This is an optimization exercise on Yosys and OpenROAD, whose aim is small area, not a production implementation.
Function was checked by simulation only, so behaviour that the tests miss may differ from the original.
The series may have gaps, and a smaller design here may also do less where the tests do not look.

`design/flow/design.v`:
```
module odd_even_sort_stage (
    input [7:0] a,
    input [7:0] b,
    output [7:0] hi,
    output [7:0] lo
);
    wire [7:0] g0 = a & ~b;
    wire [7:0] l0 = ~a & b;
    wire [3:0] g1, l1;
    wire [1:0] g2, l2;
    genvar i;
    generate
        for (i = 0; i < 4; i = i + 1) begin : t1
            assign g1[i] = g0[2 * i + 1] | (~l0[2 * i + 1] & g0[2 * i]);
            assign l1[i] = l0[2 * i + 1] | (~g0[2 * i + 1] & l0[2 * i]);
        end
        for (i = 0; i < 2; i = i + 1) begin : t2
            assign g2[i] = g1[2 * i + 1] | (~l1[2 * i + 1] & g1[2 * i]);
            assign l2[i] = l1[2 * i + 1] | (~g1[2 * i + 1] & l1[2 * i]);
        end
    endgenerate
    wire sel = ~(l2[1] | (~g2[1] & l2[0]));
    assign hi = sel ? a : b;
    assign lo = sel ? b : a;
endmodule
module odd_even_sort #(
    parameter n = 32,
    parameter k = 8
)
(
    input [n * k - 1:0] in,
    input clk, reset,
    output [n * k - 1:0] out
);
    reg [32:0] valid;
    always @(posedge clk, posedge reset)
    begin
        if (reset)
            valid <= 33'd0;
        else
            valid <= {valid[31:0], 1'b1};
    end
    reg [255:0] r0;
    always @(posedge clk) r0 <= in;
    wire [255:0] s0;
    odd_even_sort_stage ce0 (.a(r0[0 +: 8]), .b(r0[8 +: 8]), .hi(s0[0 +: 8]), .lo(s0[8 +: 8]));
    odd_even_sort_stage ce1 (.a(r0[16 +: 8]), .b(r0[24 +: 8]), .hi(s0[16 +: 8]), .lo(s0[24 +: 8]));
    odd_even_sort_stage ce2 (.a(r0[32 +: 8]), .b(r0[40 +: 8]), .hi(s0[32 +: 8]), .lo(s0[40 +: 8]));
    odd_even_sort_stage ce3 (.a(r0[48 +: 8]), .b(r0[56 +: 8]), .hi(s0[48 +: 8]), .lo(s0[56 +: 8]));
    odd_even_sort_stage ce4 (.a(r0[64 +: 8]), .b(r0[72 +: 8]), .hi(s0[64 +: 8]), .lo(s0[72 +: 8]));
    odd_even_sort_stage ce5 (.a(r0[80 +: 8]), .b(r0[88 +: 8]), .hi(s0[80 +: 8]), .lo(s0[88 +: 8]));
    odd_even_sort_stage ce6 (.a(r0[96 +: 8]), .b(r0[104 +: 8]), .hi(s0[96 +: 8]), .lo(s0[104 +: 8]));
    odd_even_sort_stage ce7 (.a(r0[112 +: 8]), .b(r0[120 +: 8]), .hi(s0[112 +: 8]), .lo(s0[120 +: 8]));
    odd_even_sort_stage ce8 (.a(r0[128 +: 8]), .b(r0[136 +: 8]), .hi(s0[128 +: 8]), .lo(s0[136 +: 8]));
    odd_even_sort_stage ce9 (.a(r0[144 +: 8]), .b(r0[152 +: 8]), .hi(s0[144 +: 8]), .lo(s0[152 +: 8]));
    odd_even_sort_stage ce10 (.a(r0[160 +: 8]), .b(r0[168 +: 8]), .hi(s0[160 +: 8]), .lo(s0[168 +: 8]));
    odd_even_sort_stage ce11 (.a(r0[176 +: 8]), .b(r0[184 +: 8]), .hi(s0[176 +: 8]), .lo(s0[184 +: 8]));
    odd_even_sort_stage ce12 (.a(r0[192 +: 8]), .b(r0[200 +: 8]), .hi(s0[192 +: 8]), .lo(s0[200 +: 8]));
    odd_even_sort_stage ce13 (.a(r0[208 +: 8]), .b(r0[216 +: 8]), .hi(s0[208 +: 8]), .lo(s0[216 +: 8]));
    odd_even_sort_stage ce14 (.a(r0[224 +: 8]), .b(r0[232 +: 8]), .hi(s0[224 +: 8]), .lo(s0[232 +: 8]));
    odd_even_sort_stage ce15 (.a(r0[240 +: 8]), .b(r0[248 +: 8]), .hi(s0[240 +: 8]), .lo(s0[248 +: 8]));
    wire [255:0] s1;
    odd_even_sort_stage ce16 (.a(s0[0 +: 8]), .b(s0[16 +: 8]), .hi(s1[0 +: 8]), .lo(s1[16 +: 8]));
    odd_even_sort_stage ce17 (.a(s0[8 +: 8]), .b(s0[24 +: 8]), .hi(s1[8 +: 8]), .lo(s1[24 +: 8]));
    odd_even_sort_stage ce18 (.a(s0[32 +: 8]), .b(s0[48 +: 8]), .hi(s1[32 +: 8]), .lo(s1[48 +: 8]));
    odd_even_sort_stage ce19 (.a(s0[40 +: 8]), .b(s0[56 +: 8]), .hi(s1[40 +: 8]), .lo(s1[56 +: 8]));
    odd_even_sort_stage ce20 (.a(s0[64 +: 8]), .b(s0[80 +: 8]), .hi(s1[64 +: 8]), .lo(s1[80 +: 8]));
    odd_even_sort_stage ce21 (.a(s0[72 +: 8]), .b(s0[88 +: 8]), .hi(s1[72 +: 8]), .lo(s1[88 +: 8]));
    odd_even_sort_stage ce22 (.a(s0[96 +: 8]), .b(s0[112 +: 8]), .hi(s1[96 +: 8]), .lo(s1[112 +: 8]));
    odd_even_sort_stage ce23 (.a(s0[104 +: 8]), .b(s0[120 +: 8]), .hi(s1[104 +: 8]), .lo(s1[120 +: 8]));
    odd_even_sort_stage ce24 (.a(s0[128 +: 8]), .b(s0[144 +: 8]), .hi(s1[128 +: 8]), .lo(s1[144 +: 8]));
    odd_even_sort_stage ce25 (.a(s0[136 +: 8]), .b(s0[152 +: 8]), .hi(s1[136 +: 8]), .lo(s1[152 +: 8]));
    odd_even_sort_stage ce26 (.a(s0[160 +: 8]), .b(s0[176 +: 8]), .hi(s1[160 +: 8]), .lo(s1[176 +: 8]));
    odd_even_sort_stage ce27 (.a(s0[168 +: 8]), .b(s0[184 +: 8]), .hi(s1[168 +: 8]), .lo(s1[184 +: 8]));
    odd_even_sort_stage ce28 (.a(s0[192 +: 8]), .b(s0[208 +: 8]), .hi(s1[192 +: 8]), .lo(s1[208 +: 8]));
    odd_even_sort_stage ce29 (.a(s0[200 +: 8]), .b(s0[216 +: 8]), .hi(s1[200 +: 8]), .lo(s1[216 +: 8]));
    odd_even_sort_stage ce30 (.a(s0[224 +: 8]), .b(s0[240 +: 8]), .hi(s1[224 +: 8]), .lo(s1[240 +: 8]));
    odd_even_sort_stage ce31 (.a(s0[232 +: 8]), .b(s0[248 +: 8]), .hi(s1[232 +: 8]), .lo(s1[248 +: 8]));
    reg [255:0] r1;
    always @(posedge clk) r1 <= s1;
    wire [255:0] s2;
    odd_even_sort_stage ce32 (.a(r1[8 +: 8]), .b(r1[16 +: 8]), .hi(s2[8 +: 8]), .lo(s2[16 +: 8]));
    odd_even_sort_stage ce33 (.a(r1[40 +: 8]), .b(r1[48 +: 8]), .hi(s2[40 +: 8]), .lo(s2[48 +: 8]));
    odd_even_sort_stage ce34 (.a(r1[72 +: 8]), .b(r1[80 +: 8]), .hi(s2[72 +: 8]), .lo(s2[80 +: 8]));
    odd_even_sort_stage ce35 (.a(r1[104 +: 8]), .b(r1[112 +: 8]), .hi(s2[104 +: 8]), .lo(s2[112 +: 8]));
    odd_even_sort_stage ce36 (.a(r1[136 +: 8]), .b(r1[144 +: 8]), .hi(s2[136 +: 8]), .lo(s2[144 +: 8]));
    odd_even_sort_stage ce37 (.a(r1[168 +: 8]), .b(r1[176 +: 8]), .hi(s2[168 +: 8]), .lo(s2[176 +: 8]));
    odd_even_sort_stage ce38 (.a(r1[200 +: 8]), .b(r1[208 +: 8]), .hi(s2[200 +: 8]), .lo(s2[208 +: 8]));
    odd_even_sort_stage ce39 (.a(r1[232 +: 8]), .b(r1[240 +: 8]), .hi(s2[232 +: 8]), .lo(s2[240 +: 8]));
    odd_even_sort_stage ce40 (.a(r1[0 +: 8]), .b(r1[32 +: 8]), .hi(s2[0 +: 8]), .lo(s2[32 +: 8]));
    odd_even_sort_stage ce41 (.a(r1[24 +: 8]), .b(r1[56 +: 8]), .hi(s2[24 +: 8]), .lo(s2[56 +: 8]));
    odd_even_sort_stage ce42 (.a(r1[64 +: 8]), .b(r1[96 +: 8]), .hi(s2[64 +: 8]), .lo(s2[96 +: 8]));
    odd_even_sort_stage ce43 (.a(r1[88 +: 8]), .b(r1[120 +: 8]), .hi(s2[88 +: 8]), .lo(s2[120 +: 8]));
    odd_even_sort_stage ce44 (.a(r1[128 +: 8]), .b(r1[160 +: 8]), .hi(s2[128 +: 8]), .lo(s2[160 +: 8]));
    odd_even_sort_stage ce45 (.a(r1[152 +: 8]), .b(r1[184 +: 8]), .hi(s2[152 +: 8]), .lo(s2[184 +: 8]));
    odd_even_sort_stage ce46 (.a(r1[192 +: 8]), .b(r1[224 +: 8]), .hi(s2[192 +: 8]), .lo(s2[224 +: 8]));
    odd_even_sort_stage ce47 (.a(r1[216 +: 8]), .b(r1[248 +: 8]), .hi(s2[216 +: 8]), .lo(s2[248 +: 8]));
    wire [255:0] s3;
    odd_even_sort_stage ce48 (.a(s2[8 +: 8]), .b(s2[40 +: 8]), .hi(s3[8 +: 8]), .lo(s3[40 +: 8]));
    odd_even_sort_stage ce49 (.a(s2[16 +: 8]), .b(s2[48 +: 8]), .hi(s3[16 +: 8]), .lo(s3[48 +: 8]));
    odd_even_sort_stage ce50 (.a(s2[72 +: 8]), .b(s2[104 +: 8]), .hi(s3[72 +: 8]), .lo(s3[104 +: 8]));
    odd_even_sort_stage ce51 (.a(s2[80 +: 8]), .b(s2[112 +: 8]), .hi(s3[80 +: 8]), .lo(s3[112 +: 8]));
    odd_even_sort_stage ce52 (.a(s2[136 +: 8]), .b(s2[168 +: 8]), .hi(s3[136 +: 8]), .lo(s3[168 +: 8]));
    odd_even_sort_stage ce53 (.a(s2[144 +: 8]), .b(s2[176 +: 8]), .hi(s3[144 +: 8]), .lo(s3[176 +: 8]));
    odd_even_sort_stage ce54 (.a(s2[200 +: 8]), .b(s2[232 +: 8]), .hi(s3[200 +: 8]), .lo(s3[232 +: 8]));
    odd_even_sort_stage ce55 (.a(s2[208 +: 8]), .b(s2[240 +: 8]), .hi(s3[208 +: 8]), .lo(s3[240 +: 8]));
    odd_even_sort_stage ce56 (.a(s2[0 +: 8]), .b(s2[64 +: 8]), .hi(s3[0 +: 8]), .lo(s3[64 +: 8]));
    odd_even_sort_stage ce57 (.a(s2[56 +: 8]), .b(s2[120 +: 8]), .hi(s3[56 +: 8]), .lo(s3[120 +: 8]));
    odd_even_sort_stage ce58 (.a(s2[128 +: 8]), .b(s2[192 +: 8]), .hi(s3[128 +: 8]), .lo(s3[192 +: 8]));
    odd_even_sort_stage ce59 (.a(s2[184 +: 8]), .b(s2[248 +: 8]), .hi(s3[184 +: 8]), .lo(s3[248 +: 8]));
    assign s3[24 +: 8] = s2[24 +: 8];
    assign s3[32 +: 8] = s2[32 +: 8];
    assign s3[88 +: 8] = s2[88 +: 8];
    assign s3[96 +: 8] = s2[96 +: 8];
    assign s3[152 +: 8] = s2[152 +: 8];
    assign s3[160 +: 8] = s2[160 +: 8];
    assign s3[216 +: 8] = s2[216 +: 8];
    assign s3[224 +: 8] = s2[224 +: 8];
    reg [255:0] r2;
    always @(posedge clk) r2 <= s3;
    wire [255:0] s4;
    odd_even_sort_stage ce60 (.a(r2[16 +: 8]), .b(r2[32 +: 8]), .hi(s4[16 +: 8]), .lo(s4[32 +: 8]));
    odd_even_sort_stage ce61 (.a(r2[24 +: 8]), .b(r2[40 +: 8]), .hi(s4[24 +: 8]), .lo(s4[40 +: 8]));
    odd_even_sort_stage ce62 (.a(r2[80 +: 8]), .b(r2[96 +: 8]), .hi(s4[80 +: 8]), .lo(s4[96 +: 8]));
    odd_even_sort_stage ce63 (.a(r2[88 +: 8]), .b(r2[104 +: 8]), .hi(s4[88 +: 8]), .lo(s4[104 +: 8]));
    odd_even_sort_stage ce64 (.a(r2[144 +: 8]), .b(r2[160 +: 8]), .hi(s4[144 +: 8]), .lo(s4[160 +: 8]));
    odd_even_sort_stage ce65 (.a(r2[152 +: 8]), .b(r2[168 +: 8]), .hi(s4[152 +: 8]), .lo(s4[168 +: 8]));
    odd_even_sort_stage ce66 (.a(r2[208 +: 8]), .b(r2[224 +: 8]), .hi(s4[208 +: 8]), .lo(s4[224 +: 8]));
    odd_even_sort_stage ce67 (.a(r2[216 +: 8]), .b(r2[232 +: 8]), .hi(s4[216 +: 8]), .lo(s4[232 +: 8]));
    odd_even_sort_stage ce68 (.a(r2[0 +: 8]), .b(r2[128 +: 8]), .hi(s4[0 +: 8]), .lo(s4[128 +: 8]));
    odd_even_sort_stage ce69 (.a(r2[120 +: 8]), .b(r2[248 +: 8]), .hi(s4[120 +: 8]), .lo(s4[248 +: 8]));
    assign s4[8 +: 8] = r2[8 +: 8];
    assign s4[48 +: 8] = r2[48 +: 8];
    assign s4[56 +: 8] = r2[56 +: 8];
    assign s4[64 +: 8] = r2[64 +: 8];
    assign s4[72 +: 8] = r2[72 +: 8];
    assign s4[112 +: 8] = r2[112 +: 8];
    assign s4[136 +: 8] = r2[136 +: 8];
    assign s4[176 +: 8] = r2[176 +: 8];
    assign s4[184 +: 8] = r2[184 +: 8];
    assign s4[192 +: 8] = r2[192 +: 8];
    assign s4[200 +: 8] = r2[200 +: 8];
    assign s4[240 +: 8] = r2[240 +: 8];
    wire [255:0] s5;
    odd_even_sort_stage ce70 (.a(s4[8 +: 8]), .b(s4[16 +: 8]), .hi(s5[8 +: 8]), .lo(s5[16 +: 8]));
    odd_even_sort_stage ce71 (.a(s4[24 +: 8]), .b(s4[32 +: 8]), .hi(s5[24 +: 8]), .lo(s5[32 +: 8]));
    odd_even_sort_stage ce72 (.a(s4[40 +: 8]), .b(s4[48 +: 8]), .hi(s5[40 +: 8]), .lo(s5[48 +: 8]));
    odd_even_sort_stage ce73 (.a(s4[72 +: 8]), .b(s4[80 +: 8]), .hi(s5[72 +: 8]), .lo(s5[80 +: 8]));
    odd_even_sort_stage ce74 (.a(s4[88 +: 8]), .b(s4[96 +: 8]), .hi(s5[88 +: 8]), .lo(s5[96 +: 8]));
    odd_even_sort_stage ce75 (.a(s4[104 +: 8]), .b(s4[112 +: 8]), .hi(s5[104 +: 8]), .lo(s5[112 +: 8]));
    odd_even_sort_stage ce76 (.a(s4[136 +: 8]), .b(s4[144 +: 8]), .hi(s5[136 +: 8]), .lo(s5[144 +: 8]));
    odd_even_sort_stage ce77 (.a(s4[152 +: 8]), .b(s4[160 +: 8]), .hi(s5[152 +: 8]), .lo(s5[160 +: 8]));
    odd_even_sort_stage ce78 (.a(s4[168 +: 8]), .b(s4[176 +: 8]), .hi(s5[168 +: 8]), .lo(s5[176 +: 8]));
    odd_even_sort_stage ce79 (.a(s4[200 +: 8]), .b(s4[208 +: 8]), .hi(s5[200 +: 8]), .lo(s5[208 +: 8]));
    odd_even_sort_stage ce80 (.a(s4[216 +: 8]), .b(s4[224 +: 8]), .hi(s5[216 +: 8]), .lo(s5[224 +: 8]));
    odd_even_sort_stage ce81 (.a(s4[232 +: 8]), .b(s4[240 +: 8]), .hi(s5[232 +: 8]), .lo(s5[240 +: 8]));
    assign s5[0 +: 8] = s4[0 +: 8];
    assign s5[56 +: 8] = s4[56 +: 8];
    assign s5[64 +: 8] = s4[64 +: 8];
    assign s5[120 +: 8] = s4[120 +: 8];
    assign s5[128 +: 8] = s4[128 +: 8];
    assign s5[184 +: 8] = s4[184 +: 8];
    assign s5[192 +: 8] = s4[192 +: 8];
    assign s5[248 +: 8] = s4[248 +: 8];
    reg [255:0] r3;
    always @(posedge clk) r3 <= s5;
    wire [255:0] s6;
    odd_even_sort_stage ce82 (.a(r3[8 +: 8]), .b(r3[72 +: 8]), .hi(s6[8 +: 8]), .lo(s6[72 +: 8]));
    odd_even_sort_stage ce83 (.a(r3[16 +: 8]), .b(r3[80 +: 8]), .hi(s6[16 +: 8]), .lo(s6[80 +: 8]));
    odd_even_sort_stage ce84 (.a(r3[24 +: 8]), .b(r3[88 +: 8]), .hi(s6[24 +: 8]), .lo(s6[88 +: 8]));
    odd_even_sort_stage ce85 (.a(r3[32 +: 8]), .b(r3[96 +: 8]), .hi(s6[32 +: 8]), .lo(s6[96 +: 8]));
    odd_even_sort_stage ce86 (.a(r3[40 +: 8]), .b(r3[104 +: 8]), .hi(s6[40 +: 8]), .lo(s6[104 +: 8]));
    odd_even_sort_stage ce87 (.a(r3[48 +: 8]), .b(r3[112 +: 8]), .hi(s6[48 +: 8]), .lo(s6[112 +: 8]));
    odd_even_sort_stage ce88 (.a(r3[136 +: 8]), .b(r3[200 +: 8]), .hi(s6[136 +: 8]), .lo(s6[200 +: 8]));
    odd_even_sort_stage ce89 (.a(r3[144 +: 8]), .b(r3[208 +: 8]), .hi(s6[144 +: 8]), .lo(s6[208 +: 8]));
    odd_even_sort_stage ce90 (.a(r3[152 +: 8]), .b(r3[216 +: 8]), .hi(s6[152 +: 8]), .lo(s6[216 +: 8]));
    odd_even_sort_stage ce91 (.a(r3[160 +: 8]), .b(r3[224 +: 8]), .hi(s6[160 +: 8]), .lo(s6[224 +: 8]));
    odd_even_sort_stage ce92 (.a(r3[168 +: 8]), .b(r3[232 +: 8]), .hi(s6[168 +: 8]), .lo(s6[232 +: 8]));
    odd_even_sort_stage ce93 (.a(r3[176 +: 8]), .b(r3[240 +: 8]), .hi(s6[176 +: 8]), .lo(s6[240 +: 8]));
    assign s6[0 +: 8] = r3[0 +: 8];
    assign s6[56 +: 8] = r3[56 +: 8];
    assign s6[64 +: 8] = r3[64 +: 8];
    assign s6[120 +: 8] = r3[120 +: 8];
    assign s6[128 +: 8] = r3[128 +: 8];
    assign s6[184 +: 8] = r3[184 +: 8];
    assign s6[192 +: 8] = r3[192 +: 8];
    assign s6[248 +: 8] = r3[248 +: 8];
    wire [255:0] s7;
    odd_even_sort_stage ce94 (.a(s6[32 +: 8]), .b(s6[64 +: 8]), .hi(s7[32 +: 8]), .lo(s7[64 +: 8]));
    odd_even_sort_stage ce95 (.a(s6[40 +: 8]), .b(s6[72 +: 8]), .hi(s7[40 +: 8]), .lo(s7[72 +: 8]));
    odd_even_sort_stage ce96 (.a(s6[48 +: 8]), .b(s6[80 +: 8]), .hi(s7[48 +: 8]), .lo(s7[80 +: 8]));
    odd_even_sort_stage ce97 (.a(s6[56 +: 8]), .b(s6[88 +: 8]), .hi(s7[56 +: 8]), .lo(s7[88 +: 8]));
    odd_even_sort_stage ce98 (.a(s6[160 +: 8]), .b(s6[192 +: 8]), .hi(s7[160 +: 8]), .lo(s7[192 +: 8]));
    odd_even_sort_stage ce99 (.a(s6[168 +: 8]), .b(s6[200 +: 8]), .hi(s7[168 +: 8]), .lo(s7[200 +: 8]));
    odd_even_sort_stage ce100 (.a(s6[176 +: 8]), .b(s6[208 +: 8]), .hi(s7[176 +: 8]), .lo(s7[208 +: 8]));
    odd_even_sort_stage ce101 (.a(s6[184 +: 8]), .b(s6[216 +: 8]), .hi(s7[184 +: 8]), .lo(s7[216 +: 8]));
    assign s7[0 +: 8] = s6[0 +: 8];
    assign s7[8 +: 8] = s6[8 +: 8];
    assign s7[16 +: 8] = s6[16 +: 8];
    assign s7[24 +: 8] = s6[24 +: 8];
    assign s7[96 +: 8] = s6[96 +: 8];
    assign s7[104 +: 8] = s6[104 +: 8];
    assign s7[112 +: 8] = s6[112 +: 8];
    assign s7[120 +: 8] = s6[120 +: 8];
    assign s7[128 +: 8] = s6[128 +: 8];
    assign s7[136 +: 8] = s6[136 +: 8];
    assign s7[144 +: 8] = s6[144 +: 8];
    assign s7[152 +: 8] = s6[152 +: 8];
    assign s7[224 +: 8] = s6[224 +: 8];
    assign s7[232 +: 8] = s6[232 +: 8];
    assign s7[240 +: 8] = s6[240 +: 8];
    assign s7[248 +: 8] = s6[248 +: 8];
    reg [255:0] r4;
    always @(posedge clk) r4 <= s7;
    wire [255:0] s8;
    odd_even_sort_stage ce102 (.a(r4[16 +: 8]), .b(r4[32 +: 8]), .hi(s8[16 +: 8]), .lo(s8[32 +: 8]));
    odd_even_sort_stage ce103 (.a(r4[24 +: 8]), .b(r4[40 +: 8]), .hi(s8[24 +: 8]), .lo(s8[40 +: 8]));
    odd_even_sort_stage ce104 (.a(r4[48 +: 8]), .b(r4[64 +: 8]), .hi(s8[48 +: 8]), .lo(s8[64 +: 8]));
    odd_even_sort_stage ce105 (.a(r4[56 +: 8]), .b(r4[72 +: 8]), .hi(s8[56 +: 8]), .lo(s8[72 +: 8]));
    odd_even_sort_stage ce106 (.a(r4[80 +: 8]), .b(r4[96 +: 8]), .hi(s8[80 +: 8]), .lo(s8[96 +: 8]));
    odd_even_sort_stage ce107 (.a(r4[88 +: 8]), .b(r4[104 +: 8]), .hi(s8[88 +: 8]), .lo(s8[104 +: 8]));
    odd_even_sort_stage ce108 (.a(r4[144 +: 8]), .b(r4[160 +: 8]), .hi(s8[144 +: 8]), .lo(s8[160 +: 8]));
    odd_even_sort_stage ce109 (.a(r4[152 +: 8]), .b(r4[168 +: 8]), .hi(s8[152 +: 8]), .lo(s8[168 +: 8]));
    odd_even_sort_stage ce110 (.a(r4[176 +: 8]), .b(r4[192 +: 8]), .hi(s8[176 +: 8]), .lo(s8[192 +: 8]));
    odd_even_sort_stage ce111 (.a(r4[184 +: 8]), .b(r4[200 +: 8]), .hi(s8[184 +: 8]), .lo(s8[200 +: 8]));
    odd_even_sort_stage ce112 (.a(r4[208 +: 8]), .b(r4[224 +: 8]), .hi(s8[208 +: 8]), .lo(s8[224 +: 8]));
    odd_even_sort_stage ce113 (.a(r4[216 +: 8]), .b(r4[232 +: 8]), .hi(s8[216 +: 8]), .lo(s8[232 +: 8]));
    assign s8[0 +: 8] = r4[0 +: 8];
    assign s8[8 +: 8] = r4[8 +: 8];
    assign s8[112 +: 8] = r4[112 +: 8];
    assign s8[120 +: 8] = r4[120 +: 8];
    assign s8[128 +: 8] = r4[128 +: 8];
    assign s8[136 +: 8] = r4[136 +: 8];
    assign s8[240 +: 8] = r4[240 +: 8];
    assign s8[248 +: 8] = r4[248 +: 8];
    wire [255:0] s9;
    odd_even_sort_stage ce114 (.a(s8[8 +: 8]), .b(s8[16 +: 8]), .hi(s9[8 +: 8]), .lo(s9[16 +: 8]));
    odd_even_sort_stage ce115 (.a(s8[24 +: 8]), .b(s8[32 +: 8]), .hi(s9[24 +: 8]), .lo(s9[32 +: 8]));
    odd_even_sort_stage ce116 (.a(s8[40 +: 8]), .b(s8[48 +: 8]), .hi(s9[40 +: 8]), .lo(s9[48 +: 8]));
    odd_even_sort_stage ce117 (.a(s8[56 +: 8]), .b(s8[64 +: 8]), .hi(s9[56 +: 8]), .lo(s9[64 +: 8]));
    odd_even_sort_stage ce118 (.a(s8[72 +: 8]), .b(s8[80 +: 8]), .hi(s9[72 +: 8]), .lo(s9[80 +: 8]));
    odd_even_sort_stage ce119 (.a(s8[88 +: 8]), .b(s8[96 +: 8]), .hi(s9[88 +: 8]), .lo(s9[96 +: 8]));
    odd_even_sort_stage ce120 (.a(s8[104 +: 8]), .b(s8[112 +: 8]), .hi(s9[104 +: 8]), .lo(s9[112 +: 8]));
    odd_even_sort_stage ce121 (.a(s8[136 +: 8]), .b(s8[144 +: 8]), .hi(s9[136 +: 8]), .lo(s9[144 +: 8]));
    odd_even_sort_stage ce122 (.a(s8[152 +: 8]), .b(s8[160 +: 8]), .hi(s9[152 +: 8]), .lo(s9[160 +: 8]));
    odd_even_sort_stage ce123 (.a(s8[168 +: 8]), .b(s8[176 +: 8]), .hi(s9[168 +: 8]), .lo(s9[176 +: 8]));
    odd_even_sort_stage ce124 (.a(s8[184 +: 8]), .b(s8[192 +: 8]), .hi(s9[184 +: 8]), .lo(s9[192 +: 8]));
    odd_even_sort_stage ce125 (.a(s8[200 +: 8]), .b(s8[208 +: 8]), .hi(s9[200 +: 8]), .lo(s9[208 +: 8]));
    odd_even_sort_stage ce126 (.a(s8[216 +: 8]), .b(s8[224 +: 8]), .hi(s9[216 +: 8]), .lo(s9[224 +: 8]));
    odd_even_sort_stage ce127 (.a(s8[232 +: 8]), .b(s8[240 +: 8]), .hi(s9[232 +: 8]), .lo(s9[240 +: 8]));
    assign s9[0 +: 8] = s8[0 +: 8];
    assign s9[120 +: 8] = s8[120 +: 8];
    assign s9[128 +: 8] = s8[128 +: 8];
    assign s9[248 +: 8] = s8[248 +: 8];
    reg [255:0] r5;
    always @(posedge clk) r5 <= s9;
    wire [255:0] s10;
    odd_even_sort_stage ce128 (.a(r5[8 +: 8]), .b(r5[136 +: 8]), .hi(s10[8 +: 8]), .lo(s10[136 +: 8]));
    odd_even_sort_stage ce129 (.a(r5[16 +: 8]), .b(r5[144 +: 8]), .hi(s10[16 +: 8]), .lo(s10[144 +: 8]));
    odd_even_sort_stage ce130 (.a(r5[24 +: 8]), .b(r5[152 +: 8]), .hi(s10[24 +: 8]), .lo(s10[152 +: 8]));
    odd_even_sort_stage ce131 (.a(r5[32 +: 8]), .b(r5[160 +: 8]), .hi(s10[32 +: 8]), .lo(s10[160 +: 8]));
    odd_even_sort_stage ce132 (.a(r5[40 +: 8]), .b(r5[168 +: 8]), .hi(s10[40 +: 8]), .lo(s10[168 +: 8]));
    odd_even_sort_stage ce133 (.a(r5[48 +: 8]), .b(r5[176 +: 8]), .hi(s10[48 +: 8]), .lo(s10[176 +: 8]));
    odd_even_sort_stage ce134 (.a(r5[56 +: 8]), .b(r5[184 +: 8]), .hi(s10[56 +: 8]), .lo(s10[184 +: 8]));
    odd_even_sort_stage ce135 (.a(r5[64 +: 8]), .b(r5[192 +: 8]), .hi(s10[64 +: 8]), .lo(s10[192 +: 8]));
    odd_even_sort_stage ce136 (.a(r5[72 +: 8]), .b(r5[200 +: 8]), .hi(s10[72 +: 8]), .lo(s10[200 +: 8]));
    odd_even_sort_stage ce137 (.a(r5[80 +: 8]), .b(r5[208 +: 8]), .hi(s10[80 +: 8]), .lo(s10[208 +: 8]));
    odd_even_sort_stage ce138 (.a(r5[88 +: 8]), .b(r5[216 +: 8]), .hi(s10[88 +: 8]), .lo(s10[216 +: 8]));
    odd_even_sort_stage ce139 (.a(r5[96 +: 8]), .b(r5[224 +: 8]), .hi(s10[96 +: 8]), .lo(s10[224 +: 8]));
    odd_even_sort_stage ce140 (.a(r5[104 +: 8]), .b(r5[232 +: 8]), .hi(s10[104 +: 8]), .lo(s10[232 +: 8]));
    odd_even_sort_stage ce141 (.a(r5[112 +: 8]), .b(r5[240 +: 8]), .hi(s10[112 +: 8]), .lo(s10[240 +: 8]));
    assign s10[0 +: 8] = r5[0 +: 8];
    assign s10[120 +: 8] = r5[120 +: 8];
    assign s10[128 +: 8] = r5[128 +: 8];
    assign s10[248 +: 8] = r5[248 +: 8];
    wire [255:0] s11;
    odd_even_sort_stage ce142 (.a(s10[64 +: 8]), .b(s10[128 +: 8]), .hi(s11[64 +: 8]), .lo(s11[128 +: 8]));
    odd_even_sort_stage ce143 (.a(s10[72 +: 8]), .b(s10[136 +: 8]), .hi(s11[72 +: 8]), .lo(s11[136 +: 8]));
    odd_even_sort_stage ce144 (.a(s10[80 +: 8]), .b(s10[144 +: 8]), .hi(s11[80 +: 8]), .lo(s11[144 +: 8]));
    odd_even_sort_stage ce145 (.a(s10[88 +: 8]), .b(s10[152 +: 8]), .hi(s11[88 +: 8]), .lo(s11[152 +: 8]));
    odd_even_sort_stage ce146 (.a(s10[96 +: 8]), .b(s10[160 +: 8]), .hi(s11[96 +: 8]), .lo(s11[160 +: 8]));
    odd_even_sort_stage ce147 (.a(s10[104 +: 8]), .b(s10[168 +: 8]), .hi(s11[104 +: 8]), .lo(s11[168 +: 8]));
    odd_even_sort_stage ce148 (.a(s10[112 +: 8]), .b(s10[176 +: 8]), .hi(s11[112 +: 8]), .lo(s11[176 +: 8]));
    odd_even_sort_stage ce149 (.a(s10[120 +: 8]), .b(s10[184 +: 8]), .hi(s11[120 +: 8]), .lo(s11[184 +: 8]));
    assign s11[0 +: 8] = s10[0 +: 8];
    assign s11[8 +: 8] = s10[8 +: 8];
    assign s11[16 +: 8] = s10[16 +: 8];
    assign s11[24 +: 8] = s10[24 +: 8];
    assign s11[32 +: 8] = s10[32 +: 8];
    assign s11[40 +: 8] = s10[40 +: 8];
    assign s11[48 +: 8] = s10[48 +: 8];
    assign s11[56 +: 8] = s10[56 +: 8];
    assign s11[192 +: 8] = s10[192 +: 8];
    assign s11[200 +: 8] = s10[200 +: 8];
    assign s11[208 +: 8] = s10[208 +: 8];
    assign s11[216 +: 8] = s10[216 +: 8];
    assign s11[224 +: 8] = s10[224 +: 8];
    assign s11[232 +: 8] = s10[232 +: 8];
    assign s11[240 +: 8] = s10[240 +: 8];
    assign s11[248 +: 8] = s10[248 +: 8];
    reg [255:0] r6;
    always @(posedge clk) r6 <= s11;
    wire [255:0] s12;
    odd_even_sort_stage ce150 (.a(r6[32 +: 8]), .b(r6[64 +: 8]), .hi(s12[32 +: 8]), .lo(s12[64 +: 8]));
    odd_even_sort_stage ce151 (.a(r6[40 +: 8]), .b(r6[72 +: 8]), .hi(s12[40 +: 8]), .lo(s12[72 +: 8]));
    odd_even_sort_stage ce152 (.a(r6[48 +: 8]), .b(r6[80 +: 8]), .hi(s12[48 +: 8]), .lo(s12[80 +: 8]));
    odd_even_sort_stage ce153 (.a(r6[56 +: 8]), .b(r6[88 +: 8]), .hi(s12[56 +: 8]), .lo(s12[88 +: 8]));
    odd_even_sort_stage ce154 (.a(r6[96 +: 8]), .b(r6[128 +: 8]), .hi(s12[96 +: 8]), .lo(s12[128 +: 8]));
    odd_even_sort_stage ce155 (.a(r6[104 +: 8]), .b(r6[136 +: 8]), .hi(s12[104 +: 8]), .lo(s12[136 +: 8]));
    odd_even_sort_stage ce156 (.a(r6[112 +: 8]), .b(r6[144 +: 8]), .hi(s12[112 +: 8]), .lo(s12[144 +: 8]));
    odd_even_sort_stage ce157 (.a(r6[120 +: 8]), .b(r6[152 +: 8]), .hi(s12[120 +: 8]), .lo(s12[152 +: 8]));
    odd_even_sort_stage ce158 (.a(r6[160 +: 8]), .b(r6[192 +: 8]), .hi(s12[160 +: 8]), .lo(s12[192 +: 8]));
    odd_even_sort_stage ce159 (.a(r6[168 +: 8]), .b(r6[200 +: 8]), .hi(s12[168 +: 8]), .lo(s12[200 +: 8]));
    odd_even_sort_stage ce160 (.a(r6[176 +: 8]), .b(r6[208 +: 8]), .hi(s12[176 +: 8]), .lo(s12[208 +: 8]));
    odd_even_sort_stage ce161 (.a(r6[184 +: 8]), .b(r6[216 +: 8]), .hi(s12[184 +: 8]), .lo(s12[216 +: 8]));
    assign s12[0 +: 8] = r6[0 +: 8];
    assign s12[8 +: 8] = r6[8 +: 8];
    assign s12[16 +: 8] = r6[16 +: 8];
    assign s12[24 +: 8] = r6[24 +: 8];
    assign s12[224 +: 8] = r6[224 +: 8];
    assign s12[232 +: 8] = r6[232 +: 8];
    assign s12[240 +: 8] = r6[240 +: 8];
    assign s12[248 +: 8] = r6[248 +: 8];
    wire [255:0] s13;
    odd_even_sort_stage ce162 (.a(s12[16 +: 8]), .b(s12[32 +: 8]), .hi(s13[16 +: 8]), .lo(s13[32 +: 8]));
    odd_even_sort_stage ce163 (.a(s12[24 +: 8]), .b(s12[40 +: 8]), .hi(s13[24 +: 8]), .lo(s13[40 +: 8]));
    odd_even_sort_stage ce164 (.a(s12[48 +: 8]), .b(s12[64 +: 8]), .hi(s13[48 +: 8]), .lo(s13[64 +: 8]));
    odd_even_sort_stage ce165 (.a(s12[56 +: 8]), .b(s12[72 +: 8]), .hi(s13[56 +: 8]), .lo(s13[72 +: 8]));
    odd_even_sort_stage ce166 (.a(s12[80 +: 8]), .b(s12[96 +: 8]), .hi(s13[80 +: 8]), .lo(s13[96 +: 8]));
    odd_even_sort_stage ce167 (.a(s12[88 +: 8]), .b(s12[104 +: 8]), .hi(s13[88 +: 8]), .lo(s13[104 +: 8]));
    odd_even_sort_stage ce168 (.a(s12[112 +: 8]), .b(s12[128 +: 8]), .hi(s13[112 +: 8]), .lo(s13[128 +: 8]));
    odd_even_sort_stage ce169 (.a(s12[120 +: 8]), .b(s12[136 +: 8]), .hi(s13[120 +: 8]), .lo(s13[136 +: 8]));
    odd_even_sort_stage ce170 (.a(s12[144 +: 8]), .b(s12[160 +: 8]), .hi(s13[144 +: 8]), .lo(s13[160 +: 8]));
    odd_even_sort_stage ce171 (.a(s12[152 +: 8]), .b(s12[168 +: 8]), .hi(s13[152 +: 8]), .lo(s13[168 +: 8]));
    odd_even_sort_stage ce172 (.a(s12[176 +: 8]), .b(s12[192 +: 8]), .hi(s13[176 +: 8]), .lo(s13[192 +: 8]));
    odd_even_sort_stage ce173 (.a(s12[184 +: 8]), .b(s12[200 +: 8]), .hi(s13[184 +: 8]), .lo(s13[200 +: 8]));
    odd_even_sort_stage ce174 (.a(s12[208 +: 8]), .b(s12[224 +: 8]), .hi(s13[208 +: 8]), .lo(s13[224 +: 8]));
    odd_even_sort_stage ce175 (.a(s12[216 +: 8]), .b(s12[232 +: 8]), .hi(s13[216 +: 8]), .lo(s13[232 +: 8]));
    assign s13[0 +: 8] = s12[0 +: 8];
    assign s13[8 +: 8] = s12[8 +: 8];
    assign s13[240 +: 8] = s12[240 +: 8];
    assign s13[248 +: 8] = s12[248 +: 8];
    reg [255:0] r7;
    always @(posedge clk) r7 <= s13;
    wire [255:0] s14;
    odd_even_sort_stage ce176 (.a(r7[8 +: 8]), .b(r7[16 +: 8]), .hi(s14[8 +: 8]), .lo(s14[16 +: 8]));
    odd_even_sort_stage ce177 (.a(r7[24 +: 8]), .b(r7[32 +: 8]), .hi(s14[24 +: 8]), .lo(s14[32 +: 8]));
    odd_even_sort_stage ce178 (.a(r7[40 +: 8]), .b(r7[48 +: 8]), .hi(s14[40 +: 8]), .lo(s14[48 +: 8]));
    odd_even_sort_stage ce179 (.a(r7[56 +: 8]), .b(r7[64 +: 8]), .hi(s14[56 +: 8]), .lo(s14[64 +: 8]));
    odd_even_sort_stage ce180 (.a(r7[72 +: 8]), .b(r7[80 +: 8]), .hi(s14[72 +: 8]), .lo(s14[80 +: 8]));
    odd_even_sort_stage ce181 (.a(r7[88 +: 8]), .b(r7[96 +: 8]), .hi(s14[88 +: 8]), .lo(s14[96 +: 8]));
    odd_even_sort_stage ce182 (.a(r7[104 +: 8]), .b(r7[112 +: 8]), .hi(s14[104 +: 8]), .lo(s14[112 +: 8]));
    odd_even_sort_stage ce183 (.a(r7[120 +: 8]), .b(r7[128 +: 8]), .hi(s14[120 +: 8]), .lo(s14[128 +: 8]));
    odd_even_sort_stage ce184 (.a(r7[136 +: 8]), .b(r7[144 +: 8]), .hi(s14[136 +: 8]), .lo(s14[144 +: 8]));
    odd_even_sort_stage ce185 (.a(r7[152 +: 8]), .b(r7[160 +: 8]), .hi(s14[152 +: 8]), .lo(s14[160 +: 8]));
    odd_even_sort_stage ce186 (.a(r7[168 +: 8]), .b(r7[176 +: 8]), .hi(s14[168 +: 8]), .lo(s14[176 +: 8]));
    odd_even_sort_stage ce187 (.a(r7[184 +: 8]), .b(r7[192 +: 8]), .hi(s14[184 +: 8]), .lo(s14[192 +: 8]));
    odd_even_sort_stage ce188 (.a(r7[200 +: 8]), .b(r7[208 +: 8]), .hi(s14[200 +: 8]), .lo(s14[208 +: 8]));
    odd_even_sort_stage ce189 (.a(r7[216 +: 8]), .b(r7[224 +: 8]), .hi(s14[216 +: 8]), .lo(s14[224 +: 8]));
    odd_even_sort_stage ce190 (.a(r7[232 +: 8]), .b(r7[240 +: 8]), .hi(s14[232 +: 8]), .lo(s14[240 +: 8]));
    assign s14[0 +: 8] = r7[0 +: 8];
    assign s14[248 +: 8] = r7[248 +: 8];
    wire [197:0] enc;
    assign enc[0 +: 5] = s14[0 +: 5];
    assign enc[5 +: 5] = s14[8 +: 5];
    assign enc[10 +: 5] = s14[16 +: 5];
    assign enc[15 +: 5] = s14[24 +: 5];
    assign enc[20 +: 5] = s14[32 +: 5];
    assign enc[25 +: 5] = s14[40 +: 5];
    assign enc[30 +: 5] = s14[48 +: 5];
    assign enc[35 +: 5] = s14[56 +: 5];
    assign enc[40 +: 5] = s14[64 +: 5];
    assign enc[45 +: 5] = s14[72 +: 5];
    assign enc[50 +: 5] = s14[80 +: 5];
    assign enc[55 +: 5] = s14[88 +: 5];
    assign enc[60 +: 5] = s14[96 +: 5];
    assign enc[65 +: 5] = s14[104 +: 5];
    assign enc[70 +: 5] = s14[112 +: 5];
    assign enc[75 +: 5] = s14[120 +: 5];
    assign enc[80 +: 5] = s14[128 +: 5];
    assign enc[85 +: 5] = s14[136 +: 5];
    assign enc[90 +: 5] = s14[144 +: 5];
    assign enc[95 +: 5] = s14[152 +: 5];
    assign enc[100 +: 5] = s14[160 +: 5];
    assign enc[105 +: 5] = s14[168 +: 5];
    assign enc[110 +: 5] = s14[176 +: 5];
    assign enc[115 +: 5] = s14[184 +: 5];
    assign enc[120 +: 5] = s14[192 +: 5];
    assign enc[125 +: 5] = s14[200 +: 5];
    assign enc[130 +: 5] = s14[208 +: 5];
    assign enc[135 +: 5] = s14[216 +: 5];
    assign enc[140 +: 5] = s14[224 +: 5];
    assign enc[145 +: 5] = s14[232 +: 5];
    assign enc[150 +: 5] = s14[240 +: 5];
    assign enc[155 +: 5] = s14[248 +: 5];
    wire [31:0] t1;
    assign t1[0] = s14[5 +: 3] >= 3'd1;
    assign t1[1] = s14[13 +: 3] >= 3'd1;
    assign t1[2] = s14[21 +: 3] >= 3'd1;
    assign t1[3] = s14[29 +: 3] >= 3'd1;
    assign t1[4] = s14[37 +: 3] >= 3'd1;
    assign t1[5] = s14[45 +: 3] >= 3'd1;
    assign t1[6] = s14[53 +: 3] >= 3'd1;
    assign t1[7] = s14[61 +: 3] >= 3'd1;
    assign t1[8] = s14[69 +: 3] >= 3'd1;
    assign t1[9] = s14[77 +: 3] >= 3'd1;
    assign t1[10] = s14[85 +: 3] >= 3'd1;
    assign t1[11] = s14[93 +: 3] >= 3'd1;
    assign t1[12] = s14[101 +: 3] >= 3'd1;
    assign t1[13] = s14[109 +: 3] >= 3'd1;
    assign t1[14] = s14[117 +: 3] >= 3'd1;
    assign t1[15] = s14[125 +: 3] >= 3'd1;
    assign t1[16] = s14[133 +: 3] >= 3'd1;
    assign t1[17] = s14[141 +: 3] >= 3'd1;
    assign t1[18] = s14[149 +: 3] >= 3'd1;
    assign t1[19] = s14[157 +: 3] >= 3'd1;
    assign t1[20] = s14[165 +: 3] >= 3'd1;
    assign t1[21] = s14[173 +: 3] >= 3'd1;
    assign t1[22] = s14[181 +: 3] >= 3'd1;
    assign t1[23] = s14[189 +: 3] >= 3'd1;
    assign t1[24] = s14[197 +: 3] >= 3'd1;
    assign t1[25] = s14[205 +: 3] >= 3'd1;
    assign t1[26] = s14[213 +: 3] >= 3'd1;
    assign t1[27] = s14[221 +: 3] >= 3'd1;
    assign t1[28] = s14[229 +: 3] >= 3'd1;
    assign t1[29] = s14[237 +: 3] >= 3'd1;
    assign t1[30] = s14[245 +: 3] >= 3'd1;
    assign t1[31] = 1'b0;
    wire [4:0] c1;
    assign c1[4] = t1[15];
    assign c1[3] = t1[{c1[4], 4'b0111}];
    assign c1[2] = t1[{c1[4:3], 3'b011}];
    assign c1[1] = t1[{c1[4:2], 2'b01}];
    assign c1[0] = t1[{c1[4:1], 1'b0}];
    assign enc[160 +: 5] = c1;
    wire [31:0] t2;
    assign t2[0] = s14[5 +: 3] >= 3'd2;
    assign t2[1] = s14[13 +: 3] >= 3'd2;
    assign t2[2] = s14[21 +: 3] >= 3'd2;
    assign t2[3] = s14[29 +: 3] >= 3'd2;
    assign t2[4] = s14[37 +: 3] >= 3'd2;
    assign t2[5] = s14[45 +: 3] >= 3'd2;
    assign t2[6] = s14[53 +: 3] >= 3'd2;
    assign t2[7] = s14[61 +: 3] >= 3'd2;
    assign t2[8] = s14[69 +: 3] >= 3'd2;
    assign t2[9] = s14[77 +: 3] >= 3'd2;
    assign t2[10] = s14[85 +: 3] >= 3'd2;
    assign t2[11] = s14[93 +: 3] >= 3'd2;
    assign t2[12] = s14[101 +: 3] >= 3'd2;
    assign t2[13] = s14[109 +: 3] >= 3'd2;
    assign t2[14] = s14[117 +: 3] >= 3'd2;
    assign t2[15] = s14[125 +: 3] >= 3'd2;
    assign t2[16] = s14[133 +: 3] >= 3'd2;
    assign t2[17] = s14[141 +: 3] >= 3'd2;
    assign t2[18] = s14[149 +: 3] >= 3'd2;
    assign t2[19] = s14[157 +: 3] >= 3'd2;
    assign t2[20] = s14[165 +: 3] >= 3'd2;
    assign t2[21] = s14[173 +: 3] >= 3'd2;
    assign t2[22] = s14[181 +: 3] >= 3'd2;
    assign t2[23] = s14[189 +: 3] >= 3'd2;
    assign t2[24] = s14[197 +: 3] >= 3'd2;
    assign t2[25] = s14[205 +: 3] >= 3'd2;
    assign t2[26] = s14[213 +: 3] >= 3'd2;
    assign t2[27] = s14[221 +: 3] >= 3'd2;
    assign t2[28] = s14[229 +: 3] >= 3'd2;
    assign t2[29] = s14[237 +: 3] >= 3'd2;
    assign t2[30] = s14[245 +: 3] >= 3'd2;
    assign t2[31] = 1'b0;
    wire [4:0] c2;
    assign c2[4] = t2[15];
    assign c2[3] = t2[{c2[4], 4'b0111}];
    assign c2[2] = t2[{c2[4:3], 3'b011}];
    assign c2[1] = t2[{c2[4:2], 2'b01}];
    assign c2[0] = t2[{c2[4:1], 1'b0}];
    assign enc[165 +: 5] = c2;
    wire [31:0] t3;
    assign t3[0] = s14[5 +: 3] >= 3'd3;
    assign t3[1] = s14[13 +: 3] >= 3'd3;
    assign t3[2] = s14[21 +: 3] >= 3'd3;
    assign t3[3] = s14[29 +: 3] >= 3'd3;
    assign t3[4] = s14[37 +: 3] >= 3'd3;
    assign t3[5] = s14[45 +: 3] >= 3'd3;
    assign t3[6] = s14[53 +: 3] >= 3'd3;
    assign t3[7] = s14[61 +: 3] >= 3'd3;
    assign t3[8] = s14[69 +: 3] >= 3'd3;
    assign t3[9] = s14[77 +: 3] >= 3'd3;
    assign t3[10] = s14[85 +: 3] >= 3'd3;
    assign t3[11] = s14[93 +: 3] >= 3'd3;
    assign t3[12] = s14[101 +: 3] >= 3'd3;
    assign t3[13] = s14[109 +: 3] >= 3'd3;
    assign t3[14] = s14[117 +: 3] >= 3'd3;
    assign t3[15] = s14[125 +: 3] >= 3'd3;
    assign t3[16] = s14[133 +: 3] >= 3'd3;
    assign t3[17] = s14[141 +: 3] >= 3'd3;
    assign t3[18] = s14[149 +: 3] >= 3'd3;
    assign t3[19] = s14[157 +: 3] >= 3'd3;
    assign t3[20] = s14[165 +: 3] >= 3'd3;
    assign t3[21] = s14[173 +: 3] >= 3'd3;
    assign t3[22] = s14[181 +: 3] >= 3'd3;
    assign t3[23] = s14[189 +: 3] >= 3'd3;
    assign t3[24] = s14[197 +: 3] >= 3'd3;
    assign t3[25] = s14[205 +: 3] >= 3'd3;
    assign t3[26] = s14[213 +: 3] >= 3'd3;
    assign t3[27] = s14[221 +: 3] >= 3'd3;
    assign t3[28] = s14[229 +: 3] >= 3'd3;
    assign t3[29] = s14[237 +: 3] >= 3'd3;
    assign t3[30] = s14[245 +: 3] >= 3'd3;
    assign t3[31] = 1'b0;
    wire [4:0] c3;
    assign c3[4] = t3[15];
    assign c3[3] = t3[{c3[4], 4'b0111}];
    assign c3[2] = t3[{c3[4:3], 3'b011}];
    assign c3[1] = t3[{c3[4:2], 2'b01}];
    assign c3[0] = t3[{c3[4:1], 1'b0}];
    assign enc[170 +: 5] = c3;
    wire [31:0] t4;
    assign t4[0] = s14[5 +: 3] >= 3'd4;
    assign t4[1] = s14[13 +: 3] >= 3'd4;
    assign t4[2] = s14[21 +: 3] >= 3'd4;
    assign t4[3] = s14[29 +: 3] >= 3'd4;
    assign t4[4] = s14[37 +: 3] >= 3'd4;
    assign t4[5] = s14[45 +: 3] >= 3'd4;
    assign t4[6] = s14[53 +: 3] >= 3'd4;
    assign t4[7] = s14[61 +: 3] >= 3'd4;
    assign t4[8] = s14[69 +: 3] >= 3'd4;
    assign t4[9] = s14[77 +: 3] >= 3'd4;
    assign t4[10] = s14[85 +: 3] >= 3'd4;
    assign t4[11] = s14[93 +: 3] >= 3'd4;
    assign t4[12] = s14[101 +: 3] >= 3'd4;
    assign t4[13] = s14[109 +: 3] >= 3'd4;
    assign t4[14] = s14[117 +: 3] >= 3'd4;
    assign t4[15] = s14[125 +: 3] >= 3'd4;
    assign t4[16] = s14[133 +: 3] >= 3'd4;
    assign t4[17] = s14[141 +: 3] >= 3'd4;
    assign t4[18] = s14[149 +: 3] >= 3'd4;
    assign t4[19] = s14[157 +: 3] >= 3'd4;
    assign t4[20] = s14[165 +: 3] >= 3'd4;
    assign t4[21] = s14[173 +: 3] >= 3'd4;
    assign t4[22] = s14[181 +: 3] >= 3'd4;
    assign t4[23] = s14[189 +: 3] >= 3'd4;
    assign t4[24] = s14[197 +: 3] >= 3'd4;
    assign t4[25] = s14[205 +: 3] >= 3'd4;
    assign t4[26] = s14[213 +: 3] >= 3'd4;
    assign t4[27] = s14[221 +: 3] >= 3'd4;
    assign t4[28] = s14[229 +: 3] >= 3'd4;
    assign t4[29] = s14[237 +: 3] >= 3'd4;
    assign t4[30] = s14[245 +: 3] >= 3'd4;
    assign t4[31] = 1'b0;
    wire [4:0] c4;
    assign c4[4] = t4[15];
    assign c4[3] = t4[{c4[4], 4'b0111}];
    assign c4[2] = t4[{c4[4:3], 3'b011}];
    assign c4[1] = t4[{c4[4:2], 2'b01}];
    assign c4[0] = t4[{c4[4:1], 1'b0}];
    assign enc[175 +: 5] = c4;
    wire [31:0] t5;
    assign t5[0] = s14[5 +: 3] >= 3'd5;
    assign t5[1] = s14[13 +: 3] >= 3'd5;
    assign t5[2] = s14[21 +: 3] >= 3'd5;
    assign t5[3] = s14[29 +: 3] >= 3'd5;
    assign t5[4] = s14[37 +: 3] >= 3'd5;
    assign t5[5] = s14[45 +: 3] >= 3'd5;
    assign t5[6] = s14[53 +: 3] >= 3'd5;
    assign t5[7] = s14[61 +: 3] >= 3'd5;
    assign t5[8] = s14[69 +: 3] >= 3'd5;
    assign t5[9] = s14[77 +: 3] >= 3'd5;
    assign t5[10] = s14[85 +: 3] >= 3'd5;
    assign t5[11] = s14[93 +: 3] >= 3'd5;
    assign t5[12] = s14[101 +: 3] >= 3'd5;
    assign t5[13] = s14[109 +: 3] >= 3'd5;
    assign t5[14] = s14[117 +: 3] >= 3'd5;
    assign t5[15] = s14[125 +: 3] >= 3'd5;
    assign t5[16] = s14[133 +: 3] >= 3'd5;
    assign t5[17] = s14[141 +: 3] >= 3'd5;
    assign t5[18] = s14[149 +: 3] >= 3'd5;
    assign t5[19] = s14[157 +: 3] >= 3'd5;
    assign t5[20] = s14[165 +: 3] >= 3'd5;
    assign t5[21] = s14[173 +: 3] >= 3'd5;
    assign t5[22] = s14[181 +: 3] >= 3'd5;
    assign t5[23] = s14[189 +: 3] >= 3'd5;
    assign t5[24] = s14[197 +: 3] >= 3'd5;
    assign t5[25] = s14[205 +: 3] >= 3'd5;
    assign t5[26] = s14[213 +: 3] >= 3'd5;
    assign t5[27] = s14[221 +: 3] >= 3'd5;
    assign t5[28] = s14[229 +: 3] >= 3'd5;
    assign t5[29] = s14[237 +: 3] >= 3'd5;
    assign t5[30] = s14[245 +: 3] >= 3'd5;
    assign t5[31] = 1'b0;
    wire [4:0] c5;
    assign c5[4] = t5[15];
    assign c5[3] = t5[{c5[4], 4'b0111}];
    assign c5[2] = t5[{c5[4:3], 3'b011}];
    assign c5[1] = t5[{c5[4:2], 2'b01}];
    assign c5[0] = t5[{c5[4:1], 1'b0}];
    assign enc[180 +: 5] = c5;
    wire [31:0] t6;
    assign t6[0] = s14[5 +: 3] >= 3'd6;
    assign t6[1] = s14[13 +: 3] >= 3'd6;
    assign t6[2] = s14[21 +: 3] >= 3'd6;
    assign t6[3] = s14[29 +: 3] >= 3'd6;
    assign t6[4] = s14[37 +: 3] >= 3'd6;
    assign t6[5] = s14[45 +: 3] >= 3'd6;
    assign t6[6] = s14[53 +: 3] >= 3'd6;
    assign t6[7] = s14[61 +: 3] >= 3'd6;
    assign t6[8] = s14[69 +: 3] >= 3'd6;
    assign t6[9] = s14[77 +: 3] >= 3'd6;
    assign t6[10] = s14[85 +: 3] >= 3'd6;
    assign t6[11] = s14[93 +: 3] >= 3'd6;
    assign t6[12] = s14[101 +: 3] >= 3'd6;
    assign t6[13] = s14[109 +: 3] >= 3'd6;
    assign t6[14] = s14[117 +: 3] >= 3'd6;
    assign t6[15] = s14[125 +: 3] >= 3'd6;
    assign t6[16] = s14[133 +: 3] >= 3'd6;
    assign t6[17] = s14[141 +: 3] >= 3'd6;
    assign t6[18] = s14[149 +: 3] >= 3'd6;
    assign t6[19] = s14[157 +: 3] >= 3'd6;
    assign t6[20] = s14[165 +: 3] >= 3'd6;
    assign t6[21] = s14[173 +: 3] >= 3'd6;
    assign t6[22] = s14[181 +: 3] >= 3'd6;
    assign t6[23] = s14[189 +: 3] >= 3'd6;
    assign t6[24] = s14[197 +: 3] >= 3'd6;
    assign t6[25] = s14[205 +: 3] >= 3'd6;
    assign t6[26] = s14[213 +: 3] >= 3'd6;
    assign t6[27] = s14[221 +: 3] >= 3'd6;
    assign t6[28] = s14[229 +: 3] >= 3'd6;
    assign t6[29] = s14[237 +: 3] >= 3'd6;
    assign t6[30] = s14[245 +: 3] >= 3'd6;
    assign t6[31] = 1'b0;
    wire [4:0] c6;
    assign c6[4] = t6[15];
    assign c6[3] = t6[{c6[4], 4'b0111}];
    assign c6[2] = t6[{c6[4:3], 3'b011}];
    assign c6[1] = t6[{c6[4:2], 2'b01}];
    assign c6[0] = t6[{c6[4:1], 1'b0}];
    assign enc[185 +: 5] = c6;
    wire [31:0] t7;
    assign t7[0] = s14[5 +: 3] >= 3'd7;
    assign t7[1] = s14[13 +: 3] >= 3'd7;
    assign t7[2] = s14[21 +: 3] >= 3'd7;
    assign t7[3] = s14[29 +: 3] >= 3'd7;
    assign t7[4] = s14[37 +: 3] >= 3'd7;
    assign t7[5] = s14[45 +: 3] >= 3'd7;
    assign t7[6] = s14[53 +: 3] >= 3'd7;
    assign t7[7] = s14[61 +: 3] >= 3'd7;
    assign t7[8] = s14[69 +: 3] >= 3'd7;
    assign t7[9] = s14[77 +: 3] >= 3'd7;
    assign t7[10] = s14[85 +: 3] >= 3'd7;
    assign t7[11] = s14[93 +: 3] >= 3'd7;
    assign t7[12] = s14[101 +: 3] >= 3'd7;
    assign t7[13] = s14[109 +: 3] >= 3'd7;
    assign t7[14] = s14[117 +: 3] >= 3'd7;
    assign t7[15] = s14[125 +: 3] >= 3'd7;
    assign t7[16] = s14[133 +: 3] >= 3'd7;
    assign t7[17] = s14[141 +: 3] >= 3'd7;
    assign t7[18] = s14[149 +: 3] >= 3'd7;
    assign t7[19] = s14[157 +: 3] >= 3'd7;
    assign t7[20] = s14[165 +: 3] >= 3'd7;
    assign t7[21] = s14[173 +: 3] >= 3'd7;
    assign t7[22] = s14[181 +: 3] >= 3'd7;
    assign t7[23] = s14[189 +: 3] >= 3'd7;
    assign t7[24] = s14[197 +: 3] >= 3'd7;
    assign t7[25] = s14[205 +: 3] >= 3'd7;
    assign t7[26] = s14[213 +: 3] >= 3'd7;
    assign t7[27] = s14[221 +: 3] >= 3'd7;
    assign t7[28] = s14[229 +: 3] >= 3'd7;
    assign t7[29] = s14[237 +: 3] >= 3'd7;
    assign t7[30] = s14[245 +: 3] >= 3'd7;
    assign t7[31] = 1'b0;
    wire [4:0] c7;
    assign c7[4] = t7[15];
    assign c7[3] = t7[{c7[4], 4'b0111}];
    assign c7[2] = t7[{c7[4:3], 3'b011}];
    assign c7[1] = t7[{c7[4:2], 2'b01}];
    assign c7[0] = t7[{c7[4:1], 1'b0}];
    assign enc[190 +: 5] = c7;
    assign enc[195 +: 3] = s14[253 +: 3];
    reg [197:0] r8;
    always @(posedge clk) r8 <= enc;
    reg [197:0] r9;
    always @(posedge clk) r9 <= r8;
    reg [197:0] r10;
    always @(posedge clk) r10 <= r9;
    reg [197:0] r11;
    always @(posedge clk) r11 <= r10;
    reg [197:0] r12;
    always @(posedge clk) r12 <= r11;
    reg [197:0] r13;
    always @(posedge clk) r13 <= r12;
    reg [197:0] r14;
    always @(posedge clk) r14 <= r13;
    reg [197:0] r15;
    always @(posedge clk) r15 <= r14;
    reg [197:0] r16;
    always @(posedge clk) r16 <= r15;
    reg [197:0] r17;
    always @(posedge clk) r17 <= r16;
    reg [197:0] r18;
    always @(posedge clk) r18 <= r17;
    reg [197:0] r19;
    always @(posedge clk) r19 <= r18;
    reg [197:0] r20;
    always @(posedge clk) r20 <= r19;
    reg [197:0] r21;
    always @(posedge clk) r21 <= r20;
    reg [197:0] r22;
    always @(posedge clk) r22 <= r21;
    reg [197:0] r23;
    always @(posedge clk) r23 <= r22;
    reg [197:0] r24;
    always @(posedge clk) r24 <= r23;
    reg [197:0] r25;
    always @(posedge clk) r25 <= r24;
    reg [197:0] r26;
    always @(posedge clk) r26 <= r25;
    reg [197:0] r27;
    always @(posedge clk) r27 <= r26;
    reg [197:0] r28;
    always @(posedge clk) r28 <= r27;
    reg [197:0] r29;
    always @(posedge clk) r29 <= r28;
    reg [197:0] r30;
    always @(posedge clk) r30 <= r29;
    reg [197:0] r31;
    always @(posedge clk) r31 <= r30;
    reg [197:0] r32;
    always @(posedge clk) r32 <= r31;
    wire [197:0] g = r32 & {198{valid[32]}};
    wire [4:0] d1 = g[160 +: 5];
    wire [4:0] d2 = g[165 +: 5];
    wire [4:0] d3 = g[170 +: 5];
    wire [4:0] d4 = g[175 +: 5];
    wire [4:0] d5 = g[180 +: 5];
    wire [4:0] d6 = g[185 +: 5];
    wire [4:0] d7 = g[190 +: 5];
    assign out[0 +: 5] = g[0 +: 5];
    wire [6:0] u0 = {(d7 > 5'd0), (d6 > 5'd0), (d5 > 5'd0), (d4 > 5'd0), (d3 > 5'd0), (d2 > 5'd0), (d1 > 5'd0)};
    assign out[7] = u0[3];
    assign out[6] = u0[3] ? u0[5] : u0[1];
    assign out[5] = u0[3] ? (u0[5] ? u0[6] : u0[4]) : (u0[1] ? u0[2] : u0[0]);
    assign out[8 +: 5] = g[5 +: 5];
    wire [6:0] u1 = {(d7 > 5'd1), (d6 > 5'd1), (d5 > 5'd1), (d4 > 5'd1), (d3 > 5'd1), (d2 > 5'd1), (d1 > 5'd1)};
    assign out[15] = u1[3];
    assign out[14] = u1[3] ? u1[5] : u1[1];
    assign out[13] = u1[3] ? (u1[5] ? u1[6] : u1[4]) : (u1[1] ? u1[2] : u1[0]);
    assign out[16 +: 5] = g[10 +: 5];
    wire [6:0] u2 = {(d7 > 5'd2), (d6 > 5'd2), (d5 > 5'd2), (d4 > 5'd2), (d3 > 5'd2), (d2 > 5'd2), (d1 > 5'd2)};
    assign out[23] = u2[3];
    assign out[22] = u2[3] ? u2[5] : u2[1];
    assign out[21] = u2[3] ? (u2[5] ? u2[6] : u2[4]) : (u2[1] ? u2[2] : u2[0]);
    assign out[24 +: 5] = g[15 +: 5];
    wire [6:0] u3 = {(d7 > 5'd3), (d6 > 5'd3), (d5 > 5'd3), (d4 > 5'd3), (d3 > 5'd3), (d2 > 5'd3), (d1 > 5'd3)};
    assign out[31] = u3[3];
    assign out[30] = u3[3] ? u3[5] : u3[1];
    assign out[29] = u3[3] ? (u3[5] ? u3[6] : u3[4]) : (u3[1] ? u3[2] : u3[0]);
    assign out[32 +: 5] = g[20 +: 5];
    wire [6:0] u4 = {(d7 > 5'd4), (d6 > 5'd4), (d5 > 5'd4), (d4 > 5'd4), (d3 > 5'd4), (d2 > 5'd4), (d1 > 5'd4)};
    assign out[39] = u4[3];
    assign out[38] = u4[3] ? u4[5] : u4[1];
    assign out[37] = u4[3] ? (u4[5] ? u4[6] : u4[4]) : (u4[1] ? u4[2] : u4[0]);
    assign out[40 +: 5] = g[25 +: 5];
    wire [6:0] u5 = {(d7 > 5'd5), (d6 > 5'd5), (d5 > 5'd5), (d4 > 5'd5), (d3 > 5'd5), (d2 > 5'd5), (d1 > 5'd5)};
    assign out[47] = u5[3];
    assign out[46] = u5[3] ? u5[5] : u5[1];
    assign out[45] = u5[3] ? (u5[5] ? u5[6] : u5[4]) : (u5[1] ? u5[2] : u5[0]);
    assign out[48 +: 5] = g[30 +: 5];
    wire [6:0] u6 = {(d7 > 5'd6), (d6 > 5'd6), (d5 > 5'd6), (d4 > 5'd6), (d3 > 5'd6), (d2 > 5'd6), (d1 > 5'd6)};
    assign out[55] = u6[3];
    assign out[54] = u6[3] ? u6[5] : u6[1];
    assign out[53] = u6[3] ? (u6[5] ? u6[6] : u6[4]) : (u6[1] ? u6[2] : u6[0]);
    assign out[56 +: 5] = g[35 +: 5];
    wire [6:0] u7 = {(d7 > 5'd7), (d6 > 5'd7), (d5 > 5'd7), (d4 > 5'd7), (d3 > 5'd7), (d2 > 5'd7), (d1 > 5'd7)};
    assign out[63] = u7[3];
    assign out[62] = u7[3] ? u7[5] : u7[1];
    assign out[61] = u7[3] ? (u7[5] ? u7[6] : u7[4]) : (u7[1] ? u7[2] : u7[0]);
    assign out[64 +: 5] = g[40 +: 5];
    wire [6:0] u8 = {(d7 > 5'd8), (d6 > 5'd8), (d5 > 5'd8), (d4 > 5'd8), (d3 > 5'd8), (d2 > 5'd8), (d1 > 5'd8)};
    assign out[71] = u8[3];
    assign out[70] = u8[3] ? u8[5] : u8[1];
    assign out[69] = u8[3] ? (u8[5] ? u8[6] : u8[4]) : (u8[1] ? u8[2] : u8[0]);
    assign out[72 +: 5] = g[45 +: 5];
    wire [6:0] u9 = {(d7 > 5'd9), (d6 > 5'd9), (d5 > 5'd9), (d4 > 5'd9), (d3 > 5'd9), (d2 > 5'd9), (d1 > 5'd9)};
    assign out[79] = u9[3];
    assign out[78] = u9[3] ? u9[5] : u9[1];
    assign out[77] = u9[3] ? (u9[5] ? u9[6] : u9[4]) : (u9[1] ? u9[2] : u9[0]);
    assign out[80 +: 5] = g[50 +: 5];
    wire [6:0] u10 = {(d7 > 5'd10), (d6 > 5'd10), (d5 > 5'd10), (d4 > 5'd10), (d3 > 5'd10), (d2 > 5'd10), (d1 > 5'd10)};
    assign out[87] = u10[3];
    assign out[86] = u10[3] ? u10[5] : u10[1];
    assign out[85] = u10[3] ? (u10[5] ? u10[6] : u10[4]) : (u10[1] ? u10[2] : u10[0]);
    assign out[88 +: 5] = g[55 +: 5];
    wire [6:0] u11 = {(d7 > 5'd11), (d6 > 5'd11), (d5 > 5'd11), (d4 > 5'd11), (d3 > 5'd11), (d2 > 5'd11), (d1 > 5'd11)};
    assign out[95] = u11[3];
    assign out[94] = u11[3] ? u11[5] : u11[1];
    assign out[93] = u11[3] ? (u11[5] ? u11[6] : u11[4]) : (u11[1] ? u11[2] : u11[0]);
    assign out[96 +: 5] = g[60 +: 5];
    wire [6:0] u12 = {(d7 > 5'd12), (d6 > 5'd12), (d5 > 5'd12), (d4 > 5'd12), (d3 > 5'd12), (d2 > 5'd12), (d1 > 5'd12)};
    assign out[103] = u12[3];
    assign out[102] = u12[3] ? u12[5] : u12[1];
    assign out[101] = u12[3] ? (u12[5] ? u12[6] : u12[4]) : (u12[1] ? u12[2] : u12[0]);
    assign out[104 +: 5] = g[65 +: 5];
    wire [6:0] u13 = {(d7 > 5'd13), (d6 > 5'd13), (d5 > 5'd13), (d4 > 5'd13), (d3 > 5'd13), (d2 > 5'd13), (d1 > 5'd13)};
    assign out[111] = u13[3];
    assign out[110] = u13[3] ? u13[5] : u13[1];
    assign out[109] = u13[3] ? (u13[5] ? u13[6] : u13[4]) : (u13[1] ? u13[2] : u13[0]);
    assign out[112 +: 5] = g[70 +: 5];
    wire [6:0] u14 = {(d7 > 5'd14), (d6 > 5'd14), (d5 > 5'd14), (d4 > 5'd14), (d3 > 5'd14), (d2 > 5'd14), (d1 > 5'd14)};
    assign out[119] = u14[3];
    assign out[118] = u14[3] ? u14[5] : u14[1];
    assign out[117] = u14[3] ? (u14[5] ? u14[6] : u14[4]) : (u14[1] ? u14[2] : u14[0]);
    assign out[120 +: 5] = g[75 +: 5];
    wire [6:0] u15 = {(d7 > 5'd15), (d6 > 5'd15), (d5 > 5'd15), (d4 > 5'd15), (d3 > 5'd15), (d2 > 5'd15), (d1 > 5'd15)};
    assign out[127] = u15[3];
    assign out[126] = u15[3] ? u15[5] : u15[1];
    assign out[125] = u15[3] ? (u15[5] ? u15[6] : u15[4]) : (u15[1] ? u15[2] : u15[0]);
    assign out[128 +: 5] = g[80 +: 5];
    wire [6:0] u16 = {(d7 > 5'd16), (d6 > 5'd16), (d5 > 5'd16), (d4 > 5'd16), (d3 > 5'd16), (d2 > 5'd16), (d1 > 5'd16)};
    assign out[135] = u16[3];
    assign out[134] = u16[3] ? u16[5] : u16[1];
    assign out[133] = u16[3] ? (u16[5] ? u16[6] : u16[4]) : (u16[1] ? u16[2] : u16[0]);
    assign out[136 +: 5] = g[85 +: 5];
    wire [6:0] u17 = {(d7 > 5'd17), (d6 > 5'd17), (d5 > 5'd17), (d4 > 5'd17), (d3 > 5'd17), (d2 > 5'd17), (d1 > 5'd17)};
    assign out[143] = u17[3];
    assign out[142] = u17[3] ? u17[5] : u17[1];
    assign out[141] = u17[3] ? (u17[5] ? u17[6] : u17[4]) : (u17[1] ? u17[2] : u17[0]);
    assign out[144 +: 5] = g[90 +: 5];
    wire [6:0] u18 = {(d7 > 5'd18), (d6 > 5'd18), (d5 > 5'd18), (d4 > 5'd18), (d3 > 5'd18), (d2 > 5'd18), (d1 > 5'd18)};
    assign out[151] = u18[3];
    assign out[150] = u18[3] ? u18[5] : u18[1];
    assign out[149] = u18[3] ? (u18[5] ? u18[6] : u18[4]) : (u18[1] ? u18[2] : u18[0]);
    assign out[152 +: 5] = g[95 +: 5];
    wire [6:0] u19 = {(d7 > 5'd19), (d6 > 5'd19), (d5 > 5'd19), (d4 > 5'd19), (d3 > 5'd19), (d2 > 5'd19), (d1 > 5'd19)};
    assign out[159] = u19[3];
    assign out[158] = u19[3] ? u19[5] : u19[1];
    assign out[157] = u19[3] ? (u19[5] ? u19[6] : u19[4]) : (u19[1] ? u19[2] : u19[0]);
    assign out[160 +: 5] = g[100 +: 5];
    wire [6:0] u20 = {(d7 > 5'd20), (d6 > 5'd20), (d5 > 5'd20), (d4 > 5'd20), (d3 > 5'd20), (d2 > 5'd20), (d1 > 5'd20)};
    assign out[167] = u20[3];
    assign out[166] = u20[3] ? u20[5] : u20[1];
    assign out[165] = u20[3] ? (u20[5] ? u20[6] : u20[4]) : (u20[1] ? u20[2] : u20[0]);
    assign out[168 +: 5] = g[105 +: 5];
    wire [6:0] u21 = {(d7 > 5'd21), (d6 > 5'd21), (d5 > 5'd21), (d4 > 5'd21), (d3 > 5'd21), (d2 > 5'd21), (d1 > 5'd21)};
    assign out[175] = u21[3];
    assign out[174] = u21[3] ? u21[5] : u21[1];
    assign out[173] = u21[3] ? (u21[5] ? u21[6] : u21[4]) : (u21[1] ? u21[2] : u21[0]);
    assign out[176 +: 5] = g[110 +: 5];
    wire [6:0] u22 = {(d7 > 5'd22), (d6 > 5'd22), (d5 > 5'd22), (d4 > 5'd22), (d3 > 5'd22), (d2 > 5'd22), (d1 > 5'd22)};
    assign out[183] = u22[3];
    assign out[182] = u22[3] ? u22[5] : u22[1];
    assign out[181] = u22[3] ? (u22[5] ? u22[6] : u22[4]) : (u22[1] ? u22[2] : u22[0]);
    assign out[184 +: 5] = g[115 +: 5];
    wire [6:0] u23 = {(d7 > 5'd23), (d6 > 5'd23), (d5 > 5'd23), (d4 > 5'd23), (d3 > 5'd23), (d2 > 5'd23), (d1 > 5'd23)};
    assign out[191] = u23[3];
    assign out[190] = u23[3] ? u23[5] : u23[1];
    assign out[189] = u23[3] ? (u23[5] ? u23[6] : u23[4]) : (u23[1] ? u23[2] : u23[0]);
    assign out[192 +: 5] = g[120 +: 5];
    wire [6:0] u24 = {(d7 > 5'd24), (d6 > 5'd24), (d5 > 5'd24), (d4 > 5'd24), (d3 > 5'd24), (d2 > 5'd24), (d1 > 5'd24)};
    assign out[199] = u24[3];
    assign out[198] = u24[3] ? u24[5] : u24[1];
    assign out[197] = u24[3] ? (u24[5] ? u24[6] : u24[4]) : (u24[1] ? u24[2] : u24[0]);
    assign out[200 +: 5] = g[125 +: 5];
    wire [6:0] u25 = {(d7 > 5'd25), (d6 > 5'd25), (d5 > 5'd25), (d4 > 5'd25), (d3 > 5'd25), (d2 > 5'd25), (d1 > 5'd25)};
    assign out[207] = u25[3];
    assign out[206] = u25[3] ? u25[5] : u25[1];
    assign out[205] = u25[3] ? (u25[5] ? u25[6] : u25[4]) : (u25[1] ? u25[2] : u25[0]);
    assign out[208 +: 5] = g[130 +: 5];
    wire [6:0] u26 = {(d7 > 5'd26), (d6 > 5'd26), (d5 > 5'd26), (d4 > 5'd26), (d3 > 5'd26), (d2 > 5'd26), (d1 > 5'd26)};
    assign out[215] = u26[3];
    assign out[214] = u26[3] ? u26[5] : u26[1];
    assign out[213] = u26[3] ? (u26[5] ? u26[6] : u26[4]) : (u26[1] ? u26[2] : u26[0]);
    assign out[216 +: 5] = g[135 +: 5];
    wire [6:0] u27 = {(d7 > 5'd27), (d6 > 5'd27), (d5 > 5'd27), (d4 > 5'd27), (d3 > 5'd27), (d2 > 5'd27), (d1 > 5'd27)};
    assign out[223] = u27[3];
    assign out[222] = u27[3] ? u27[5] : u27[1];
    assign out[221] = u27[3] ? (u27[5] ? u27[6] : u27[4]) : (u27[1] ? u27[2] : u27[0]);
    assign out[224 +: 5] = g[140 +: 5];
    wire [6:0] u28 = {(d7 > 5'd28), (d6 > 5'd28), (d5 > 5'd28), (d4 > 5'd28), (d3 > 5'd28), (d2 > 5'd28), (d1 > 5'd28)};
    assign out[231] = u28[3];
    assign out[230] = u28[3] ? u28[5] : u28[1];
    assign out[229] = u28[3] ? (u28[5] ? u28[6] : u28[4]) : (u28[1] ? u28[2] : u28[0]);
    assign out[232 +: 5] = g[145 +: 5];
    wire [6:0] u29 = {(d7 > 5'd29), (d6 > 5'd29), (d5 > 5'd29), (d4 > 5'd29), (d3 > 5'd29), (d2 > 5'd29), (d1 > 5'd29)};
    assign out[239] = u29[3];
    assign out[238] = u29[3] ? u29[5] : u29[1];
    assign out[237] = u29[3] ? (u29[5] ? u29[6] : u29[4]) : (u29[1] ? u29[2] : u29[0]);
    assign out[240 +: 5] = g[150 +: 5];
    wire [6:0] u30 = {(d7 > 5'd30), (d6 > 5'd30), (d5 > 5'd30), (d4 > 5'd30), (d3 > 5'd30), (d2 > 5'd30), (d1 > 5'd30)};
    assign out[247] = u30[3];
    assign out[246] = u30[3] ? u30[5] : u30[1];
    assign out[245] = u30[3] ? (u30[5] ? u30[6] : u30[4]) : (u30[1] ? u30[2] : u30[0]);
    assign out[248 +: 5] = g[155 +: 5];
    assign out[253 +: 3] = g[195 +: 3];
endmodule
```
`design/flow/run.sh`:
```
#!/bin/bash
# synth_recipe.tcl (not shown) runs the flow's synth.tcl, then flattens the netlist and writes it again
# the make line also repeats each setting of config.mk as NAME=value (left out here)
make -C /OpenROAD-flow-scripts/flow DESIGN_CONFIG=/design/flow/config.mk WORK_HOME=/design/flow/orfs CLKGATE_MAP_FILE= SYNTH_SCRIPT=/design/flow/synth_recipe.tcl finish
```
`design/flow/config.mk`:
```
export PLATFORM = sky130hd
export DESIGN_NAME = odd_even_sort
export DESIGN_NICKNAME = odd_even_sort
export VERILOG_FILES = /design/flow/design.v
export SDC_FILE = /design/flow/constraint.sdc
export NUM_CORES = 4
export LEC_CHECK = 0
export CAP_MARGIN = 20
export CORE_MARGIN = 2
export CORE_UTILIZATION = 45
export PLACE_DENSITY = 0.6
export SLEW_MARGIN = 20
```
`design/flow/constraint.sdc`:
```
create_clock -name core_clock -period 5.0 [get_ports {clk}]
set_input_delay 1.0000 -clock core_clock [delete_from_list [all_inputs] [get_ports {clk}]]
set_output_delay 1.0000 -clock core_clock [all_outputs]
set_load 0.01 [all_outputs]
```
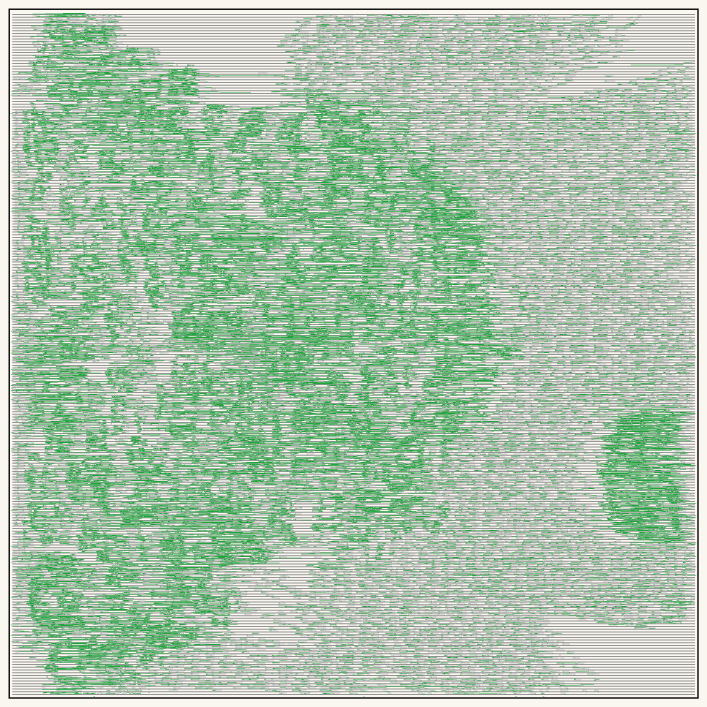
**Above:** run 1 (the metal 1 layer).
Scale: 1 px per um. Supply wires on this layer in grey.
wire length on this layer = 212 mm
longest straight run = 91.1 um

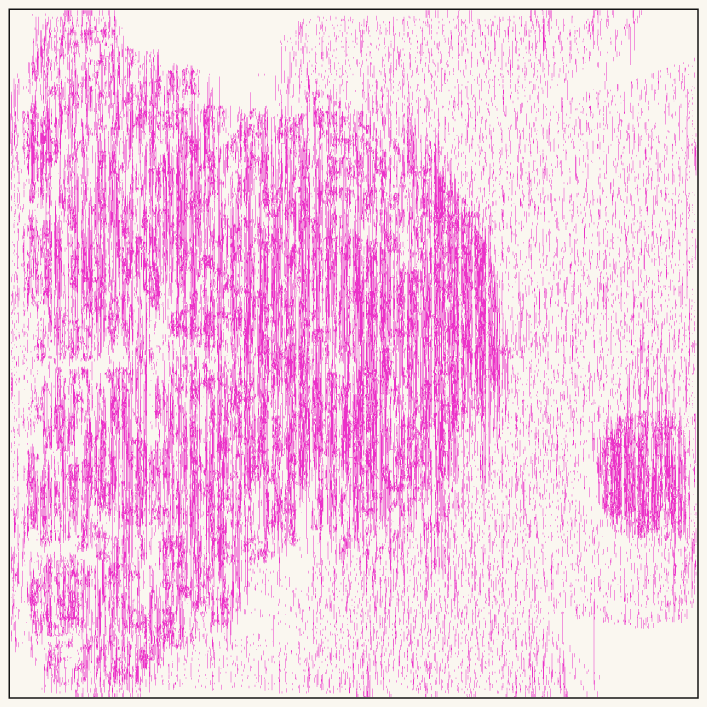
**Above:** run 1 (metal 2).
Scale: 1 px per um.
share of all routed wire = 47%
wire length on this layer = 235 mm
main direction = vertical
longest straight run = 201 um
nets with wire on the layer = 15629

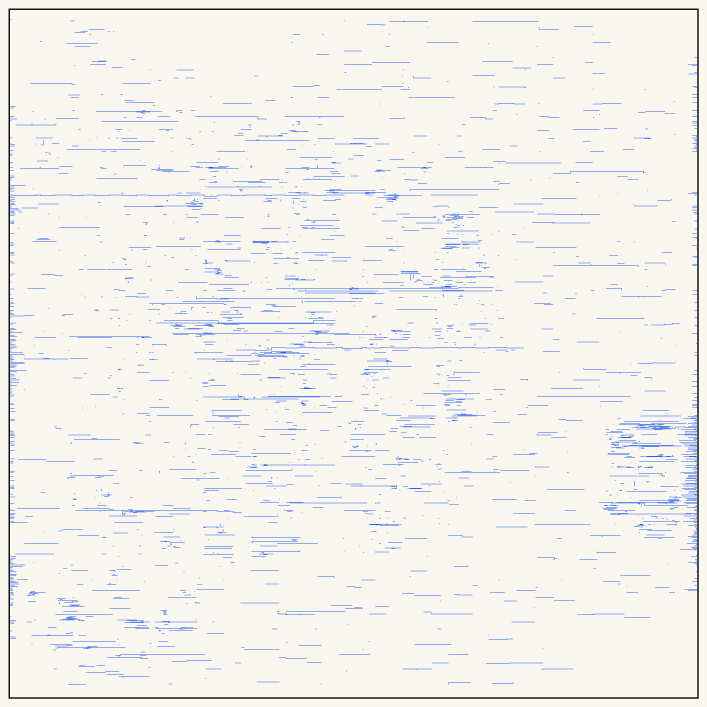
**Above:** run 1 (the metal 3 layer).
Scale: 1 px per um.
nets with wire on the layer = 1422
main direction = horizontal
share of all routed wire = 4.5%
longest straight run = 182 um

run 1: synth_stat cells (31+ instances only):
cell type | instances | area share
a2111oi_0 | 33 | 0.0014
a211oi_1 | 134 | 0.0048
a21boi_0 | 44 | 0.0016
a21o_1 | 115 | 0.0041
a21oi_1 | 872 | 0.021
a221o_1 | 31 | 0.0015
a221oi_1 | 101 | 0.0042
a22oi_1 | 70 | 0.0025
a2bb2oi_1 | 34 | 0.0014
a31oi_1 | 148 | 0.0044
and2_1 | 260 | 0.0077
and3_1 | 60 | 0.0018
buf_1 | 56 | 0.0010
buf_2 | 52 | 0.0012
clkbuf_1 | 354 | 0.0063
dfrtp_1 | 33 | 0.0039
dfxtp_1 | 6998 | 0.67
inv_1 | 952 | 0.017
maj3_1 | 541 | 0.026
mux2_1 | 123 | 0.0066
mux2_2 | 460 | 0.025
mux2i_1 | 1322 | 0.063
nand2_1 | 1029 | 0.018
nand2b_1 | 338 | 0.010
nand3_1 | 138 | 0.0033
nor2_1 | 1030 | 0.018
nor2b_1 | 338 | 0.010
nor3_1 | 220 | 0.0052
nor3b_1 | 36 | 0.0013
nor4_1 | 45 | 0.0013
o211ai_1 | 83 | 0.0030
o21a_1 | 90 | 0.0032
o21ai_0 | 668 | 0.016
o21ai_1 | 111 | 0.0026
o221ai_1 | 83 | 0.0035
o22ai_1 | 153 | 0.0046
o31ai_1 | 55 | 0.0020
or2_2 | 51 | 0.0015
or3_1 | 42 | 0.0013
run 1: metal layers:
metal / global-route usage / vias to the layer above / part of all wire
met3: 0.0307 / 1166 / 0.045
met4: 0.128 / 20 / 0.069
li1: - / 63600 / -
met1: 0.250 / 59100 / 0.42
met2: 0.345 / 3354 / 0.47
met5: 0 / - / 0.00027
run 1: logic make-up (layout without fill, tap and decap cells):
logic type,Yosys count,count (layout),synth area share
buffers and inverters,1436,3109,0.0262
AOI/OAI and AO/OA,3207,3207,0.0981
other,1,46,0.0000179
xor gates and xnor gates,2,2,0.0000834
adders and majority gates,550,550,0.0263
muxes,1914,1914,0.0952
and+or+nand+nor,3672,3672,0.0834
DFF,7031,7031,0.671
run 1: what timing repair did:
item                                    in CTS  in global routing
pin swaps                                    1                  0
gates resized for setup                      6                 27
setup buffers                                4                  0
endpoints found under the setup margin      17                 71
run 1: sequential cells by signal, summed over array words and instances (netlist names), 256 cells and up:
signal,flops
r5,256
r1,256
r6,256
r7,256
r0,256
r3,256
r4,256
r2,256
run 1: how the worst max path moves through the flow:
stage | start | to | slack (ns) | cells past startpoint
final | r32[188]$_DFF_P_ | out[13] | 0.17 | 7
after global routing | r0[28]$_DFF_P_ | r1[21]$_DFF_P_ | 0.001 | 14
after CTS | r32[169]$_DFF_P_ | out[181] | 0.0004 | 6
after detailed placement | r4[160]$_DFF_P_ | r5[144]$_DFF_P_ | -0.05 | 14
after global placement | r4[161]$_DFF_P_ | r5[144]$_DFF_P_ | -0.06 | 15
after floorplan | r5[240]$_DFF_P_ | r6[181]$_DFF_P_ | 0.32 | 16
run 1: final cells by class:
class | instances | area (um2) | area share
tap | 6174 | 7720 | 0.0312
sequential | 7031 | 141000 | 0.569
antenna | 45 | 113 | 0.000455
timing repair buffer | 933 | 8390 | 0.0339
multi-input combinational | 9346 | 63900 | 0.258
inverter | 965 | 3620 | 0.0146
clock buffer | 946 | 19000 | 0.0768
clock inverter | 265 | 3840 | 0.0155
run 1: metrics by stage:
stage	util	cell area, um2	hold slack (ns)	TNS [ns]
4_1_cts	0.533	247000	0.207	0
6_report	0.533	248000	0.263	0
5_1_grt	0.533	248000	0.249	0
3_3_place_gp	0.483	224000	0.309	-0.0577
3_5_place_dp	0.483	224000	0.312	-0.0516
2_1_floorplan	-	210000	0.310	0
==> flow_metrics.py, run 1 <==
metrics = {
    "logic_synthesis": {
        "synthCells": 17800,
        "synth_flop_cell": "dfxtp_1",
        "yosysUniqueCellTypes": 102,
        "async_reset_ff_frac": 0.00469,
        "ys_seq_area_frac": 0.671,
        "synth_area_um2": 210000,
        "synthesis.nets": 18100,
        "synth.avg_cell_area_um2": 11.8,
        "ys_warn_count": 1,
        "ys_ff_latch": 7031,
        "synth_edf_count": 0,
    },
    "min_path": {
        "min-delay-start": "r24[191]$_DFF_P_",
        "hp-class": "reg -> reg",
        "whs_endpoint": "r25[191]$_DFF_P_",
        "whs_path_depth": 0,
    },
    "place": {
        "numPortBuffers": 513,
        "post-place-ws_ns": -0.0516,
        "dp_hpwl_um": 388000,
        "dp_cells": 24400,
        "gp_congestion": 0.981,
    },
    "worst_setup_path": {
        "crit_fanout": 18,
        "path_delay_family": "flip-flops",
        "cp_num_buf_inv": 1,
        "regToRegEndpoint": "r6[88]$_DFF_P_",
        "cp-start-kind": "flop",
        "path_class": "reg -> out",
        "cpPeakStageDelay_ns": 0.88,
        "cp-end-kind": "primary output",
        "slowest_stage": "dfxtp_1",
        "cp.arrival_ns": 3.83,
        "ff2ff_setup_slack_ns": 0.21,
        "rr_worst_depth": 15,
        "worstPathRequired_ns": 4.00,
        "crit_chain": "nor2_1, nand2_1, o21ai_0, nand3b_1, o311ai_0, a21oi_1, clkdlybuf4s50_1",
        "rr_startpoint": "r5[88]$_DFF_P_",
    },
    "layout": {
        "drive_gt1_frac": 0.109,
        "final_nets": 19200,
        "n_fill_cell": 39900,
        "final_common_cell": "dfxtp_1",
        "final_cell_mix": "dfxtp_1, mux2i_1, nand2_1",
        "areaGrowthSynthToFinish_pct": 17.8,
        "layoutNonFillerInstCount": 25700,
    },
    "floorplanning": {
        "num_rows": 250,
        "fp.dieH_um": 687,
        "ios": 514,
        "start_util": 0.453,
        "die_width_um": 687,
        "dieArea_um2": 472000,
        "core_um2": 464000,
    },
    "sta": {
        "tightest_slew_ns": 1.10,
        "fin_crit_sh": 0.966,
        "hold_viol": 0,
        "setup_ws_ns": 0.169,
        "fmax_ghz": 0.207,
        "relSlewSlack": 0.260,
        "setup_viol": 0,
        "rsz0062_at_grt": "no",
        "fin_crit_ns": 4.83,
        "fin_skew_ns": 0.0701,
        "drv_slew": 0,
    },
    "routing": {
        "wirelength_um": 504000,
        "vias": 127000,
        "dr.first_iter.drc_count": 8263,
        "drt_pass1_iterations": 6,
        "viasPerCell": 4.95,
        "drc": 0,
        "ant_nets": 0,
        "wl_per_cell_um": 19.6,
    },
    "clock_tree": {
        "cts-root-buf": "clkbuf_16",
        "cts_hold_buf": 0,
        "clkLatencyLatePin_ns": 1.09,
        "htreeDepth": 6,
        "clk_pin_slew_ns": 0.06,
        "cts_tree": "built",
        "cts_sinks": 7031,
        "cts_buffer_depth": 4,
        "numCtsBuffers": 661,
    },
    "global_route": {
        "grtUsageTotal": 0.206,
        "grt_pass1_wl_um": 746000,
        "first_global_vias": 121000,
        "antenna_found_initial": 31,
        "grt_max_degree": 107,
        "grt_overflow_total": 0,
    },
    "outcome": {
        "status": "finished clean",
    },
    "job": {
        "max_cap_viol_count": 0,
    },
}
## Run 2: what changed since run 1
--- a/design/flow/config.mk
+++ b/design/flow/config.mk
@@ -9,4 +9,4 @@
 export CORE_MARGIN = 2
-export CORE_UTILIZATION = 45
-export PLACE_DENSITY = 0.6
+export CORE_UTILIZATION = 60
+export PLACE_DENSITY = 0.72
 export SLEW_MARGIN = 20
==> run 2 against run 1 <==
  * Critical path depth down 1
  * Sequential share of layout area up 0.80 points
  * Synthesized cell count unchanged
  * Critical path type unchanged
  * Critical endpoint is now out[165]
  * Largest cell class unchanged
  * Highest routed layer unchanged
==> flow_metrics.py, run 2 <==
metrics = {
    "sta": {
        "tightest_slew_ns": 1.24,
        "drv_slew": 0,
        "hold_viol": 0,
        "finalSetupTns_ns": 0,
        "setup_ws_ns": 0.0648,
        "setup_viol": 0,
        "fin_skew_ns": 0.0788,
        "fmax_ghz": 0.203,
        "fin_crit_ns": 4.94,
        "rsz0062_at_grt": "no",
        "relSlewSlack": 0.166,
        "finalHoldWorstSlack_ns": 0.269,
        "fin_crit_sh": 0.987,
    },
    "floorplanning": {
        "num_rows": 217,
        "dieArea_um2": 355000,
        "die_width_um": 596,
        "fp.dieH_um": 596,
        "core_um2": 349000,
        "ios": 514,
        "start_util": 0.602,
    },
    "global_route": {
        "grtUsageTotal": 0.296,
        "grt_max_degree": 102,
        "antenna_found_initial": 39,
        "first_global_vias": 130000,
        "grt_pass1_wl_um": 799000,
        "grt_overflow_total": 0,
    },
    "place": {
        "place_area_um2": 222000,
        "post-place-ws_ns": 0.00702,
        "numPortBuffers": 513,
        "dp_hpwl_um": 381000,
        "dp_cells": 22900,
        "gp_congestion": 1.02,
    },
    "logic_synthesis": {
        "synth_fa_ha_area_frac": 0.0263,
        "synth_area_um2": 210000,
        "yosysMostFrequentCell": "dfxtp_1",
        "synth_top_area_share": 0.667,
        "synthCells": 17800,
        "synthesis.nets": 18100,
        "ys_ff_latch": 7031,
        "synth_edf_count": 0,
        "synth_xor_area_frac": 0.0000834,
        "synth.avg_cell_area_um2": 11.8,
        "muxShareOfSynthArea": 0.0952,
        "synthTopCellsByArea": "dfxtp_1, mux2i_1, maj3_1",
        "ys_seq_area_frac": 0.671,
        "ys_warn_count": 1,
        "synth_compound_area_frac": 0.0981,
        "synth_flop_cell": "dfxtp_1",
        "yosysUniqueCellTypes": 102,
        "async_reset_ff_frac": 0.00469,
        "synth_common_cells": "dfxtp_1, mux2i_1, nor2_1, nand2_1, inv_1",
        "synth_top_family_by_area": "compound AO/OA/AOI/OAI gates",
        "synth_largest_area_cell": "dfxtp_1",
        "synth-simple-area-share": 0.0834,
    },
    "routing": {
        "vias": 131000,
        "drc": 0,
        "drt_pass1_iterations": 7,
        "viasPerCell": 5.45,
        "dr.first_iter.drc_count": 10300,
        "ant_nets": 0,
        "wl_per_cell_um": 22.6,
        "wirelength_um": 542000,
    },
    "clock_tree": {
        "clk_pin_slew_ns": 0.07,
        "cts_buffer_depth": 4,
        "cts_hold_buf": 0,
        "htreeDepth": 6,
        "numCtsBuffers": 631,
        "cts-root-buf": "clkbuf_16",
        "cts_sinks": 7031,
        "cts_tree": "built",
        "post-cts-setup-buffer-count": 0,
        "clkLatencyLatePin_ns": 1.07,
    },
    "job": {
        "max_cap_viol_count": 0,
    },
    "min_path": {
        "hp-class": "reg -> reg",
    },
    "layout": {
        "layoutNonFillerInstCount": 24000,
        "final_nets": 19200,
        "multi_input_area_um2": 63900,
        "drive_gt1_frac": 0.105,
        "stdcell_area_um2": 244000,
        "areaGrowthSynthToFinish_pct": 16.2,
        "final_cell_mix": "dfxtp_1, mux2i_1, nand2_1",
        "n_fill_cell": 23900,
        "regArea_um2": 141000,
        "final_util": 0.700,
        "final_common_cell": "dfxtp_1",
    },
    "worst_setup_path": {
        "cp-end-kind": "primary output",
        "crit_fanout": 6,
        "cpPeakStageDelay_ns": 0.55,
        "cp.arrival_ns": 3.94,
        "crit_chain": "inv_1, nor2_1, o21ai_0, mux2_2, a21oi_1, clkdlybuf4s50_1",
        "path_class": "reg -> out",
        "slowest_stage": "clkdlybuf4s50_1",
        "cp-start-kind": "flop",
        "worstPathRequired_ns": 4.00,
    },
    "outcome": {
        "status": "finished clean",
    },
}
## run 2: cell counts after synthesis
No cell type changed its count.
## run 2: worst paths after layout
kind | end | slack, ns | cells after the start | from
setup / recovery | out[165] | 0.06 | 6 | valid[32]$_DFF_PP0_
hold / removal | r17[144]$_DFF_P_ | 0.27 | 0 | r16[144]$_DFF_P_
setup reg to reg | r6[88]$_DFF_P_ | 0.14 | 15 | r5[88]$_DFF_P_
hold reg to reg | r17[144]$_DFF_P_ | 0.27 | 0 | r16[144]$_DFF_P_
max in group asynchronous | valid[10]$_DFF_PP0_ | 4.22 | 3 | reset
min in group asynchronous | valid[31]$_DFF_PP0_ | 0.28 | 2 | reset
## run 2: kinds of logic (layout without fill, tap and decap cells)
kind of cell / after synthesis / in the layout
AND/OR/NAND/NOR: 3672 / 3672
multiplexers: 1914 / 1914
flip-flops: 7031 / 7031
other: 1 / 32
AO/OA/AOI/OAI: 3207 / 3207
buffers and inverters: 1436 / 3035
adder cells (fa/ha/maj): 550 / 550
XOR/XNOR: 2 / 2
## run 2: final cells by class
type / count / area share
diodes: 31 / 0.000318
clock buffers: 916 / 0.0749
clock inverters: 224 / 0.0132
inverters: 965 / 0.0148
multi-input cells: 9346 / 0.262
flip-flops and latches: 7031 / 0.577
well taps: 4599 / 0.0236
repair buffers: 930 / 0.0342
## run 2: timing repair
item                       in CTS  in global routing
resized for setup               5                 17
setup endpoints to repair       5                 48
pin swaps                       0                  0
hold endpoints to repair        0                  0
## run 2: critical path: cells and delay by family (launching register included)
kind                   cells  cell delay, ns
buffers and inverters      2            0.74
AOI/OAI and AO/OA          2            0.68
and+or+nand+nor            1            0.52
muxes                      1            0.47
DFF                        1            0.46
## run 2: layer usage
metal  up-vias  wire length, um  GRT usage
li1      63400                -          -
met4        20            39200      0.195
met3      1344            26700     0.0415
met5         -              148          0
met1     62000           210000      0.337
met2      4266           267000      0.520
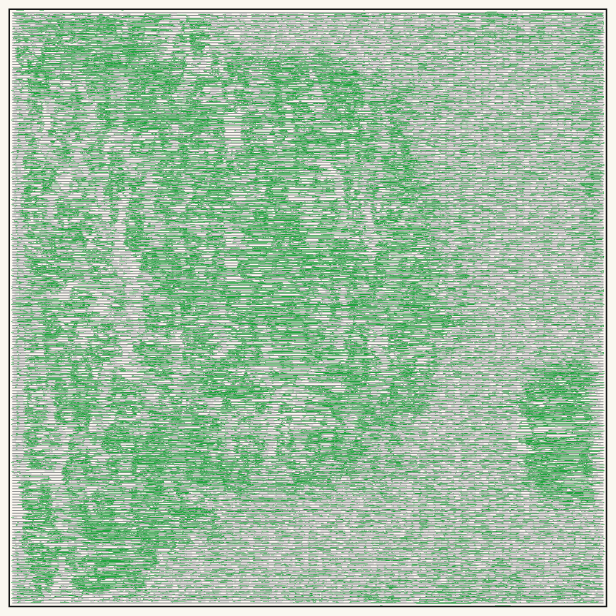
**Above:** run 2 (the metal 1 layer).
Scale: 1 px per um. Supply wires on this layer in grey.
wire length on this layer = 210 mm
nets with wire on the layer = 18493
share of all routed wire = 39%

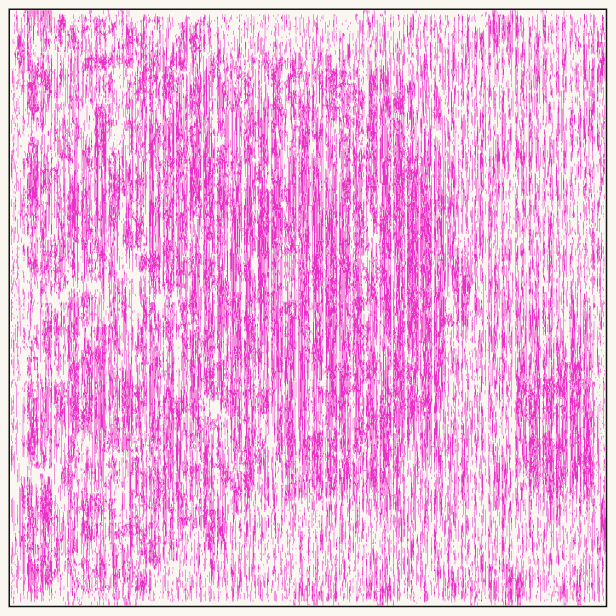
**Above:** run 2 (metal 2).
Scale: 1 px per um.
wire length on this layer = 267 mm
longest straight run = 168 um
nets with wire on the layer = 16632
share of all routed wire = 49%
main direction = vertical

==> run 3: a larger rewrite; changed files in full <==
==> design/flow/design.v <==
module odd_even_sort_stage (
    input [7:0] a,
    input [7:0] b,
    output [7:0] hi,
    output [7:0] lo
);
    wire [7:0] g0 = a & ~b;
    wire [7:0] l0 = ~a & b;
    wire [3:0] g1, l1;
    wire [1:0] g2, l2;
    genvar i;
    generate
        for (i = 0; i < 4; i = i + 1) begin : t1
            assign g1[i] = g0[2 * i + 1] | (~l0[2 * i + 1] & g0[2 * i]);
            assign l1[i] = l0[2 * i + 1] | (~g0[2 * i + 1] & l0[2 * i]);
        end
        for (i = 0; i < 2; i = i + 1) begin : t2
            assign g2[i] = g1[2 * i + 1] | (~l1[2 * i + 1] & g1[2 * i]);
            assign l2[i] = l1[2 * i + 1] | (~g1[2 * i + 1] & l1[2 * i]);
        end
    endgenerate
    wire sel = ~(l2[1] | (~g2[1] & l2[0]));
    assign hi = sel ? a : b;
    assign lo = sel ? b : a;
endmodule
module odd_even_sort #(
    parameter n = 32,
    parameter k = 8
)
(
    input [n * k - 1:0] in,
    input clk, reset,
    output [n * k - 1:0] out
);
    reg [32:0] valid;
    always @(posedge clk, posedge reset)
    begin
        if (reset)
            valid <= 33'd0;
        else
            valid <= {valid[31:0], 1'b1};
    end
    wire [255:0] s0;
    odd_even_sort_stage ce0 (.a(in[0 +: 8]), .b(in[104 +: 8]), .hi(s0[0 +: 8]), .lo(s0[104 +: 8]));
    odd_even_sort_stage ce1 (.a(in[8 +: 8]), .b(in[96 +: 8]), .hi(s0[8 +: 8]), .lo(s0[96 +: 8]));
    odd_even_sort_stage ce2 (.a(in[16 +: 8]), .b(in[120 +: 8]), .hi(s0[16 +: 8]), .lo(s0[120 +: 8]));
    odd_even_sort_stage ce3 (.a(in[24 +: 8]), .b(in[112 +: 8]), .hi(s0[24 +: 8]), .lo(s0[112 +: 8]));
    odd_even_sort_stage ce4 (.a(in[32 +: 8]), .b(in[64 +: 8]), .hi(s0[32 +: 8]), .lo(s0[64 +: 8]));
    odd_even_sort_stage ce5 (.a(in[40 +: 8]), .b(in[48 +: 8]), .hi(s0[40 +: 8]), .lo(s0[48 +: 8]));
    odd_even_sort_stage ce6 (.a(in[56 +: 8]), .b(in[88 +: 8]), .hi(s0[56 +: 8]), .lo(s0[88 +: 8]));
    odd_even_sort_stage ce7 (.a(in[72 +: 8]), .b(in[80 +: 8]), .hi(s0[72 +: 8]), .lo(s0[80 +: 8]));
    odd_even_sort_stage ce8 (.a(in[128 +: 8]), .b(in[232 +: 8]), .hi(s0[128 +: 8]), .lo(s0[232 +: 8]));
    odd_even_sort_stage ce9 (.a(in[136 +: 8]), .b(in[224 +: 8]), .hi(s0[136 +: 8]), .lo(s0[224 +: 8]));
    odd_even_sort_stage ce10 (.a(in[144 +: 8]), .b(in[248 +: 8]), .hi(s0[144 +: 8]), .lo(s0[248 +: 8]));
    odd_even_sort_stage ce11 (.a(in[152 +: 8]), .b(in[240 +: 8]), .hi(s0[152 +: 8]), .lo(s0[240 +: 8]));
    odd_even_sort_stage ce12 (.a(in[160 +: 8]), .b(in[192 +: 8]), .hi(s0[160 +: 8]), .lo(s0[192 +: 8]));
    odd_even_sort_stage ce13 (.a(in[168 +: 8]), .b(in[176 +: 8]), .hi(s0[168 +: 8]), .lo(s0[176 +: 8]));
    odd_even_sort_stage ce14 (.a(in[184 +: 8]), .b(in[216 +: 8]), .hi(s0[184 +: 8]), .lo(s0[216 +: 8]));
    odd_even_sort_stage ce15 (.a(in[200 +: 8]), .b(in[208 +: 8]), .hi(s0[200 +: 8]), .lo(s0[208 +: 8]));
    wire [255:0] s1;
    odd_even_sort_stage ce16 (.a(s0[0 +: 8]), .b(s0[40 +: 8]), .hi(s1[0 +: 8]), .lo(s1[40 +: 8]));
    odd_even_sort_stage ce17 (.a(s0[8 +: 8]), .b(s0[56 +: 8]), .hi(s1[8 +: 8]), .lo(s1[56 +: 8]));
    odd_even_sort_stage ce18 (.a(s0[16 +: 8]), .b(s0[72 +: 8]), .hi(s1[16 +: 8]), .lo(s1[72 +: 8]));
    odd_even_sort_stage ce19 (.a(s0[24 +: 8]), .b(s0[32 +: 8]), .hi(s1[24 +: 8]), .lo(s1[32 +: 8]));
    odd_even_sort_stage ce20 (.a(s0[48 +: 8]), .b(s0[104 +: 8]), .hi(s1[48 +: 8]), .lo(s1[104 +: 8]));
    odd_even_sort_stage ce21 (.a(s0[64 +: 8]), .b(s0[112 +: 8]), .hi(s1[64 +: 8]), .lo(s1[112 +: 8]));
    odd_even_sort_stage ce22 (.a(s0[80 +: 8]), .b(s0[120 +: 8]), .hi(s1[80 +: 8]), .lo(s1[120 +: 8]));
    odd_even_sort_stage ce23 (.a(s0[88 +: 8]), .b(s0[96 +: 8]), .hi(s1[88 +: 8]), .lo(s1[96 +: 8]));
    odd_even_sort_stage ce24 (.a(s0[128 +: 8]), .b(s0[168 +: 8]), .hi(s1[128 +: 8]), .lo(s1[168 +: 8]));
    odd_even_sort_stage ce25 (.a(s0[136 +: 8]), .b(s0[184 +: 8]), .hi(s1[136 +: 8]), .lo(s1[184 +: 8]));
    odd_even_sort_stage ce26 (.a(s0[144 +: 8]), .b(s0[200 +: 8]), .hi(s1[144 +: 8]), .lo(s1[200 +: 8]));
    odd_even_sort_stage ce27 (.a(s0[152 +: 8]), .b(s0[160 +: 8]), .hi(s1[152 +: 8]), .lo(s1[160 +: 8]));
    odd_even_sort_stage ce28 (.a(s0[176 +: 8]), .b(s0[232 +: 8]), .hi(s1[176 +: 8]), .lo(s1[232 +: 8]));
    odd_even_sort_stage ce29 (.a(s0[192 +: 8]), .b(s0[240 +: 8]), .hi(s1[192 +: 8]), .lo(s1[240 +: 8]));
    odd_even_sort_stage ce30 (.a(s0[208 +: 8]), .b(s0[248 +: 8]), .hi(s1[208 +: 8]), .lo(s1[248 +: 8]));
    odd_even_sort_stage ce31 (.a(s0[216 +: 8]), .b(s0[224 +: 8]), .hi(s1[216 +: 8]), .lo(s1[224 +: 8]));
    wire [255:0] s2;
    odd_even_sort_stage ce32 (.a(s1[0 +: 8]), .b(s1[8 +: 8]), .hi(s2[0 +: 8]), .lo(s2[8 +: 8]));
    odd_even_sort_stage ce33 (.a(s1[16 +: 8]), .b(s1[24 +: 8]), .hi(s2[16 +: 8]), .lo(s2[24 +: 8]));
    odd_even_sort_stage ce34 (.a(s1[32 +: 8]), .b(s1[40 +: 8]), .hi(s2[32 +: 8]), .lo(s2[40 +: 8]));
    odd_even_sort_stage ce35 (.a(s1[48 +: 8]), .b(s1[64 +: 8]), .hi(s2[48 +: 8]), .lo(s2[64 +: 8]));
    odd_even_sort_stage ce36 (.a(s1[56 +: 8]), .b(s1[72 +: 8]), .hi(s2[56 +: 8]), .lo(s2[72 +: 8]));
    odd_even_sort_stage ce37 (.a(s1[80 +: 8]), .b(s1[88 +: 8]), .hi(s2[80 +: 8]), .lo(s2[88 +: 8]));
    odd_even_sort_stage ce38 (.a(s1[96 +: 8]), .b(s1[104 +: 8]), .hi(s2[96 +: 8]), .lo(s2[104 +: 8]));
    odd_even_sort_stage ce39 (.a(s1[112 +: 8]), .b(s1[120 +: 8]), .hi(s2[112 +: 8]), .lo(s2[120 +: 8]));
    odd_even_sort_stage ce40 (.a(s1[128 +: 8]), .b(s1[136 +: 8]), .hi(s2[128 +: 8]), .lo(s2[136 +: 8]));
    odd_even_sort_stage ce41 (.a(s1[144 +: 8]), .b(s1[152 +: 8]), .hi(s2[144 +: 8]), .lo(s2[152 +: 8]));
    odd_even_sort_stage ce42 (.a(s1[160 +: 8]), .b(s1[168 +: 8]), .hi(s2[160 +: 8]), .lo(s2[168 +: 8]));
    odd_even_sort_stage ce43 (.a(s1[176 +: 8]), .b(s1[192 +: 8]), .hi(s2[176 +: 8]), .lo(s2[192 +: 8]));
    odd_even_sort_stage ce44 (.a(s1[184 +: 8]), .b(s1[200 +: 8]), .hi(s2[184 +: 8]), .lo(s2[200 +: 8]));
    odd_even_sort_stage ce45 (.a(s1[208 +: 8]), .b(s1[216 +: 8]), .hi(s2[208 +: 8]), .lo(s2[216 +: 8]));
    odd_even_sort_stage ce46 (.a(s1[224 +: 8]), .b(s1[232 +: 8]), .hi(s2[224 +: 8]), .lo(s2[232 +: 8]));
    odd_even_sort_stage ce47 (.a(s1[240 +: 8]), .b(s1[248 +: 8]), .hi(s2[240 +: 8]), .lo(s2[248 +: 8]));
    reg [255:0] r0;
    always @(posedge clk) r0 <= s2;
    wire [255:0] s3;
    odd_even_sort_stage ce48 (.a(r0[0 +: 8]), .b(r0[16 +: 8]), .hi(s3[0 +: 8]), .lo(s3[16 +: 8]));
    odd_even_sort_stage ce49 (.a(r0[8 +: 8]), .b(r0[24 +: 8]), .hi(s3[8 +: 8]), .lo(s3[24 +: 8]));
    odd_even_sort_stage ce50 (.a(r0[32 +: 8]), .b(r0[80 +: 8]), .hi(s3[32 +: 8]), .lo(s3[80 +: 8]));
    odd_even_sort_stage ce51 (.a(r0[40 +: 8]), .b(r0[88 +: 8]), .hi(s3[40 +: 8]), .lo(s3[88 +: 8]));
    odd_even_sort_stage ce52 (.a(r0[48 +: 8]), .b(r0[56 +: 8]), .hi(s3[48 +: 8]), .lo(s3[56 +: 8]));
    odd_even_sort_stage ce53 (.a(r0[64 +: 8]), .b(r0[72 +: 8]), .hi(s3[64 +: 8]), .lo(s3[72 +: 8]));
    odd_even_sort_stage ce54 (.a(r0[96 +: 8]), .b(r0[112 +: 8]), .hi(s3[96 +: 8]), .lo(s3[112 +: 8]));
    odd_even_sort_stage ce55 (.a(r0[104 +: 8]), .b(r0[120 +: 8]), .hi(s3[104 +: 8]), .lo(s3[120 +: 8]));
    odd_even_sort_stage ce56 (.a(r0[128 +: 8]), .b(r0[144 +: 8]), .hi(s3[128 +: 8]), .lo(s3[144 +: 8]));
    odd_even_sort_stage ce57 (.a(r0[136 +: 8]), .b(r0[152 +: 8]), .hi(s3[136 +: 8]), .lo(s3[152 +: 8]));
    odd_even_sort_stage ce58 (.a(r0[160 +: 8]), .b(r0[208 +: 8]), .hi(s3[160 +: 8]), .lo(s3[208 +: 8]));
    odd_even_sort_stage ce59 (.a(r0[168 +: 8]), .b(r0[216 +: 8]), .hi(s3[168 +: 8]), .lo(s3[216 +: 8]));
    odd_even_sort_stage ce60 (.a(r0[176 +: 8]), .b(r0[184 +: 8]), .hi(s3[176 +: 8]), .lo(s3[184 +: 8]));
    odd_even_sort_stage ce61 (.a(r0[192 +: 8]), .b(r0[200 +: 8]), .hi(s3[192 +: 8]), .lo(s3[200 +: 8]));
    odd_even_sort_stage ce62 (.a(r0[224 +: 8]), .b(r0[240 +: 8]), .hi(s3[224 +: 8]), .lo(s3[240 +: 8]));
    odd_even_sort_stage ce63 (.a(r0[232 +: 8]), .b(r0[248 +: 8]), .hi(s3[232 +: 8]), .lo(s3[248 +: 8]));
    wire [255:0] s4;
    odd_even_sort_stage ce64 (.a(s3[8 +: 8]), .b(s3[16 +: 8]), .hi(s4[8 +: 8]), .lo(s4[16 +: 8]));
    odd_even_sort_stage ce65 (.a(s3[24 +: 8]), .b(s3[96 +: 8]), .hi(s4[24 +: 8]), .lo(s4[96 +: 8]));
    odd_even_sort_stage ce66 (.a(s3[32 +: 8]), .b(s3[48 +: 8]), .hi(s4[32 +: 8]), .lo(s4[48 +: 8]));
    odd_even_sort_stage ce67 (.a(s3[40 +: 8]), .b(s3[56 +: 8]), .hi(s4[40 +: 8]), .lo(s4[56 +: 8]));
    odd_even_sort_stage ce68 (.a(s3[64 +: 8]), .b(s3[80 +: 8]), .hi(s4[64 +: 8]), .lo(s4[80 +: 8]));
    odd_even_sort_stage ce69 (.a(s3[72 +: 8]), .b(s3[88 +: 8]), .hi(s4[72 +: 8]), .lo(s4[88 +: 8]));
    odd_even_sort_stage ce70 (.a(s3[104 +: 8]), .b(s3[112 +: 8]), .hi(s4[104 +: 8]), .lo(s4[112 +: 8]));
    odd_even_sort_stage ce71 (.a(s3[136 +: 8]), .b(s3[144 +: 8]), .hi(s4[136 +: 8]), .lo(s4[144 +: 8]));
    odd_even_sort_stage ce72 (.a(s3[152 +: 8]), .b(s3[224 +: 8]), .hi(s4[152 +: 8]), .lo(s4[224 +: 8]));
    odd_even_sort_stage ce73 (.a(s3[160 +: 8]), .b(s3[176 +: 8]), .hi(s4[160 +: 8]), .lo(s4[176 +: 8]));
    odd_even_sort_stage ce74 (.a(s3[168 +: 8]), .b(s3[184 +: 8]), .hi(s4[168 +: 8]), .lo(s4[184 +: 8]));
    odd_even_sort_stage ce75 (.a(s3[192 +: 8]), .b(s3[208 +: 8]), .hi(s4[192 +: 8]), .lo(s4[208 +: 8]));
    odd_even_sort_stage ce76 (.a(s3[200 +: 8]), .b(s3[216 +: 8]), .hi(s4[200 +: 8]), .lo(s4[216 +: 8]));
    odd_even_sort_stage ce77 (.a(s3[232 +: 8]), .b(s3[240 +: 8]), .hi(s4[232 +: 8]), .lo(s4[240 +: 8]));
    odd_even_sort_stage ce78 (.a(s3[0 +: 8]), .b(s3[128 +: 8]), .hi(s4[0 +: 8]), .lo(s4[128 +: 8]));
    odd_even_sort_stage ce79 (.a(s3[120 +: 8]), .b(s3[248 +: 8]), .hi(s4[120 +: 8]), .lo(s4[248 +: 8]));
    reg [255:0] r1;
    always @(posedge clk) r1 <= s4;
    wire [255:0] s5;
    odd_even_sort_stage ce80 (.a(r1[8 +: 8]), .b(r1[32 +: 8]), .hi(s5[8 +: 8]), .lo(s5[32 +: 8]));
    odd_even_sort_stage ce81 (.a(r1[16 +: 8]), .b(r1[48 +: 8]), .hi(s5[16 +: 8]), .lo(s5[48 +: 8]));
    odd_even_sort_stage ce82 (.a(r1[40 +: 8]), .b(r1[64 +: 8]), .hi(s5[40 +: 8]), .lo(s5[64 +: 8]));
    odd_even_sort_stage ce83 (.a(r1[56 +: 8]), .b(r1[80 +: 8]), .hi(s5[56 +: 8]), .lo(s5[80 +: 8]));
    odd_even_sort_stage ce84 (.a(r1[72 +: 8]), .b(r1[104 +: 8]), .hi(s5[72 +: 8]), .lo(s5[104 +: 8]));
    odd_even_sort_stage ce85 (.a(r1[88 +: 8]), .b(r1[112 +: 8]), .hi(s5[88 +: 8]), .lo(s5[112 +: 8]));
    odd_even_sort_stage ce86 (.a(r1[136 +: 8]), .b(r1[160 +: 8]), .hi(s5[136 +: 8]), .lo(s5[160 +: 8]));
    odd_even_sort_stage ce87 (.a(r1[144 +: 8]), .b(r1[176 +: 8]), .hi(s5[144 +: 8]), .lo(s5[176 +: 8]));
    odd_even_sort_stage ce88 (.a(r1[168 +: 8]), .b(r1[192 +: 8]), .hi(s5[168 +: 8]), .lo(s5[192 +: 8]));
    odd_even_sort_stage ce89 (.a(r1[184 +: 8]), .b(r1[208 +: 8]), .hi(s5[184 +: 8]), .lo(s5[208 +: 8]));
    odd_even_sort_stage ce90 (.a(r1[200 +: 8]), .b(r1[232 +: 8]), .hi(s5[200 +: 8]), .lo(s5[232 +: 8]));
    odd_even_sort_stage ce91 (.a(r1[216 +: 8]), .b(r1[240 +: 8]), .hi(s5[216 +: 8]), .lo(s5[240 +: 8]));
    assign s5[0 +: 8] = r1[0 +: 8];
    assign s5[24 +: 8] = r1[24 +: 8];
    assign s5[96 +: 8] = r1[96 +: 8];
    assign s5[120 +: 8] = r1[120 +: 8];
    assign s5[128 +: 8] = r1[128 +: 8];
    assign s5[152 +: 8] = r1[152 +: 8];
    assign s5[224 +: 8] = r1[224 +: 8];
    assign s5[248 +: 8] = r1[248 +: 8];
    wire [255:0] s6;
    odd_even_sort_stage ce92 (.a(s5[16 +: 8]), .b(s5[32 +: 8]), .hi(s6[16 +: 8]), .lo(s6[32 +: 8]));
    odd_even_sort_stage ce93 (.a(s5[24 +: 8]), .b(s5[48 +: 8]), .hi(s6[24 +: 8]), .lo(s6[48 +: 8]));
    odd_even_sort_stage ce94 (.a(s5[72 +: 8]), .b(s5[96 +: 8]), .hi(s6[72 +: 8]), .lo(s6[96 +: 8]));
    odd_even_sort_stage ce95 (.a(s5[88 +: 8]), .b(s5[104 +: 8]), .hi(s6[88 +: 8]), .lo(s6[104 +: 8]));
    odd_even_sort_stage ce96 (.a(s5[144 +: 8]), .b(s5[160 +: 8]), .hi(s6[144 +: 8]), .lo(s6[160 +: 8]));
    odd_even_sort_stage ce97 (.a(s5[152 +: 8]), .b(s5[176 +: 8]), .hi(s6[152 +: 8]), .lo(s6[176 +: 8]));
    odd_even_sort_stage ce98 (.a(s5[200 +: 8]), .b(s5[224 +: 8]), .hi(s6[200 +: 8]), .lo(s6[224 +: 8]));
    odd_even_sort_stage ce99 (.a(s5[216 +: 8]), .b(s5[232 +: 8]), .hi(s6[216 +: 8]), .lo(s6[232 +: 8]));
    odd_even_sort_stage ce100 (.a(s5[8 +: 8]), .b(s5[136 +: 8]), .hi(s6[8 +: 8]), .lo(s6[136 +: 8]));
    odd_even_sort_stage ce101 (.a(s5[112 +: 8]), .b(s5[240 +: 8]), .hi(s6[112 +: 8]), .lo(s6[240 +: 8]));
    assign s6[0 +: 8] = s5[0 +: 8];
    assign s6[40 +: 8] = s5[40 +: 8];
    assign s6[56 +: 8] = s5[56 +: 8];
    assign s6[64 +: 8] = s5[64 +: 8];
    assign s6[80 +: 8] = s5[80 +: 8];
    assign s6[120 +: 8] = s5[120 +: 8];
    assign s6[128 +: 8] = s5[128 +: 8];
    assign s6[168 +: 8] = s5[168 +: 8];
    assign s6[184 +: 8] = s5[184 +: 8];
    assign s6[192 +: 8] = s5[192 +: 8];
    assign s6[208 +: 8] = s5[208 +: 8];
    assign s6[248 +: 8] = s5[248 +: 8];
    reg [255:0] r2;
    always @(posedge clk) r2 <= s6;
    wire [255:0] s7;
    odd_even_sort_stage ce102 (.a(r2[24 +: 8]), .b(r2[40 +: 8]), .hi(s7[24 +: 8]), .lo(s7[40 +: 8]));
    odd_even_sort_stage ce103 (.a(r2[48 +: 8]), .b(r2[64 +: 8]), .hi(s7[48 +: 8]), .lo(s7[64 +: 8]));
    odd_even_sort_stage ce104 (.a(r2[56 +: 8]), .b(r2[72 +: 8]), .hi(s7[56 +: 8]), .lo(s7[72 +: 8]));
    odd_even_sort_stage ce105 (.a(r2[80 +: 8]), .b(r2[96 +: 8]), .hi(s7[80 +: 8]), .lo(s7[96 +: 8]));
    odd_even_sort_stage ce106 (.a(r2[152 +: 8]), .b(r2[168 +: 8]), .hi(s7[152 +: 8]), .lo(s7[168 +: 8]));
    odd_even_sort_stage ce107 (.a(r2[176 +: 8]), .b(r2[192 +: 8]), .hi(s7[176 +: 8]), .lo(s7[192 +: 8]));
    odd_even_sort_stage ce108 (.a(r2[184 +: 8]), .b(r2[200 +: 8]), .hi(s7[184 +: 8]), .lo(s7[200 +: 8]));
    odd_even_sort_stage ce109 (.a(r2[208 +: 8]), .b(r2[224 +: 8]), .hi(s7[208 +: 8]), .lo(s7[224 +: 8]));
    odd_even_sort_stage ce110 (.a(r2[16 +: 8]), .b(r2[144 +: 8]), .hi(s7[16 +: 8]), .lo(s7[144 +: 8]));
    odd_even_sort_stage ce111 (.a(r2[104 +: 8]), .b(r2[232 +: 8]), .hi(s7[104 +: 8]), .lo(s7[232 +: 8]));
    assign s7[0 +: 8] = r2[0 +: 8];
    assign s7[8 +: 8] = r2[8 +: 8];
    assign s7[32 +: 8] = r2[32 +: 8];
    assign s7[88 +: 8] = r2[88 +: 8];
    assign s7[112 +: 8] = r2[112 +: 8];
    assign s7[120 +: 8] = r2[120 +: 8];
    assign s7[128 +: 8] = r2[128 +: 8];
    assign s7[136 +: 8] = r2[136 +: 8];
    assign s7[160 +: 8] = r2[160 +: 8];
    assign s7[216 +: 8] = r2[216 +: 8];
    assign s7[240 +: 8] = r2[240 +: 8];
    assign s7[248 +: 8] = r2[248 +: 8];
    wire [255:0] s8;
    odd_even_sort_stage ce112 (.a(s7[24 +: 8]), .b(s7[32 +: 8]), .hi(s8[24 +: 8]), .lo(s8[32 +: 8]));
    odd_even_sort_stage ce113 (.a(s7[40 +: 8]), .b(s7[48 +: 8]), .hi(s8[40 +: 8]), .lo(s8[48 +: 8]));
    odd_even_sort_stage ce114 (.a(s7[56 +: 8]), .b(s7[64 +: 8]), .hi(s8[56 +: 8]), .lo(s8[64 +: 8]));
    odd_even_sort_stage ce115 (.a(s7[72 +: 8]), .b(s7[80 +: 8]), .hi(s8[72 +: 8]), .lo(s8[80 +: 8]));
    odd_even_sort_stage ce116 (.a(s7[88 +: 8]), .b(s7[96 +: 8]), .hi(s8[88 +: 8]), .lo(s8[96 +: 8]));
    odd_even_sort_stage ce117 (.a(s7[152 +: 8]), .b(s7[160 +: 8]), .hi(s8[152 +: 8]), .lo(s8[160 +: 8]));
    odd_even_sort_stage ce118 (.a(s7[168 +: 8]), .b(s7[176 +: 8]), .hi(s8[168 +: 8]), .lo(s8[176 +: 8]));
    odd_even_sort_stage ce119 (.a(s7[184 +: 8]), .b(s7[192 +: 8]), .hi(s8[184 +: 8]), .lo(s8[192 +: 8]));
    odd_even_sort_stage ce120 (.a(s7[200 +: 8]), .b(s7[208 +: 8]), .hi(s8[200 +: 8]), .lo(s8[208 +: 8]));
    odd_even_sort_stage ce121 (.a(s7[216 +: 8]), .b(s7[224 +: 8]), .hi(s8[216 +: 8]), .lo(s8[224 +: 8]));
    assign s8[0 +: 8] = s7[0 +: 8];
    assign s8[8 +: 8] = s7[8 +: 8];
    assign s8[16 +: 8] = s7[16 +: 8];
    assign s8[104 +: 8] = s7[104 +: 8];
    assign s8[112 +: 8] = s7[112 +: 8];
    assign s8[120 +: 8] = s7[120 +: 8];
    assign s8[128 +: 8] = s7[128 +: 8];
    assign s8[136 +: 8] = s7[136 +: 8];
    assign s8[144 +: 8] = s7[144 +: 8];
    assign s8[232 +: 8] = s7[232 +: 8];
    assign s8[240 +: 8] = s7[240 +: 8];
    assign s8[248 +: 8] = s7[248 +: 8];
    reg [255:0] r3;
    always @(posedge clk) r3 <= s8;
    wire [255:0] s9;
    odd_even_sort_stage ce122 (.a(r3[48 +: 8]), .b(r3[56 +: 8]), .hi(s9[48 +: 8]), .lo(s9[56 +: 8]));
    odd_even_sort_stage ce123 (.a(r3[64 +: 8]), .b(r3[72 +: 8]), .hi(s9[64 +: 8]), .lo(s9[72 +: 8]));
    odd_even_sort_stage ce124 (.a(r3[176 +: 8]), .b(r3[184 +: 8]), .hi(s9[176 +: 8]), .lo(s9[184 +: 8]));
    odd_even_sort_stage ce125 (.a(r3[192 +: 8]), .b(r3[200 +: 8]), .hi(s9[192 +: 8]), .lo(s9[200 +: 8]));
    odd_even_sort_stage ce126 (.a(r3[24 +: 8]), .b(r3[152 +: 8]), .hi(s9[24 +: 8]), .lo(s9[152 +: 8]));
    odd_even_sort_stage ce127 (.a(r3[32 +: 8]), .b(r3[160 +: 8]), .hi(s9[32 +: 8]), .lo(s9[160 +: 8]));
    odd_even_sort_stage ce128 (.a(r3[40 +: 8]), .b(r3[168 +: 8]), .hi(s9[40 +: 8]), .lo(s9[168 +: 8]));
    odd_even_sort_stage ce129 (.a(r3[80 +: 8]), .b(r3[208 +: 8]), .hi(s9[80 +: 8]), .lo(s9[208 +: 8]));
    odd_even_sort_stage ce130 (.a(r3[88 +: 8]), .b(r3[216 +: 8]), .hi(s9[88 +: 8]), .lo(s9[216 +: 8]));
    odd_even_sort_stage ce131 (.a(r3[96 +: 8]), .b(r3[224 +: 8]), .hi(s9[96 +: 8]), .lo(s9[224 +: 8]));
    assign s9[0 +: 8] = r3[0 +: 8];
    assign s9[8 +: 8] = r3[8 +: 8];
    assign s9[16 +: 8] = r3[16 +: 8];
    assign s9[104 +: 8] = r3[104 +: 8];
    assign s9[112 +: 8] = r3[112 +: 8];
    assign s9[120 +: 8] = r3[120 +: 8];
    assign s9[128 +: 8] = r3[128 +: 8];
    assign s9[136 +: 8] = r3[136 +: 8];
    assign s9[144 +: 8] = r3[144 +: 8];
    assign s9[232 +: 8] = r3[232 +: 8];
    assign s9[240 +: 8] = r3[240 +: 8];
    assign s9[248 +: 8] = r3[248 +: 8];
    wire [255:0] s10;
    odd_even_sort_stage ce132 (.a(s9[48 +: 8]), .b(s9[176 +: 8]), .hi(s10[48 +: 8]), .lo(s10[176 +: 8]));
    odd_even_sort_stage ce133 (.a(s9[56 +: 8]), .b(s9[184 +: 8]), .hi(s10[56 +: 8]), .lo(s10[184 +: 8]));
    odd_even_sort_stage ce134 (.a(s9[64 +: 8]), .b(s9[192 +: 8]), .hi(s10[64 +: 8]), .lo(s10[192 +: 8]));
    odd_even_sort_stage ce135 (.a(s9[72 +: 8]), .b(s9[200 +: 8]), .hi(s10[72 +: 8]), .lo(s10[200 +: 8]));
    odd_even_sort_stage ce136 (.a(s9[80 +: 8]), .b(s9[144 +: 8]), .hi(s10[80 +: 8]), .lo(s10[144 +: 8]));
    odd_even_sort_stage ce137 (.a(s9[88 +: 8]), .b(s9[152 +: 8]), .hi(s10[88 +: 8]), .lo(s10[152 +: 8]));
    odd_even_sort_stage ce138 (.a(s9[96 +: 8]), .b(s9[160 +: 8]), .hi(s10[96 +: 8]), .lo(s10[160 +: 8]));
    odd_even_sort_stage ce139 (.a(s9[104 +: 8]), .b(s9[168 +: 8]), .hi(s10[104 +: 8]), .lo(s10[168 +: 8]));
    assign s10[0 +: 8] = s9[0 +: 8];
    assign s10[8 +: 8] = s9[8 +: 8];
    assign s10[16 +: 8] = s9[16 +: 8];
    assign s10[24 +: 8] = s9[24 +: 8];
    assign s10[32 +: 8] = s9[32 +: 8];
    assign s10[40 +: 8] = s9[40 +: 8];
    assign s10[112 +: 8] = s9[112 +: 8];
    assign s10[120 +: 8] = s9[120 +: 8];
    assign s10[128 +: 8] = s9[128 +: 8];
    assign s10[136 +: 8] = s9[136 +: 8];
    assign s10[208 +: 8] = s9[208 +: 8];
    assign s10[216 +: 8] = s9[216 +: 8];
    assign s10[224 +: 8] = s9[224 +: 8];
    assign s10[232 +: 8] = s9[232 +: 8];
    assign s10[240 +: 8] = s9[240 +: 8];
    assign s10[248 +: 8] = s9[248 +: 8];
    reg [255:0] r4;
    always @(posedge clk) r4 <= s10;
    wire [255:0] s11;
    odd_even_sort_stage ce140 (.a(r4[64 +: 8]), .b(r4[128 +: 8]), .hi(s11[64 +: 8]), .lo(s11[128 +: 8]));
    odd_even_sort_stage ce141 (.a(r4[72 +: 8]), .b(r4[136 +: 8]), .hi(s11[72 +: 8]), .lo(s11[136 +: 8]));
    odd_even_sort_stage ce142 (.a(r4[112 +: 8]), .b(r4[176 +: 8]), .hi(s11[112 +: 8]), .lo(s11[176 +: 8]));
    odd_even_sort_stage ce143 (.a(r4[120 +: 8]), .b(r4[184 +: 8]), .hi(s11[120 +: 8]), .lo(s11[184 +: 8]));
    odd_even_sort_stage ce144 (.a(r4[48 +: 8]), .b(r4[80 +: 8]), .hi(s11[48 +: 8]), .lo(s11[80 +: 8]));
    odd_even_sort_stage ce145 (.a(r4[56 +: 8]), .b(r4[88 +: 8]), .hi(s11[56 +: 8]), .lo(s11[88 +: 8]));
    odd_even_sort_stage ce146 (.a(r4[160 +: 8]), .b(r4[192 +: 8]), .hi(s11[160 +: 8]), .lo(s11[192 +: 8]));
    odd_even_sort_stage ce147 (.a(r4[168 +: 8]), .b(r4[200 +: 8]), .hi(s11[168 +: 8]), .lo(s11[200 +: 8]));
    assign s11[0 +: 8] = r4[0 +: 8];
    assign s11[8 +: 8] = r4[8 +: 8];
    assign s11[16 +: 8] = r4[16 +: 8];
    assign s11[24 +: 8] = r4[24 +: 8];
    assign s11[32 +: 8] = r4[32 +: 8];
    assign s11[40 +: 8] = r4[40 +: 8];
    assign s11[96 +: 8] = r4[96 +: 8];
    assign s11[104 +: 8] = r4[104 +: 8];
    assign s11[144 +: 8] = r4[144 +: 8];
    assign s11[152 +: 8] = r4[152 +: 8];
    assign s11[208 +: 8] = r4[208 +: 8];
    assign s11[216 +: 8] = r4[216 +: 8];
    assign s11[224 +: 8] = r4[224 +: 8];
    assign s11[232 +: 8] = r4[232 +: 8];
    assign s11[240 +: 8] = r4[240 +: 8];
    assign s11[248 +: 8] = r4[248 +: 8];
    wire [255:0] s12;
    odd_even_sort_stage ce148 (.a(s11[32 +: 8]), .b(s11[64 +: 8]), .hi(s12[32 +: 8]), .lo(s12[64 +: 8]));
    odd_even_sort_stage ce149 (.a(s11[40 +: 8]), .b(s11[72 +: 8]), .hi(s12[40 +: 8]), .lo(s12[72 +: 8]));
    odd_even_sort_stage ce150 (.a(s11[96 +: 8]), .b(s11[128 +: 8]), .hi(s12[96 +: 8]), .lo(s12[128 +: 8]));
    odd_even_sort_stage ce151 (.a(s11[104 +: 8]), .b(s11[136 +: 8]), .hi(s12[104 +: 8]), .lo(s12[136 +: 8]));
    odd_even_sort_stage ce152 (.a(s11[112 +: 8]), .b(s11[144 +: 8]), .hi(s12[112 +: 8]), .lo(s12[144 +: 8]));
    odd_even_sort_stage ce153 (.a(s11[120 +: 8]), .b(s11[152 +: 8]), .hi(s12[120 +: 8]), .lo(s12[152 +: 8]));
    odd_even_sort_stage ce154 (.a(s11[176 +: 8]), .b(s11[208 +: 8]), .hi(s12[176 +: 8]), .lo(s12[208 +: 8]));
    odd_even_sort_stage ce155 (.a(s11[184 +: 8]), .b(s11[216 +: 8]), .hi(s12[184 +: 8]), .lo(s12[216 +: 8]));
    assign s12[0 +: 8] = s11[0 +: 8];
    assign s12[8 +: 8] = s11[8 +: 8];
    assign s12[16 +: 8] = s11[16 +: 8];
    assign s12[24 +: 8] = s11[24 +: 8];
    assign s12[48 +: 8] = s11[48 +: 8];
    assign s12[56 +: 8] = s11[56 +: 8];
    assign s12[80 +: 8] = s11[80 +: 8];
    assign s12[88 +: 8] = s11[88 +: 8];
    assign s12[160 +: 8] = s11[160 +: 8];
    assign s12[168 +: 8] = s11[168 +: 8];
    assign s12[192 +: 8] = s11[192 +: 8];
    assign s12[200 +: 8] = s11[200 +: 8];
    assign s12[224 +: 8] = s11[224 +: 8];
    assign s12[232 +: 8] = s11[232 +: 8];
    assign s12[240 +: 8] = s11[240 +: 8];
    assign s12[248 +: 8] = s11[248 +: 8];
    reg [255:0] r5;
    always @(posedge clk) r5 <= s12;
    wire [255:0] s13;
    odd_even_sort_stage ce156 (.a(r5[16 +: 8]), .b(r5[32 +: 8]), .hi(s13[16 +: 8]), .lo(s13[32 +: 8]));
    odd_even_sort_stage ce157 (.a(r5[24 +: 8]), .b(r5[40 +: 8]), .hi(s13[24 +: 8]), .lo(s13[40 +: 8]));
    odd_even_sort_stage ce158 (.a(r5[48 +: 8]), .b(r5[64 +: 8]), .hi(s13[48 +: 8]), .lo(s13[64 +: 8]));
    odd_even_sort_stage ce159 (.a(r5[56 +: 8]), .b(r5[72 +: 8]), .hi(s13[56 +: 8]), .lo(s13[72 +: 8]));
    odd_even_sort_stage ce160 (.a(r5[80 +: 8]), .b(r5[96 +: 8]), .hi(s13[80 +: 8]), .lo(s13[96 +: 8]));
    odd_even_sort_stage ce161 (.a(r5[88 +: 8]), .b(r5[104 +: 8]), .hi(s13[88 +: 8]), .lo(s13[104 +: 8]));
    odd_even_sort_stage ce162 (.a(r5[112 +: 8]), .b(r5[128 +: 8]), .hi(s13[112 +: 8]), .lo(s13[128 +: 8]));
    odd_even_sort_stage ce163 (.a(r5[120 +: 8]), .b(r5[136 +: 8]), .hi(s13[120 +: 8]), .lo(s13[136 +: 8]));
    odd_even_sort_stage ce164 (.a(r5[144 +: 8]), .b(r5[160 +: 8]), .hi(s13[144 +: 8]), .lo(s13[160 +: 8]));
    odd_even_sort_stage ce165 (.a(r5[152 +: 8]), .b(r5[168 +: 8]), .hi(s13[152 +: 8]), .lo(s13[168 +: 8]));
    odd_even_sort_stage ce166 (.a(r5[176 +: 8]), .b(r5[192 +: 8]), .hi(s13[176 +: 8]), .lo(s13[192 +: 8]));
    odd_even_sort_stage ce167 (.a(r5[184 +: 8]), .b(r5[200 +: 8]), .hi(s13[184 +: 8]), .lo(s13[200 +: 8]));
    odd_even_sort_stage ce168 (.a(r5[208 +: 8]), .b(r5[224 +: 8]), .hi(s13[208 +: 8]), .lo(s13[224 +: 8]));
    odd_even_sort_stage ce169 (.a(r5[216 +: 8]), .b(r5[232 +: 8]), .hi(s13[216 +: 8]), .lo(s13[232 +: 8]));
    assign s13[0 +: 8] = r5[0 +: 8];
    assign s13[8 +: 8] = r5[8 +: 8];
    assign s13[240 +: 8] = r5[240 +: 8];
    assign s13[248 +: 8] = r5[248 +: 8];
    wire [255:0] s14;
    odd_even_sort_stage ce170 (.a(s13[8 +: 8]), .b(s13[16 +: 8]), .hi(s14[8 +: 8]), .lo(s14[16 +: 8]));
    odd_even_sort_stage ce171 (.a(s13[24 +: 8]), .b(s13[32 +: 8]), .hi(s14[24 +: 8]), .lo(s14[32 +: 8]));
    odd_even_sort_stage ce172 (.a(s13[40 +: 8]), .b(s13[48 +: 8]), .hi(s14[40 +: 8]), .lo(s14[48 +: 8]));
    odd_even_sort_stage ce173 (.a(s13[56 +: 8]), .b(s13[64 +: 8]), .hi(s14[56 +: 8]), .lo(s14[64 +: 8]));
    odd_even_sort_stage ce174 (.a(s13[72 +: 8]), .b(s13[80 +: 8]), .hi(s14[72 +: 8]), .lo(s14[80 +: 8]));
    odd_even_sort_stage ce175 (.a(s13[88 +: 8]), .b(s13[96 +: 8]), .hi(s14[88 +: 8]), .lo(s14[96 +: 8]));
    odd_even_sort_stage ce176 (.a(s13[104 +: 8]), .b(s13[112 +: 8]), .hi(s14[104 +: 8]), .lo(s14[112 +: 8]));
    odd_even_sort_stage ce177 (.a(s13[120 +: 8]), .b(s13[128 +: 8]), .hi(s14[120 +: 8]), .lo(s14[128 +: 8]));
    odd_even_sort_stage ce178 (.a(s13[136 +: 8]), .b(s13[144 +: 8]), .hi(s14[136 +: 8]), .lo(s14[144 +: 8]));
    odd_even_sort_stage ce179 (.a(s13[152 +: 8]), .b(s13[160 +: 8]), .hi(s14[152 +: 8]), .lo(s14[160 +: 8]));
    odd_even_sort_stage ce180 (.a(s13[168 +: 8]), .b(s13[176 +: 8]), .hi(s14[168 +: 8]), .lo(s14[176 +: 8]));
    odd_even_sort_stage ce181 (.a(s13[184 +: 8]), .b(s13[192 +: 8]), .hi(s14[184 +: 8]), .lo(s14[192 +: 8]));
    odd_even_sort_stage ce182 (.a(s13[200 +: 8]), .b(s13[208 +: 8]), .hi(s14[200 +: 8]), .lo(s14[208 +: 8]));
    odd_even_sort_stage ce183 (.a(s13[216 +: 8]), .b(s13[224 +: 8]), .hi(s14[216 +: 8]), .lo(s14[224 +: 8]));
    odd_even_sort_stage ce184 (.a(s13[232 +: 8]), .b(s13[240 +: 8]), .hi(s14[232 +: 8]), .lo(s14[240 +: 8]));
    assign s14[0 +: 8] = s13[0 +: 8];
    assign s14[248 +: 8] = s13[248 +: 8];
    wire [197:0] enc;
    assign enc[0 +: 5] = s14[0 +: 5];
    assign enc[5 +: 5] = s14[8 +: 5];
    assign enc[10 +: 5] = s14[16 +: 5];
    assign enc[15 +: 5] = s14[24 +: 5];
    assign enc[20 +: 5] = s14[32 +: 5];
    assign enc[25 +: 5] = s14[40 +: 5];
    assign enc[30 +: 5] = s14[48 +: 5];
    assign enc[35 +: 5] = s14[56 +: 5];
    assign enc[40 +: 5] = s14[64 +: 5];
    assign enc[45 +: 5] = s14[72 +: 5];
    assign enc[50 +: 5] = s14[80 +: 5];
    assign enc[55 +: 5] = s14[88 +: 5];
    assign enc[60 +: 5] = s14[96 +: 5];
    assign enc[65 +: 5] = s14[104 +: 5];
    assign enc[70 +: 5] = s14[112 +: 5];
    assign enc[75 +: 5] = s14[120 +: 5];
    assign enc[80 +: 5] = s14[128 +: 5];
    assign enc[85 +: 5] = s14[136 +: 5];
    assign enc[90 +: 5] = s14[144 +: 5];
    assign enc[95 +: 5] = s14[152 +: 5];
    assign enc[100 +: 5] = s14[160 +: 5];
    assign enc[105 +: 5] = s14[168 +: 5];
    assign enc[110 +: 5] = s14[176 +: 5];
    assign enc[115 +: 5] = s14[184 +: 5];
    assign enc[120 +: 5] = s14[192 +: 5];
    assign enc[125 +: 5] = s14[200 +: 5];
    assign enc[130 +: 5] = s14[208 +: 5];
    assign enc[135 +: 5] = s14[216 +: 5];
    assign enc[140 +: 5] = s14[224 +: 5];
    assign enc[145 +: 5] = s14[232 +: 5];
    assign enc[150 +: 5] = s14[240 +: 5];
    assign enc[155 +: 5] = s14[248 +: 5];
    wire [31:0] t1;
    assign t1[0] = s14[5 +: 3] >= 3'd1;
    assign t1[1] = s14[13 +: 3] >= 3'd1;
    assign t1[2] = s14[21 +: 3] >= 3'd1;
    assign t1[3] = s14[29 +: 3] >= 3'd1;
    assign t1[4] = s14[37 +: 3] >= 3'd1;
    assign t1[5] = s14[45 +: 3] >= 3'd1;
    assign t1[6] = s14[53 +: 3] >= 3'd1;
    assign t1[7] = s14[61 +: 3] >= 3'd1;
    assign t1[8] = s14[69 +: 3] >= 3'd1;
    assign t1[9] = s14[77 +: 3] >= 3'd1;
    assign t1[10] = s14[85 +: 3] >= 3'd1;
    assign t1[11] = s14[93 +: 3] >= 3'd1;
    assign t1[12] = s14[101 +: 3] >= 3'd1;
    assign t1[13] = s14[109 +: 3] >= 3'd1;
    assign t1[14] = s14[117 +: 3] >= 3'd1;
    assign t1[15] = s14[125 +: 3] >= 3'd1;
    assign t1[16] = s14[133 +: 3] >= 3'd1;
    assign t1[17] = s14[141 +: 3] >= 3'd1;
    assign t1[18] = s14[149 +: 3] >= 3'd1;
    assign t1[19] = s14[157 +: 3] >= 3'd1;
    assign t1[20] = s14[165 +: 3] >= 3'd1;
    assign t1[21] = s14[173 +: 3] >= 3'd1;
    assign t1[22] = s14[181 +: 3] >= 3'd1;
    assign t1[23] = s14[189 +: 3] >= 3'd1;
    assign t1[24] = s14[197 +: 3] >= 3'd1;
    assign t1[25] = s14[205 +: 3] >= 3'd1;
    assign t1[26] = s14[213 +: 3] >= 3'd1;
    assign t1[27] = s14[221 +: 3] >= 3'd1;
    assign t1[28] = s14[229 +: 3] >= 3'd1;
    assign t1[29] = s14[237 +: 3] >= 3'd1;
    assign t1[30] = s14[245 +: 3] >= 3'd1;
    assign t1[31] = 1'b0;
    wire [4:0] c1;
    assign c1[4] = t1[15];
    assign c1[3] = t1[{c1[4], 4'b0111}];
    assign c1[2] = t1[{c1[4:3], 3'b011}];
    assign c1[1] = t1[{c1[4:2], 2'b01}];
    assign c1[0] = t1[{c1[4:1], 1'b0}];
    assign enc[160 +: 5] = c1;
    wire [31:0] t2;
    assign t2[0] = s14[5 +: 3] >= 3'd2;
    assign t2[1] = s14[13 +: 3] >= 3'd2;
    assign t2[2] = s14[21 +: 3] >= 3'd2;
    assign t2[3] = s14[29 +: 3] >= 3'd2;
    assign t2[4] = s14[37 +: 3] >= 3'd2;
    assign t2[5] = s14[45 +: 3] >= 3'd2;
    assign t2[6] = s14[53 +: 3] >= 3'd2;
    assign t2[7] = s14[61 +: 3] >= 3'd2;
    assign t2[8] = s14[69 +: 3] >= 3'd2;
    assign t2[9] = s14[77 +: 3] >= 3'd2;
    assign t2[10] = s14[85 +: 3] >= 3'd2;
    assign t2[11] = s14[93 +: 3] >= 3'd2;
    assign t2[12] = s14[101 +: 3] >= 3'd2;
    assign t2[13] = s14[109 +: 3] >= 3'd2;
    assign t2[14] = s14[117 +: 3] >= 3'd2;
    assign t2[15] = s14[125 +: 3] >= 3'd2;
    assign t2[16] = s14[133 +: 3] >= 3'd2;
    assign t2[17] = s14[141 +: 3] >= 3'd2;
    assign t2[18] = s14[149 +: 3] >= 3'd2;
    assign t2[19] = s14[157 +: 3] >= 3'd2;
    assign t2[20] = s14[165 +: 3] >= 3'd2;
    assign t2[21] = s14[173 +: 3] >= 3'd2;
    assign t2[22] = s14[181 +: 3] >= 3'd2;
    assign t2[23] = s14[189 +: 3] >= 3'd2;
    assign t2[24] = s14[197 +: 3] >= 3'd2;
    assign t2[25] = s14[205 +: 3] >= 3'd2;
    assign t2[26] = s14[213 +: 3] >= 3'd2;
    assign t2[27] = s14[221 +: 3] >= 3'd2;
    assign t2[28] = s14[229 +: 3] >= 3'd2;
    assign t2[29] = s14[237 +: 3] >= 3'd2;
    assign t2[30] = s14[245 +: 3] >= 3'd2;
    assign t2[31] = 1'b0;
    wire [4:0] c2;
    assign c2[4] = t2[15];
    assign c2[3] = t2[{c2[4], 4'b0111}];
    assign c2[2] = t2[{c2[4:3], 3'b011}];
    assign c2[1] = t2[{c2[4:2], 2'b01}];
    assign c2[0] = t2[{c2[4:1], 1'b0}];
    assign enc[165 +: 5] = c2;
    wire [31:0] t3;
    assign t3[0] = s14[5 +: 3] >= 3'd3;
    assign t3[1] = s14[13 +: 3] >= 3'd3;
    assign t3[2] = s14[21 +: 3] >= 3'd3;
    assign t3[3] = s14[29 +: 3] >= 3'd3;
    assign t3[4] = s14[37 +: 3] >= 3'd3;
    assign t3[5] = s14[45 +: 3] >= 3'd3;
    assign t3[6] = s14[53 +: 3] >= 3'd3;
    assign t3[7] = s14[61 +: 3] >= 3'd3;
    assign t3[8] = s14[69 +: 3] >= 3'd3;
    assign t3[9] = s14[77 +: 3] >= 3'd3;
    assign t3[10] = s14[85 +: 3] >= 3'd3;
    assign t3[11] = s14[93 +: 3] >= 3'd3;
    assign t3[12] = s14[101 +: 3] >= 3'd3;
    assign t3[13] = s14[109 +: 3] >= 3'd3;
    assign t3[14] = s14[117 +: 3] >= 3'd3;
    assign t3[15] = s14[125 +: 3] >= 3'd3;
    assign t3[16] = s14[133 +: 3] >= 3'd3;
    assign t3[17] = s14[141 +: 3] >= 3'd3;
    assign t3[18] = s14[149 +: 3] >= 3'd3;
    assign t3[19] = s14[157 +: 3] >= 3'd3;
    assign t3[20] = s14[165 +: 3] >= 3'd3;
    assign t3[21] = s14[173 +: 3] >= 3'd3;
    assign t3[22] = s14[181 +: 3] >= 3'd3;
    assign t3[23] = s14[189 +: 3] >= 3'd3;
    assign t3[24] = s14[197 +: 3] >= 3'd3;
    assign t3[25] = s14[205 +: 3] >= 3'd3;
    assign t3[26] = s14[213 +: 3] >= 3'd3;
    assign t3[27] = s14[221 +: 3] >= 3'd3;
    assign t3[28] = s14[229 +: 3] >= 3'd3;
    assign t3[29] = s14[237 +: 3] >= 3'd3;
    assign t3[30] = s14[245 +: 3] >= 3'd3;
    assign t3[31] = 1'b0;
    wire [4:0] c3;
    assign c3[4] = t3[15];
    assign c3[3] = t3[{c3[4], 4'b0111}];
    assign c3[2] = t3[{c3[4:3], 3'b011}];
    assign c3[1] = t3[{c3[4:2], 2'b01}];
    assign c3[0] = t3[{c3[4:1], 1'b0}];
    assign enc[170 +: 5] = c3;
    wire [31:0] t4;
    assign t4[0] = s14[5 +: 3] >= 3'd4;
    assign t4[1] = s14[13 +: 3] >= 3'd4;
    assign t4[2] = s14[21 +: 3] >= 3'd4;
    assign t4[3] = s14[29 +: 3] >= 3'd4;
    assign t4[4] = s14[37 +: 3] >= 3'd4;
    assign t4[5] = s14[45 +: 3] >= 3'd4;
    assign t4[6] = s14[53 +: 3] >= 3'd4;
    assign t4[7] = s14[61 +: 3] >= 3'd4;
    assign t4[8] = s14[69 +: 3] >= 3'd4;
    assign t4[9] = s14[77 +: 3] >= 3'd4;
    assign t4[10] = s14[85 +: 3] >= 3'd4;
    assign t4[11] = s14[93 +: 3] >= 3'd4;
    assign t4[12] = s14[101 +: 3] >= 3'd4;
    assign t4[13] = s14[109 +: 3] >= 3'd4;
    assign t4[14] = s14[117 +: 3] >= 3'd4;
    assign t4[15] = s14[125 +: 3] >= 3'd4;
    assign t4[16] = s14[133 +: 3] >= 3'd4;
    assign t4[17] = s14[141 +: 3] >= 3'd4;
    assign t4[18] = s14[149 +: 3] >= 3'd4;
    assign t4[19] = s14[157 +: 3] >= 3'd4;
    assign t4[20] = s14[165 +: 3] >= 3'd4;
    assign t4[21] = s14[173 +: 3] >= 3'd4;
    assign t4[22] = s14[181 +: 3] >= 3'd4;
    assign t4[23] = s14[189 +: 3] >= 3'd4;
    assign t4[24] = s14[197 +: 3] >= 3'd4;
    assign t4[25] = s14[205 +: 3] >= 3'd4;
    assign t4[26] = s14[213 +: 3] >= 3'd4;
    assign t4[27] = s14[221 +: 3] >= 3'd4;
    assign t4[28] = s14[229 +: 3] >= 3'd4;
    assign t4[29] = s14[237 +: 3] >= 3'd4;
    assign t4[30] = s14[245 +: 3] >= 3'd4;
    assign t4[31] = 1'b0;
    wire [4:0] c4;
    assign c4[4] = t4[15];
    assign c4[3] = t4[{c4[4], 4'b0111}];
    assign c4[2] = t4[{c4[4:3], 3'b011}];
    assign c4[1] = t4[{c4[4:2], 2'b01}];
    assign c4[0] = t4[{c4[4:1], 1'b0}];
    assign enc[175 +: 5] = c4;
    wire [31:0] t5;
    assign t5[0] = s14[5 +: 3] >= 3'd5;
    assign t5[1] = s14[13 +: 3] >= 3'd5;
    assign t5[2] = s14[21 +: 3] >= 3'd5;
    assign t5[3] = s14[29 +: 3] >= 3'd5;
    assign t5[4] = s14[37 +: 3] >= 3'd5;
    assign t5[5] = s14[45 +: 3] >= 3'd5;
    assign t5[6] = s14[53 +: 3] >= 3'd5;
    assign t5[7] = s14[61 +: 3] >= 3'd5;
    assign t5[8] = s14[69 +: 3] >= 3'd5;
    assign t5[9] = s14[77 +: 3] >= 3'd5;
    assign t5[10] = s14[85 +: 3] >= 3'd5;
    assign t5[11] = s14[93 +: 3] >= 3'd5;
    assign t5[12] = s14[101 +: 3] >= 3'd5;
    assign t5[13] = s14[109 +: 3] >= 3'd5;
    assign t5[14] = s14[117 +: 3] >= 3'd5;
    assign t5[15] = s14[125 +: 3] >= 3'd5;
    assign t5[16] = s14[133 +: 3] >= 3'd5;
    assign t5[17] = s14[141 +: 3] >= 3'd5;
    assign t5[18] = s14[149 +: 3] >= 3'd5;
    assign t5[19] = s14[157 +: 3] >= 3'd5;
    assign t5[20] = s14[165 +: 3] >= 3'd5;
    assign t5[21] = s14[173 +: 3] >= 3'd5;
    assign t5[22] = s14[181 +: 3] >= 3'd5;
    assign t5[23] = s14[189 +: 3] >= 3'd5;
    assign t5[24] = s14[197 +: 3] >= 3'd5;
    assign t5[25] = s14[205 +: 3] >= 3'd5;
    assign t5[26] = s14[213 +: 3] >= 3'd5;
    assign t5[27] = s14[221 +: 3] >= 3'd5;
    assign t5[28] = s14[229 +: 3] >= 3'd5;
    assign t5[29] = s14[237 +: 3] >= 3'd5;
    assign t5[30] = s14[245 +: 3] >= 3'd5;
    assign t5[31] = 1'b0;
    wire [4:0] c5;
    assign c5[4] = t5[15];
    assign c5[3] = t5[{c5[4], 4'b0111}];
    assign c5[2] = t5[{c5[4:3], 3'b011}];
    assign c5[1] = t5[{c5[4:2], 2'b01}];
    assign c5[0] = t5[{c5[4:1], 1'b0}];
    assign enc[180 +: 5] = c5;
    wire [31:0] t6;
    assign t6[0] = s14[5 +: 3] >= 3'd6;
    assign t6[1] = s14[13 +: 3] >= 3'd6;
    assign t6[2] = s14[21 +: 3] >= 3'd6;
    assign t6[3] = s14[29 +: 3] >= 3'd6;
    assign t6[4] = s14[37 +: 3] >= 3'd6;
    assign t6[5] = s14[45 +: 3] >= 3'd6;
    assign t6[6] = s14[53 +: 3] >= 3'd6;
    assign t6[7] = s14[61 +: 3] >= 3'd6;
    assign t6[8] = s14[69 +: 3] >= 3'd6;
    assign t6[9] = s14[77 +: 3] >= 3'd6;
    assign t6[10] = s14[85 +: 3] >= 3'd6;
    assign t6[11] = s14[93 +: 3] >= 3'd6;
    assign t6[12] = s14[101 +: 3] >= 3'd6;
    assign t6[13] = s14[109 +: 3] >= 3'd6;
    assign t6[14] = s14[117 +: 3] >= 3'd6;
    assign t6[15] = s14[125 +: 3] >= 3'd6;
    assign t6[16] = s14[133 +: 3] >= 3'd6;
    assign t6[17] = s14[141 +: 3] >= 3'd6;
    assign t6[18] = s14[149 +: 3] >= 3'd6;
    assign t6[19] = s14[157 +: 3] >= 3'd6;
    assign t6[20] = s14[165 +: 3] >= 3'd6;
    assign t6[21] = s14[173 +: 3] >= 3'd6;
    assign t6[22] = s14[181 +: 3] >= 3'd6;
    assign t6[23] = s14[189 +: 3] >= 3'd6;
    assign t6[24] = s14[197 +: 3] >= 3'd6;
    assign t6[25] = s14[205 +: 3] >= 3'd6;
    assign t6[26] = s14[213 +: 3] >= 3'd6;
    assign t6[27] = s14[221 +: 3] >= 3'd6;
    assign t6[28] = s14[229 +: 3] >= 3'd6;
    assign t6[29] = s14[237 +: 3] >= 3'd6;
    assign t6[30] = s14[245 +: 3] >= 3'd6;
    assign t6[31] = 1'b0;
    wire [4:0] c6;
    assign c6[4] = t6[15];
    assign c6[3] = t6[{c6[4], 4'b0111}];
    assign c6[2] = t6[{c6[4:3], 3'b011}];
    assign c6[1] = t6[{c6[4:2], 2'b01}];
    assign c6[0] = t6[{c6[4:1], 1'b0}];
    assign enc[185 +: 5] = c6;
    wire [31:0] t7;
    assign t7[0] = s14[5 +: 3] >= 3'd7;
    assign t7[1] = s14[13 +: 3] >= 3'd7;
    assign t7[2] = s14[21 +: 3] >= 3'd7;
    assign t7[3] = s14[29 +: 3] >= 3'd7;
    assign t7[4] = s14[37 +: 3] >= 3'd7;
    assign t7[5] = s14[45 +: 3] >= 3'd7;
    assign t7[6] = s14[53 +: 3] >= 3'd7;
    assign t7[7] = s14[61 +: 3] >= 3'd7;
    assign t7[8] = s14[69 +: 3] >= 3'd7;
    assign t7[9] = s14[77 +: 3] >= 3'd7;
    assign t7[10] = s14[85 +: 3] >= 3'd7;
    assign t7[11] = s14[93 +: 3] >= 3'd7;
    assign t7[12] = s14[101 +: 3] >= 3'd7;
    assign t7[13] = s14[109 +: 3] >= 3'd7;
    assign t7[14] = s14[117 +: 3] >= 3'd7;
    assign t7[15] = s14[125 +: 3] >= 3'd7;
    assign t7[16] = s14[133 +: 3] >= 3'd7;
    assign t7[17] = s14[141 +: 3] >= 3'd7;
    assign t7[18] = s14[149 +: 3] >= 3'd7;
    assign t7[19] = s14[157 +: 3] >= 3'd7;
    assign t7[20] = s14[165 +: 3] >= 3'd7;
    assign t7[21] = s14[173 +: 3] >= 3'd7;
    assign t7[22] = s14[181 +: 3] >= 3'd7;
    assign t7[23] = s14[189 +: 3] >= 3'd7;
    assign t7[24] = s14[197 +: 3] >= 3'd7;
    assign t7[25] = s14[205 +: 3] >= 3'd7;
    assign t7[26] = s14[213 +: 3] >= 3'd7;
    assign t7[27] = s14[221 +: 3] >= 3'd7;
    assign t7[28] = s14[229 +: 3] >= 3'd7;
    assign t7[29] = s14[237 +: 3] >= 3'd7;
    assign t7[30] = s14[245 +: 3] >= 3'd7;
    assign t7[31] = 1'b0;
    wire [4:0] c7;
    assign c7[4] = t7[15];
    assign c7[3] = t7[{c7[4], 4'b0111}];
    assign c7[2] = t7[{c7[4:3], 3'b011}];
    assign c7[1] = t7[{c7[4:2], 2'b01}];
    assign c7[0] = t7[{c7[4:1], 1'b0}];
    assign enc[190 +: 5] = c7;
    assign enc[195 +: 3] = s14[253 +: 3];
    reg [197:0] r6;
    always @(posedge clk) r6 <= enc;
    reg [197:0] r7;
    always @(posedge clk) r7 <= r6;
    reg [197:0] r8;
    always @(posedge clk) r8 <= r7;
    reg [197:0] r9;
    always @(posedge clk) r9 <= r8;
    reg [197:0] r10;
    always @(posedge clk) r10 <= r9;
    reg [197:0] r11;
    always @(posedge clk) r11 <= r10;
    reg [197:0] r12;
    always @(posedge clk) r12 <= r11;
    reg [197:0] r13;
    always @(posedge clk) r13 <= r12;
    reg [197:0] r14;
    always @(posedge clk) r14 <= r13;
    reg [197:0] r15;
    always @(posedge clk) r15 <= r14;
    reg [197:0] r16;
    always @(posedge clk) r16 <= r15;
    reg [197:0] r17;
    always @(posedge clk) r17 <= r16;
    reg [197:0] r18;
    always @(posedge clk) r18 <= r17;
    reg [197:0] r19;
    always @(posedge clk) r19 <= r18;
    reg [197:0] r20;
    always @(posedge clk) r20 <= r19;
    reg [197:0] r21;
    always @(posedge clk) r21 <= r20;
    reg [197:0] r22;
    always @(posedge clk) r22 <= r21;
    reg [197:0] r23;
    always @(posedge clk) r23 <= r22;
    reg [197:0] r24;
    always @(posedge clk) r24 <= r23;
    reg [197:0] r25;
    always @(posedge clk) r25 <= r24;
    reg [197:0] r26;
    always @(posedge clk) r26 <= r25;
    reg [197:0] r27;
    always @(posedge clk) r27 <= r26;
    reg [197:0] r28;
    always @(posedge clk) r28 <= r27;
    reg [197:0] r29;
    always @(posedge clk) r29 <= r28;
    reg [197:0] r30;
    always @(posedge clk) r30 <= r29;
    reg [197:0] r31;
    always @(posedge clk) r31 <= r30;
    reg [197:0] r32;
    always @(posedge clk) r32 <= r31;
    wire [197:0] g = r32;
    wire [255:0] dec;
    wire [4:0] d1 = g[160 +: 5];
    wire [4:0] d2 = g[165 +: 5];
    wire [4:0] d3 = g[170 +: 5];
    wire [4:0] d4 = g[175 +: 5];
    wire [4:0] d5 = g[180 +: 5];
    wire [4:0] d6 = g[185 +: 5];
    wire [4:0] d7 = g[190 +: 5];
    assign dec[0 +: 5] = g[0 +: 5];
    wire [6:0] u0 = {(d7 > 5'd0), (d6 > 5'd0), (d5 > 5'd0), (d4 > 5'd0), (d3 > 5'd0), (d2 > 5'd0), (d1 > 5'd0)};
    assign dec[7] = u0[3];
    assign dec[6] = u0[3] ? u0[5] : u0[1];
    assign dec[5] = u0[3] ? (u0[5] ? u0[6] : u0[4]) : (u0[1] ? u0[2] : u0[0]);
    assign dec[8 +: 5] = g[5 +: 5];
    wire [6:0] u1 = {(d7 > 5'd1), (d6 > 5'd1), (d5 > 5'd1), (d4 > 5'd1), (d3 > 5'd1), (d2 > 5'd1), (d1 > 5'd1)};
    assign dec[15] = u1[3];
    assign dec[14] = u1[3] ? u1[5] : u1[1];
    assign dec[13] = u1[3] ? (u1[5] ? u1[6] : u1[4]) : (u1[1] ? u1[2] : u1[0]);
    assign dec[16 +: 5] = g[10 +: 5];
    wire [6:0] u2 = {(d7 > 5'd2), (d6 > 5'd2), (d5 > 5'd2), (d4 > 5'd2), (d3 > 5'd2), (d2 > 5'd2), (d1 > 5'd2)};
    assign dec[23] = u2[3];
    assign dec[22] = u2[3] ? u2[5] : u2[1];
    assign dec[21] = u2[3] ? (u2[5] ? u2[6] : u2[4]) : (u2[1] ? u2[2] : u2[0]);
    assign dec[24 +: 5] = g[15 +: 5];
    wire [6:0] u3 = {(d7 > 5'd3), (d6 > 5'd3), (d5 > 5'd3), (d4 > 5'd3), (d3 > 5'd3), (d2 > 5'd3), (d1 > 5'd3)};
    assign dec[31] = u3[3];
    assign dec[30] = u3[3] ? u3[5] : u3[1];
    assign dec[29] = u3[3] ? (u3[5] ? u3[6] : u3[4]) : (u3[1] ? u3[2] : u3[0]);
    assign dec[32 +: 5] = g[20 +: 5];
    wire [6:0] u4 = {(d7 > 5'd4), (d6 > 5'd4), (d5 > 5'd4), (d4 > 5'd4), (d3 > 5'd4), (d2 > 5'd4), (d1 > 5'd4)};
    assign dec[39] = u4[3];
    assign dec[38] = u4[3] ? u4[5] : u4[1];
    assign dec[37] = u4[3] ? (u4[5] ? u4[6] : u4[4]) : (u4[1] ? u4[2] : u4[0]);
    assign dec[40 +: 5] = g[25 +: 5];
    wire [6:0] u5 = {(d7 > 5'd5), (d6 > 5'd5), (d5 > 5'd5), (d4 > 5'd5), (d3 > 5'd5), (d2 > 5'd5), (d1 > 5'd5)};
    assign dec[47] = u5[3];
    assign dec[46] = u5[3] ? u5[5] : u5[1];
    assign dec[45] = u5[3] ? (u5[5] ? u5[6] : u5[4]) : (u5[1] ? u5[2] : u5[0]);
    assign dec[48 +: 5] = g[30 +: 5];
    wire [6:0] u6 = {(d7 > 5'd6), (d6 > 5'd6), (d5 > 5'd6), (d4 > 5'd6), (d3 > 5'd6), (d2 > 5'd6), (d1 > 5'd6)};
    assign dec[55] = u6[3];
    assign dec[54] = u6[3] ? u6[5] : u6[1];
    assign dec[53] = u6[3] ? (u6[5] ? u6[6] : u6[4]) : (u6[1] ? u6[2] : u6[0]);
    assign dec[56 +: 5] = g[35 +: 5];
    wire [6:0] u7 = {(d7 > 5'd7), (d6 > 5'd7), (d5 > 5'd7), (d4 > 5'd7), (d3 > 5'd7), (d2 > 5'd7), (d1 > 5'd7)};
    assign dec[63] = u7[3];
    assign dec[62] = u7[3] ? u7[5] : u7[1];
    assign dec[61] = u7[3] ? (u7[5] ? u7[6] : u7[4]) : (u7[1] ? u7[2] : u7[0]);
    assign dec[64 +: 5] = g[40 +: 5];
    wire [6:0] u8 = {(d7 > 5'd8), (d6 > 5'd8), (d5 > 5'd8), (d4 > 5'd8), (d3 > 5'd8), (d2 > 5'd8), (d1 > 5'd8)};
    assign dec[71] = u8[3];
    assign dec[70] = u8[3] ? u8[5] : u8[1];
    assign dec[69] = u8[3] ? (u8[5] ? u8[6] : u8[4]) : (u8[1] ? u8[2] : u8[0]);
    assign dec[72 +: 5] = g[45 +: 5];
    wire [6:0] u9 = {(d7 > 5'd9), (d6 > 5'd9), (d5 > 5'd9), (d4 > 5'd9), (d3 > 5'd9), (d2 > 5'd9), (d1 > 5'd9)};
    assign dec[79] = u9[3];
    assign dec[78] = u9[3] ? u9[5] : u9[1];
    assign dec[77] = u9[3] ? (u9[5] ? u9[6] : u9[4]) : (u9[1] ? u9[2] : u9[0]);
    assign dec[80 +: 5] = g[50 +: 5];
    wire [6:0] u10 = {(d7 > 5'd10), (d6 > 5'd10), (d5 > 5'd10), (d4 > 5'd10), (d3 > 5'd10), (d2 > 5'd10), (d1 > 5'd10)};
    assign dec[87] = u10[3];
    assign dec[86] = u10[3] ? u10[5] : u10[1];
    assign dec[85] = u10[3] ? (u10[5] ? u10[6] : u10[4]) : (u10[1] ? u10[2] : u10[0]);
    assign dec[88 +: 5] = g[55 +: 5];
    wire [6:0] u11 = {(d7 > 5'd11), (d6 > 5'd11), (d5 > 5'd11), (d4 > 5'd11), (d3 > 5'd11), (d2 > 5'd11), (d1 > 5'd11)};
    assign dec[95] = u11[3];
    assign dec[94] = u11[3] ? u11[5] : u11[1];
    assign dec[93] = u11[3] ? (u11[5] ? u11[6] : u11[4]) : (u11[1] ? u11[2] : u11[0]);
    assign dec[96 +: 5] = g[60 +: 5];
    wire [6:0] u12 = {(d7 > 5'd12), (d6 > 5'd12), (d5 > 5'd12), (d4 > 5'd12), (d3 > 5'd12), (d2 > 5'd12), (d1 > 5'd12)};
    assign dec[103] = u12[3];
    assign dec[102] = u12[3] ? u12[5] : u12[1];
    assign dec[101] = u12[3] ? (u12[5] ? u12[6] : u12[4]) : (u12[1] ? u12[2] : u12[0]);
    assign dec[104 +: 5] = g[65 +: 5];
    wire [6:0] u13 = {(d7 > 5'd13), (d6 > 5'd13), (d5 > 5'd13), (d4 > 5'd13), (d3 > 5'd13), (d2 > 5'd13), (d1 > 5'd13)};
    assign dec[111] = u13[3];
    assign dec[110] = u13[3] ? u13[5] : u13[1];
    assign dec[109] = u13[3] ? (u13[5] ? u13[6] : u13[4]) : (u13[1] ? u13[2] : u13[0]);
    assign dec[112 +: 5] = g[70 +: 5];
    wire [6:0] u14 = {(d7 > 5'd14), (d6 > 5'd14), (d5 > 5'd14), (d4 > 5'd14), (d3 > 5'd14), (d2 > 5'd14), (d1 > 5'd14)};
    assign dec[119] = u14[3];
    assign dec[118] = u14[3] ? u14[5] : u14[1];
    assign dec[117] = u14[3] ? (u14[5] ? u14[6] : u14[4]) : (u14[1] ? u14[2] : u14[0]);
    assign dec[120 +: 5] = g[75 +: 5];
    wire [6:0] u15 = {(d7 > 5'd15), (d6 > 5'd15), (d5 > 5'd15), (d4 > 5'd15), (d3 > 5'd15), (d2 > 5'd15), (d1 > 5'd15)};
    assign dec[127] = u15[3];
    assign dec[126] = u15[3] ? u15[5] : u15[1];
    assign dec[125] = u15[3] ? (u15[5] ? u15[6] : u15[4]) : (u15[1] ? u15[2] : u15[0]);
    assign dec[128 +: 5] = g[80 +: 5];
    wire [6:0] u16 = {(d7 > 5'd16), (d6 > 5'd16), (d5 > 5'd16), (d4 > 5'd16), (d3 > 5'd16), (d2 > 5'd16), (d1 > 5'd16)};
    assign dec[135] = u16[3];
    assign dec[134] = u16[3] ? u16[5] : u16[1];
    assign dec[133] = u16[3] ? (u16[5] ? u16[6] : u16[4]) : (u16[1] ? u16[2] : u16[0]);
    assign dec[136 +: 5] = g[85 +: 5];
    wire [6:0] u17 = {(d7 > 5'd17), (d6 > 5'd17), (d5 > 5'd17), (d4 > 5'd17), (d3 > 5'd17), (d2 > 5'd17), (d1 > 5'd17)};
    assign dec[143] = u17[3];
    assign dec[142] = u17[3] ? u17[5] : u17[1];
    assign dec[141] = u17[3] ? (u17[5] ? u17[6] : u17[4]) : (u17[1] ? u17[2] : u17[0]);
    assign dec[144 +: 5] = g[90 +: 5];
    wire [6:0] u18 = {(d7 > 5'd18), (d6 > 5'd18), (d5 > 5'd18), (d4 > 5'd18), (d3 > 5'd18), (d2 > 5'd18), (d1 > 5'd18)};
    assign dec[151] = u18[3];
    assign dec[150] = u18[3] ? u18[5] : u18[1];
    assign dec[149] = u18[3] ? (u18[5] ? u18[6] : u18[4]) : (u18[1] ? u18[2] : u18[0]);
    assign dec[152 +: 5] = g[95 +: 5];
    wire [6:0] u19 = {(d7 > 5'd19), (d6 > 5'd19), (d5 > 5'd19), (d4 > 5'd19), (d3 > 5'd19), (d2 > 5'd19), (d1 > 5'd19)};
    assign dec[159] = u19[3];
    assign dec[158] = u19[3] ? u19[5] : u19[1];
    assign dec[157] = u19[3] ? (u19[5] ? u19[6] : u19[4]) : (u19[1] ? u19[2] : u19[0]);
    assign dec[160 +: 5] = g[100 +: 5];
    wire [6:0] u20 = {(d7 > 5'd20), (d6 > 5'd20), (d5 > 5'd20), (d4 > 5'd20), (d3 > 5'd20), (d2 > 5'd20), (d1 > 5'd20)};
    assign dec[167] = u20[3];
    assign dec[166] = u20[3] ? u20[5] : u20[1];
    assign dec[165] = u20[3] ? (u20[5] ? u20[6] : u20[4]) : (u20[1] ? u20[2] : u20[0]);
    assign dec[168 +: 5] = g[105 +: 5];
    wire [6:0] u21 = {(d7 > 5'd21), (d6 > 5'd21), (d5 > 5'd21), (d4 > 5'd21), (d3 > 5'd21), (d2 > 5'd21), (d1 > 5'd21)};
    assign dec[175] = u21[3];
    assign dec[174] = u21[3] ? u21[5] : u21[1];
    assign dec[173] = u21[3] ? (u21[5] ? u21[6] : u21[4]) : (u21[1] ? u21[2] : u21[0]);
    assign dec[176 +: 5] = g[110 +: 5];
    wire [6:0] u22 = {(d7 > 5'd22), (d6 > 5'd22), (d5 > 5'd22), (d4 > 5'd22), (d3 > 5'd22), (d2 > 5'd22), (d1 > 5'd22)};
    assign dec[183] = u22[3];
    assign dec[182] = u22[3] ? u22[5] : u22[1];
    assign dec[181] = u22[3] ? (u22[5] ? u22[6] : u22[4]) : (u22[1] ? u22[2] : u22[0]);
    assign dec[184 +: 5] = g[115 +: 5];
    wire [6:0] u23 = {(d7 > 5'd23), (d6 > 5'd23), (d5 > 5'd23), (d4 > 5'd23), (d3 > 5'd23), (d2 > 5'd23), (d1 > 5'd23)};
    assign dec[191] = u23[3];
    assign dec[190] = u23[3] ? u23[5] : u23[1];
    assign dec[189] = u23[3] ? (u23[5] ? u23[6] : u23[4]) : (u23[1] ? u23[2] : u23[0]);
    assign dec[192 +: 5] = g[120 +: 5];
    wire [6:0] u24 = {(d7 > 5'd24), (d6 > 5'd24), (d5 > 5'd24), (d4 > 5'd24), (d3 > 5'd24), (d2 > 5'd24), (d1 > 5'd24)};
    assign dec[199] = u24[3];
    assign dec[198] = u24[3] ? u24[5] : u24[1];
    assign dec[197] = u24[3] ? (u24[5] ? u24[6] : u24[4]) : (u24[1] ? u24[2] : u24[0]);
    assign dec[200 +: 5] = g[125 +: 5];
    wire [6:0] u25 = {(d7 > 5'd25), (d6 > 5'd25), (d5 > 5'd25), (d4 > 5'd25), (d3 > 5'd25), (d2 > 5'd25), (d1 > 5'd25)};
    assign dec[207] = u25[3];
    assign dec[206] = u25[3] ? u25[5] : u25[1];
    assign dec[205] = u25[3] ? (u25[5] ? u25[6] : u25[4]) : (u25[1] ? u25[2] : u25[0]);
    assign dec[208 +: 5] = g[130 +: 5];
    wire [6:0] u26 = {(d7 > 5'd26), (d6 > 5'd26), (d5 > 5'd26), (d4 > 5'd26), (d3 > 5'd26), (d2 > 5'd26), (d1 > 5'd26)};
    assign dec[215] = u26[3];
    assign dec[214] = u26[3] ? u26[5] : u26[1];
    assign dec[213] = u26[3] ? (u26[5] ? u26[6] : u26[4]) : (u26[1] ? u26[2] : u26[0]);
    assign dec[216 +: 5] = g[135 +: 5];
    wire [6:0] u27 = {(d7 > 5'd27), (d6 > 5'd27), (d5 > 5'd27), (d4 > 5'd27), (d3 > 5'd27), (d2 > 5'd27), (d1 > 5'd27)};
    assign dec[223] = u27[3];
    assign dec[222] = u27[3] ? u27[5] : u27[1];
    assign dec[221] = u27[3] ? (u27[5] ? u27[6] : u27[4]) : (u27[1] ? u27[2] : u27[0]);
    assign dec[224 +: 5] = g[140 +: 5];
    wire [6:0] u28 = {(d7 > 5'd28), (d6 > 5'd28), (d5 > 5'd28), (d4 > 5'd28), (d3 > 5'd28), (d2 > 5'd28), (d1 > 5'd28)};
    assign dec[231] = u28[3];
    assign dec[230] = u28[3] ? u28[5] : u28[1];
    assign dec[229] = u28[3] ? (u28[5] ? u28[6] : u28[4]) : (u28[1] ? u28[2] : u28[0]);
    assign dec[232 +: 5] = g[145 +: 5];
    wire [6:0] u29 = {(d7 > 5'd29), (d6 > 5'd29), (d5 > 5'd29), (d4 > 5'd29), (d3 > 5'd29), (d2 > 5'd29), (d1 > 5'd29)};
    assign dec[239] = u29[3];
    assign dec[238] = u29[3] ? u29[5] : u29[1];
    assign dec[237] = u29[3] ? (u29[5] ? u29[6] : u29[4]) : (u29[1] ? u29[2] : u29[0]);
    assign dec[240 +: 5] = g[150 +: 5];
    wire [6:0] u30 = {(d7 > 5'd30), (d6 > 5'd30), (d5 > 5'd30), (d4 > 5'd30), (d3 > 5'd30), (d2 > 5'd30), (d1 > 5'd30)};
    assign dec[247] = u30[3];
    assign dec[246] = u30[3] ? u30[5] : u30[1];
    assign dec[245] = u30[3] ? (u30[5] ? u30[6] : u30[4]) : (u30[1] ? u30[2] : u30[0]);
    assign dec[248 +: 5] = g[155 +: 5];
    assign dec[253 +: 3] = g[195 +: 3];
    assign out = dec & {256{valid[32]}};
endmodule
==> design/flow/config.mk <==
export PLATFORM = sky130hd
export DESIGN_NAME = odd_even_sort
export DESIGN_NICKNAME = odd_even_sort
export VERILOG_FILES = /design/flow/design.v
export SDC_FILE = /design/flow/constraint.sdc
export NUM_CORES = 4
export LEC_CHECK = 0
export ABC_AREA = 1
export CAP_MARGIN = 20
export CORE_MARGIN = 2
export CORE_UTILIZATION = 60
export CTS_BUF_LIST = sky130_fd_sc_hd__clkbuf_16
export CTS_CLUSTER_DIAMETER = 80
export CTS_CLUSTER_SIZE = 24
export PLACE_DENSITY = 0.72
export SLEW_MARGIN = 20
==> run 3 against run 2 <==
  * Still clean
  * Clock skew grew 0.0072 ns
  * Non-clock buffer count grew 311
  * Count of clock-buffer cells in the layout shrank 571
  * Wire length shrank 3.7%
  * Global-route usage shrank 0.28 points
  * First-iteration DRC count grew 16%
  * Register-to-register slack gained 0.06 ns
  * Critical path depth grew 1
  * Synthesized cell count grew 21%
  * Fmax grew 0.26%
==> flow_metrics.py, run 3 <==
metrics = {
    "clock_tree": {
        "cts_tree": "built",
        "cts-root-buf": "clkbuf_16",
        "cts_sinks": 6915,
        "clk_pin_slew_ns": 0.09,
        "cts_hold_buf": 0,
        "htreeDepth": 5,
        "clkLatencyLatePin_ns": 0.98,
    },
    "logic_synthesis": {
        "muxShareOfSynthArea": 0,
        "synth_area_um2": 204000,
        "synth_top_family_by_area": "simple AND/OR/NAND/NOR gates",
        "synth_fa_ha_area_frac": 0.000639,
        "synthesis.nets": 21800,
        "yosysUniqueCellTypes": 79,
        "synth_edf_count": 0,
        "yosysMostFrequentCell": "dfxtp_1",
        "ys_ff_latch": 6915,
        "synthCells": 21600,
        "synth_compound_area_frac": 0.105,
        "synth-simple-area-share": 0.153,
        "synth_xor_area_frac": 0,
        "ys_warn_count": 1,
        "async_reset_ff_frac": 0.00477,
        "ys_seq_area_frac": 0.681,
        "synth.avg_cell_area_um2": 9.44,
        "synth_largest_area_cell": "dfxtp_1",
    },
    "worst_setup_path": {
        "ff2ff_setup_slack_ns": 0.20,
        "crit_chain": "nand2_1, nor2_1, nand2_1, nor4_1, a31oi_1, a221oi_1, clkdlybuf4s50_1",
        "slowest_stage": "clkdlybuf4s50_1",
        "worstPathRequired_ns": 4.00,
        "cpPeakStageDelay_ns": 0.63,
        "cp-end-kind": "primary output",
        "cp.arrival_ns": 3.92,
    },
    "floorplanning": {
        "core_um2": 337000,
        "die_width_um": 587,
        "ios": 514,
        "start_util": 0.604,
        "num_rows": 213,
        "dieArea_um2": 344000,
    },
    "sta": {
        "rsz0062_at_grt": "yes",
        "finalHoldWorstSlack_ns": 0.282,
        "fin_crit_sh": 0.985,
        "relSlewSlack": 0.196,
        "tightest_slew_ns": 1.19,
        "fin_skew_ns": 0.0860,
        "drv_slew": 0,
        "setup_viol": 0,
        "hold_viol": 0,
        "finalSetupTns_ns": 0,
        "setup_ws_ns": 0.0774,
    },
    "job": {
        "max_cap_viol_count": 0,
    },
    "routing": {
        "vias": 140000,
        "ant_nets": 0,
        "dr.first_iter.drc_count": 12000,
        "viasPerCell": 5.11,
        "drt_pass1_iterations": 7,
        "drc": 0,
    },
    "global_route": {
        "antenna_found_initial": 36,
        "grt_overflow_total": 0,
        "grtUsageTotal": 0.293,
        "grt_pass1_wl_um": 776000,
        "first_global_vias": 132000,
    },
    "place": {
        "post-place-ws_ns": -0.227,
        "dp_hpwl_um": 386000,
        "numPortBuffers": 513,
        "gp_congestion": 0.999,
        "dp_cells": 26900,
    },
    "layout": {
        "drive_gt1_frac": 0.0628,
        "areaGrowthSynthToFinish_pct": 11.8,
        "final_common_cell": "dfxtp_1",
        "layoutNonFillerInstCount": 27300,
        "final_cell_mix": "dfxtp_1, nand2_1, inv_1",
    },
    "outcome": {
        "status": "finished clean",
    },
}
==> run 3: cell count changes in the layout (fill, tap and decap cells not counted), moves of 288 or more <==
| cell | previous run | this run |
|---|---|---|
| nand2_1 | 1029 | 4995 |
| inv_1 | 952 | 2629 |
| o21ai_0 | 664 | 2215 |
| mux2i_1 | 1318 | 0 |
| nand3_1 | 138 | 920 |
| maj3_1 | 540 | 13 |
| mux2_2 | 462 | 0 |
| nor2_1 | 1027 | 1423 |
| nand2b_1 | 338 | 0 |
| nor2b_1 | 338 | 0 |
| a21oi_1 | 869 | 561 |
| buf_4 | 408 | 703 |
| clkbuf_16 | 633 | 345 |
==> run 3: cell type report <==
class / count / area (um2)
Tap cell: 4515 / 5650
Multi-Input combinational cell: 11500 / 52900
Antenna cell: 29 / 72.6
Clock buffer: 345 / 8630
Clock inverter: 69 / 940
Timing Repair Buffer: 1241 / 10900
Fill cell: 25400 / 109000
Sequential cell: 6915 / 139000
Inverter: 2666 / 10000
==> run 3: layer usage <==
metal | track usage | share of wire
met5 | 0 | 0.00012
met4 | 0.162 | 0.063
met3 | 0.0334 | 0.050
met2 | 0.523 | 0.49
met1 | 0.344 | 0.39
==> run 3: cell families (layout without fill, tap and decap cells) <==
kind of cell	count (synthesis)	count (layout)
simple gates	7664	7664
compound gates	3839	3839
other cells	1	30
buf+inv	3129	4321
fa+ha+maj	13	13
flops	6915	6915
==> run 3: worst paths after layout <==
kind	start	to	depth (start not counted)
setup / recovery	r32[168]$_DFF_P_	out[229]	7
hold / removal	r25[5]$_DFF_P_	r26[5]$_DFF_P_	0
setup reg to reg	r5[125]$_DFF_P_	r6[170]$_DFF_P_	30
hold reg to reg	r25[5]$_DFF_P_	r26[5]$_DFF_P_	0
max in group asynchronous	reset	valid[32]$_DFF_PP0_	3
min in group asynchronous	reset	valid[25]$_DFF_PP0_	3
==> run 3: per-stage QoR <==
step           instance area, um2
2_1_floorplan              204000
3_3_place_gp               218000
3_5_place_dp               218000
4_1_cts                    228000
5_1_grt                    228000
6_report                   228000
==> run 3: timing repair <==
| item | CTS | global route |
|---|---|---|
| gates resized for setup | 2 | 24 |
| pin swaps | 0 | 1 |
| setup buffers | 0 | 1 |
| endpoints found under the setup margin | 3 | 10 |
==> run 3: worst max-delay path: cells and delay by family (launching register included) <==
kind	cells	cell delay, ns
DFF	1	0.58
buffers and inverters	1	0.63
AOI/OAI and AO/OA	2	0.60
and+or+nand+nor	4	1.16
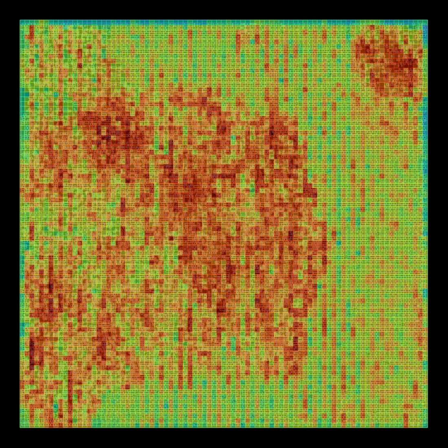
**Above:** run 3 (routing congestion map).
met2 Resource Use GR: 0.523
GR peak layer: met2
fin util: 0.676
met1 GRT Util: 0.344

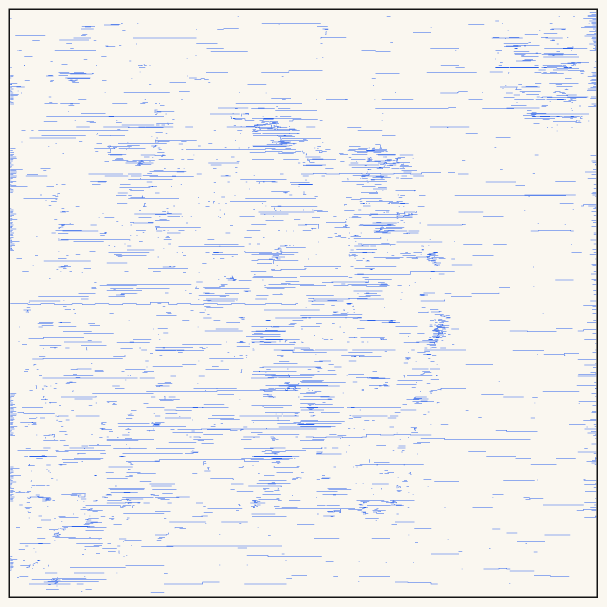
**Above:** run 3 (the metal 3 layer).
Scale: 1 px per um.
wire length on this layer = 26.4 mm
nets with wire on the layer = 1920
main direction = horizontal
share of all routed wire = 5.1%
longest straight run = 116 um

## Run 4: large edit since run 3, in outline
design/flow/design.v: 900 -> 900 lines; modules unchanged: 1
  odd_even_sort: edited, 875 -> 875 lines
==> run 4 against run 3 <==
  * Now fails the layout checks on negative setup slack
  * Synthesized cell count is 3.3% lower
  * Setup slack worse by 0.093 ns
  * Core utilization is 0.66 points lower
  * Non-clock buffer count is 332 lower
  * Die area is 1.1% lower
  * Wire length is 1.3% higher
  * Sequential share of layout area is 1.8 points higher
  * Synthesized area is 1.1% lower
  * Clock skew is 0.0069 ns lower
  * Critical endpoint is now out[14]
==> flow_metrics.py, run 4 <==
metrics = {
    "sta": {
        "fin_crit_ns": 5.02,
        "drv_slew": 0,
        "fmax_ghz": 0.199,
        "setup_viol": 1,
        "tightest_slew_ns": 1.23,
        "relSlewSlack": 0.169,
        "finalSetupTns_ns": -0.0158,
        "setup_ws_ns": -0.0158,
        "fin_skew_ns": 0.0792,
        "rsz0062_at_grt": "no",
        "hold_viol": 0,
        "fin_crit_sh": 1.00,
    },
    "clock_tree": {
        "cts-root-buf": "clkbuf_16",
        "clkLatencyLatePin_ns": 0.99,
        "numCtsBuffers": 343,
        "cts_sinks": 6973,
        "cts_buffer_depth": 4,
        "post-cts-setup-buffer-count": 0,
        "htreeDepth": 5,
        "cts_tree": "built",
        "clk_pin_slew_ns": 0.09,
    },
    "worst_setup_path": {
        "cp-start-kind": "flop",
        "regToRegEndpoint": "r7[165]$_DFF_P_",
        "rr_startpoint": "r6[193]$_DFF_P_",
        "cp.arrival_ns": 4.02,
        "rr_worst_depth": 33,
        "cp-end-kind": "primary output",
        "path_class": "reg -> out",
        "worstPathRequired_ns": 4.00,
        "ff2ff_setup_slack_ns": 0.35,
        "crit_fanout": 8,
    },
    "logic_synthesis": {
        "synth_largest_area_cell": "dfxtp_1",
        "yosysUniqueCellTypes": 74,
        "yosysMostFrequentCell": "dfxtp_1",
        "synth_top_area_share": 0.690,
        "synth.avg_cell_area_um2": 9.66,
        "synthTopCellsByArea": "dfxtp_1, nand2_1, o21ai_0",
        "synthesis.nets": 21100,
        "synth_common_cells": "dfxtp_1, nand2_1, inv_1, o21ai_0, nor2_1",
        "ys_ff_latch": 6973,
        "ys_seq_area_frac": 0.694,
        "synth_flop_cell": "dfxtp_1",
        "synth_area_um2": 201000,
        "async_reset_ff_frac": 0.00473,
        "ys_warn_count": 1,
        "synth_edf_count": 0,
        "synthCells": 20800,
    },
    "global_route": {
        "first_global_vias": 129000,
        "met2_usage": 0.549,
        "grt_max_degree": 127,
        "top_usage_layer": "met2",
        "grtUsageTotal": 0.303,
        "grt_pass1_wl_um": 780000,
        "grt_overflow_total": 0,
        "grt_use_met3": 0.0323,
        "use_met1": 0.345,
        "antenna_found_initial": 28,
    },
    "routing": {
        "drt_pass1_iterations": 10,
        "viasPerCell": 5.14,
        "wl_per_cell_um": 20.3,
        "wirelength_um": 529000,
        "vias": 134000,
        "dr.first_iter.drc_count": 10700,
        "drc": 0,
        "ant_nets": 0,
    },
    "floorplanning": {
        "fp.dieH_um": 583,
        "die_width_um": 583,
        "dieArea_um2": 340000,
        "start_util": 0.604,
        "ios": 514,
        "num_rows": 212,
        "core_um2": 334000,
    },
    "min_path": {
        "min-delay-start": "r7[197]$_DFF_P_",
        "hp-class": "reg -> reg",
        "whs_endpoint": "r8[197]$_DFF_P_",
        "whs_path_depth": 0,
    },
    "layout": {
        "areaGrowthSynthToFinish_pct": 10.8,
        "final_common_cell": "dfxtp_1",
        "final_util": 0.669,
        "final_cell_mix": "dfxtp_1, nand2_1, inv_1",
        "stdcell_area_um2": 223000,
        "drive_gt1_frac": 0.0467,
        "regArea_um2": 140000,
        "multi_input_area_um2": 49900,
        "layoutNonFillerInstCount": 26100,
        "final_nets": 21900,
        "n_fill_cell": 24900,
    },
    "place": {
        "dp_cells": 25700,
        "place_area_um2": 213000,
        "dp_hpwl_um": 390000,
        "gp_congestion": 0.994,
        "numPortBuffers": 513,
    },
    "outcome": {
        "status": "finished with violations",
        "so_faults": "negative setup slack",
    },
    "job": {
        "max_cap_viol_count": 0,
    },
}
-- run 4: final cells by class --
| type | count | share of cell area |
|---|---|---|
| sequential | 6973 | 0.626 |
| inverter | 2659 | 0.0447 |
| tap | 4387 | 0.0246 |
| multi-input combinational | 10800 | 0.223 |
| clock inverter | 80 | 0.00492 |
| timing repair buffer | 909 | 0.0365 |
| antenna | 20 | 0.000224 |
| clock buffer | 351 | 0.0394 |
-- run 4: metal layers --
layer / routed length [um] / share of wire / vias to the layer above
met4: 36400 / 0.069 / 2
met1: 205000 / 0.39 / 61400
li1: - / - / 67700
met5: 11 / 0.000021 / -
met2: 265000 / 0.50 / 4018
met3: 23500 / 0.044 / 1179
-- run 4: cell families after synthesis --
logic type / share of synthesized area
adders and majority gates: 0.000696
muxes: 0.0000497
buffers and inverters: 0.0588
and+or+nand+nor: 0.127
other: 0.0000186
DFF: 0.694
AOI/OAI and AO/OA: 0.120
-- run 4: per-stage QoR --
step	hold WS, ns	worst slack [ns]
CTS	0.251	0.0143
global placement	0.309	0.438
detailed placement	0.312	0.429
finish	0.258	-0.0158
global route	0.251	0.00813
floorplan	0.310	1.69
-- run 4: repair_timing --
action                                  4_1_cts  5_1_grt
endpoints found under the setup margin        0        5
hold buffers                                  0        0
resized for setup                             0        8
-- run 4: how the worst max path moves through the flow --
stage	start	end	slack, ns	cells past startpoint
6_report	r32[178]$_DFF_P_	out[14]	-0.02	6
5_1_grt	r32[177]$_DFF_P_	out[85]	0.008	8
4_1_cts	r32[178]$_DFF_P_	out[6]	0.01	10
3_5_place_dp	r6[223]$_DFF_P_	r7[180]$_DFF_P_	0.43	29
3_3_place_gp	r6[53]$_DFF_P_	r7[170]$_DFF_P_	0.44	27
2_1_floorplan	r6[127]$_DFF_P_	r7[190]$_DFF_P_	1.69	34
-- run 4: critical path, stage by stage (launching register included) --
cell and delay, ns:
dfxtp_1 0.47, nor2_1 0.20, inv_1 0.20, nor2_1 0.74, o21ai_0 0.24, a21oi_1 0.52
clkdlybuf4s50_1 0.66
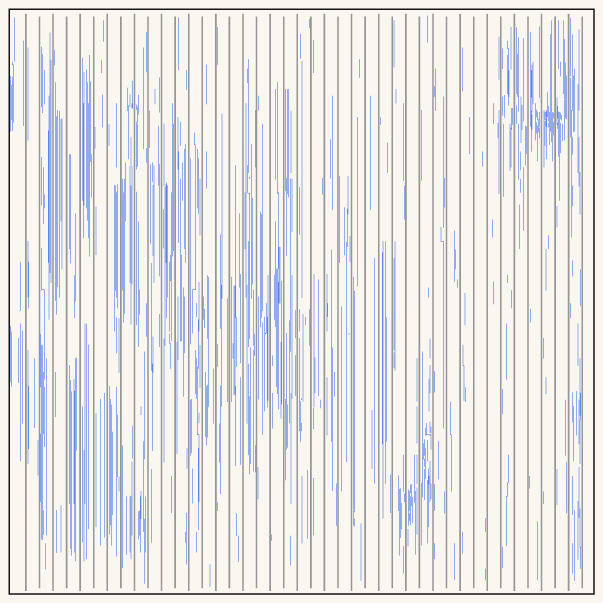
**Above:** run 4 (the metal 4 layer).
Scale: 1 px per um. Supply wires on this layer in grey.
nets with wire on the layer = 421
longest straight run = 277 um

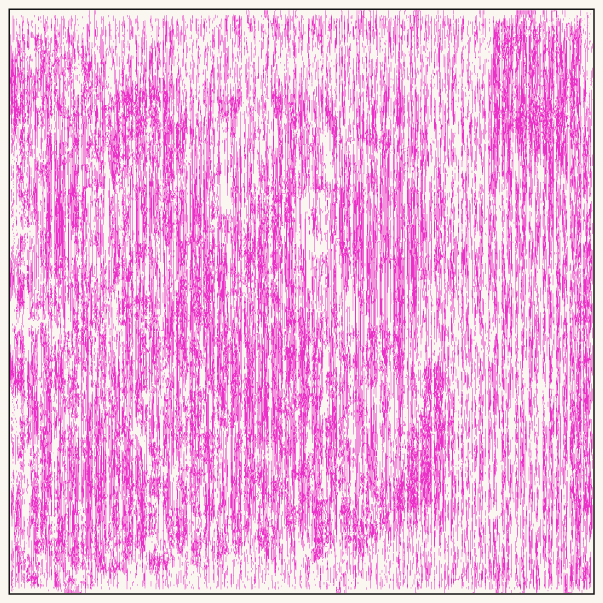
**Above:** run 4 (metal 2).
Scale: 1 px per um.
longest straight run = 220 um
main direction = vertical

## Run 5: what changed since run 4
==> design/flow/flow/run.sh (new file) <==
#!/bin/bash
# The standard layout, with plain buf_1 cells (instead of the default delay
# buffers) as the port buffers that buffer_ports puts on every input and output.
set -euo pipefail
export BUFFER_PORTS_ARGS="-buffer_cell sky130_fd_sc_hd__buf_1"
bash standard.sh > standard.log 2>&1
==> design/flow/standard.sh (new file) <==
#!/bin/bash
# synth_recipe.tcl (not shown) runs the flow's synth.tcl, then flattens the netlist and writes it again
# the make line also repeats each setting of config.mk as NAME=value (left out here)
make -C /OpenROAD-flow-scripts/flow DESIGN_CONFIG=/design/flow/config.mk WORK_HOME=/design/flow/orfs CLKGATE_MAP_FILE= SYNTH_SCRIPT=/design/flow/synth_recipe.tcl "${@:-finish}"
--- a/design/flow/config.mk
+++ b/design/flow/config.mk
@@ -10,3 +10,3 @@
 export CORE_MARGIN = 2
-export CORE_UTILIZATION = 60
+export CORE_UTILIZATION = 50
 export CTS_BUF_LIST = sky130_fd_sc_hd__clkbuf_16
@@ -14,3 +14,3 @@
 export CTS_CLUSTER_SIZE = 24
-export PLACE_DENSITY = 0.72
+export PLACE_DENSITY = 0.65
 export SLEW_MARGIN = 20
removed: design/flow/run.sh
==> run 5 against run 4 <==
  * The run now finishes clean
  * Via count shrank 3.9%
  * Synthesized area is the same
  * First-iteration DRC count shrank 18%
  * Core utilization shrank 12 points
  * Synthesized cell count is the same
  * Die area grew 20%
  * Register-to-register slack gained 0.17 ns
  * Clock skew is essentially flat
  * Critical path type unchanged
  * Critical endpoint is now out[165]
==> flow_metrics.py, run 5 <==
metrics = {
    "layout": {
        "stdcell_area_um2": 222000,
        "layoutNonFillerInstCount": 27100,
        "n_fill_cell": 35400,
        "final_util": 0.551,
        "final_cell_mix": "dfxtp_1, nand2_1, inv_1",
        "final_common_cell": "dfxtp_1",
        "multi_input_area_um2": 49900,
        "final_nets": 21900,
    },
    "sta": {
        "rsz0062_at_grt": "no",
        "setup_viol": 0,
        "fin_crit_ns": 4.76,
        "fmax_ghz": 0.210,
        "drv_slew": 0,
        "fin_crit_sh": 0.952,
        "finalSetupTns_ns": 0,
        "relSlewSlack": 0.193,
        "finalHoldWorstSlack_ns": 0.134,
        "hold_viol": 0,
        "setup_ws_ns": 0.242,
        "tightest_slew_ns": 1.20,
        "fin_skew_ns": 0.0792,
    },
    "place": {
        "dp_hpwl_um": 369000,
        "place_area_um2": 211000,
        "dp_cells": 26600,
        "gp_congestion": 0.975,
        "post-place-ws_ns": 0.430,
        "numPortBuffers": 513,
    },
    "clock_tree": {
        "cts_buffer_depth": 4,
        "cts_hold_buf": 0,
        "numCtsBuffers": 351,
        "cts-root-buf": "clkbuf_16",
        "cts_sinks": 6973,
        "clkLatencyLatePin_ns": 1.00,
        "htreeDepth": 5,
        "clk_pin_slew_ns": 0.09,
        "cts_tree": "built",
    },
    "outcome": {
        "status": "finished clean",
    },
    "min_path": {
        "hp-class": "in -> async",
    },
    "logic_synthesis": {
        "synthTopCellsByArea": "dfxtp_1, nand2_1, o21ai_0",
        "synth_flop_cell": "dfxtp_1",
        "ys_warn_count": 1,
        "yosysUniqueCellTypes": 74,
        "synth_edf_count": 0,
        "async_reset_ff_frac": 0.00473,
        "synth_common_cells": "dfxtp_1, nand2_1, inv_1, o21ai_0, nor2_1",
        "ys_seq_area_frac": 0.694,
        "synth_area_um2": 201000,
        "ys_ff_latch": 6973,
        "synthesis.nets": 21100,
        "synthCells": 20800,
    },
    "floorplanning": {
        "ios": 514,
        "num_rows": 233,
        "die_width_um": 639,
        "fp.dieH_um": 639,
        "start_util": 0.501,
    },
    "routing": {
        "drc": 0,
        "drt_pass1_iterations": 6,
        "vias": 129000,
        "ant_nets": 0,
        "viasPerCell": 4.77,
    },
    "worst_setup_path": {
        "cp-start-kind": "flop",
        "cp.arrival_ns": 3.76,
        "slowest_stage": "dfxtp_1",
        "cpPeakStageDelay_ns": 0.66,
        "crit_fanout": 10,
        "cp-end-kind": "primary output",
        "worstPathRequired_ns": 4.00,
        "crit_chain": "clkinv_1, nor2_1, o21ai_0, a211o_1, a311oi_1, buf_1",
    },
    "global_route": {
        "first_global_vias": 117000,
        "grt_pass1_wl_um": 694000,
        "grt_overflow_total": 0,
    },
    "job": {
        "max_cap_viol_count": 0,
    },
}
## run 5: routing by layer
metal,track usage,up-vias,share of wire
met5,0,-,0.000073
met4,0.110,4,0.057
met3,0.0247,864,0.040
met2,0.393,2871,0.48
met1,0.269,57600,0.42
li1,-,67700,-
## run 5: layout make-up
cell class,instances,area share
Antenna cell,6,0.0000677
Clock buffer,351,0.0396
Clock inverter,100,0.00696
Inverter,2659,0.0450
Multi-Input combinational cell,10800,0.225
Sequential cell,6973,0.630
Tap cell,5287,0.0298
Timing Repair Buffer,928,0.0230
## run 5: logic make-up (layout without fill, tap and decap cells)
kind of cell | Yosys count | after routing | share of synthesized area
other cells | 1 | 7 | 0.0000186
flops | 6973 | 6973 | 0.694
mux | 1 | 1 | 0.0000497
fa+ha+maj | 14 | 14 | 0.000696
simple gates | 6414 | 6414 | 0.127
buf+inv | 3117 | 4038 | 0.0588
compound gates | 4328 | 4328 | 0.120
## run 5: what timing repair did
item                                    CTS  global route
setup buffers                             0             0
gates resized for setup                   0             7
endpoints found under the setup margin    0             6
## run 5: path summary, 6_finish.rpt
check                                  from                   to  slack, ns  cells past startpoint
setup / recovery           r32[169]$_DFF_P_             out[165]       0.24                      6
hold / removal                        reset  valid[32]$_DFF_PP0_       0.13                      3
setup reg to reg            r6[213]$_DFF_P_      r7[160]$_DFF_P_       0.52                     30
hold reg to reg             r29[71]$_DFF_P_      r30[71]$_DFF_P_       0.29                      0
max in group asynchronous             reset  valid[32]$_DFF_PP0_       4.53                      3
min in group core_clock              in[39]       r0[71]$_DFF_P_       0.22                      3
## run 5: critical path: cells and delay by family, from the launching register on
family | cells | cell delay [ns]
AND/OR/NAND/NOR | 1 | 0.39
flip-flops | 1 | 0.66
buffers and inverters | 2 | 0.63
AO/OA/AOI/OAI | 3 | 1.15
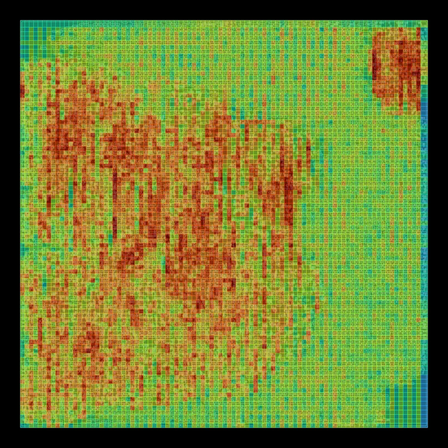
**Above:** run 5 (routing congestion map).
Total GRT Usage: 0.222
drt wl/cell: 17.2 um
met3 usage: 0.0247
met2 Resource Use GR: 0.393

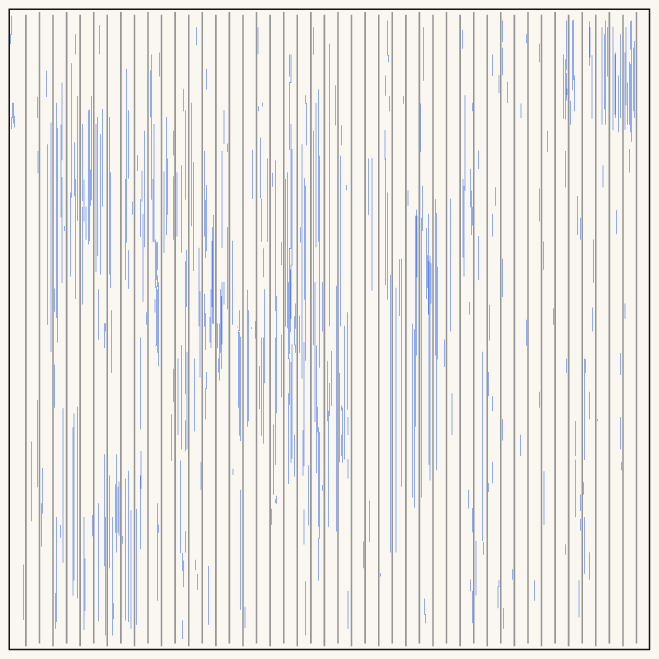
**Above:** run 5 (the metal 4 layer).
Scale: 1 px per um. Supply wires on this layer in grey.
nets with wire on the layer = 260
longest straight run = 282 um
share of all routed wire = 5.7%
wire length on this layer = 26.4 mm
main direction = vertical

## Run 6: what changed since run 5
--- a/design/flow/config.mk
+++ b/design/flow/config.mk
@@ -10,3 +10,3 @@
 export CORE_MARGIN = 2
-export CORE_UTILIZATION = 50
+export CORE_UTILIZATION = 55
 export CTS_BUF_LIST = sky130_fd_sc_hd__clkbuf_16
@@ -14,3 +14,4 @@
 export CTS_CLUSTER_SIZE = 24
-export PLACE_DENSITY = 0.65
+export PLACE_DENSITY = 0.68
+export SETUP_SLACK_MARGIN = 0.1
 export SLEW_MARGIN = 20
==> run 6 against run 5 <==
  * Still clean
  * Worst hold slack improved by 0.013 ns
  * Via count grew 0.13%
  * Synthesized cell count unchanged
  * Critical path type unchanged
==> flow_metrics.py, run 6 <==
metrics = {
    "outcome": {
        "status": "finished clean",
    },
    "layout": {
        "multi_input_area_um2": 49900,
        "final_cell_mix": "dfxtp_1, nand2_1, inv_1",
        "areaGrowthSynthToFinish_pct": 9.11,
        "final_nets": 21800,
        "regArea_um2": 140000,
        "stdcell_area_um2": 220000,
        "layoutNonFillerInstCount": 26500,
        "n_fill_cell": 30700,
        "drive_gt1_frac": 0.0424,
    },
    "place": {
        "numPortBuffers": 513,
        "dp_hpwl_um": 345000,
        "gp_congestion": 0.986,
        "place_area_um2": 210000,
        "dp_cells": 26000,
    },
    "worst_setup_path": {
        "rr_worst_depth": 25,
        "crit_fanout": 10,
        "ff2ff_setup_slack_ns": 0.54,
        "regToRegEndpoint": "r7[175]$_DFF_P_",
        "worstPathRequired_ns": 4.00,
        "cp-end-kind": "primary output",
        "path_class": "reg -> out",
    },
    "floorplanning": {
        "core_um2": 365000,
        "num_rows": 222,
        "fp.dieH_um": 609,
        "start_util": 0.552,
        "die_width_um": 609,
        "dieArea_um2": 371000,
        "ios": 514,
    },
    "sta": {
        "fin_crit_ns": 4.66,
        "drv_slew": 0,
        "relSlewSlack": 0.251,
        "finalHoldWorstSlack_ns": 0.147,
        "setup_ws_ns": 0.338,
        "fin_crit_sh": 0.932,
        "finalSetupTns_ns": 0,
        "fmax_ghz": 0.215,
        "rsz0062_at_grt": "yes",
    },
    "routing": {
        "dr.first_iter.drc_count": 9559,
        "drc": 0,
        "vias": 129000,
        "wirelength_um": 443000,
        "viasPerCell": 4.88,
    },
    "logic_synthesis": {
        "synth_top_area_share": 0.690,
        "ys_warn_count": 1,
        "yosysUniqueCellTypes": 74,
        "ys_seq_area_frac": 0.694,
        "synth_largest_area_cell": "dfxtp_1",
        "synthCells": 20800,
        "ys_ff_latch": 6973,
        "yosysMostFrequentCell": "dfxtp_1",
        "synth_area_um2": 201000,
        "synth_common_cells": "dfxtp_1, nand2_1, inv_1, o21ai_0, nor2_1",
        "synth_edf_count": 0,
    },
    "global_route": {
        "grt_pass1_wl_um": 664000,
        "grt_max_degree": 140,
        "antenna_found_initial": 16,
        "grt_overflow_total": 0,
        "use_met1": 0.279,
        "top_usage_layer": "met2",
    },
    "clock_tree": {
        "htreeDepth": 5,
        "clk_pin_slew_ns": 0.09,
        "cts-root-buf": "clkbuf_16",
        "clkLatencyLatePin_ns": 0.96,
    },
    "min_path": {
        "hp-class": "in -> async",
    },
    "job": {
        "max_cap_viol_count": 0,
    },
}
-- run 6: how the worst max path moves through the flow --
stage	to	startpoint	slack, ns	depth (start not counted)
global placement	r7[165]$_DFF_P_	r6[191]$_DFF_P_	0.55	32
CTS	out[181]	r32[179]$_DFF_P_	0.25	9
detailed placement	r7[160]$_DFF_P_	r6[87]$_DFF_P_	0.51	30
finish	out[165]	r32[169]$_DFF_P_	0.34	6
global route	r7[160]$_DFF_P_	r6[213]$_DFF_P_	0.07	27
floorplan	r7[190]$_DFF_P_	r6[127]$_DFF_P_	1.69	34
-- run 6: layer usage --
metal,up-vias,routed length (um)
li1,67500,-
met1,57600,186000
met2,3185,206000
met3,978,20400
met4,8,30100
met5,-,46
-- run 6: logic make-up after synthesis --
family | after synthesis | share of synthesized area
adder cells (fa/ha/maj) | 14 | 0.000696
AND/OR/NAND/NOR | 6414 | 0.127
buffers and inverters | 3117 | 0.0588
AO/OA/AOI/OAI | 4328 | 0.120
other | 1 | 0.0000186
multiplexers | 1 | 0.0000497
flip-flops | 6973 | 0.694
-- run 6: cell type report --
cell class / count / area share
diodes: 6 / 0.0000683
clock buffers: 350 / 0.0399
clock inverters: 87 / 0.00503
inverters: 2659 / 0.0454
multi-input cells: 10800 / 0.227
flip-flops and latches: 6973 / 0.636
well taps: 4816 / 0.0274
repair buffers: 811 / 0.0190
-- run 6: critical path: stages, from the launching register on --
cell and delay, ns:
dfxtp_1 0.61, clkinv_1 0.42, nor2_1 0.42, o21ai_0 0.31, a211o_1 0.31, a311oi_1 0.43, buf_1 0.24
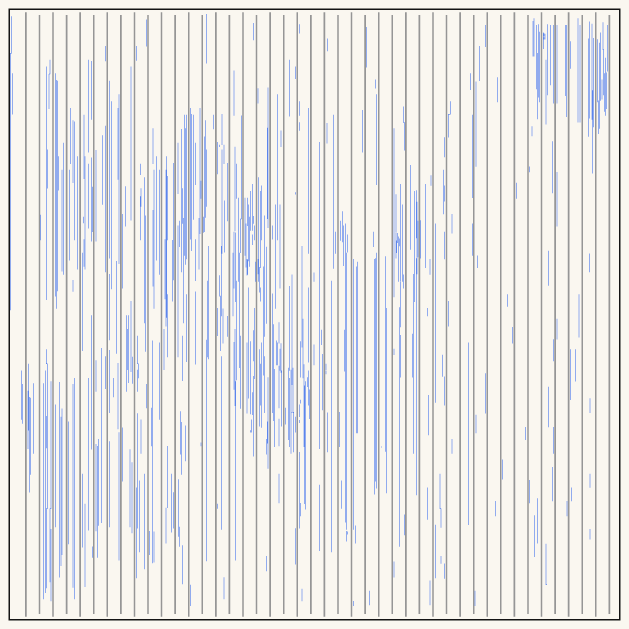
**Above:** run 6 (the metal 4 layer).
Scale: 1 px per um. Supply wires on this layer in grey.
wire length on this layer = 30.1 mm
main direction = vertical
nets with wire on the layer = 328
longest straight run = 307 um

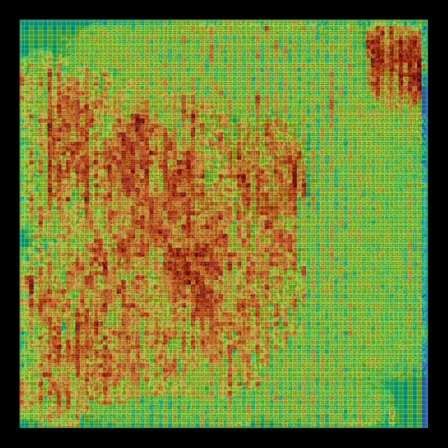
**Above:** run 6 (routing congestion map).
met2 Resource Use GR: 0.395
fin util: 0.602
Total GRT Usage: 0.231
met3 usage: 0.0309
drt wl/cell: 16.7 um

==> run 7: too many edits to list; what changed since run 6 <==
design/flow/design.v: 900 -> 907 lines; modules unchanged: 1
  odd_even_sort: edited, 875 -> 882 lines
==> run 7 against run 6 <==
  * Non-clock buffer count up 148
  * Clock skew up 0.019 ns
  * Wire length up 9.6%
  * Critical endpoint is now out[181]
  * Core utilization up 0.58 points
  * Synthesized area down 0.36%
  * Still clean
  * First-iteration DRC count down 5.1%
==> flow_metrics.py, run 7 <==
metrics = {
    "logic_synthesis": {
        "ys_ff_latch": 6973,
        "ys_warn_count": 1,
        "synth_area_um2": 201000,
        "synthCells": 20600,
        "synth.avg_cell_area_um2": 9.74,
        "synthesis.nets": 20900,
        "synth_flop_cell": "dfxtp_1",
        "ys_seq_area_frac": 0.696,
        "synthTopCellsByArea": "dfxtp_1, nand2_1, o21ai_0",
        "yosysUniqueCellTypes": 72,
        "synth_largest_area_cell": "dfxtp_1",
        "yosysMostFrequentCell": "dfxtp_1",
        "async_reset_ff_frac": 0.00473,
        "synth_edf_count": 0,
        "synth_common_cells": "dfxtp_1, nand2_1, o21ai_0, inv_1, nor2_1",
        "synth_top_area_share": 0.692,
    },
    "sta": {
        "fin_skew_ns": 0.0649,
        "rsz0062_at_grt": "yes",
        "hold_viol": 0,
        "setup_viol": 0,
        "relSlewSlack": 0.234,
        "drv_slew": 0,
        "fmax_ghz": 0.221,
        "fin_crit_sh": 0.907,
        "finalSetupTns_ns": 0,
        "fin_crit_ns": 4.53,
        "tightest_slew_ns": 1.14,
    },
    "job": {
        "max_cap_viol_count": 0,
    },
    "outcome": {
        "status": "finished clean",
    },
    "place": {
        "numPortBuffers": 513,
        "gp_congestion": 1.02,
        "dp_hpwl_um": 375000,
        "dp_cells": 25900,
    },
    "clock_tree": {
        "cts-root-buf": "clkbuf_16",
        "clkLatencyLatePin_ns": 0.98,
        "htreeDepth": 5,
        "post-cts-setup-buffer-count": 0,
        "cts_buffer_depth": 4,
        "cts_tree": "built",
        "cts_sinks": 6973,
        "numCtsBuffers": 349,
        "clk_pin_slew_ns": 0.09,
    },
    "worst_setup_path": {
        "path_class": "reg -> out",
        "worstPathRequired_ns": 4.00,
        "rr_startpoint": "r3[177]$_DFF_P_",
        "startpoint": "r32[176]$_DFF_P_",
        "rr_worst_depth": 19,
        "cp.arrival_ns": 3.53,
        "crit_fanout": 7,
        "cp-start-kind": "flop",
        "cp-end-kind": "primary output",
    },
    "global_route": {
        "grtUsageTotal": 0.254,
        "grt_overflow_total": 0,
        "antenna_found_initial": 31,
        "first_global_vias": 119000,
        "grt_max_degree": 65,
        "grt_pass1_wl_um": 710000,
    },
    "layout": {
        "areaGrowthSynthToFinish_pct": 9.89,
        "layoutNonFillerInstCount": 26400,
        "final_nets": 21700,
        "final_cell_mix": "dfxtp_1, nand2_1, o21ai_0",
        "drive_gt1_frac": 0.0497,
        "final_common_cell": "dfxtp_1",
    },
    "floorplanning": {
        "fp.dieH_um": 608,
        "ios": 514,
        "die_width_um": 608,
        "start_util": 0.553,
        "dieArea_um2": 370000,
        "num_rows": 221,
        "core_um2": 363000,
    },
    "routing": {
        "wl_per_cell_um": 18.4,
        "drc": 0,
        "dr.first_iter.drc_count": 9074,
        "drt_pass1_iterations": 8,
        "ant_nets": 0,
        "wirelength_um": 485000,
        "viasPerCell": 4.92,
        "vias": 130000,
    },
    "min_path": {
        "hp-class": "in -> async",
    },
}
==> run 7: path summary, 6_finish.rpt <==
check | slack (ns) | to
setup reg to reg | 0.55 | r4[187]$_DFF_P_
hold / removal | 0.09 | valid[29]$_DFF_PP0_
hold reg to reg | 0.28 | r19[90]$_DFF_P_
setup / recovery | 0.47 | out[181]
min in group core_clock | 0.21 | r0[127]$_DFF_P_
max in group asynchronous | 4.63 | valid[8]$_DFF_PP0_
==> run 7: per-stage QoR <==
step	utilization	instance area (um2)	worst slack [ns]	hold WS (ns)
floorplan	-	201000	1.66	0.310
global placement	0.579	210000	0.544	0.309
detailed placement	0.579	210000	0.560	0.312
CTS	0.607	220000	0.461	0.00525
global route	0.608	221000	0.0565	0.0805
finish	0.608	221000	0.467	0.0896
==> run 7: what timing repair did <==
action                     4_1_cts  5_1_grt
gates resized for setup          0        5
hold buffers                     0        0
setup endpoints to repair        0        7
==> run 7: logic make-up after synthesis <==
group | count (synthesis) | synth area share
DFF | 6973 | 0.696
and+or+nand+nor | 6284 | 0.125
AOI/OAI and AO/OA | 4359 | 0.121
buffers and inverters | 2964 | 0.0561
adders and majority gates | 16 | 0.000798
muxes | 1 | 0.0000499
other | 1 | 0.0000187
==> run 7: layout make-up <==
type / instances / area (um2)
clock buffer: 350 / 8760
sequential: 6973 / 140000
multi-input combinational: 10700 / 49700
antenna: 47 / 118
clock inverter: 86 / 1410
inverter: 2510 / 9430
tap: 4794 / 6000
timing repair buffer: 959 / 5330
fill: 30000 / 142000
==> run 7: routing by layer <==
metal | vias up | part of all wire | track usage
met2 | 3056 | 0.49 | 0.449
li1 | 67300 | - | -
met5 | - | 0.000025 | 0
met3 | 920 | 0.038 | 0.0257
met4 | 2 | 0.068 | 0.151
met1 | 58600 | 0.41 | 0.298
==> run 7: critical path: stages (launching register included) <==
cell and delay (ns):
dfxtp_1 0.66, nor2_1 0.17, o21ai_0 0.82, a21oi_1 0.13, inv_1 0.16, o21ai_0 0.09
o21ai_0 0.18, a31oi_1 0.14, buf_1 0.23
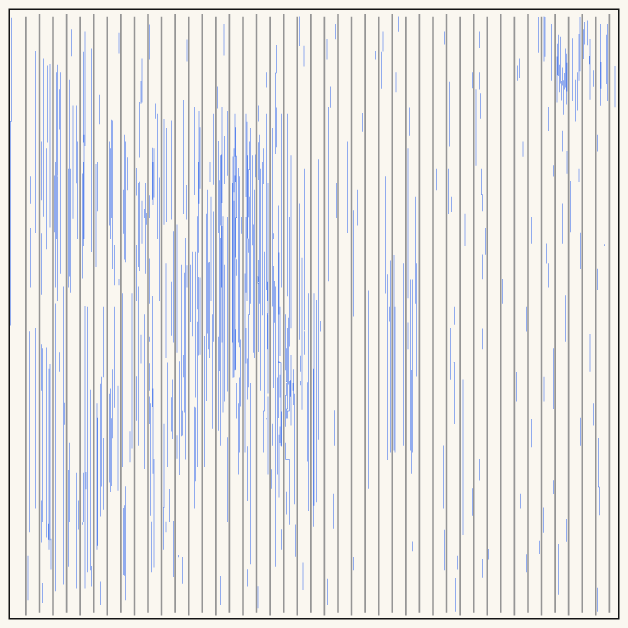
**Above:** run 7 (the metal 4 layer).
Scale: 1 px per um. Supply wires on this layer in grey.
nets with wire on the layer = 298
wire length on this layer = 32.9 mm
longest straight run = 298 um

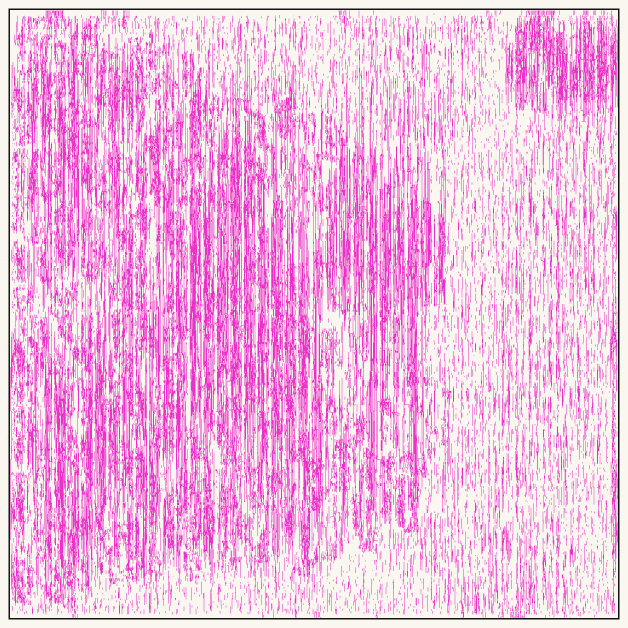
**Above:** run 7 (metal 2).
Scale: 1 px per um.
wire length on this layer = 236 mm
share of all routed wire = 49%

## Run 8: what changed since run 7
--- a/design/flow/design.v
+++ b/design/flow/design.v
@@ -34,9 +34,15 @@
 );
-    reg [32:0] valid;
+    reg [5:0] since;
+    reg valid;
     always @(posedge clk, posedge reset)
     begin
-        if (reset)
-            valid <= 33'd0;
-        else
-            valid <= {valid[31:0], 1'b1};
+        if (reset) begin
+            since <= 6'd0;
+            valid <= 1'b0;
+        end else begin
+            if (since != 6'd32)
+                since <= since + 6'd1;
+            if (since == 6'd32)
+                valid <= 1'b1;
+        end
     end
@@ -905,3 +911,3 @@
     assign dec[253 +: 3] = g[195 +: 3];
-    assign out = dec & {256{valid[32]}};
+    assign out = dec & {256{valid}};
 endmodule
==> run 8 against run 7 <==
  * Still clean
  * Via count shrank 0.37%
  * Worst hold slack improved by 0.12 ns
  * Core utilization about the same
  * Wire length down 4.0%
  * Register-to-register slack about the same
  * Sequential share of layout area down 0.26 points
==> flow_metrics.py, run 8 <==
metrics = {
    "clock_tree": {
        "clkLatencyLatePin_ns": 0.97,
        "cts_tree": "built",
        "clk_pin_slew_ns": 0.08,
        "cts_sinks": 6947,
        "cts-root-buf": "clkbuf_16",
        "htreeDepth": 5,
        "cts_buffer_depth": 4,
        "numCtsBuffers": 348,
    },
    "layout": {
        "multi_input_area_um2": 50100,
        "final_cell_mix": "dfxtp_1, nand2_1, o21ai_0",
        "final_nets": 21800,
        "areaGrowthSynthToFinish_pct": 9.93,
        "final_common_cell": "dfxtp_1",
        "stdcell_area_um2": 220000,
        "regArea_um2": 139000,
        "drive_gt1_frac": 0.0490,
        "n_fill_cell": 30100,
    },
    "routing": {
        "wirelength_um": 466000,
        "ant_nets": 0,
        "drc": 0,
        "viasPerCell": 4.89,
        "wl_per_cell_um": 17.6,
        "vias": 129000,
        "dr.first_iter.drc_count": 8663,
        "drt_pass1_iterations": 6,
    },
    "sta": {
        "tightest_slew_ns": 1.17,
        "rsz0062_at_grt": "yes",
        "hold_viol": 0,
        "finalSetupTns_ns": 0,
        "relSlewSlack": 0.215,
        "fin_skew_ns": 0.0574,
        "fin_crit_ns": 4.57,
        "fin_crit_sh": 0.914,
        "fmax_ghz": 0.219,
        "setup_viol": 0,
        "drv_slew": 0,
    },
    "worst_setup_path": {
        "rr_worst_depth": 30,
        "slowest_stage": "dfxtp_1",
        "crit_chain": "nand2_1, nor2_1, inv_1, nor2_1, inv_1, a31oi_1, o21ai_0, nor2_1, buf_1",
        "cp_num_buf_inv": 3,
        "crit_fanout": 12,
        "ff2ff_setup_slack_ns": 0.54,
        "path_class": "reg -> out",
        "rr_startpoint": "r6[103]$_DFF_P_",
        "regToRegEndpoint": "r7[165]$_DFF_P_",
        "cp.arrival_ns": 3.57,
        "path_delay_family": "simple AND/OR/NAND/NOR gates",
        "crit_top_cell": "nor2_1",
        "cp-end-kind": "primary output",
        "worstPathRequired_ns": 4.00,
        "cpPeakStageDelay_ns": 0.66,
        "cp-start-kind": "flop",
    },
    "outcome": {
        "status": "finished clean",
    },
    "floorplanning": {
        "core_um2": 363000,
        "start_util": 0.553,
        "dieArea_um2": 369000,
        "die_width_um": 608,
        "num_rows": 221,
        "fp.dieH_um": 608,
        "ios": 514,
    },
    "logic_synthesis": {
        "synthTopCellsByArea": "dfxtp_1, nand2_1, o21ai_0",
        "synthCells": 20700,
        "synth_area_um2": 201000,
        "ys_warn_count": 1,
        "synth_top_family_by_area": "simple AND/OR/NAND/NOR gates",
        "ys_seq_area_frac": 0.694,
        "yosysMostFrequentCell": "dfxtp_1",
        "muxShareOfSynthArea": 0.0000562,
        "synthesis.nets": 21000,
        "synth.avg_cell_area_um2": 9.68,
        "synth_xor_area_frac": 0.000175,
        "synth_flop_cell": "dfxtp_1",
        "ys_ff_latch": 6947,
        "synth_top_area_share": 0.693,
        "synth_largest_area_cell": "dfxtp_1",
        "async_reset_ff_frac": 0.00101,
        "yosysUniqueCellTypes": 74,
        "synth_compound_area_frac": 0.121,
        "synth_edf_count": 0,
        "synth_fa_ha_area_frac": 0.000674,
        "synth-simple-area-share": 0.127,
        "synth_common_cells": "dfxtp_1, nand2_1, o21ai_0, inv_1, nor2_1",
    },
    "min_path": {
        "whs_endpoint": "r0[215]$_DFF_P_",
        "hp-class": "in -> reg",
        "whs_path_depth": 2,
        "min-delay-start": "in[215]",
    },
    "global_route": {
        "first_global_vias": 118000,
        "grt_pass1_wl_um": 692000,
        "antenna_found_initial": 21,
        "grt_overflow_total": 0,
        "grt_max_degree": 67,
        "grtUsageTotal": 0.245,
    },
    "place": {
        "gp_congestion": 0.986,
        "numPortBuffers": 513,
        "place_area_um2": 210000,
        "dp_hpwl_um": 362000,
    },
    "job": {
        "max_cap_viol_count": 0,
    },
}
-- run 8: cell types whose count changed after synthesis, sizes merged, moves of 8 or more --
cell | previous run | this run
a31oi | 181 | 195
nand3b | 34 | 22
o31ai | 108 | 124
nand2 | 4051 | 4118
o211ai | 172 | 151
dfrtp | 33 | 7
clkbuf | 406 | 429
o22ai | 243 | 232
nand3 | 525 | 554
buf | 48 | 40
o21a | 39 | 28
inv | 2491 | 2511
o21ai | 2671 | 2699
-- run 8: cell families after synthesis --
group,count (synthesis)
AOI/OAI and AO/OA,4375
xor gates and xnor gates,4
adders and majority gates,13
buffers and inverters,3001
DFF,6947
muxes,1
and+or+nand+nor,6362
-- run 8: layout make-up --
type,count,share of cell area
diodes,42,0.000477
clock buffers,350,0.0397
inverters,2532,0.0432
multi-input cells,10800,0.227
clock inverters,85,0.00618
repair buffers,944,0.0247
flip-flops and latches,6947,0.631
well taps,4794,0.0272
-- run 8: metal layers --
layer | global-route usage | vias up | part of all wire | routed length (um)
met5 | 0 | - | 0.000077 | 36
met4 | 0.128 | 6 | 0.060 | 27800
met3 | 0.0287 | 821 | 0.044 | 20400
met2 | 0.426 | 3054 | 0.48 | 222000
met1 | 0.297 | 58000 | 0.42 | 196000
li1 | - | 67500 | - | -
-- run 8: how the worst max path moves through the flow --
| stage | slack [ns] | cells after the start | from | endpoint |
|---|---|---|---|---|
| global placement | 0.44 | 32 | r6[167]$_DFF_P_ | r7[165]$_DFF_P_ |
| CTS | 0.39 | 9 | r32[179]$_DFF_P_ | out[5] |
| finish | 0.43 | 9 | r32[179]$_DFF_P_ | out[5] |
| global route | 0.09 | 35 | r6[95]$_DFF_P_ | r7[165]$_DFF_P_ |
| detailed placement | 0.45 | 32 | r6[167]$_DFF_P_ | r7[165]$_DFF_P_ |
| floorplan | 1.59 | 33 | r6[134]$_DFF_P_ | r7[175]$_DFF_P_ |
-- run 8: per-stage QoR --
stage,hold WS (ns),cells,utilization,setup slack [ns]
4_1_cts,0.141,26400,0.608,0.393
3_5_place_dp,0.312,26000,0.580,0.454
2_1_floorplan,0.310,20700,-,1.59
3_3_place_gp,0.309,26000,0.580,0.435
5_1_grt,0.201,26400,0.608,0.0851
6_report,0.211,26400,0.608,0.432
-- run 8: what timing repair did --
action	CTS	global route
gates resized for setup	0	10
hold buffers	1	0
endpoints found under the setup margin	0	9
hold endpoints to repair	7	0
buffers inserted	0	0
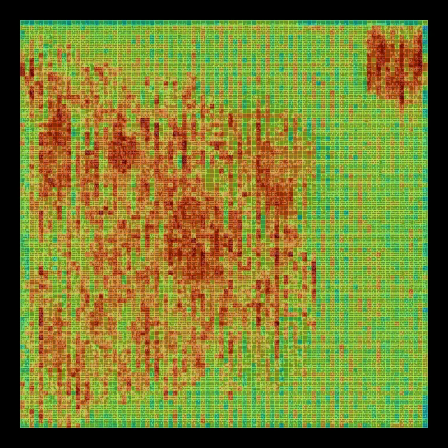
**Above:** run 8 (routing congestion map).
met2 Resource Use GR: 0.426
met3 usage: 0.0287
met1 GRT Util: 0.297
fin util: 0.608

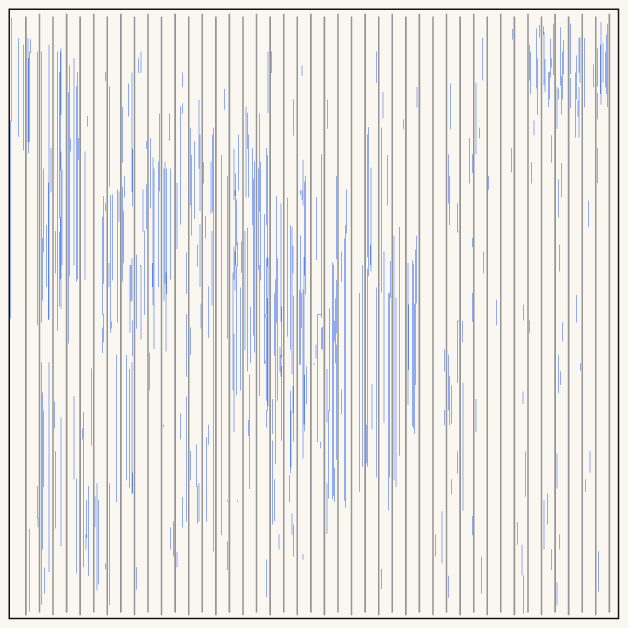
**Above:** run 8 (the metal 4 layer).
Scale: 1 px per um. Supply wires on this layer in grey.
share of all routed wire = 6.0%
wire length on this layer = 27.8 mm
longest straight run = 424 um

--- run 9: outline of the changes from run 8 ---
design/flow/design.v: 913 -> 913 lines; modules unchanged: 1
  odd_even_sort: edited, 888 -> 888 lines
==> design/flow/flow/run.sh (replaced) <==
#!/bin/bash
# The standard layout with two changes:
# - synthesis maps the logic with ABC's area-oriented mapper (amap) instead of
#   the delay-oriented one: flow/abc_area.script replaces ORFS's abc_area.script
#   in a copy of ORFS's scripts folder; the rest of synthesis is unchanged, so
#   the registers are the standard synthesis's;
# - buffer_ports puts plain buf_1 cells on every input and output port.
set -euo pipefail
here=$(pwd)
rm -rf "$here/scripts_amap"
cp -r "$FLOW_HOME/scripts" "$here/scripts_amap"
cp "$here/flow/abc_area.script" "$here/scripts_amap/abc_area.script"
export SCRIPTS_DIR="$here/scripts_amap"
export BUFFER_PORTS_ARGS="-buffer_cell sky130_fd_sc_hd__buf_1"
bash standard.sh > standard.log 2>&1
==> design/flow/flow/abc_area.script (new file) <==
strash
dch
amap
topo
stime -c
buffer -c
upsize -c
dnsize -c
==> run 9 against run 8 <==
  * Via count fell by 8.2%
  * Worst hold slack improved by 0.071 ns
  * Critical path depth fell by 3
  * Wire length fell by 2.1%
  * Highest routed layer unchanged
==> flow_metrics.py, run 9 <==
metrics = {
    "clock_tree": {
        "cts_tree": "built",
        "clk_pin_slew_ns": 0.09,
        "htreeDepth": 5,
        "cts_sinks": 6947,
        "cts_buffer_depth": 4,
        "clkLatencyLatePin_ns": 0.95,
        "cts-root-buf": "clkbuf_16",
        "numCtsBuffers": 343,
    },
    "logic_synthesis": {
        "synthTopCellsByArea": "dfxtp_1, o22ai_1, inv_1",
        "yosysMostFrequentCell": "dfxtp_1",
        "ys_warn_count": 1,
        "synth_largest_area_cell": "dfxtp_1",
        "synthesis.nets": 17000,
        "synth_common_cells": "dfxtp_1, o22ai_1, inv_1, nor2_1, a21oi_1",
        "synth_edf_count": 0,
        "ys_ff_latch": 6947,
        "async_reset_ff_frac": 0.00101,
        "synth_flop_cell": "dfxtp_1",
        "synth_top_area_share": 0.730,
        "yosysUniqueCellTypes": 79,
        "synth.avg_cell_area_um2": 11.4,
        "ys_seq_area_frac": 0.731,
    },
    "sta": {
        "setup_viol": 0,
        "hold_viol": 0,
        "rsz0062_at_grt": "no",
        "finalSetupTns_ns": 0,
        "fin_crit_ns": 4.81,
        "tightest_slew_ns": 1.25,
        "drv_slew": 0,
        "fin_crit_sh": 0.962,
        "fmax_ghz": 0.208,
    },
    "routing": {
        "vias": 119000,
        "viasPerCell": 5.33,
        "wl_per_cell_um": 20.5,
        "ant_nets": 0,
        "drc": 0,
        "wirelength_um": 456000,
        "drt_pass1_iterations": 10,
        "dr.first_iter.drc_count": 9106,
    },
    "floorplanning": {
        "dieArea_um2": 351000,
        "start_util": 0.551,
        "die_width_um": 592,
        "fp.dieH_um": 592,
        "num_rows": 216,
        "ios": 514,
    },
    "global_route": {
        "grt_overflow_total": 0,
        "grt_max_degree": 112,
        "grt_pass1_wl_um": 657000,
        "first_global_vias": 108000,
        "grtUsageTotal": 0.249,
    },
    "job": {
        "max_cap_viol_count": 0,
    },
    "layout": {
        "drive_gt1_frac": 0.0613,
        "areaGrowthSynthToFinish_pct": 10.1,
        "final_util": 0.607,
        "layoutNonFillerInstCount": 22300,
        "final_cell_mix": "dfxtp_1, o22ai_1, inv_1",
        "stdcell_area_um2": 210000,
        "final_common_cell": "dfxtp_1",
    },
    "worst_setup_path": {
        "slowest_stage": "o21ai_0",
        "ff2ff_setup_slack_ns": 0.27,
        "cp-end-kind": "primary output",
        "crit_chain": "inv_1, o21ai_0, a31oi_1, a311oi_1, nor3_1, buf_1",
        "cpPeakStageDelay_ns": 0.81,
        "worstPathRequired_ns": 4.00,
        "crit_fanout": 7,
        "path_class": "reg -> out",
    },
    "place": {
        "gp_congestion": 1.04,
        "place_area_um2": 200000,
        "numPortBuffers": 513,
        "dp_hpwl_um": 352000,
    },
    "outcome": {
        "status": "finished clean",
    },
    "min_path": {
        "hp-class": "reg -> reg",
    },
}
[run 9: final timing paths]
check	from	to	depth (start not counted)
max in group asynchronous	reset	since[0]$_DFFE_PP0P_	3
min in group asynchronous	reset	valid$_DFFE_PP0N_	3
min reg2reg	r26[177]$_DFF_P_	r27[177]$_DFF_P_	0
min	r26[177]$_DFF_P_	r27[177]$_DFF_P_	0
max reg2reg	r6[153]$_DFF_P_	r7[192]$_DFF_P_	17
max	r32[168]$_DFF_P_	out[165]	6
[run 9: what timing repair did]
action | 4_1_cts | 5_1_grt
gates resized for setup | 0 | 9
hold endpoints to repair | 7 | 0
endpoints found under the setup margin | 0 | 51
hold buffers | 1 | 0
[run 9: layer usage]
| metal | track usage | routed length (um) | up-vias |
|---|---|---|---|
| met5 | 0 | 36 | - |
| met3 | 0.0295 | 21100 | 1071 |
| met2 | 0.426 | 216000 | 3753 |
| li1 | - | - | 59500 |
| met1 | 0.287 | 180000 | 54400 |
| met4 | 0.185 | 39100 | 6 |
[run 9: cell type report]
class                      count  area, um2
antenna                       63        158
clock buffer                 345       8630
clock inverter                77       1180
fill                       27500     136000
inverter                    2619       9840
multi-input combinational   6733      40000
sequential                  6947     139000
tap                         4578       5730
timing repair buffer         921       5020
[run 9: stage by stage]
| step | setup WS, ns | hold WS, ns |
|---|---|---|
| floorplan | 0.797 | 0.310 |
| global placement | 0.237 | 0.309 |
| detailed placement | 0.317 | 0.312 |
| CTS | 0.122 | 0.280 |
| global route | 0.139 | 0.290 |
| finish | 0.191 | 0.282 |
[run 9: worst max-delay path, delay by kind of cell, from the launching register on]
kind / cells / cell delay, ns
simple gates: 1 / 0.17
flops: 1 / 0.59
buf+inv: 2 / 0.36
compound gates: 3 / 1.77
[run 9: kinds of logic (layout without fill, tap and decap cells)]
logic type | Yosys count | count (layout) | synth area share
compound gates | 4795 | 4795 | 0.165
buf+inv | 3031 | 3962 | 0.0601
flops | 6947 | 6947 | 0.731
fa+ha+maj | 2 | 2 | 0.000131
simple gates | 1936 | 1936 | 0.0445
other cells | 0 | 63 | 0
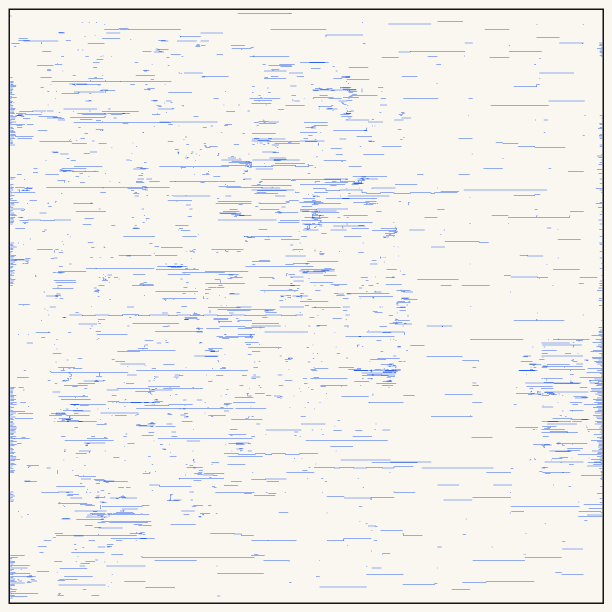
**Above:** run 9 (the metal 3 layer).
Scale: 1 px per um.
nets with wire on the layer = 1723
share of all routed wire = 4.6%
wire length on this layer = 21.1 mm
longest straight run = 123 um
main direction = horizontal

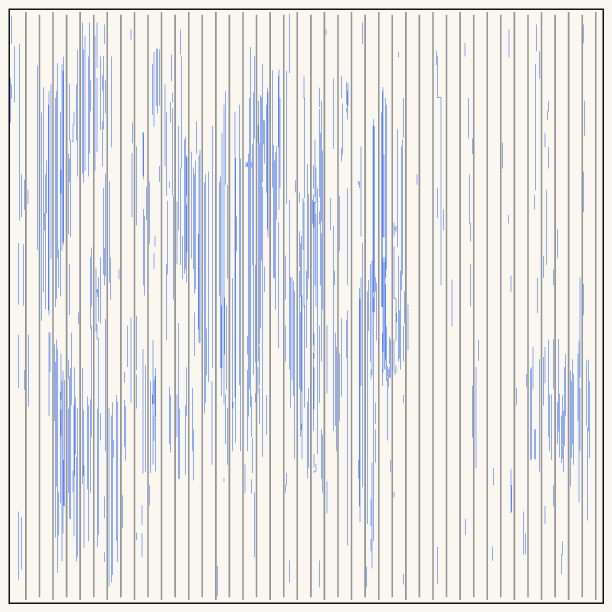
**Above:** run 9 (the metal 4 layer).
Scale: 1 px per um. Supply wires on this layer in grey.
wire length on this layer = 39.1 mm
share of all routed wire = 8.6%
nets with wire on the layer = 385

## Run 10: what changed since run 9
--- a/design/flow/design.v
+++ b/design/flow/design.v
@@ -6,18 +6,18 @@
 );
-    wire [7:0] g0 = a & ~b;
-    wire [7:0] l0 = ~a & b;
-    wire [3:0] g1, l1;
-    wire [1:0] g2, l2;
+    wire [7:0] gt = a & ~b;
+    wire [7:0] lt = ~a & b;
+    wire [4:0] ge;
+    assign ge[0] = 1'b1;
+    wire [4:0] hg, hl;
+    assign hg[0] = 1'b0;
+    assign hl[0] = 1'b0;
     genvar i;
     generate
-        for (i = 0; i < 4; i = i + 1) begin : t1
-            assign g1[i] = g0[2 * i + 1] | (~l0[2 * i + 1] & g0[2 * i]);
-            assign l1[i] = l0[2 * i + 1] | (~g0[2 * i + 1] & l0[2 * i]);
-        end
-        for (i = 0; i < 2; i = i + 1) begin : t2
-            assign g2[i] = g1[2 * i + 1] | (~l1[2 * i + 1] & g1[2 * i]);
-            assign l2[i] = l1[2 * i + 1] | (~g1[2 * i + 1] & l1[2 * i]);
+        for (i = 0; i < 4; i = i + 1) begin : c
+            assign ge[i + 1] = gt[i] | (~lt[i] & ge[i]);
+            assign hg[i + 1] = gt[i + 4] | (~lt[i + 4] & hg[i]);
+            assign hl[i + 1] = lt[i + 4] | (~gt[i + 4] & hl[i]);
         end
     endgenerate
-    wire sel = ~(l2[1] | (~g2[1] & l2[0]));
+    wire sel = hg[4] | (~hl[4] & ge[4]);
     assign hi = sel ? a : b;
==> run 10 against run 9 <==
  * Final cell count decreased by 0.85%
  * Fmax increased by 3.5%
  * Sequential share of layout area increased by 0.51 points
  * Sequential cell count unchanged
  * Clock skew increased by 0.0042 ns
  * Highest routed layer unchanged
==> flow_metrics.py, run 10 <==
metrics = {
    "global_route": {
        "antenna_found_initial": 18,
        "grt_max_degree": 124,
        "grt_overflow_total": 0,
        "grt_pass1_wl_um": 662000,
        "first_global_vias": 108000,
        "grtUsageTotal": 0.252,
    },
    "sta": {
        "fin_crit_sh": 0.929,
        "drv_slew": 0,
        "relSlewSlack": 0.263,
        "rsz0062_at_grt": "yes",
        "tightest_slew_ns": 1.10,
        "finalSetupTns_ns": 0,
        "fin_crit_ns": 4.64,
        "hold_viol": 0,
        "fmax_ghz": 0.215,
        "setup_viol": 0,
        "setup_ws_ns": 0.355,
        "fin_skew_ns": 0.0564,
    },
    "floorplanning": {
        "fp.dieH_um": 591,
        "ios": 514,
        "die_width_um": 591,
        "dieArea_um2": 349000,
        "core_um2": 343000,
        "start_util": 0.553,
        "num_rows": 215,
    },
    "place": {
        "place_area_um2": 198000,
        "dp_hpwl_um": 351000,
        "gp_congestion": 1.03,
        "numPortBuffers": 513,
        "post-place-ws_ns": 0.142,
    },
    "routing": {
        "dr.first_iter.drc_count": 8696,
        "drt_pass1_iterations": 7,
        "viasPerCell": 5.25,
        "drc": 0,
        "wirelength_um": 456000,
        "wl_per_cell_um": 20.6,
        "ant_nets": 0,
        "vias": 116000,
    },
    "worst_setup_path": {
        "regToRegEndpoint": "r5[192]$_DFF_P_",
        "cp-end-kind": "primary output",
        "worstPathRequired_ns": 4.00,
        "rr_worst_depth": 23,
        "ff2ff_setup_slack_ns": 0.45,
        "path_class": "reg -> out",
        "cp-start-kind": "flop",
        "cp.arrival_ns": 3.64,
        "rr_startpoint": "r4[193]$_DFF_P_",
        "crit_fanout": 11,
    },
    "logic_synthesis": {
        "synth_common_cells": "dfxtp_1, o22ai_1, inv_1, nor2_1, nand2_1",
        "synth_area_um2": 190000,
        "synth.avg_cell_area_um2": 11.4,
        "synth_top_area_share": 0.733,
        "yosysMostFrequentCell": "dfxtp_1",
        "synthCells": 16700,
        "yosysUniqueCellTypes": 72,
        "ys_ff_latch": 6947,
        "synthTopCellsByArea": "dfxtp_1, o22ai_1, inv_1",
        "synthesis.nets": 16900,
        "async_reset_ff_frac": 0.00101,
        "ys_seq_area_frac": 0.734,
        "synth_flop_cell": "dfxtp_1",
        "synth_largest_area_cell": "dfxtp_1",
        "synth_edf_count": 0,
        "ys_warn_count": 1,
    },
    "min_path": {
        "hp-class": "reg -> reg",
        "whs_path_depth": 0,
        "whs_endpoint": "r32[90]$_DFF_P_",
        "min-delay-start": "r31[90]$_DFF_P_",
    },
    "job": {
        "max_cap_viol_count": 0,
    },
    "clock_tree": {
        "htreeDepth": 5,
        "cts_tree": "built",
        "clkLatencyLatePin_ns": 0.95,
        "cts_buffer_depth": 4,
        "cts_sinks": 6947,
        "numCtsBuffers": 344,
        "cts-root-buf": "clkbuf_16",
        "clk_pin_slew_ns": 0.08,
    },
    "layout": {
        "final_util": 0.607,
        "stdcell_area_um2": 208000,
        "drive_gt1_frac": 0.0598,
        "areaGrowthSynthToFinish_pct": 9.71,
        "final_cell_mix": "dfxtp_1, o22ai_1, inv_1",
        "final_common_cell": "dfxtp_1",
        "final_nets": 17700,
    },
    "outcome": {
        "status": "finished clean",
    },
}
run 10: critical path, cell delays in order (launching register included):
cell and delay, ns:
dfxtp_1 0.32, buf_4 0.18, nor2_1 0.32, inv_1 0.31, nor2_1 0.24, inv_1 0.13, nor2_1 0.35, inv_1 0.15
a311oi_1 0.40, nor3_1 0.14, buf_1 0.17
run 10: cells by family after synthesis:
family | synth area share
and+or+nand+nor | 0.0437
AOI/OAI and AO/OA | 0.158
adders and majority gates | 0.000132
buffers and inverters | 0.0643
DFF | 0.734
run 10: metrics by stage:
stage               hold WS [ns]  std cells
floorplan                  0.310      16700
CTS                        0.289      22100
detailed placement         0.312      21700
global placement           0.309      21700
finish                     0.302      22100
global route               0.288      22100
run 10: cell type report:
| cell class | count | area [um2] |
|---|---|---|
| clock inverters | 78 | 1070 |
| clock buffers | 350 | 8760 |
| multi-input cells | 6507 | 38400 |
| repair buffers | 844 | 4440 |
| inverters | 2796 | 10500 |
| flip-flops and latches | 6947 | 139000 |
| well taps | 4557 | 5700 |
| diodes | 14 | 35.0 |
| fillers | 27300 | 135000 |
run 10: worst max path at each step:
stage	start	to	slack, ns	depth (start not counted)
finish	r32[179]$_DFF_P_	out[229]	0.36	10
global route	r0[233]$_DFF_P_	r1[249]$_DFF_P_	0.09	23
CTS	r6[40]$_DFF_P_	r7[170]$_DFF_P_	0.10	20
detailed placement	r6[40]$_DFF_P_	r7[170]$_DFF_P_	0.14	20
global placement	r6[40]$_DFF_P_	r7[170]$_DFF_P_	0.06	20
floorplan	in[73]	r0[74]$_DFF_P_	0.95	20
run 10: per-layer routing:
metal  GRT usage  vias up  part of all wire
li1            -    58300                 -
met4       0.164        6             0.076
met1       0.289    53400              0.39
met5           0        -          0.000090
met3      0.0294      934             0.043
met2       0.447     3318              0.49
run 10: what timing repair did:
action | CTS | global route
hold buffers | 1 | 0
hold endpoints to repair | 7 | 0
resized for setup | 0 | 16
setup endpoints to repair | 0 | 50
setup buffers | 0 | 0
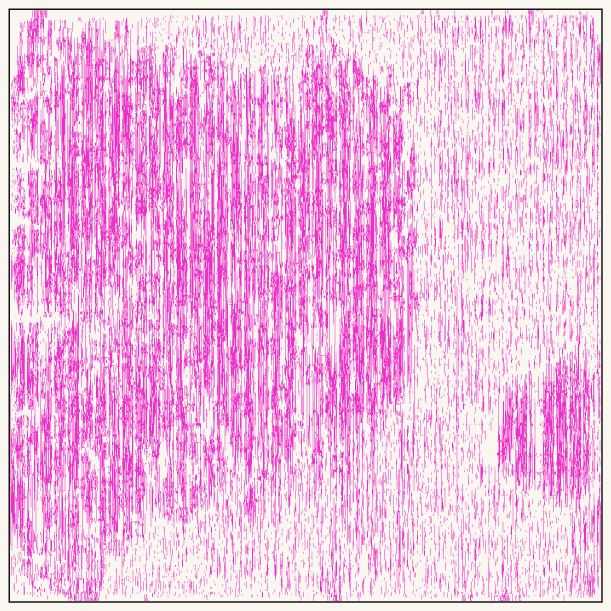
**Above:** run 10 (metal 2).
Scale: 1 px per um.
share of all routed wire = 49%
nets with wire on the layer = 15291

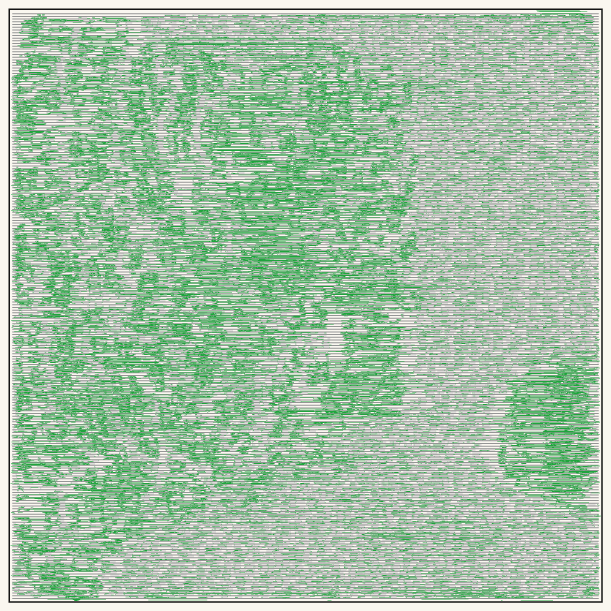
**Above:** run 10 (the metal 1 layer).
Scale: 1 px per um. Supply wires on this layer in grey.
longest straight run = 187 um
main direction = horizontal

## Run 11: what changed since run 10
--- a/design/flow/config.mk
+++ b/design/flow/config.mk
@@ -13,3 +13,3 @@
 export CTS_CLUSTER_DIAMETER = 80
-export CTS_CLUSTER_SIZE = 24
+export CTS_CLUSTER_SIZE = 28
 export PLACE_DENSITY = 0.68
==> run 11 against run 10 <==
  * Still clean
  * Final cell count down 0.17%
  * Critical path depth unchanged
  * Synthesized area unchanged
  * Register-to-register slack about the same
  * Fmax up 1.1%
  * Count of clock-buffer cells in the layout down 37
  * Non-clock buffer count unchanged
  * Via count down 0.29%
  * Highest routed layer unchanged
==> flow_metrics.py, run 11 <==
metrics = {
    "clock_tree": {
        "htreeDepth": 5,
        "cts_sinks": 6947,
        "clkLatencyLatePin_ns": 0.95,
        "clk_pin_slew_ns": 0.09,
        "cts_tree": "built",
        "cts_buffer_depth": 4,
        "post-cts-setup-buffer-count": 0,
        "numCtsBuffers": 307,
        "cts-root-buf": "clkbuf_16",
    },
    "sta": {
        "rsz0062_at_grt": "no",
        "hold_viol": 0,
        "setup_viol": 0,
        "fin_crit_ns": 4.60,
        "fin_crit_sh": 0.919,
        "relSlewSlack": 0.224,
        "fmax_ghz": 0.218,
        "finalHoldWorstSlack_ns": 0.310,
        "drv_slew": 0,
        "setup_ws_ns": 0.405,
        "fin_skew_ns": 0.0529,
        "finalSetupTns_ns": 0,
        "tightest_slew_ns": 1.16,
    },
    "worst_setup_path": {
        "cp-start-kind": "flop",
        "cpPeakStageDelay_ns": 0.40,
        "path_class": "reg -> out",
        "cp.arrival_ns": 3.60,
        "crit_chain": "buf_4, nor2_1, inv_1, nor2_1, inv_1, nor2_1, inv_1, a311oi_1, nor3_1, buf_1",
        "slowest_stage": "a311oi_1",
        "crit_fanout": 11,
        "worstPathRequired_ns": 4.00,
        "cp-end-kind": "primary output",
    },
    "logic_synthesis": {
        "muxShareOfSynthArea": 0,
        "synthCells": 16700,
        "synth_xor_area_frac": 0,
        "synth_fa_ha_area_frac": 0.000132,
        "synthTopCellsByArea": "dfxtp_1, o22ai_1, inv_1",
        "synth_common_cells": "dfxtp_1, o22ai_1, inv_1, nor2_1, nand2_1",
        "synth_top_family_by_area": "compound AO/OA/AOI/OAI gates",
        "synth_edf_count": 0,
        "synthesis.nets": 16900,
        "synth_top_area_share": 0.733,
        "async_reset_ff_frac": 0.00101,
        "yosysMostFrequentCell": "dfxtp_1",
        "ys_warn_count": 1,
        "synth_flop_cell": "dfxtp_1",
        "synth_area_um2": 190000,
        "yosysUniqueCellTypes": 72,
        "synth_largest_area_cell": "dfxtp_1",
        "synth.avg_cell_area_um2": 11.4,
        "ys_seq_area_frac": 0.734,
        "synth_compound_area_frac": 0.158,
        "ys_ff_latch": 6947,
        "synth-simple-area-share": 0.0437,
    },
    "global_route": {
        "grt_pass1_wl_um": 654000,
        "first_global_vias": 107000,
        "grt_overflow_total": 0,
        "grtUsageTotal": 0.250,
        "grt_max_degree": 124,
        "antenna_found_initial": 16,
    },
    "layout": {
        "final_cell_mix": "dfxtp_1, o22ai_1, inv_1",
        "areaGrowthSynthToFinish_pct": 9.30,
        "final_nets": 17700,
        "multi_input_area_um2": 38400,
        "drive_gt1_frac": 0.0580,
        "final_common_cell": "dfxtp_1",
        "regArea_um2": 139000,
        "n_fill_cell": 27400,
    },
    "routing": {
        "vias": 116000,
        "wl_per_cell_um": 20.5,
        "wirelength_um": 451000,
        "dr.first_iter.drc_count": 8627,
        "viasPerCell": 5.24,
        "ant_nets": 0,
        "drt_pass1_iterations": 7,
        "drc": 0,
    },
    "min_path": {
        "hp-class": "reg -> reg",
    },
    "job": {
        "max_cap_viol_count": 0,
    },
    "place": {
        "gp_congestion": 1.03,
        "post-place-ws_ns": 0.142,
        "dp_hpwl_um": 351000,
        "numPortBuffers": 513,
    },
    "floorplanning": {
        "num_rows": 215,
        "dieArea_um2": 349000,
        "fp.dieH_um": 591,
        "die_width_um": 591,
        "start_util": 0.553,
        "core_um2": 343000,
        "ios": 514,
    },
    "outcome": {
        "status": "finished clean",
    },
}
run 11: final cells by class:
type,count,area share
Tap cell,4557,0.0275
Inverter,2796,0.0507
Timing Repair Buffer,844,0.0214
Antenna cell,12,0.000145
Clock buffer,313,0.0378
Clock inverter,80,0.00605
Multi-Input combinational cell,6507,0.185
Sequential cell,6947,0.671
run 11: final timing paths:
check	startpoint	end	slack (ns)	cells past startpoint
hold reg to reg	r15[138]$_DFF_P_	r16[138]$_DFF_P_	0.31	0
min in group asynchronous	reset	since[3]$_DFFE_PP0P_	0.58	3
max in group asynchronous	reset	since[5]$_DFFE_PP0P_	4.20	3
setup / recovery	r32[179]$_DFF_P_	out[229]	0.40	10
hold / removal	r15[138]$_DFF_P_	r16[138]$_DFF_P_	0.31	0
setup reg to reg	r4[193]$_DFF_P_	r5[192]$_DFF_P_	0.44	23
run 11: kinds of logic after synthesis:
family          after synthesis
compound gates             4454
fa+ha+maj                     2
buf+inv                    3207
simple gates               2051
flops                      6947
run 11: per-layer routing:
layer | vias up | global-route usage | wire length (um)
met1 | 53100 | 0.286 | 179000
met5 | - | 0 | 46
met4 | 6 | 0.169 | 35800
li1 | 58200 | - | -
met3 | 956 | 0.0297 | 20400
met2 | 3363 | 0.437 | 217000
run 11: stage by stage:
stage	std cells	utilization	area, um2
floorplan	16700	-	190000
global placement	21700	0.577	198000
global route	22100	0.604	207000
CTS	22000	0.604	207000
detailed placement	21700	0.577	198000
finish	22100	0.604	207000
run 11: worst max-delay path: cells and delay by family, from the launching register on:
| family | cells | cell delay (ns) |
|---|---|---|
| buffers and inverters | 5 | 0.92 |
| and+or+nand+nor | 4 | 1.02 |
| AOI/OAI and AO/OA | 1 | 0.40 |
| DFF | 1 | 0.32 |
run 11: timing repair:
action,CTS,global route
hold buffers,1,0
resized for setup,1,13
pin swaps,0,0
hold endpoints to repair,7,0
endpoints found under the setup margin,1,52
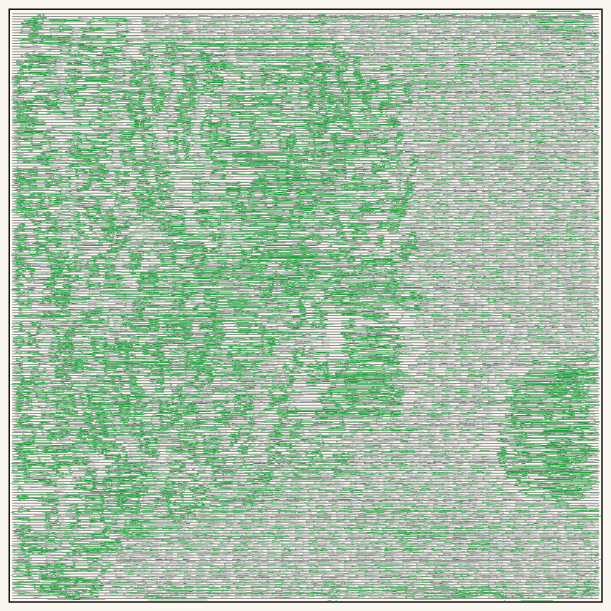
**Above:** run 11 (the metal 1 layer).
Scale: 1 px per um. Supply wires on this layer in grey.
longest straight run = 187 um
main direction = horizontal

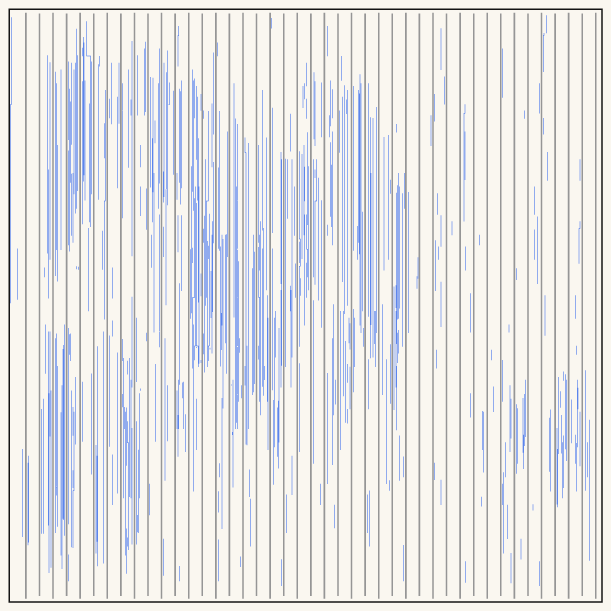
**Above:** run 11 (the metal 4 layer).
Scale: 1 px per um. Supply wires on this layer in grey.
longest straight run = 310 um
nets with wire on the layer = 330
share of all routed wire = 7.9%
main direction = vertical
wire length on this layer = 35.8 mm

## Run 12: what changed since run 11
--- a/design/flow/design.v
+++ b/design/flow/design.v
@@ -8,16 +8,18 @@
     wire [7:0] lt = ~a & b;
+    wire [3:0] g, l;
+    genvar i;
+    generate
+        for (i = 0; i < 4; i = i + 1) begin : grp
+            assign g[i] = gt[2 * i + 1] | (~lt[2 * i + 1] & gt[2 * i]);
+            assign l[i] = lt[2 * i + 1] | (~gt[2 * i + 1] & lt[2 * i]);
+        end
+    endgenerate
     wire [4:0] ge;
     assign ge[0] = 1'b1;
-    wire [4:0] hg, hl;
-    assign hg[0] = 1'b0;
-    assign hl[0] = 1'b0;
-    genvar i;
     generate
         for (i = 0; i < 4; i = i + 1) begin : c
-            assign ge[i + 1] = gt[i] | (~lt[i] & ge[i]);
-            assign hg[i + 1] = gt[i + 4] | (~lt[i + 4] & hg[i]);
-            assign hl[i + 1] = lt[i + 4] | (~gt[i + 4] & hl[i]);
+            assign ge[i + 1] = g[i] | (~l[i] & ge[i]);
         end
     endgenerate
-    wire sel = hg[4] | (~hl[4] & ge[4]);
+    wire sel = ge[4];
     assign hi = sel ? a : b;
--- a/design/flow/config.mk
+++ b/design/flow/config.mk
@@ -13,3 +13,3 @@
 export CTS_CLUSTER_DIAMETER = 80
-export CTS_CLUSTER_SIZE = 28
+export CTS_CLUSTER_SIZE = 24
 export PLACE_DENSITY = 0.68
==> run 12 against run 11 <==
  * Still clean on timing, DRC and antenna
  * Die area down 0.85%
  * Critical path depth up 13
  * Sequential share of layout area up 0.21 points
  * Synthesized cell count down 2.3%
  * Final area down 0.32%
  * Core utilization up 0.33 points
  * Synthesized area down 0.85%
  * First-iteration DRC count up 0.20%
  * Count of clock-buffer cells in the layout up 35
  * Fmax down 2.9%
==> flow_metrics.py, run 12 <==
metrics = {
    "job": {
        "max_cap_viol_count": 0,
    },
    "logic_synthesis": {
        "synthesis.nets": 16500,
        "ys_ff_latch": 6947,
        "synthTopCellsByArea": "dfxtp_1, o22ai_1, inv_1",
        "ys_seq_area_frac": 0.740,
        "yosysUniqueCellTypes": 94,
        "synth.avg_cell_area_um2": 11.5,
        "synth_flop_cell": "dfxtp_1",
        "synth_common_cells": "dfxtp_1, o22ai_1, inv_1, nor2_1, a21oi_1",
        "yosysMostFrequentCell": "dfxtp_1",
        "synth_top_area_share": 0.739,
        "synth_largest_area_cell": "dfxtp_1",
        "synthCells": 16300,
        "async_reset_ff_frac": 0.00101,
        "synth_edf_count": 0,
    },
    "sta": {
        "fin_crit_sh": 0.947,
        "rsz0062_at_grt": "yes",
        "relSlewSlack": 0.251,
        "fin_crit_ns": 4.73,
        "finalHoldWorstSlack_ns": 0.256,
        "fmax_ghz": 0.211,
        "fin_skew_ns": 0.0931,
        "drv_slew": 0,
        "setup_viol": 0,
    },
    "floorplanning": {
        "fp.dieH_um": 589,
        "dieArea_um2": 347000,
        "start_util": 0.553,
        "core_um2": 340000,
        "ios": 514,
        "num_rows": 214,
    },
    "global_route": {
        "grt_pass1_wl_um": 624000,
        "first_global_vias": 103000,
        "grt_overflow_total": 0,
        "grt_max_degree": 126,
    },
    "layout": {
        "stdcell_area_um2": 207000,
        "final_util": 0.608,
        "areaGrowthSynthToFinish_pct": 9.90,
        "final_cell_mix": "dfxtp_1, o22ai_1, inv_1",
        "final_common_cell": "dfxtp_1",
        "drive_gt1_frac": 0.0565,
    },
    "worst_setup_path": {
        "cpPeakStageDelay_ns": 0.40,
        "cp-start-kind": "flop",
        "crit_fanout": 6,
        "cp.arrival_ns": 5.58,
        "cp-end-kind": "flop",
        "worstPathRequired_ns": 5.84,
        "path_class": "reg -> reg",
        "crit_chain": "inv_2, o211ai_2, o221ai_1, o221ai_1, a31oi_2, a2111o_1, o311ai_4, o22ai_2, nor2_2, nand2_1, and3_1, a311oi_1, o31ai_1, a311oi_1, buf_4, o31ai_1, a311oi_1, o31ai_1, a311o_1, a31oi_1, o31a_1, o31a_1, a21boi_2",
    },
    "routing": {
        "dr.first_iter.drc_count": 8644,
        "ant_nets": 0,
        "drt_pass1_iterations": 12,
    },
    "outcome": {
        "status": "finished clean",
    },
    "clock_tree": {
        "cts_buffer_depth": 4,
        "numCtsBuffers": 342,
        "cts_sinks": 6947,
        "clk_pin_slew_ns": 0.09,
        "cts_tree": "built",
        "htreeDepth": 5,
    },
    "place": {
        "gp_congestion": 1.01,
    },
    "min_path": {
        "hp-class": "reg -> reg",
    },
}
[run 12: cell count changes after synthesis, sizes merged, moves of 44 or more]
cell | before | now
inv | 2794 | 2514
a21oi | 313 | 461
buf | 156 | 112
a211oi | 127 | 73
o21a | 16 | 107
a2111o | 56 | 3
clkbuf | 255 | 299
o211ai | 31 | 92
o21ai | 384 | 203
nor3 | 302 | 187
a221oi | 146 | 284
o22ai | 2777 | 2647
[run 12: layout make-up]
cell class                 instances  area, um2
clock inverter                    68        981
inverter                        2519       9470
multi-input combinational       6407      37900
antenna                           13       32.5
timing repair buffer             887       4760
fill                           27300     133000
sequential                      6947     139000
tap                             4536       5680
clock buffer                     348       8710
[run 12: worst max-delay path, delay by kind of cell (launching register included)]
| family | cells | cell delay, ns |
|---|---|---|
| compound gates | 18 | 3.60 |
| simple gates | 3 | 0.43 |
| flops | 1 | 0.36 |
| buf+inv | 2 | 0.22 |
[run 12: per-stage QoR]
step / setup TNS, ns / setup slack (ns)
2_1_floorplan: 0 / 0.739
3_3_place_gp: -3.29 / -0.247
3_5_place_dp: -2.62 / -0.216
4_1_cts: 0 / 0.144
5_1_grt: 0 / 0.0710
6_report: 0 / 0.265
[run 12: worst paths after layout]
path                                   from              endpoint  cells past startpoint  slack [ns]
max                          r6[17]$_DFF_P_       r7[190]$_DFF_P_                     23        0.27
min                        r16[170]$_DFF_P_      r17[170]$_DFF_P_                      0        0.26
max reg2reg                  r6[17]$_DFF_P_       r7[190]$_DFF_P_                     23        0.27
min reg2reg                r16[170]$_DFF_P_      r17[170]$_DFF_P_                      0        0.26
max in group asynchronous             reset  since[2]$_DFFE_PP0P_                      3        4.22
min in group asynchronous             reset  since[5]$_DFFE_PP0P_                      3        0.57
[run 12: logic make-up after synthesis]
logic type | after synthesis | share of synthesized area
flops | 6947 | 0.740
compound gates | 4440 | 0.159
buf+inv | 2930 | 0.0592
simple gates | 1965 | 0.0422
fa+ha+maj | 2 | 0.000133
[run 12: what timing repair did]
item / 4_1_cts / 5_1_grt
cloned: 0 / 0
hold buffers: 1 / 0
endpoints found under the setup margin: 14 / 227
endpoints found under the hold margin: 7 / 0
pin swaps: 0 / 2
setup buffers: 0 / 10
gates resized for setup: 1 / 17
[run 12: metal layers]
layer,wire (um),GRT usage,vias to the layer above,part of all wire
met5,56,0,-,0.00013
met4,33900,0.165,8,0.079
met3,17800,0.0243,981,0.041
met2,205000,0.413,3196,0.48
met1,173000,0.277,51900,0.40
li1,-,-,57400,-
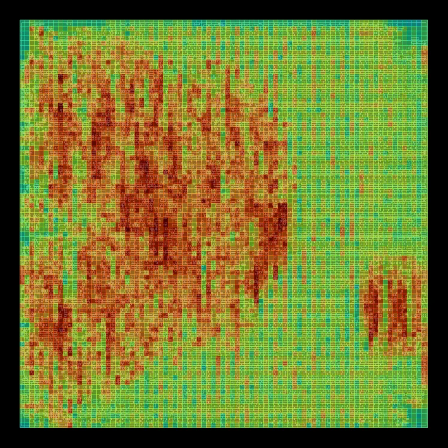
**Above:** run 12 (routing congestion map).
drt wl/cell: 19.8 um
met3 usage: 0.0243
met1 GRT Util: 0.277

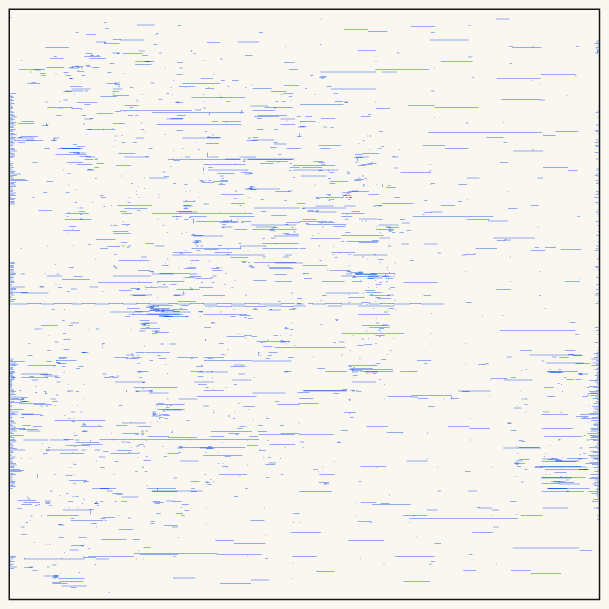
**Above:** run 12 (the metal 3 layer).
Scale: 1 px per um.
main direction = horizontal
longest straight run = 159 um
share of all routed wire = 4.1%

## Run 13: what changed since run 12
--- a/design/flow/config.mk
+++ b/design/flow/config.mk
@@ -13,3 +13,3 @@
 export CTS_CLUSTER_DIAMETER = 80
-export CTS_CLUSTER_SIZE = 24
+export CTS_CLUSTER_SIZE = 28
 export PLACE_DENSITY = 0.68
==> run 13 against run 12 <==
  * Still clean on timing, DRC and antenna
  * Setup slack improved by 0.019 ns
  * Critical path depth decreased by 8
  * Final area is 0.37% lower
  * Synthesized cell count stayed put
  * Register-to-register slack improved by 0.02 ns
  * Wire length shrank 0.53%
  * Critical path type unchanged
  * Highest routed layer unchanged
==> flow_metrics.py, run 13 <==
metrics = {
    "logic_synthesis": {
        "synth_edf_count": 0,
        "ys_ff_latch": 6947,
        "synth.avg_cell_area_um2": 11.5,
        "ys_seq_area_frac": 0.740,
        "synth_top_area_share": 0.739,
        "synth_flop_cell": "dfxtp_1",
        "synth_common_cells": "dfxtp_1, o22ai_1, inv_1, nor2_1, a21oi_1",
        "synthTopCellsByArea": "dfxtp_1, o22ai_1, inv_1",
        "synthesis.nets": 16500,
        "synthCells": 16300,
        "async_reset_ff_frac": 0.00101,
        "synth_largest_area_cell": "dfxtp_1",
        "synth_area_um2": 188000,
        "ys_warn_count": 1,
        "yosysUniqueCellTypes": 94,
        "yosysMostFrequentCell": "dfxtp_1",
    },
    "clock_tree": {
        "clk_pin_slew_ns": 0.10,
        "clkLatencyLatePin_ns": 0.94,
        "numCtsBuffers": 304,
        "htreeDepth": 5,
        "cts-root-buf": "clkbuf_16",
        "cts_buffer_depth": 4,
        "cts_tree": "built",
        "cts_sinks": 6947,
    },
    "layout": {
        "drive_gt1_frac": 0.0548,
        "stdcell_area_um2": 206000,
        "final_nets": 17300,
        "final_cell_mix": "dfxtp_1, o22ai_1, inv_1",
        "n_fill_cell": 27500,
        "final_common_cell": "dfxtp_1",
        "areaGrowthSynthToFinish_pct": 9.49,
    },
    "worst_setup_path": {
        "cp-start-kind": "flop",
        "worstPathRequired_ns": 5.86,
        "crit_fanout": 15,
        "path_delay_family": "compound AO/OA/AOI/OAI gates",
        "cpPeakStageDelay_ns": 0.53,
        "slowest_stage": "or4_1",
        "cp-end-kind": "flop",
        "crit_chain": "inv_1, o221ai_1, a222oi_1, a221o_1, a311oi_1, buf_4, inv_1, o22ai_1, nor2_1, or4_1, a2111oi_0, buf_4, o21ai_0, a2111oi_0, buf_4",
        "cp_num_buf_inv": 5,
        "path_class": "reg -> reg",
        "cp.arrival_ns": 5.58,
        "crit_top_cell": "buf_4",
    },
    "sta": {
        "relSlewSlack": 0.253,
        "tightest_slew_ns": 1.11,
        "drv_slew": 0,
        "fmax_ghz": 0.212,
        "fin_crit_ns": 4.72,
        "rsz0062_at_grt": "yes",
        "fin_skew_ns": 0.0525,
        "fin_crit_sh": 0.943,
        "finalSetupTns_ns": 0,
        "setup_viol": 0,
        "hold_viol": 0,
        "finalHoldWorstSlack_ns": 0.310,
    },
    "floorplanning": {
        "fp.dieH_um": 589,
        "core_um2": 340000,
        "dieArea_um2": 347000,
        "start_util": 0.553,
        "ios": 514,
        "num_rows": 214,
        "die_width_um": 589,
    },
    "outcome": {
        "status": "finished clean",
    },
    "global_route": {
        "grt_overflow_total": 0,
        "grt_pass1_wl_um": 619000,
        "first_global_vias": 102000,
        "grt_max_degree": 126,
        "grtUsageTotal": 0.236,
        "antenna_found_initial": 17,
    },
    "routing": {
        "wl_per_cell_um": 19.7,
        "drt_pass1_iterations": 9,
        "drc": 0,
        "dr.first_iter.drc_count": 8402,
        "vias": 113000,
        "wirelength_um": 427000,
        "viasPerCell": 5.21,
        "ant_nets": 0,
    },
    "place": {
        "dp_hpwl_um": 333000,
        "gp_congestion": 1.01,
        "numPortBuffers": 513,
        "place_area_um2": 197000,
    },
    "min_path": {
        "hp-class": "reg -> reg",
    },
    "job": {
        "max_cap_viol_count": 0,
    },
}
==> run 13: routing by layer <==
metal  vias to the layer above  share of wire  track usage
li1                      57300              -            -
met1                     51600           0.40        0.276
met2                      3218           0.48        0.409
met3                       932          0.042       0.0275
met4                         6          0.076        0.158
met5                         -        0.00015            0
==> run 13: layout make-up <==
type,instances,area (um2),share of cell area
Sequential cell,6947,139000,0.676
Multi-Input combinational cell,6407,37900,0.184
Tap cell,4536,5680,0.0276
Inverter,2519,9470,0.0460
Timing Repair Buffer,887,4760,0.0231
Clock inverter,81,1180,0.00574
Clock buffer,309,7730,0.0376
Antenna cell,17,42.5,0.000207
==> run 13: path summary, 6_finish.rpt <==
check	startpoint	to	slack, ns	cells past startpoint
hold / removal	r31[31]$_DFF_P_	r32[31]$_DFF_P_	0.31	0
hold reg to reg	r31[31]$_DFF_P_	r32[31]$_DFF_P_	0.31	0
max in group asynchronous	reset	since[5]$_DFFE_PP0P_	4.22	3
setup reg to reg	r6[233]$_DFF_P_	r7[170]$_DFF_P_	0.28	15
setup / recovery	r6[233]$_DFF_P_	r7[170]$_DFF_P_	0.28	15
min in group asynchronous	reset	valid$_DFFE_PP0N_	0.57	3
==> run 13: kinds of logic after synthesis <==
group	count (synthesis)	synth area share
AOI/OAI and AO/OA	4440	0.159
adders and majority gates	2	0.000133
buffers and inverters	2930	0.0592
DFF	6947	0.740
and+or+nand+nor	1965	0.0422
==> run 13: through the flow <==
step	std cells	setup slack, ns
CTS	21700	0.135
floorplan	16300	0.739
detailed placement	21300	-0.216
finish	21700	0.284
global placement	21300	-0.247
global route	21700	0.0797
==> run 13: timing repair <==
item	CTS	global route
hold buffers	1	0
endpoints found under the hold margin	7	0
endpoints found under the setup margin	14	229
pin swaps	0	2
setup buffers	0	10
gates resized for setup	1	17
cloned	0	0
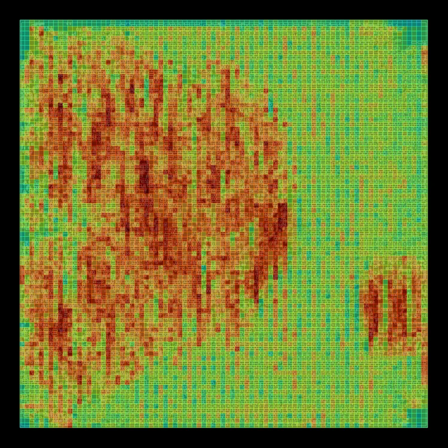
**Above:** run 13 (routing congestion map).
met2 Resource Use GR: 0.409
met1 GRT Util: 0.276
fin util: 0.605

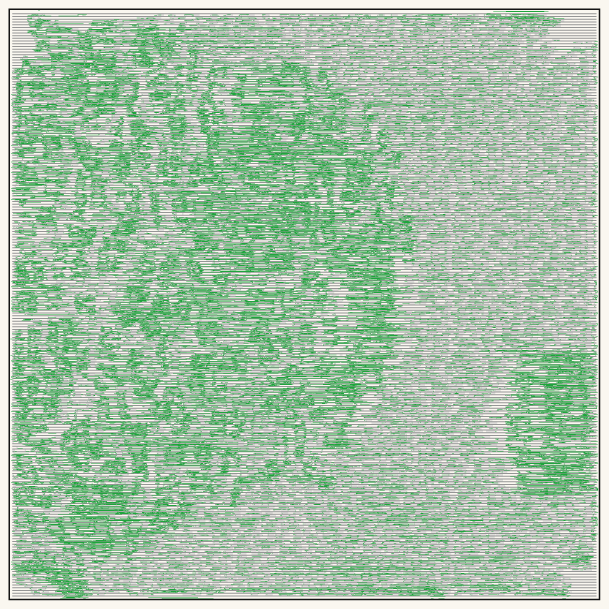
**Above:** run 13 (the metal 1 layer).
Scale: 1 px per um. Supply wires on this layer in grey.
main direction = horizontal
longest straight run = 209 um


==> screenshots <==
The metal 3 layer.
Scale: 1 px per um.
image #1
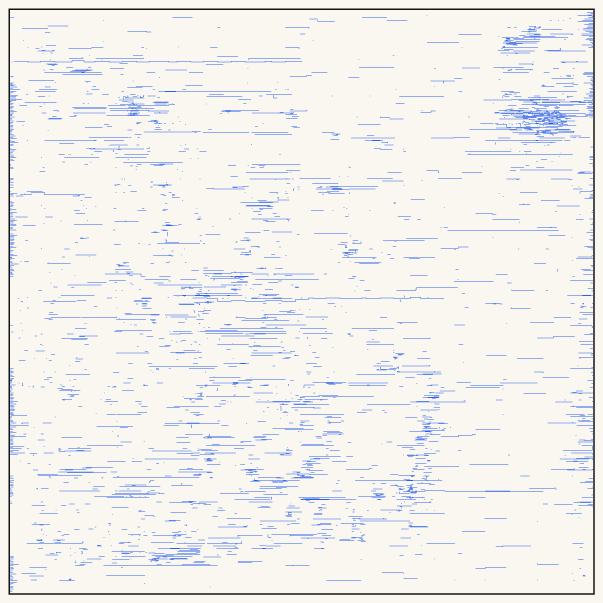
image #2
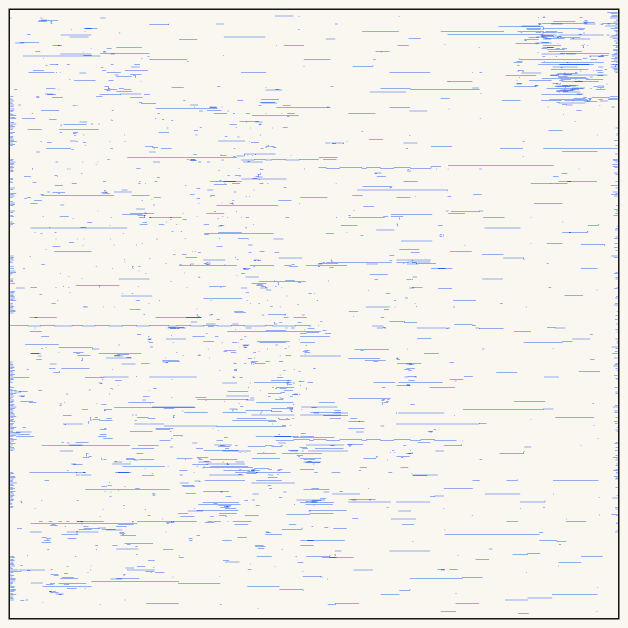
image #3
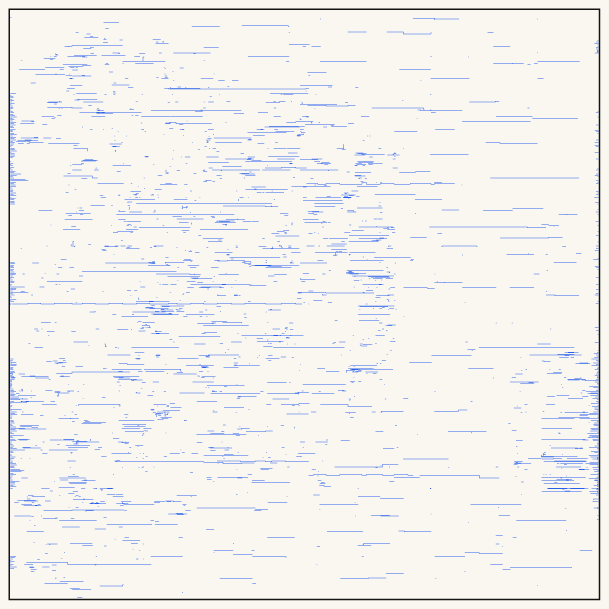
image #4
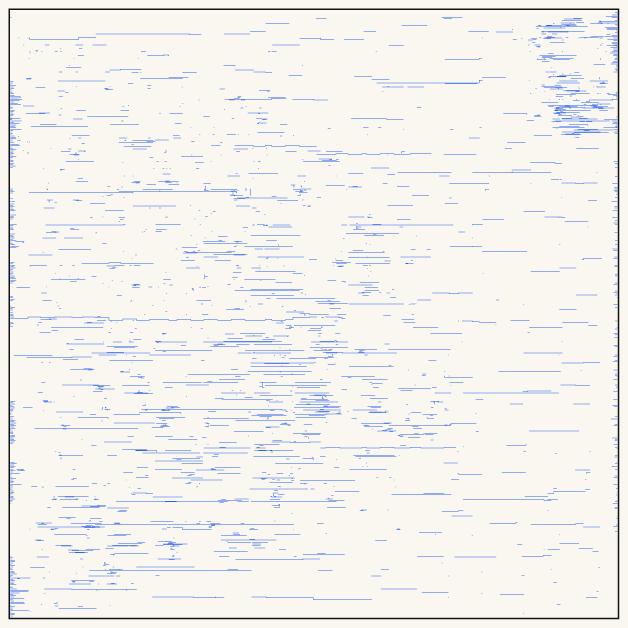
image #5
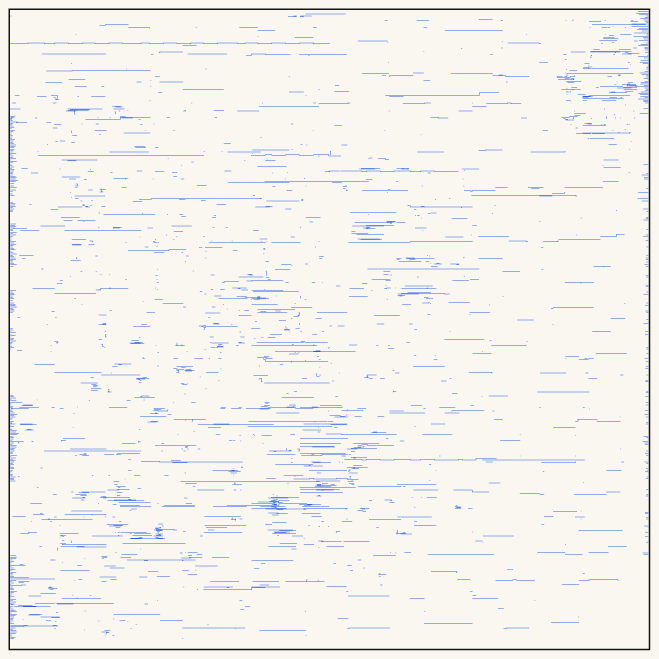
image #3 -> run 13
image #2 -> run 7
image #1 -> run 4
image #4 -> run 8
image #5 -> run 5


## Gallery

The metal 1 layer.
Scale: 1 px per um. Supply wires on this layer in grey.
Plate I
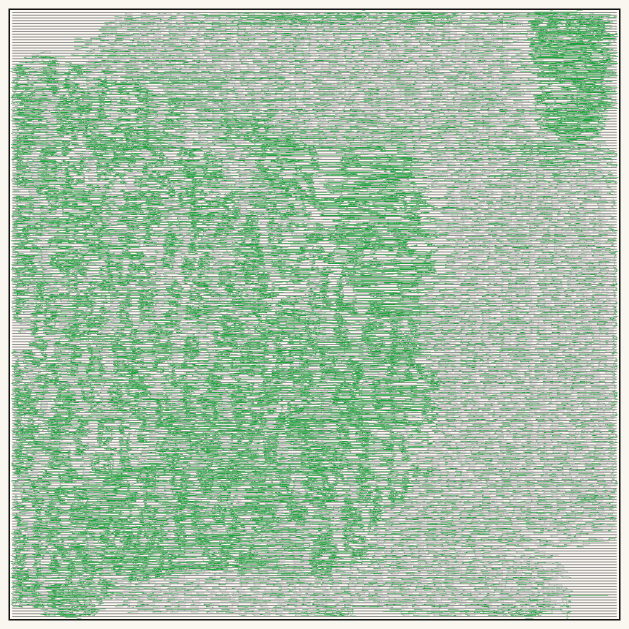
Plate II
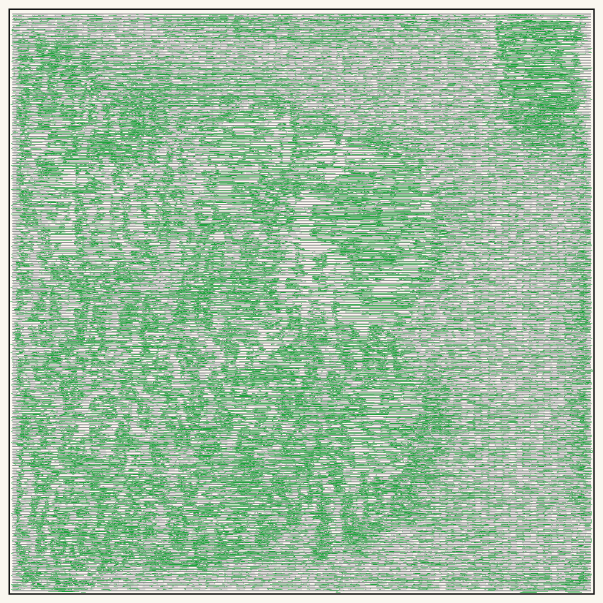
Plate III
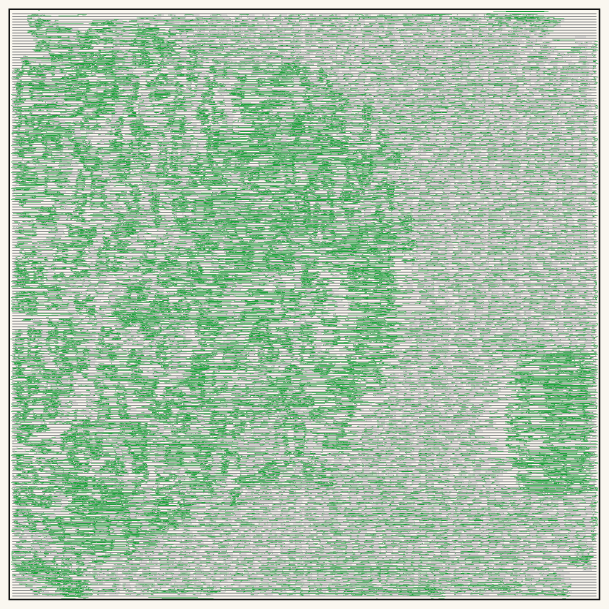
run 6: Plate I
run 12: Plate III
run 4: Plate II

Key to Plate II:
wire length on this layer = 205 mm
longest straight run = 161 um
main direction = horizontal
nets with wire on the layer = 21128

## what the ideal ports hide
No port has a modelled driver above. Below, the same layouts with a new extraction and two added sets of constraints. Step 1: set_driving_cell puts a clkbuf_16 on clk and a buf_2 on each other input, an assumption about the parent block. Step 2 also shifts input and output timing later by t, the mid clock arrival at the registers, as if the neighbouring blocks saw the same clock. Slacks: ideal / step 1 / step 2; pairs: ideal / step 1.
run	t, ns	slack for setup (ns)	hold WS [ns]	slew at the worst register clock pin (ns)	worst data-port slew with drivers (ns)
run 1	1.169	0.169 / 0.037 / 0.208	0.263 / 0.214 / 0.263	0.07 / 0.07	0.09
run 2	1.163	0.065 / -0.059 / 0.139	0.269 / 0.210 / 0.269	0.08 / 0.08	0.07
run 3	1.053	0.077 / -0.037 / -0.203	0.282 / 0.282 / 0.282	0.12 / 0.12	0.10
run 4	1.073	-0.016 / -0.141 / 0.354	0.258 / 0.258 / 0.258	0.10 / 0.10	0.10
run 5	1.076	0.242 / 0.121 / 0.520	0.134 / 0.044 / 0.289	0.10 / 0.10	0.06
run 6	1.042	0.338 / 0.222 / 0.542	0.147 / 0.101 / 0.302	0.10 / 0.10	0.09
run 7	1.050	0.467 / 0.349 / 0.552	0.090 / 0.048 / 0.283	0.10 / 0.10	0.10
run 8	1.054	0.432 / 0.311 / 0.536	0.211 / 0.113 / 0.298	0.10 / 0.10	0.06
run 9	1.057	0.191 / 0.066 / 0.244	0.282 / 0.282 / 0.282	0.10 / 0.10	0.06
run 10	1.032	0.355 / 0.245 / 0.092	0.302 / 0.302 / 0.302	0.10 / 0.10	0.07
run 11	1.039	0.405 / 0.294 / 0.121	0.310 / 0.310 / 0.310	0.11 / 0.11	0.06
run 12	1.050	0.265 / 0.216 / -0.111	0.256 / 0.256 / 0.256	0.10 / 0.10	0.07
run 13	1.033	0.284 / 0.185 / -0.081	0.310 / 0.293 / 0.310	0.11 / 0.11	0.07
With both steps, setup timing fails in run 3, run 12 and run 13, where it was met with ideal ports. The setup slack of run 12, which loses most, moves by -0.049 ns with the drivers and by -0.376 ns with both steps.
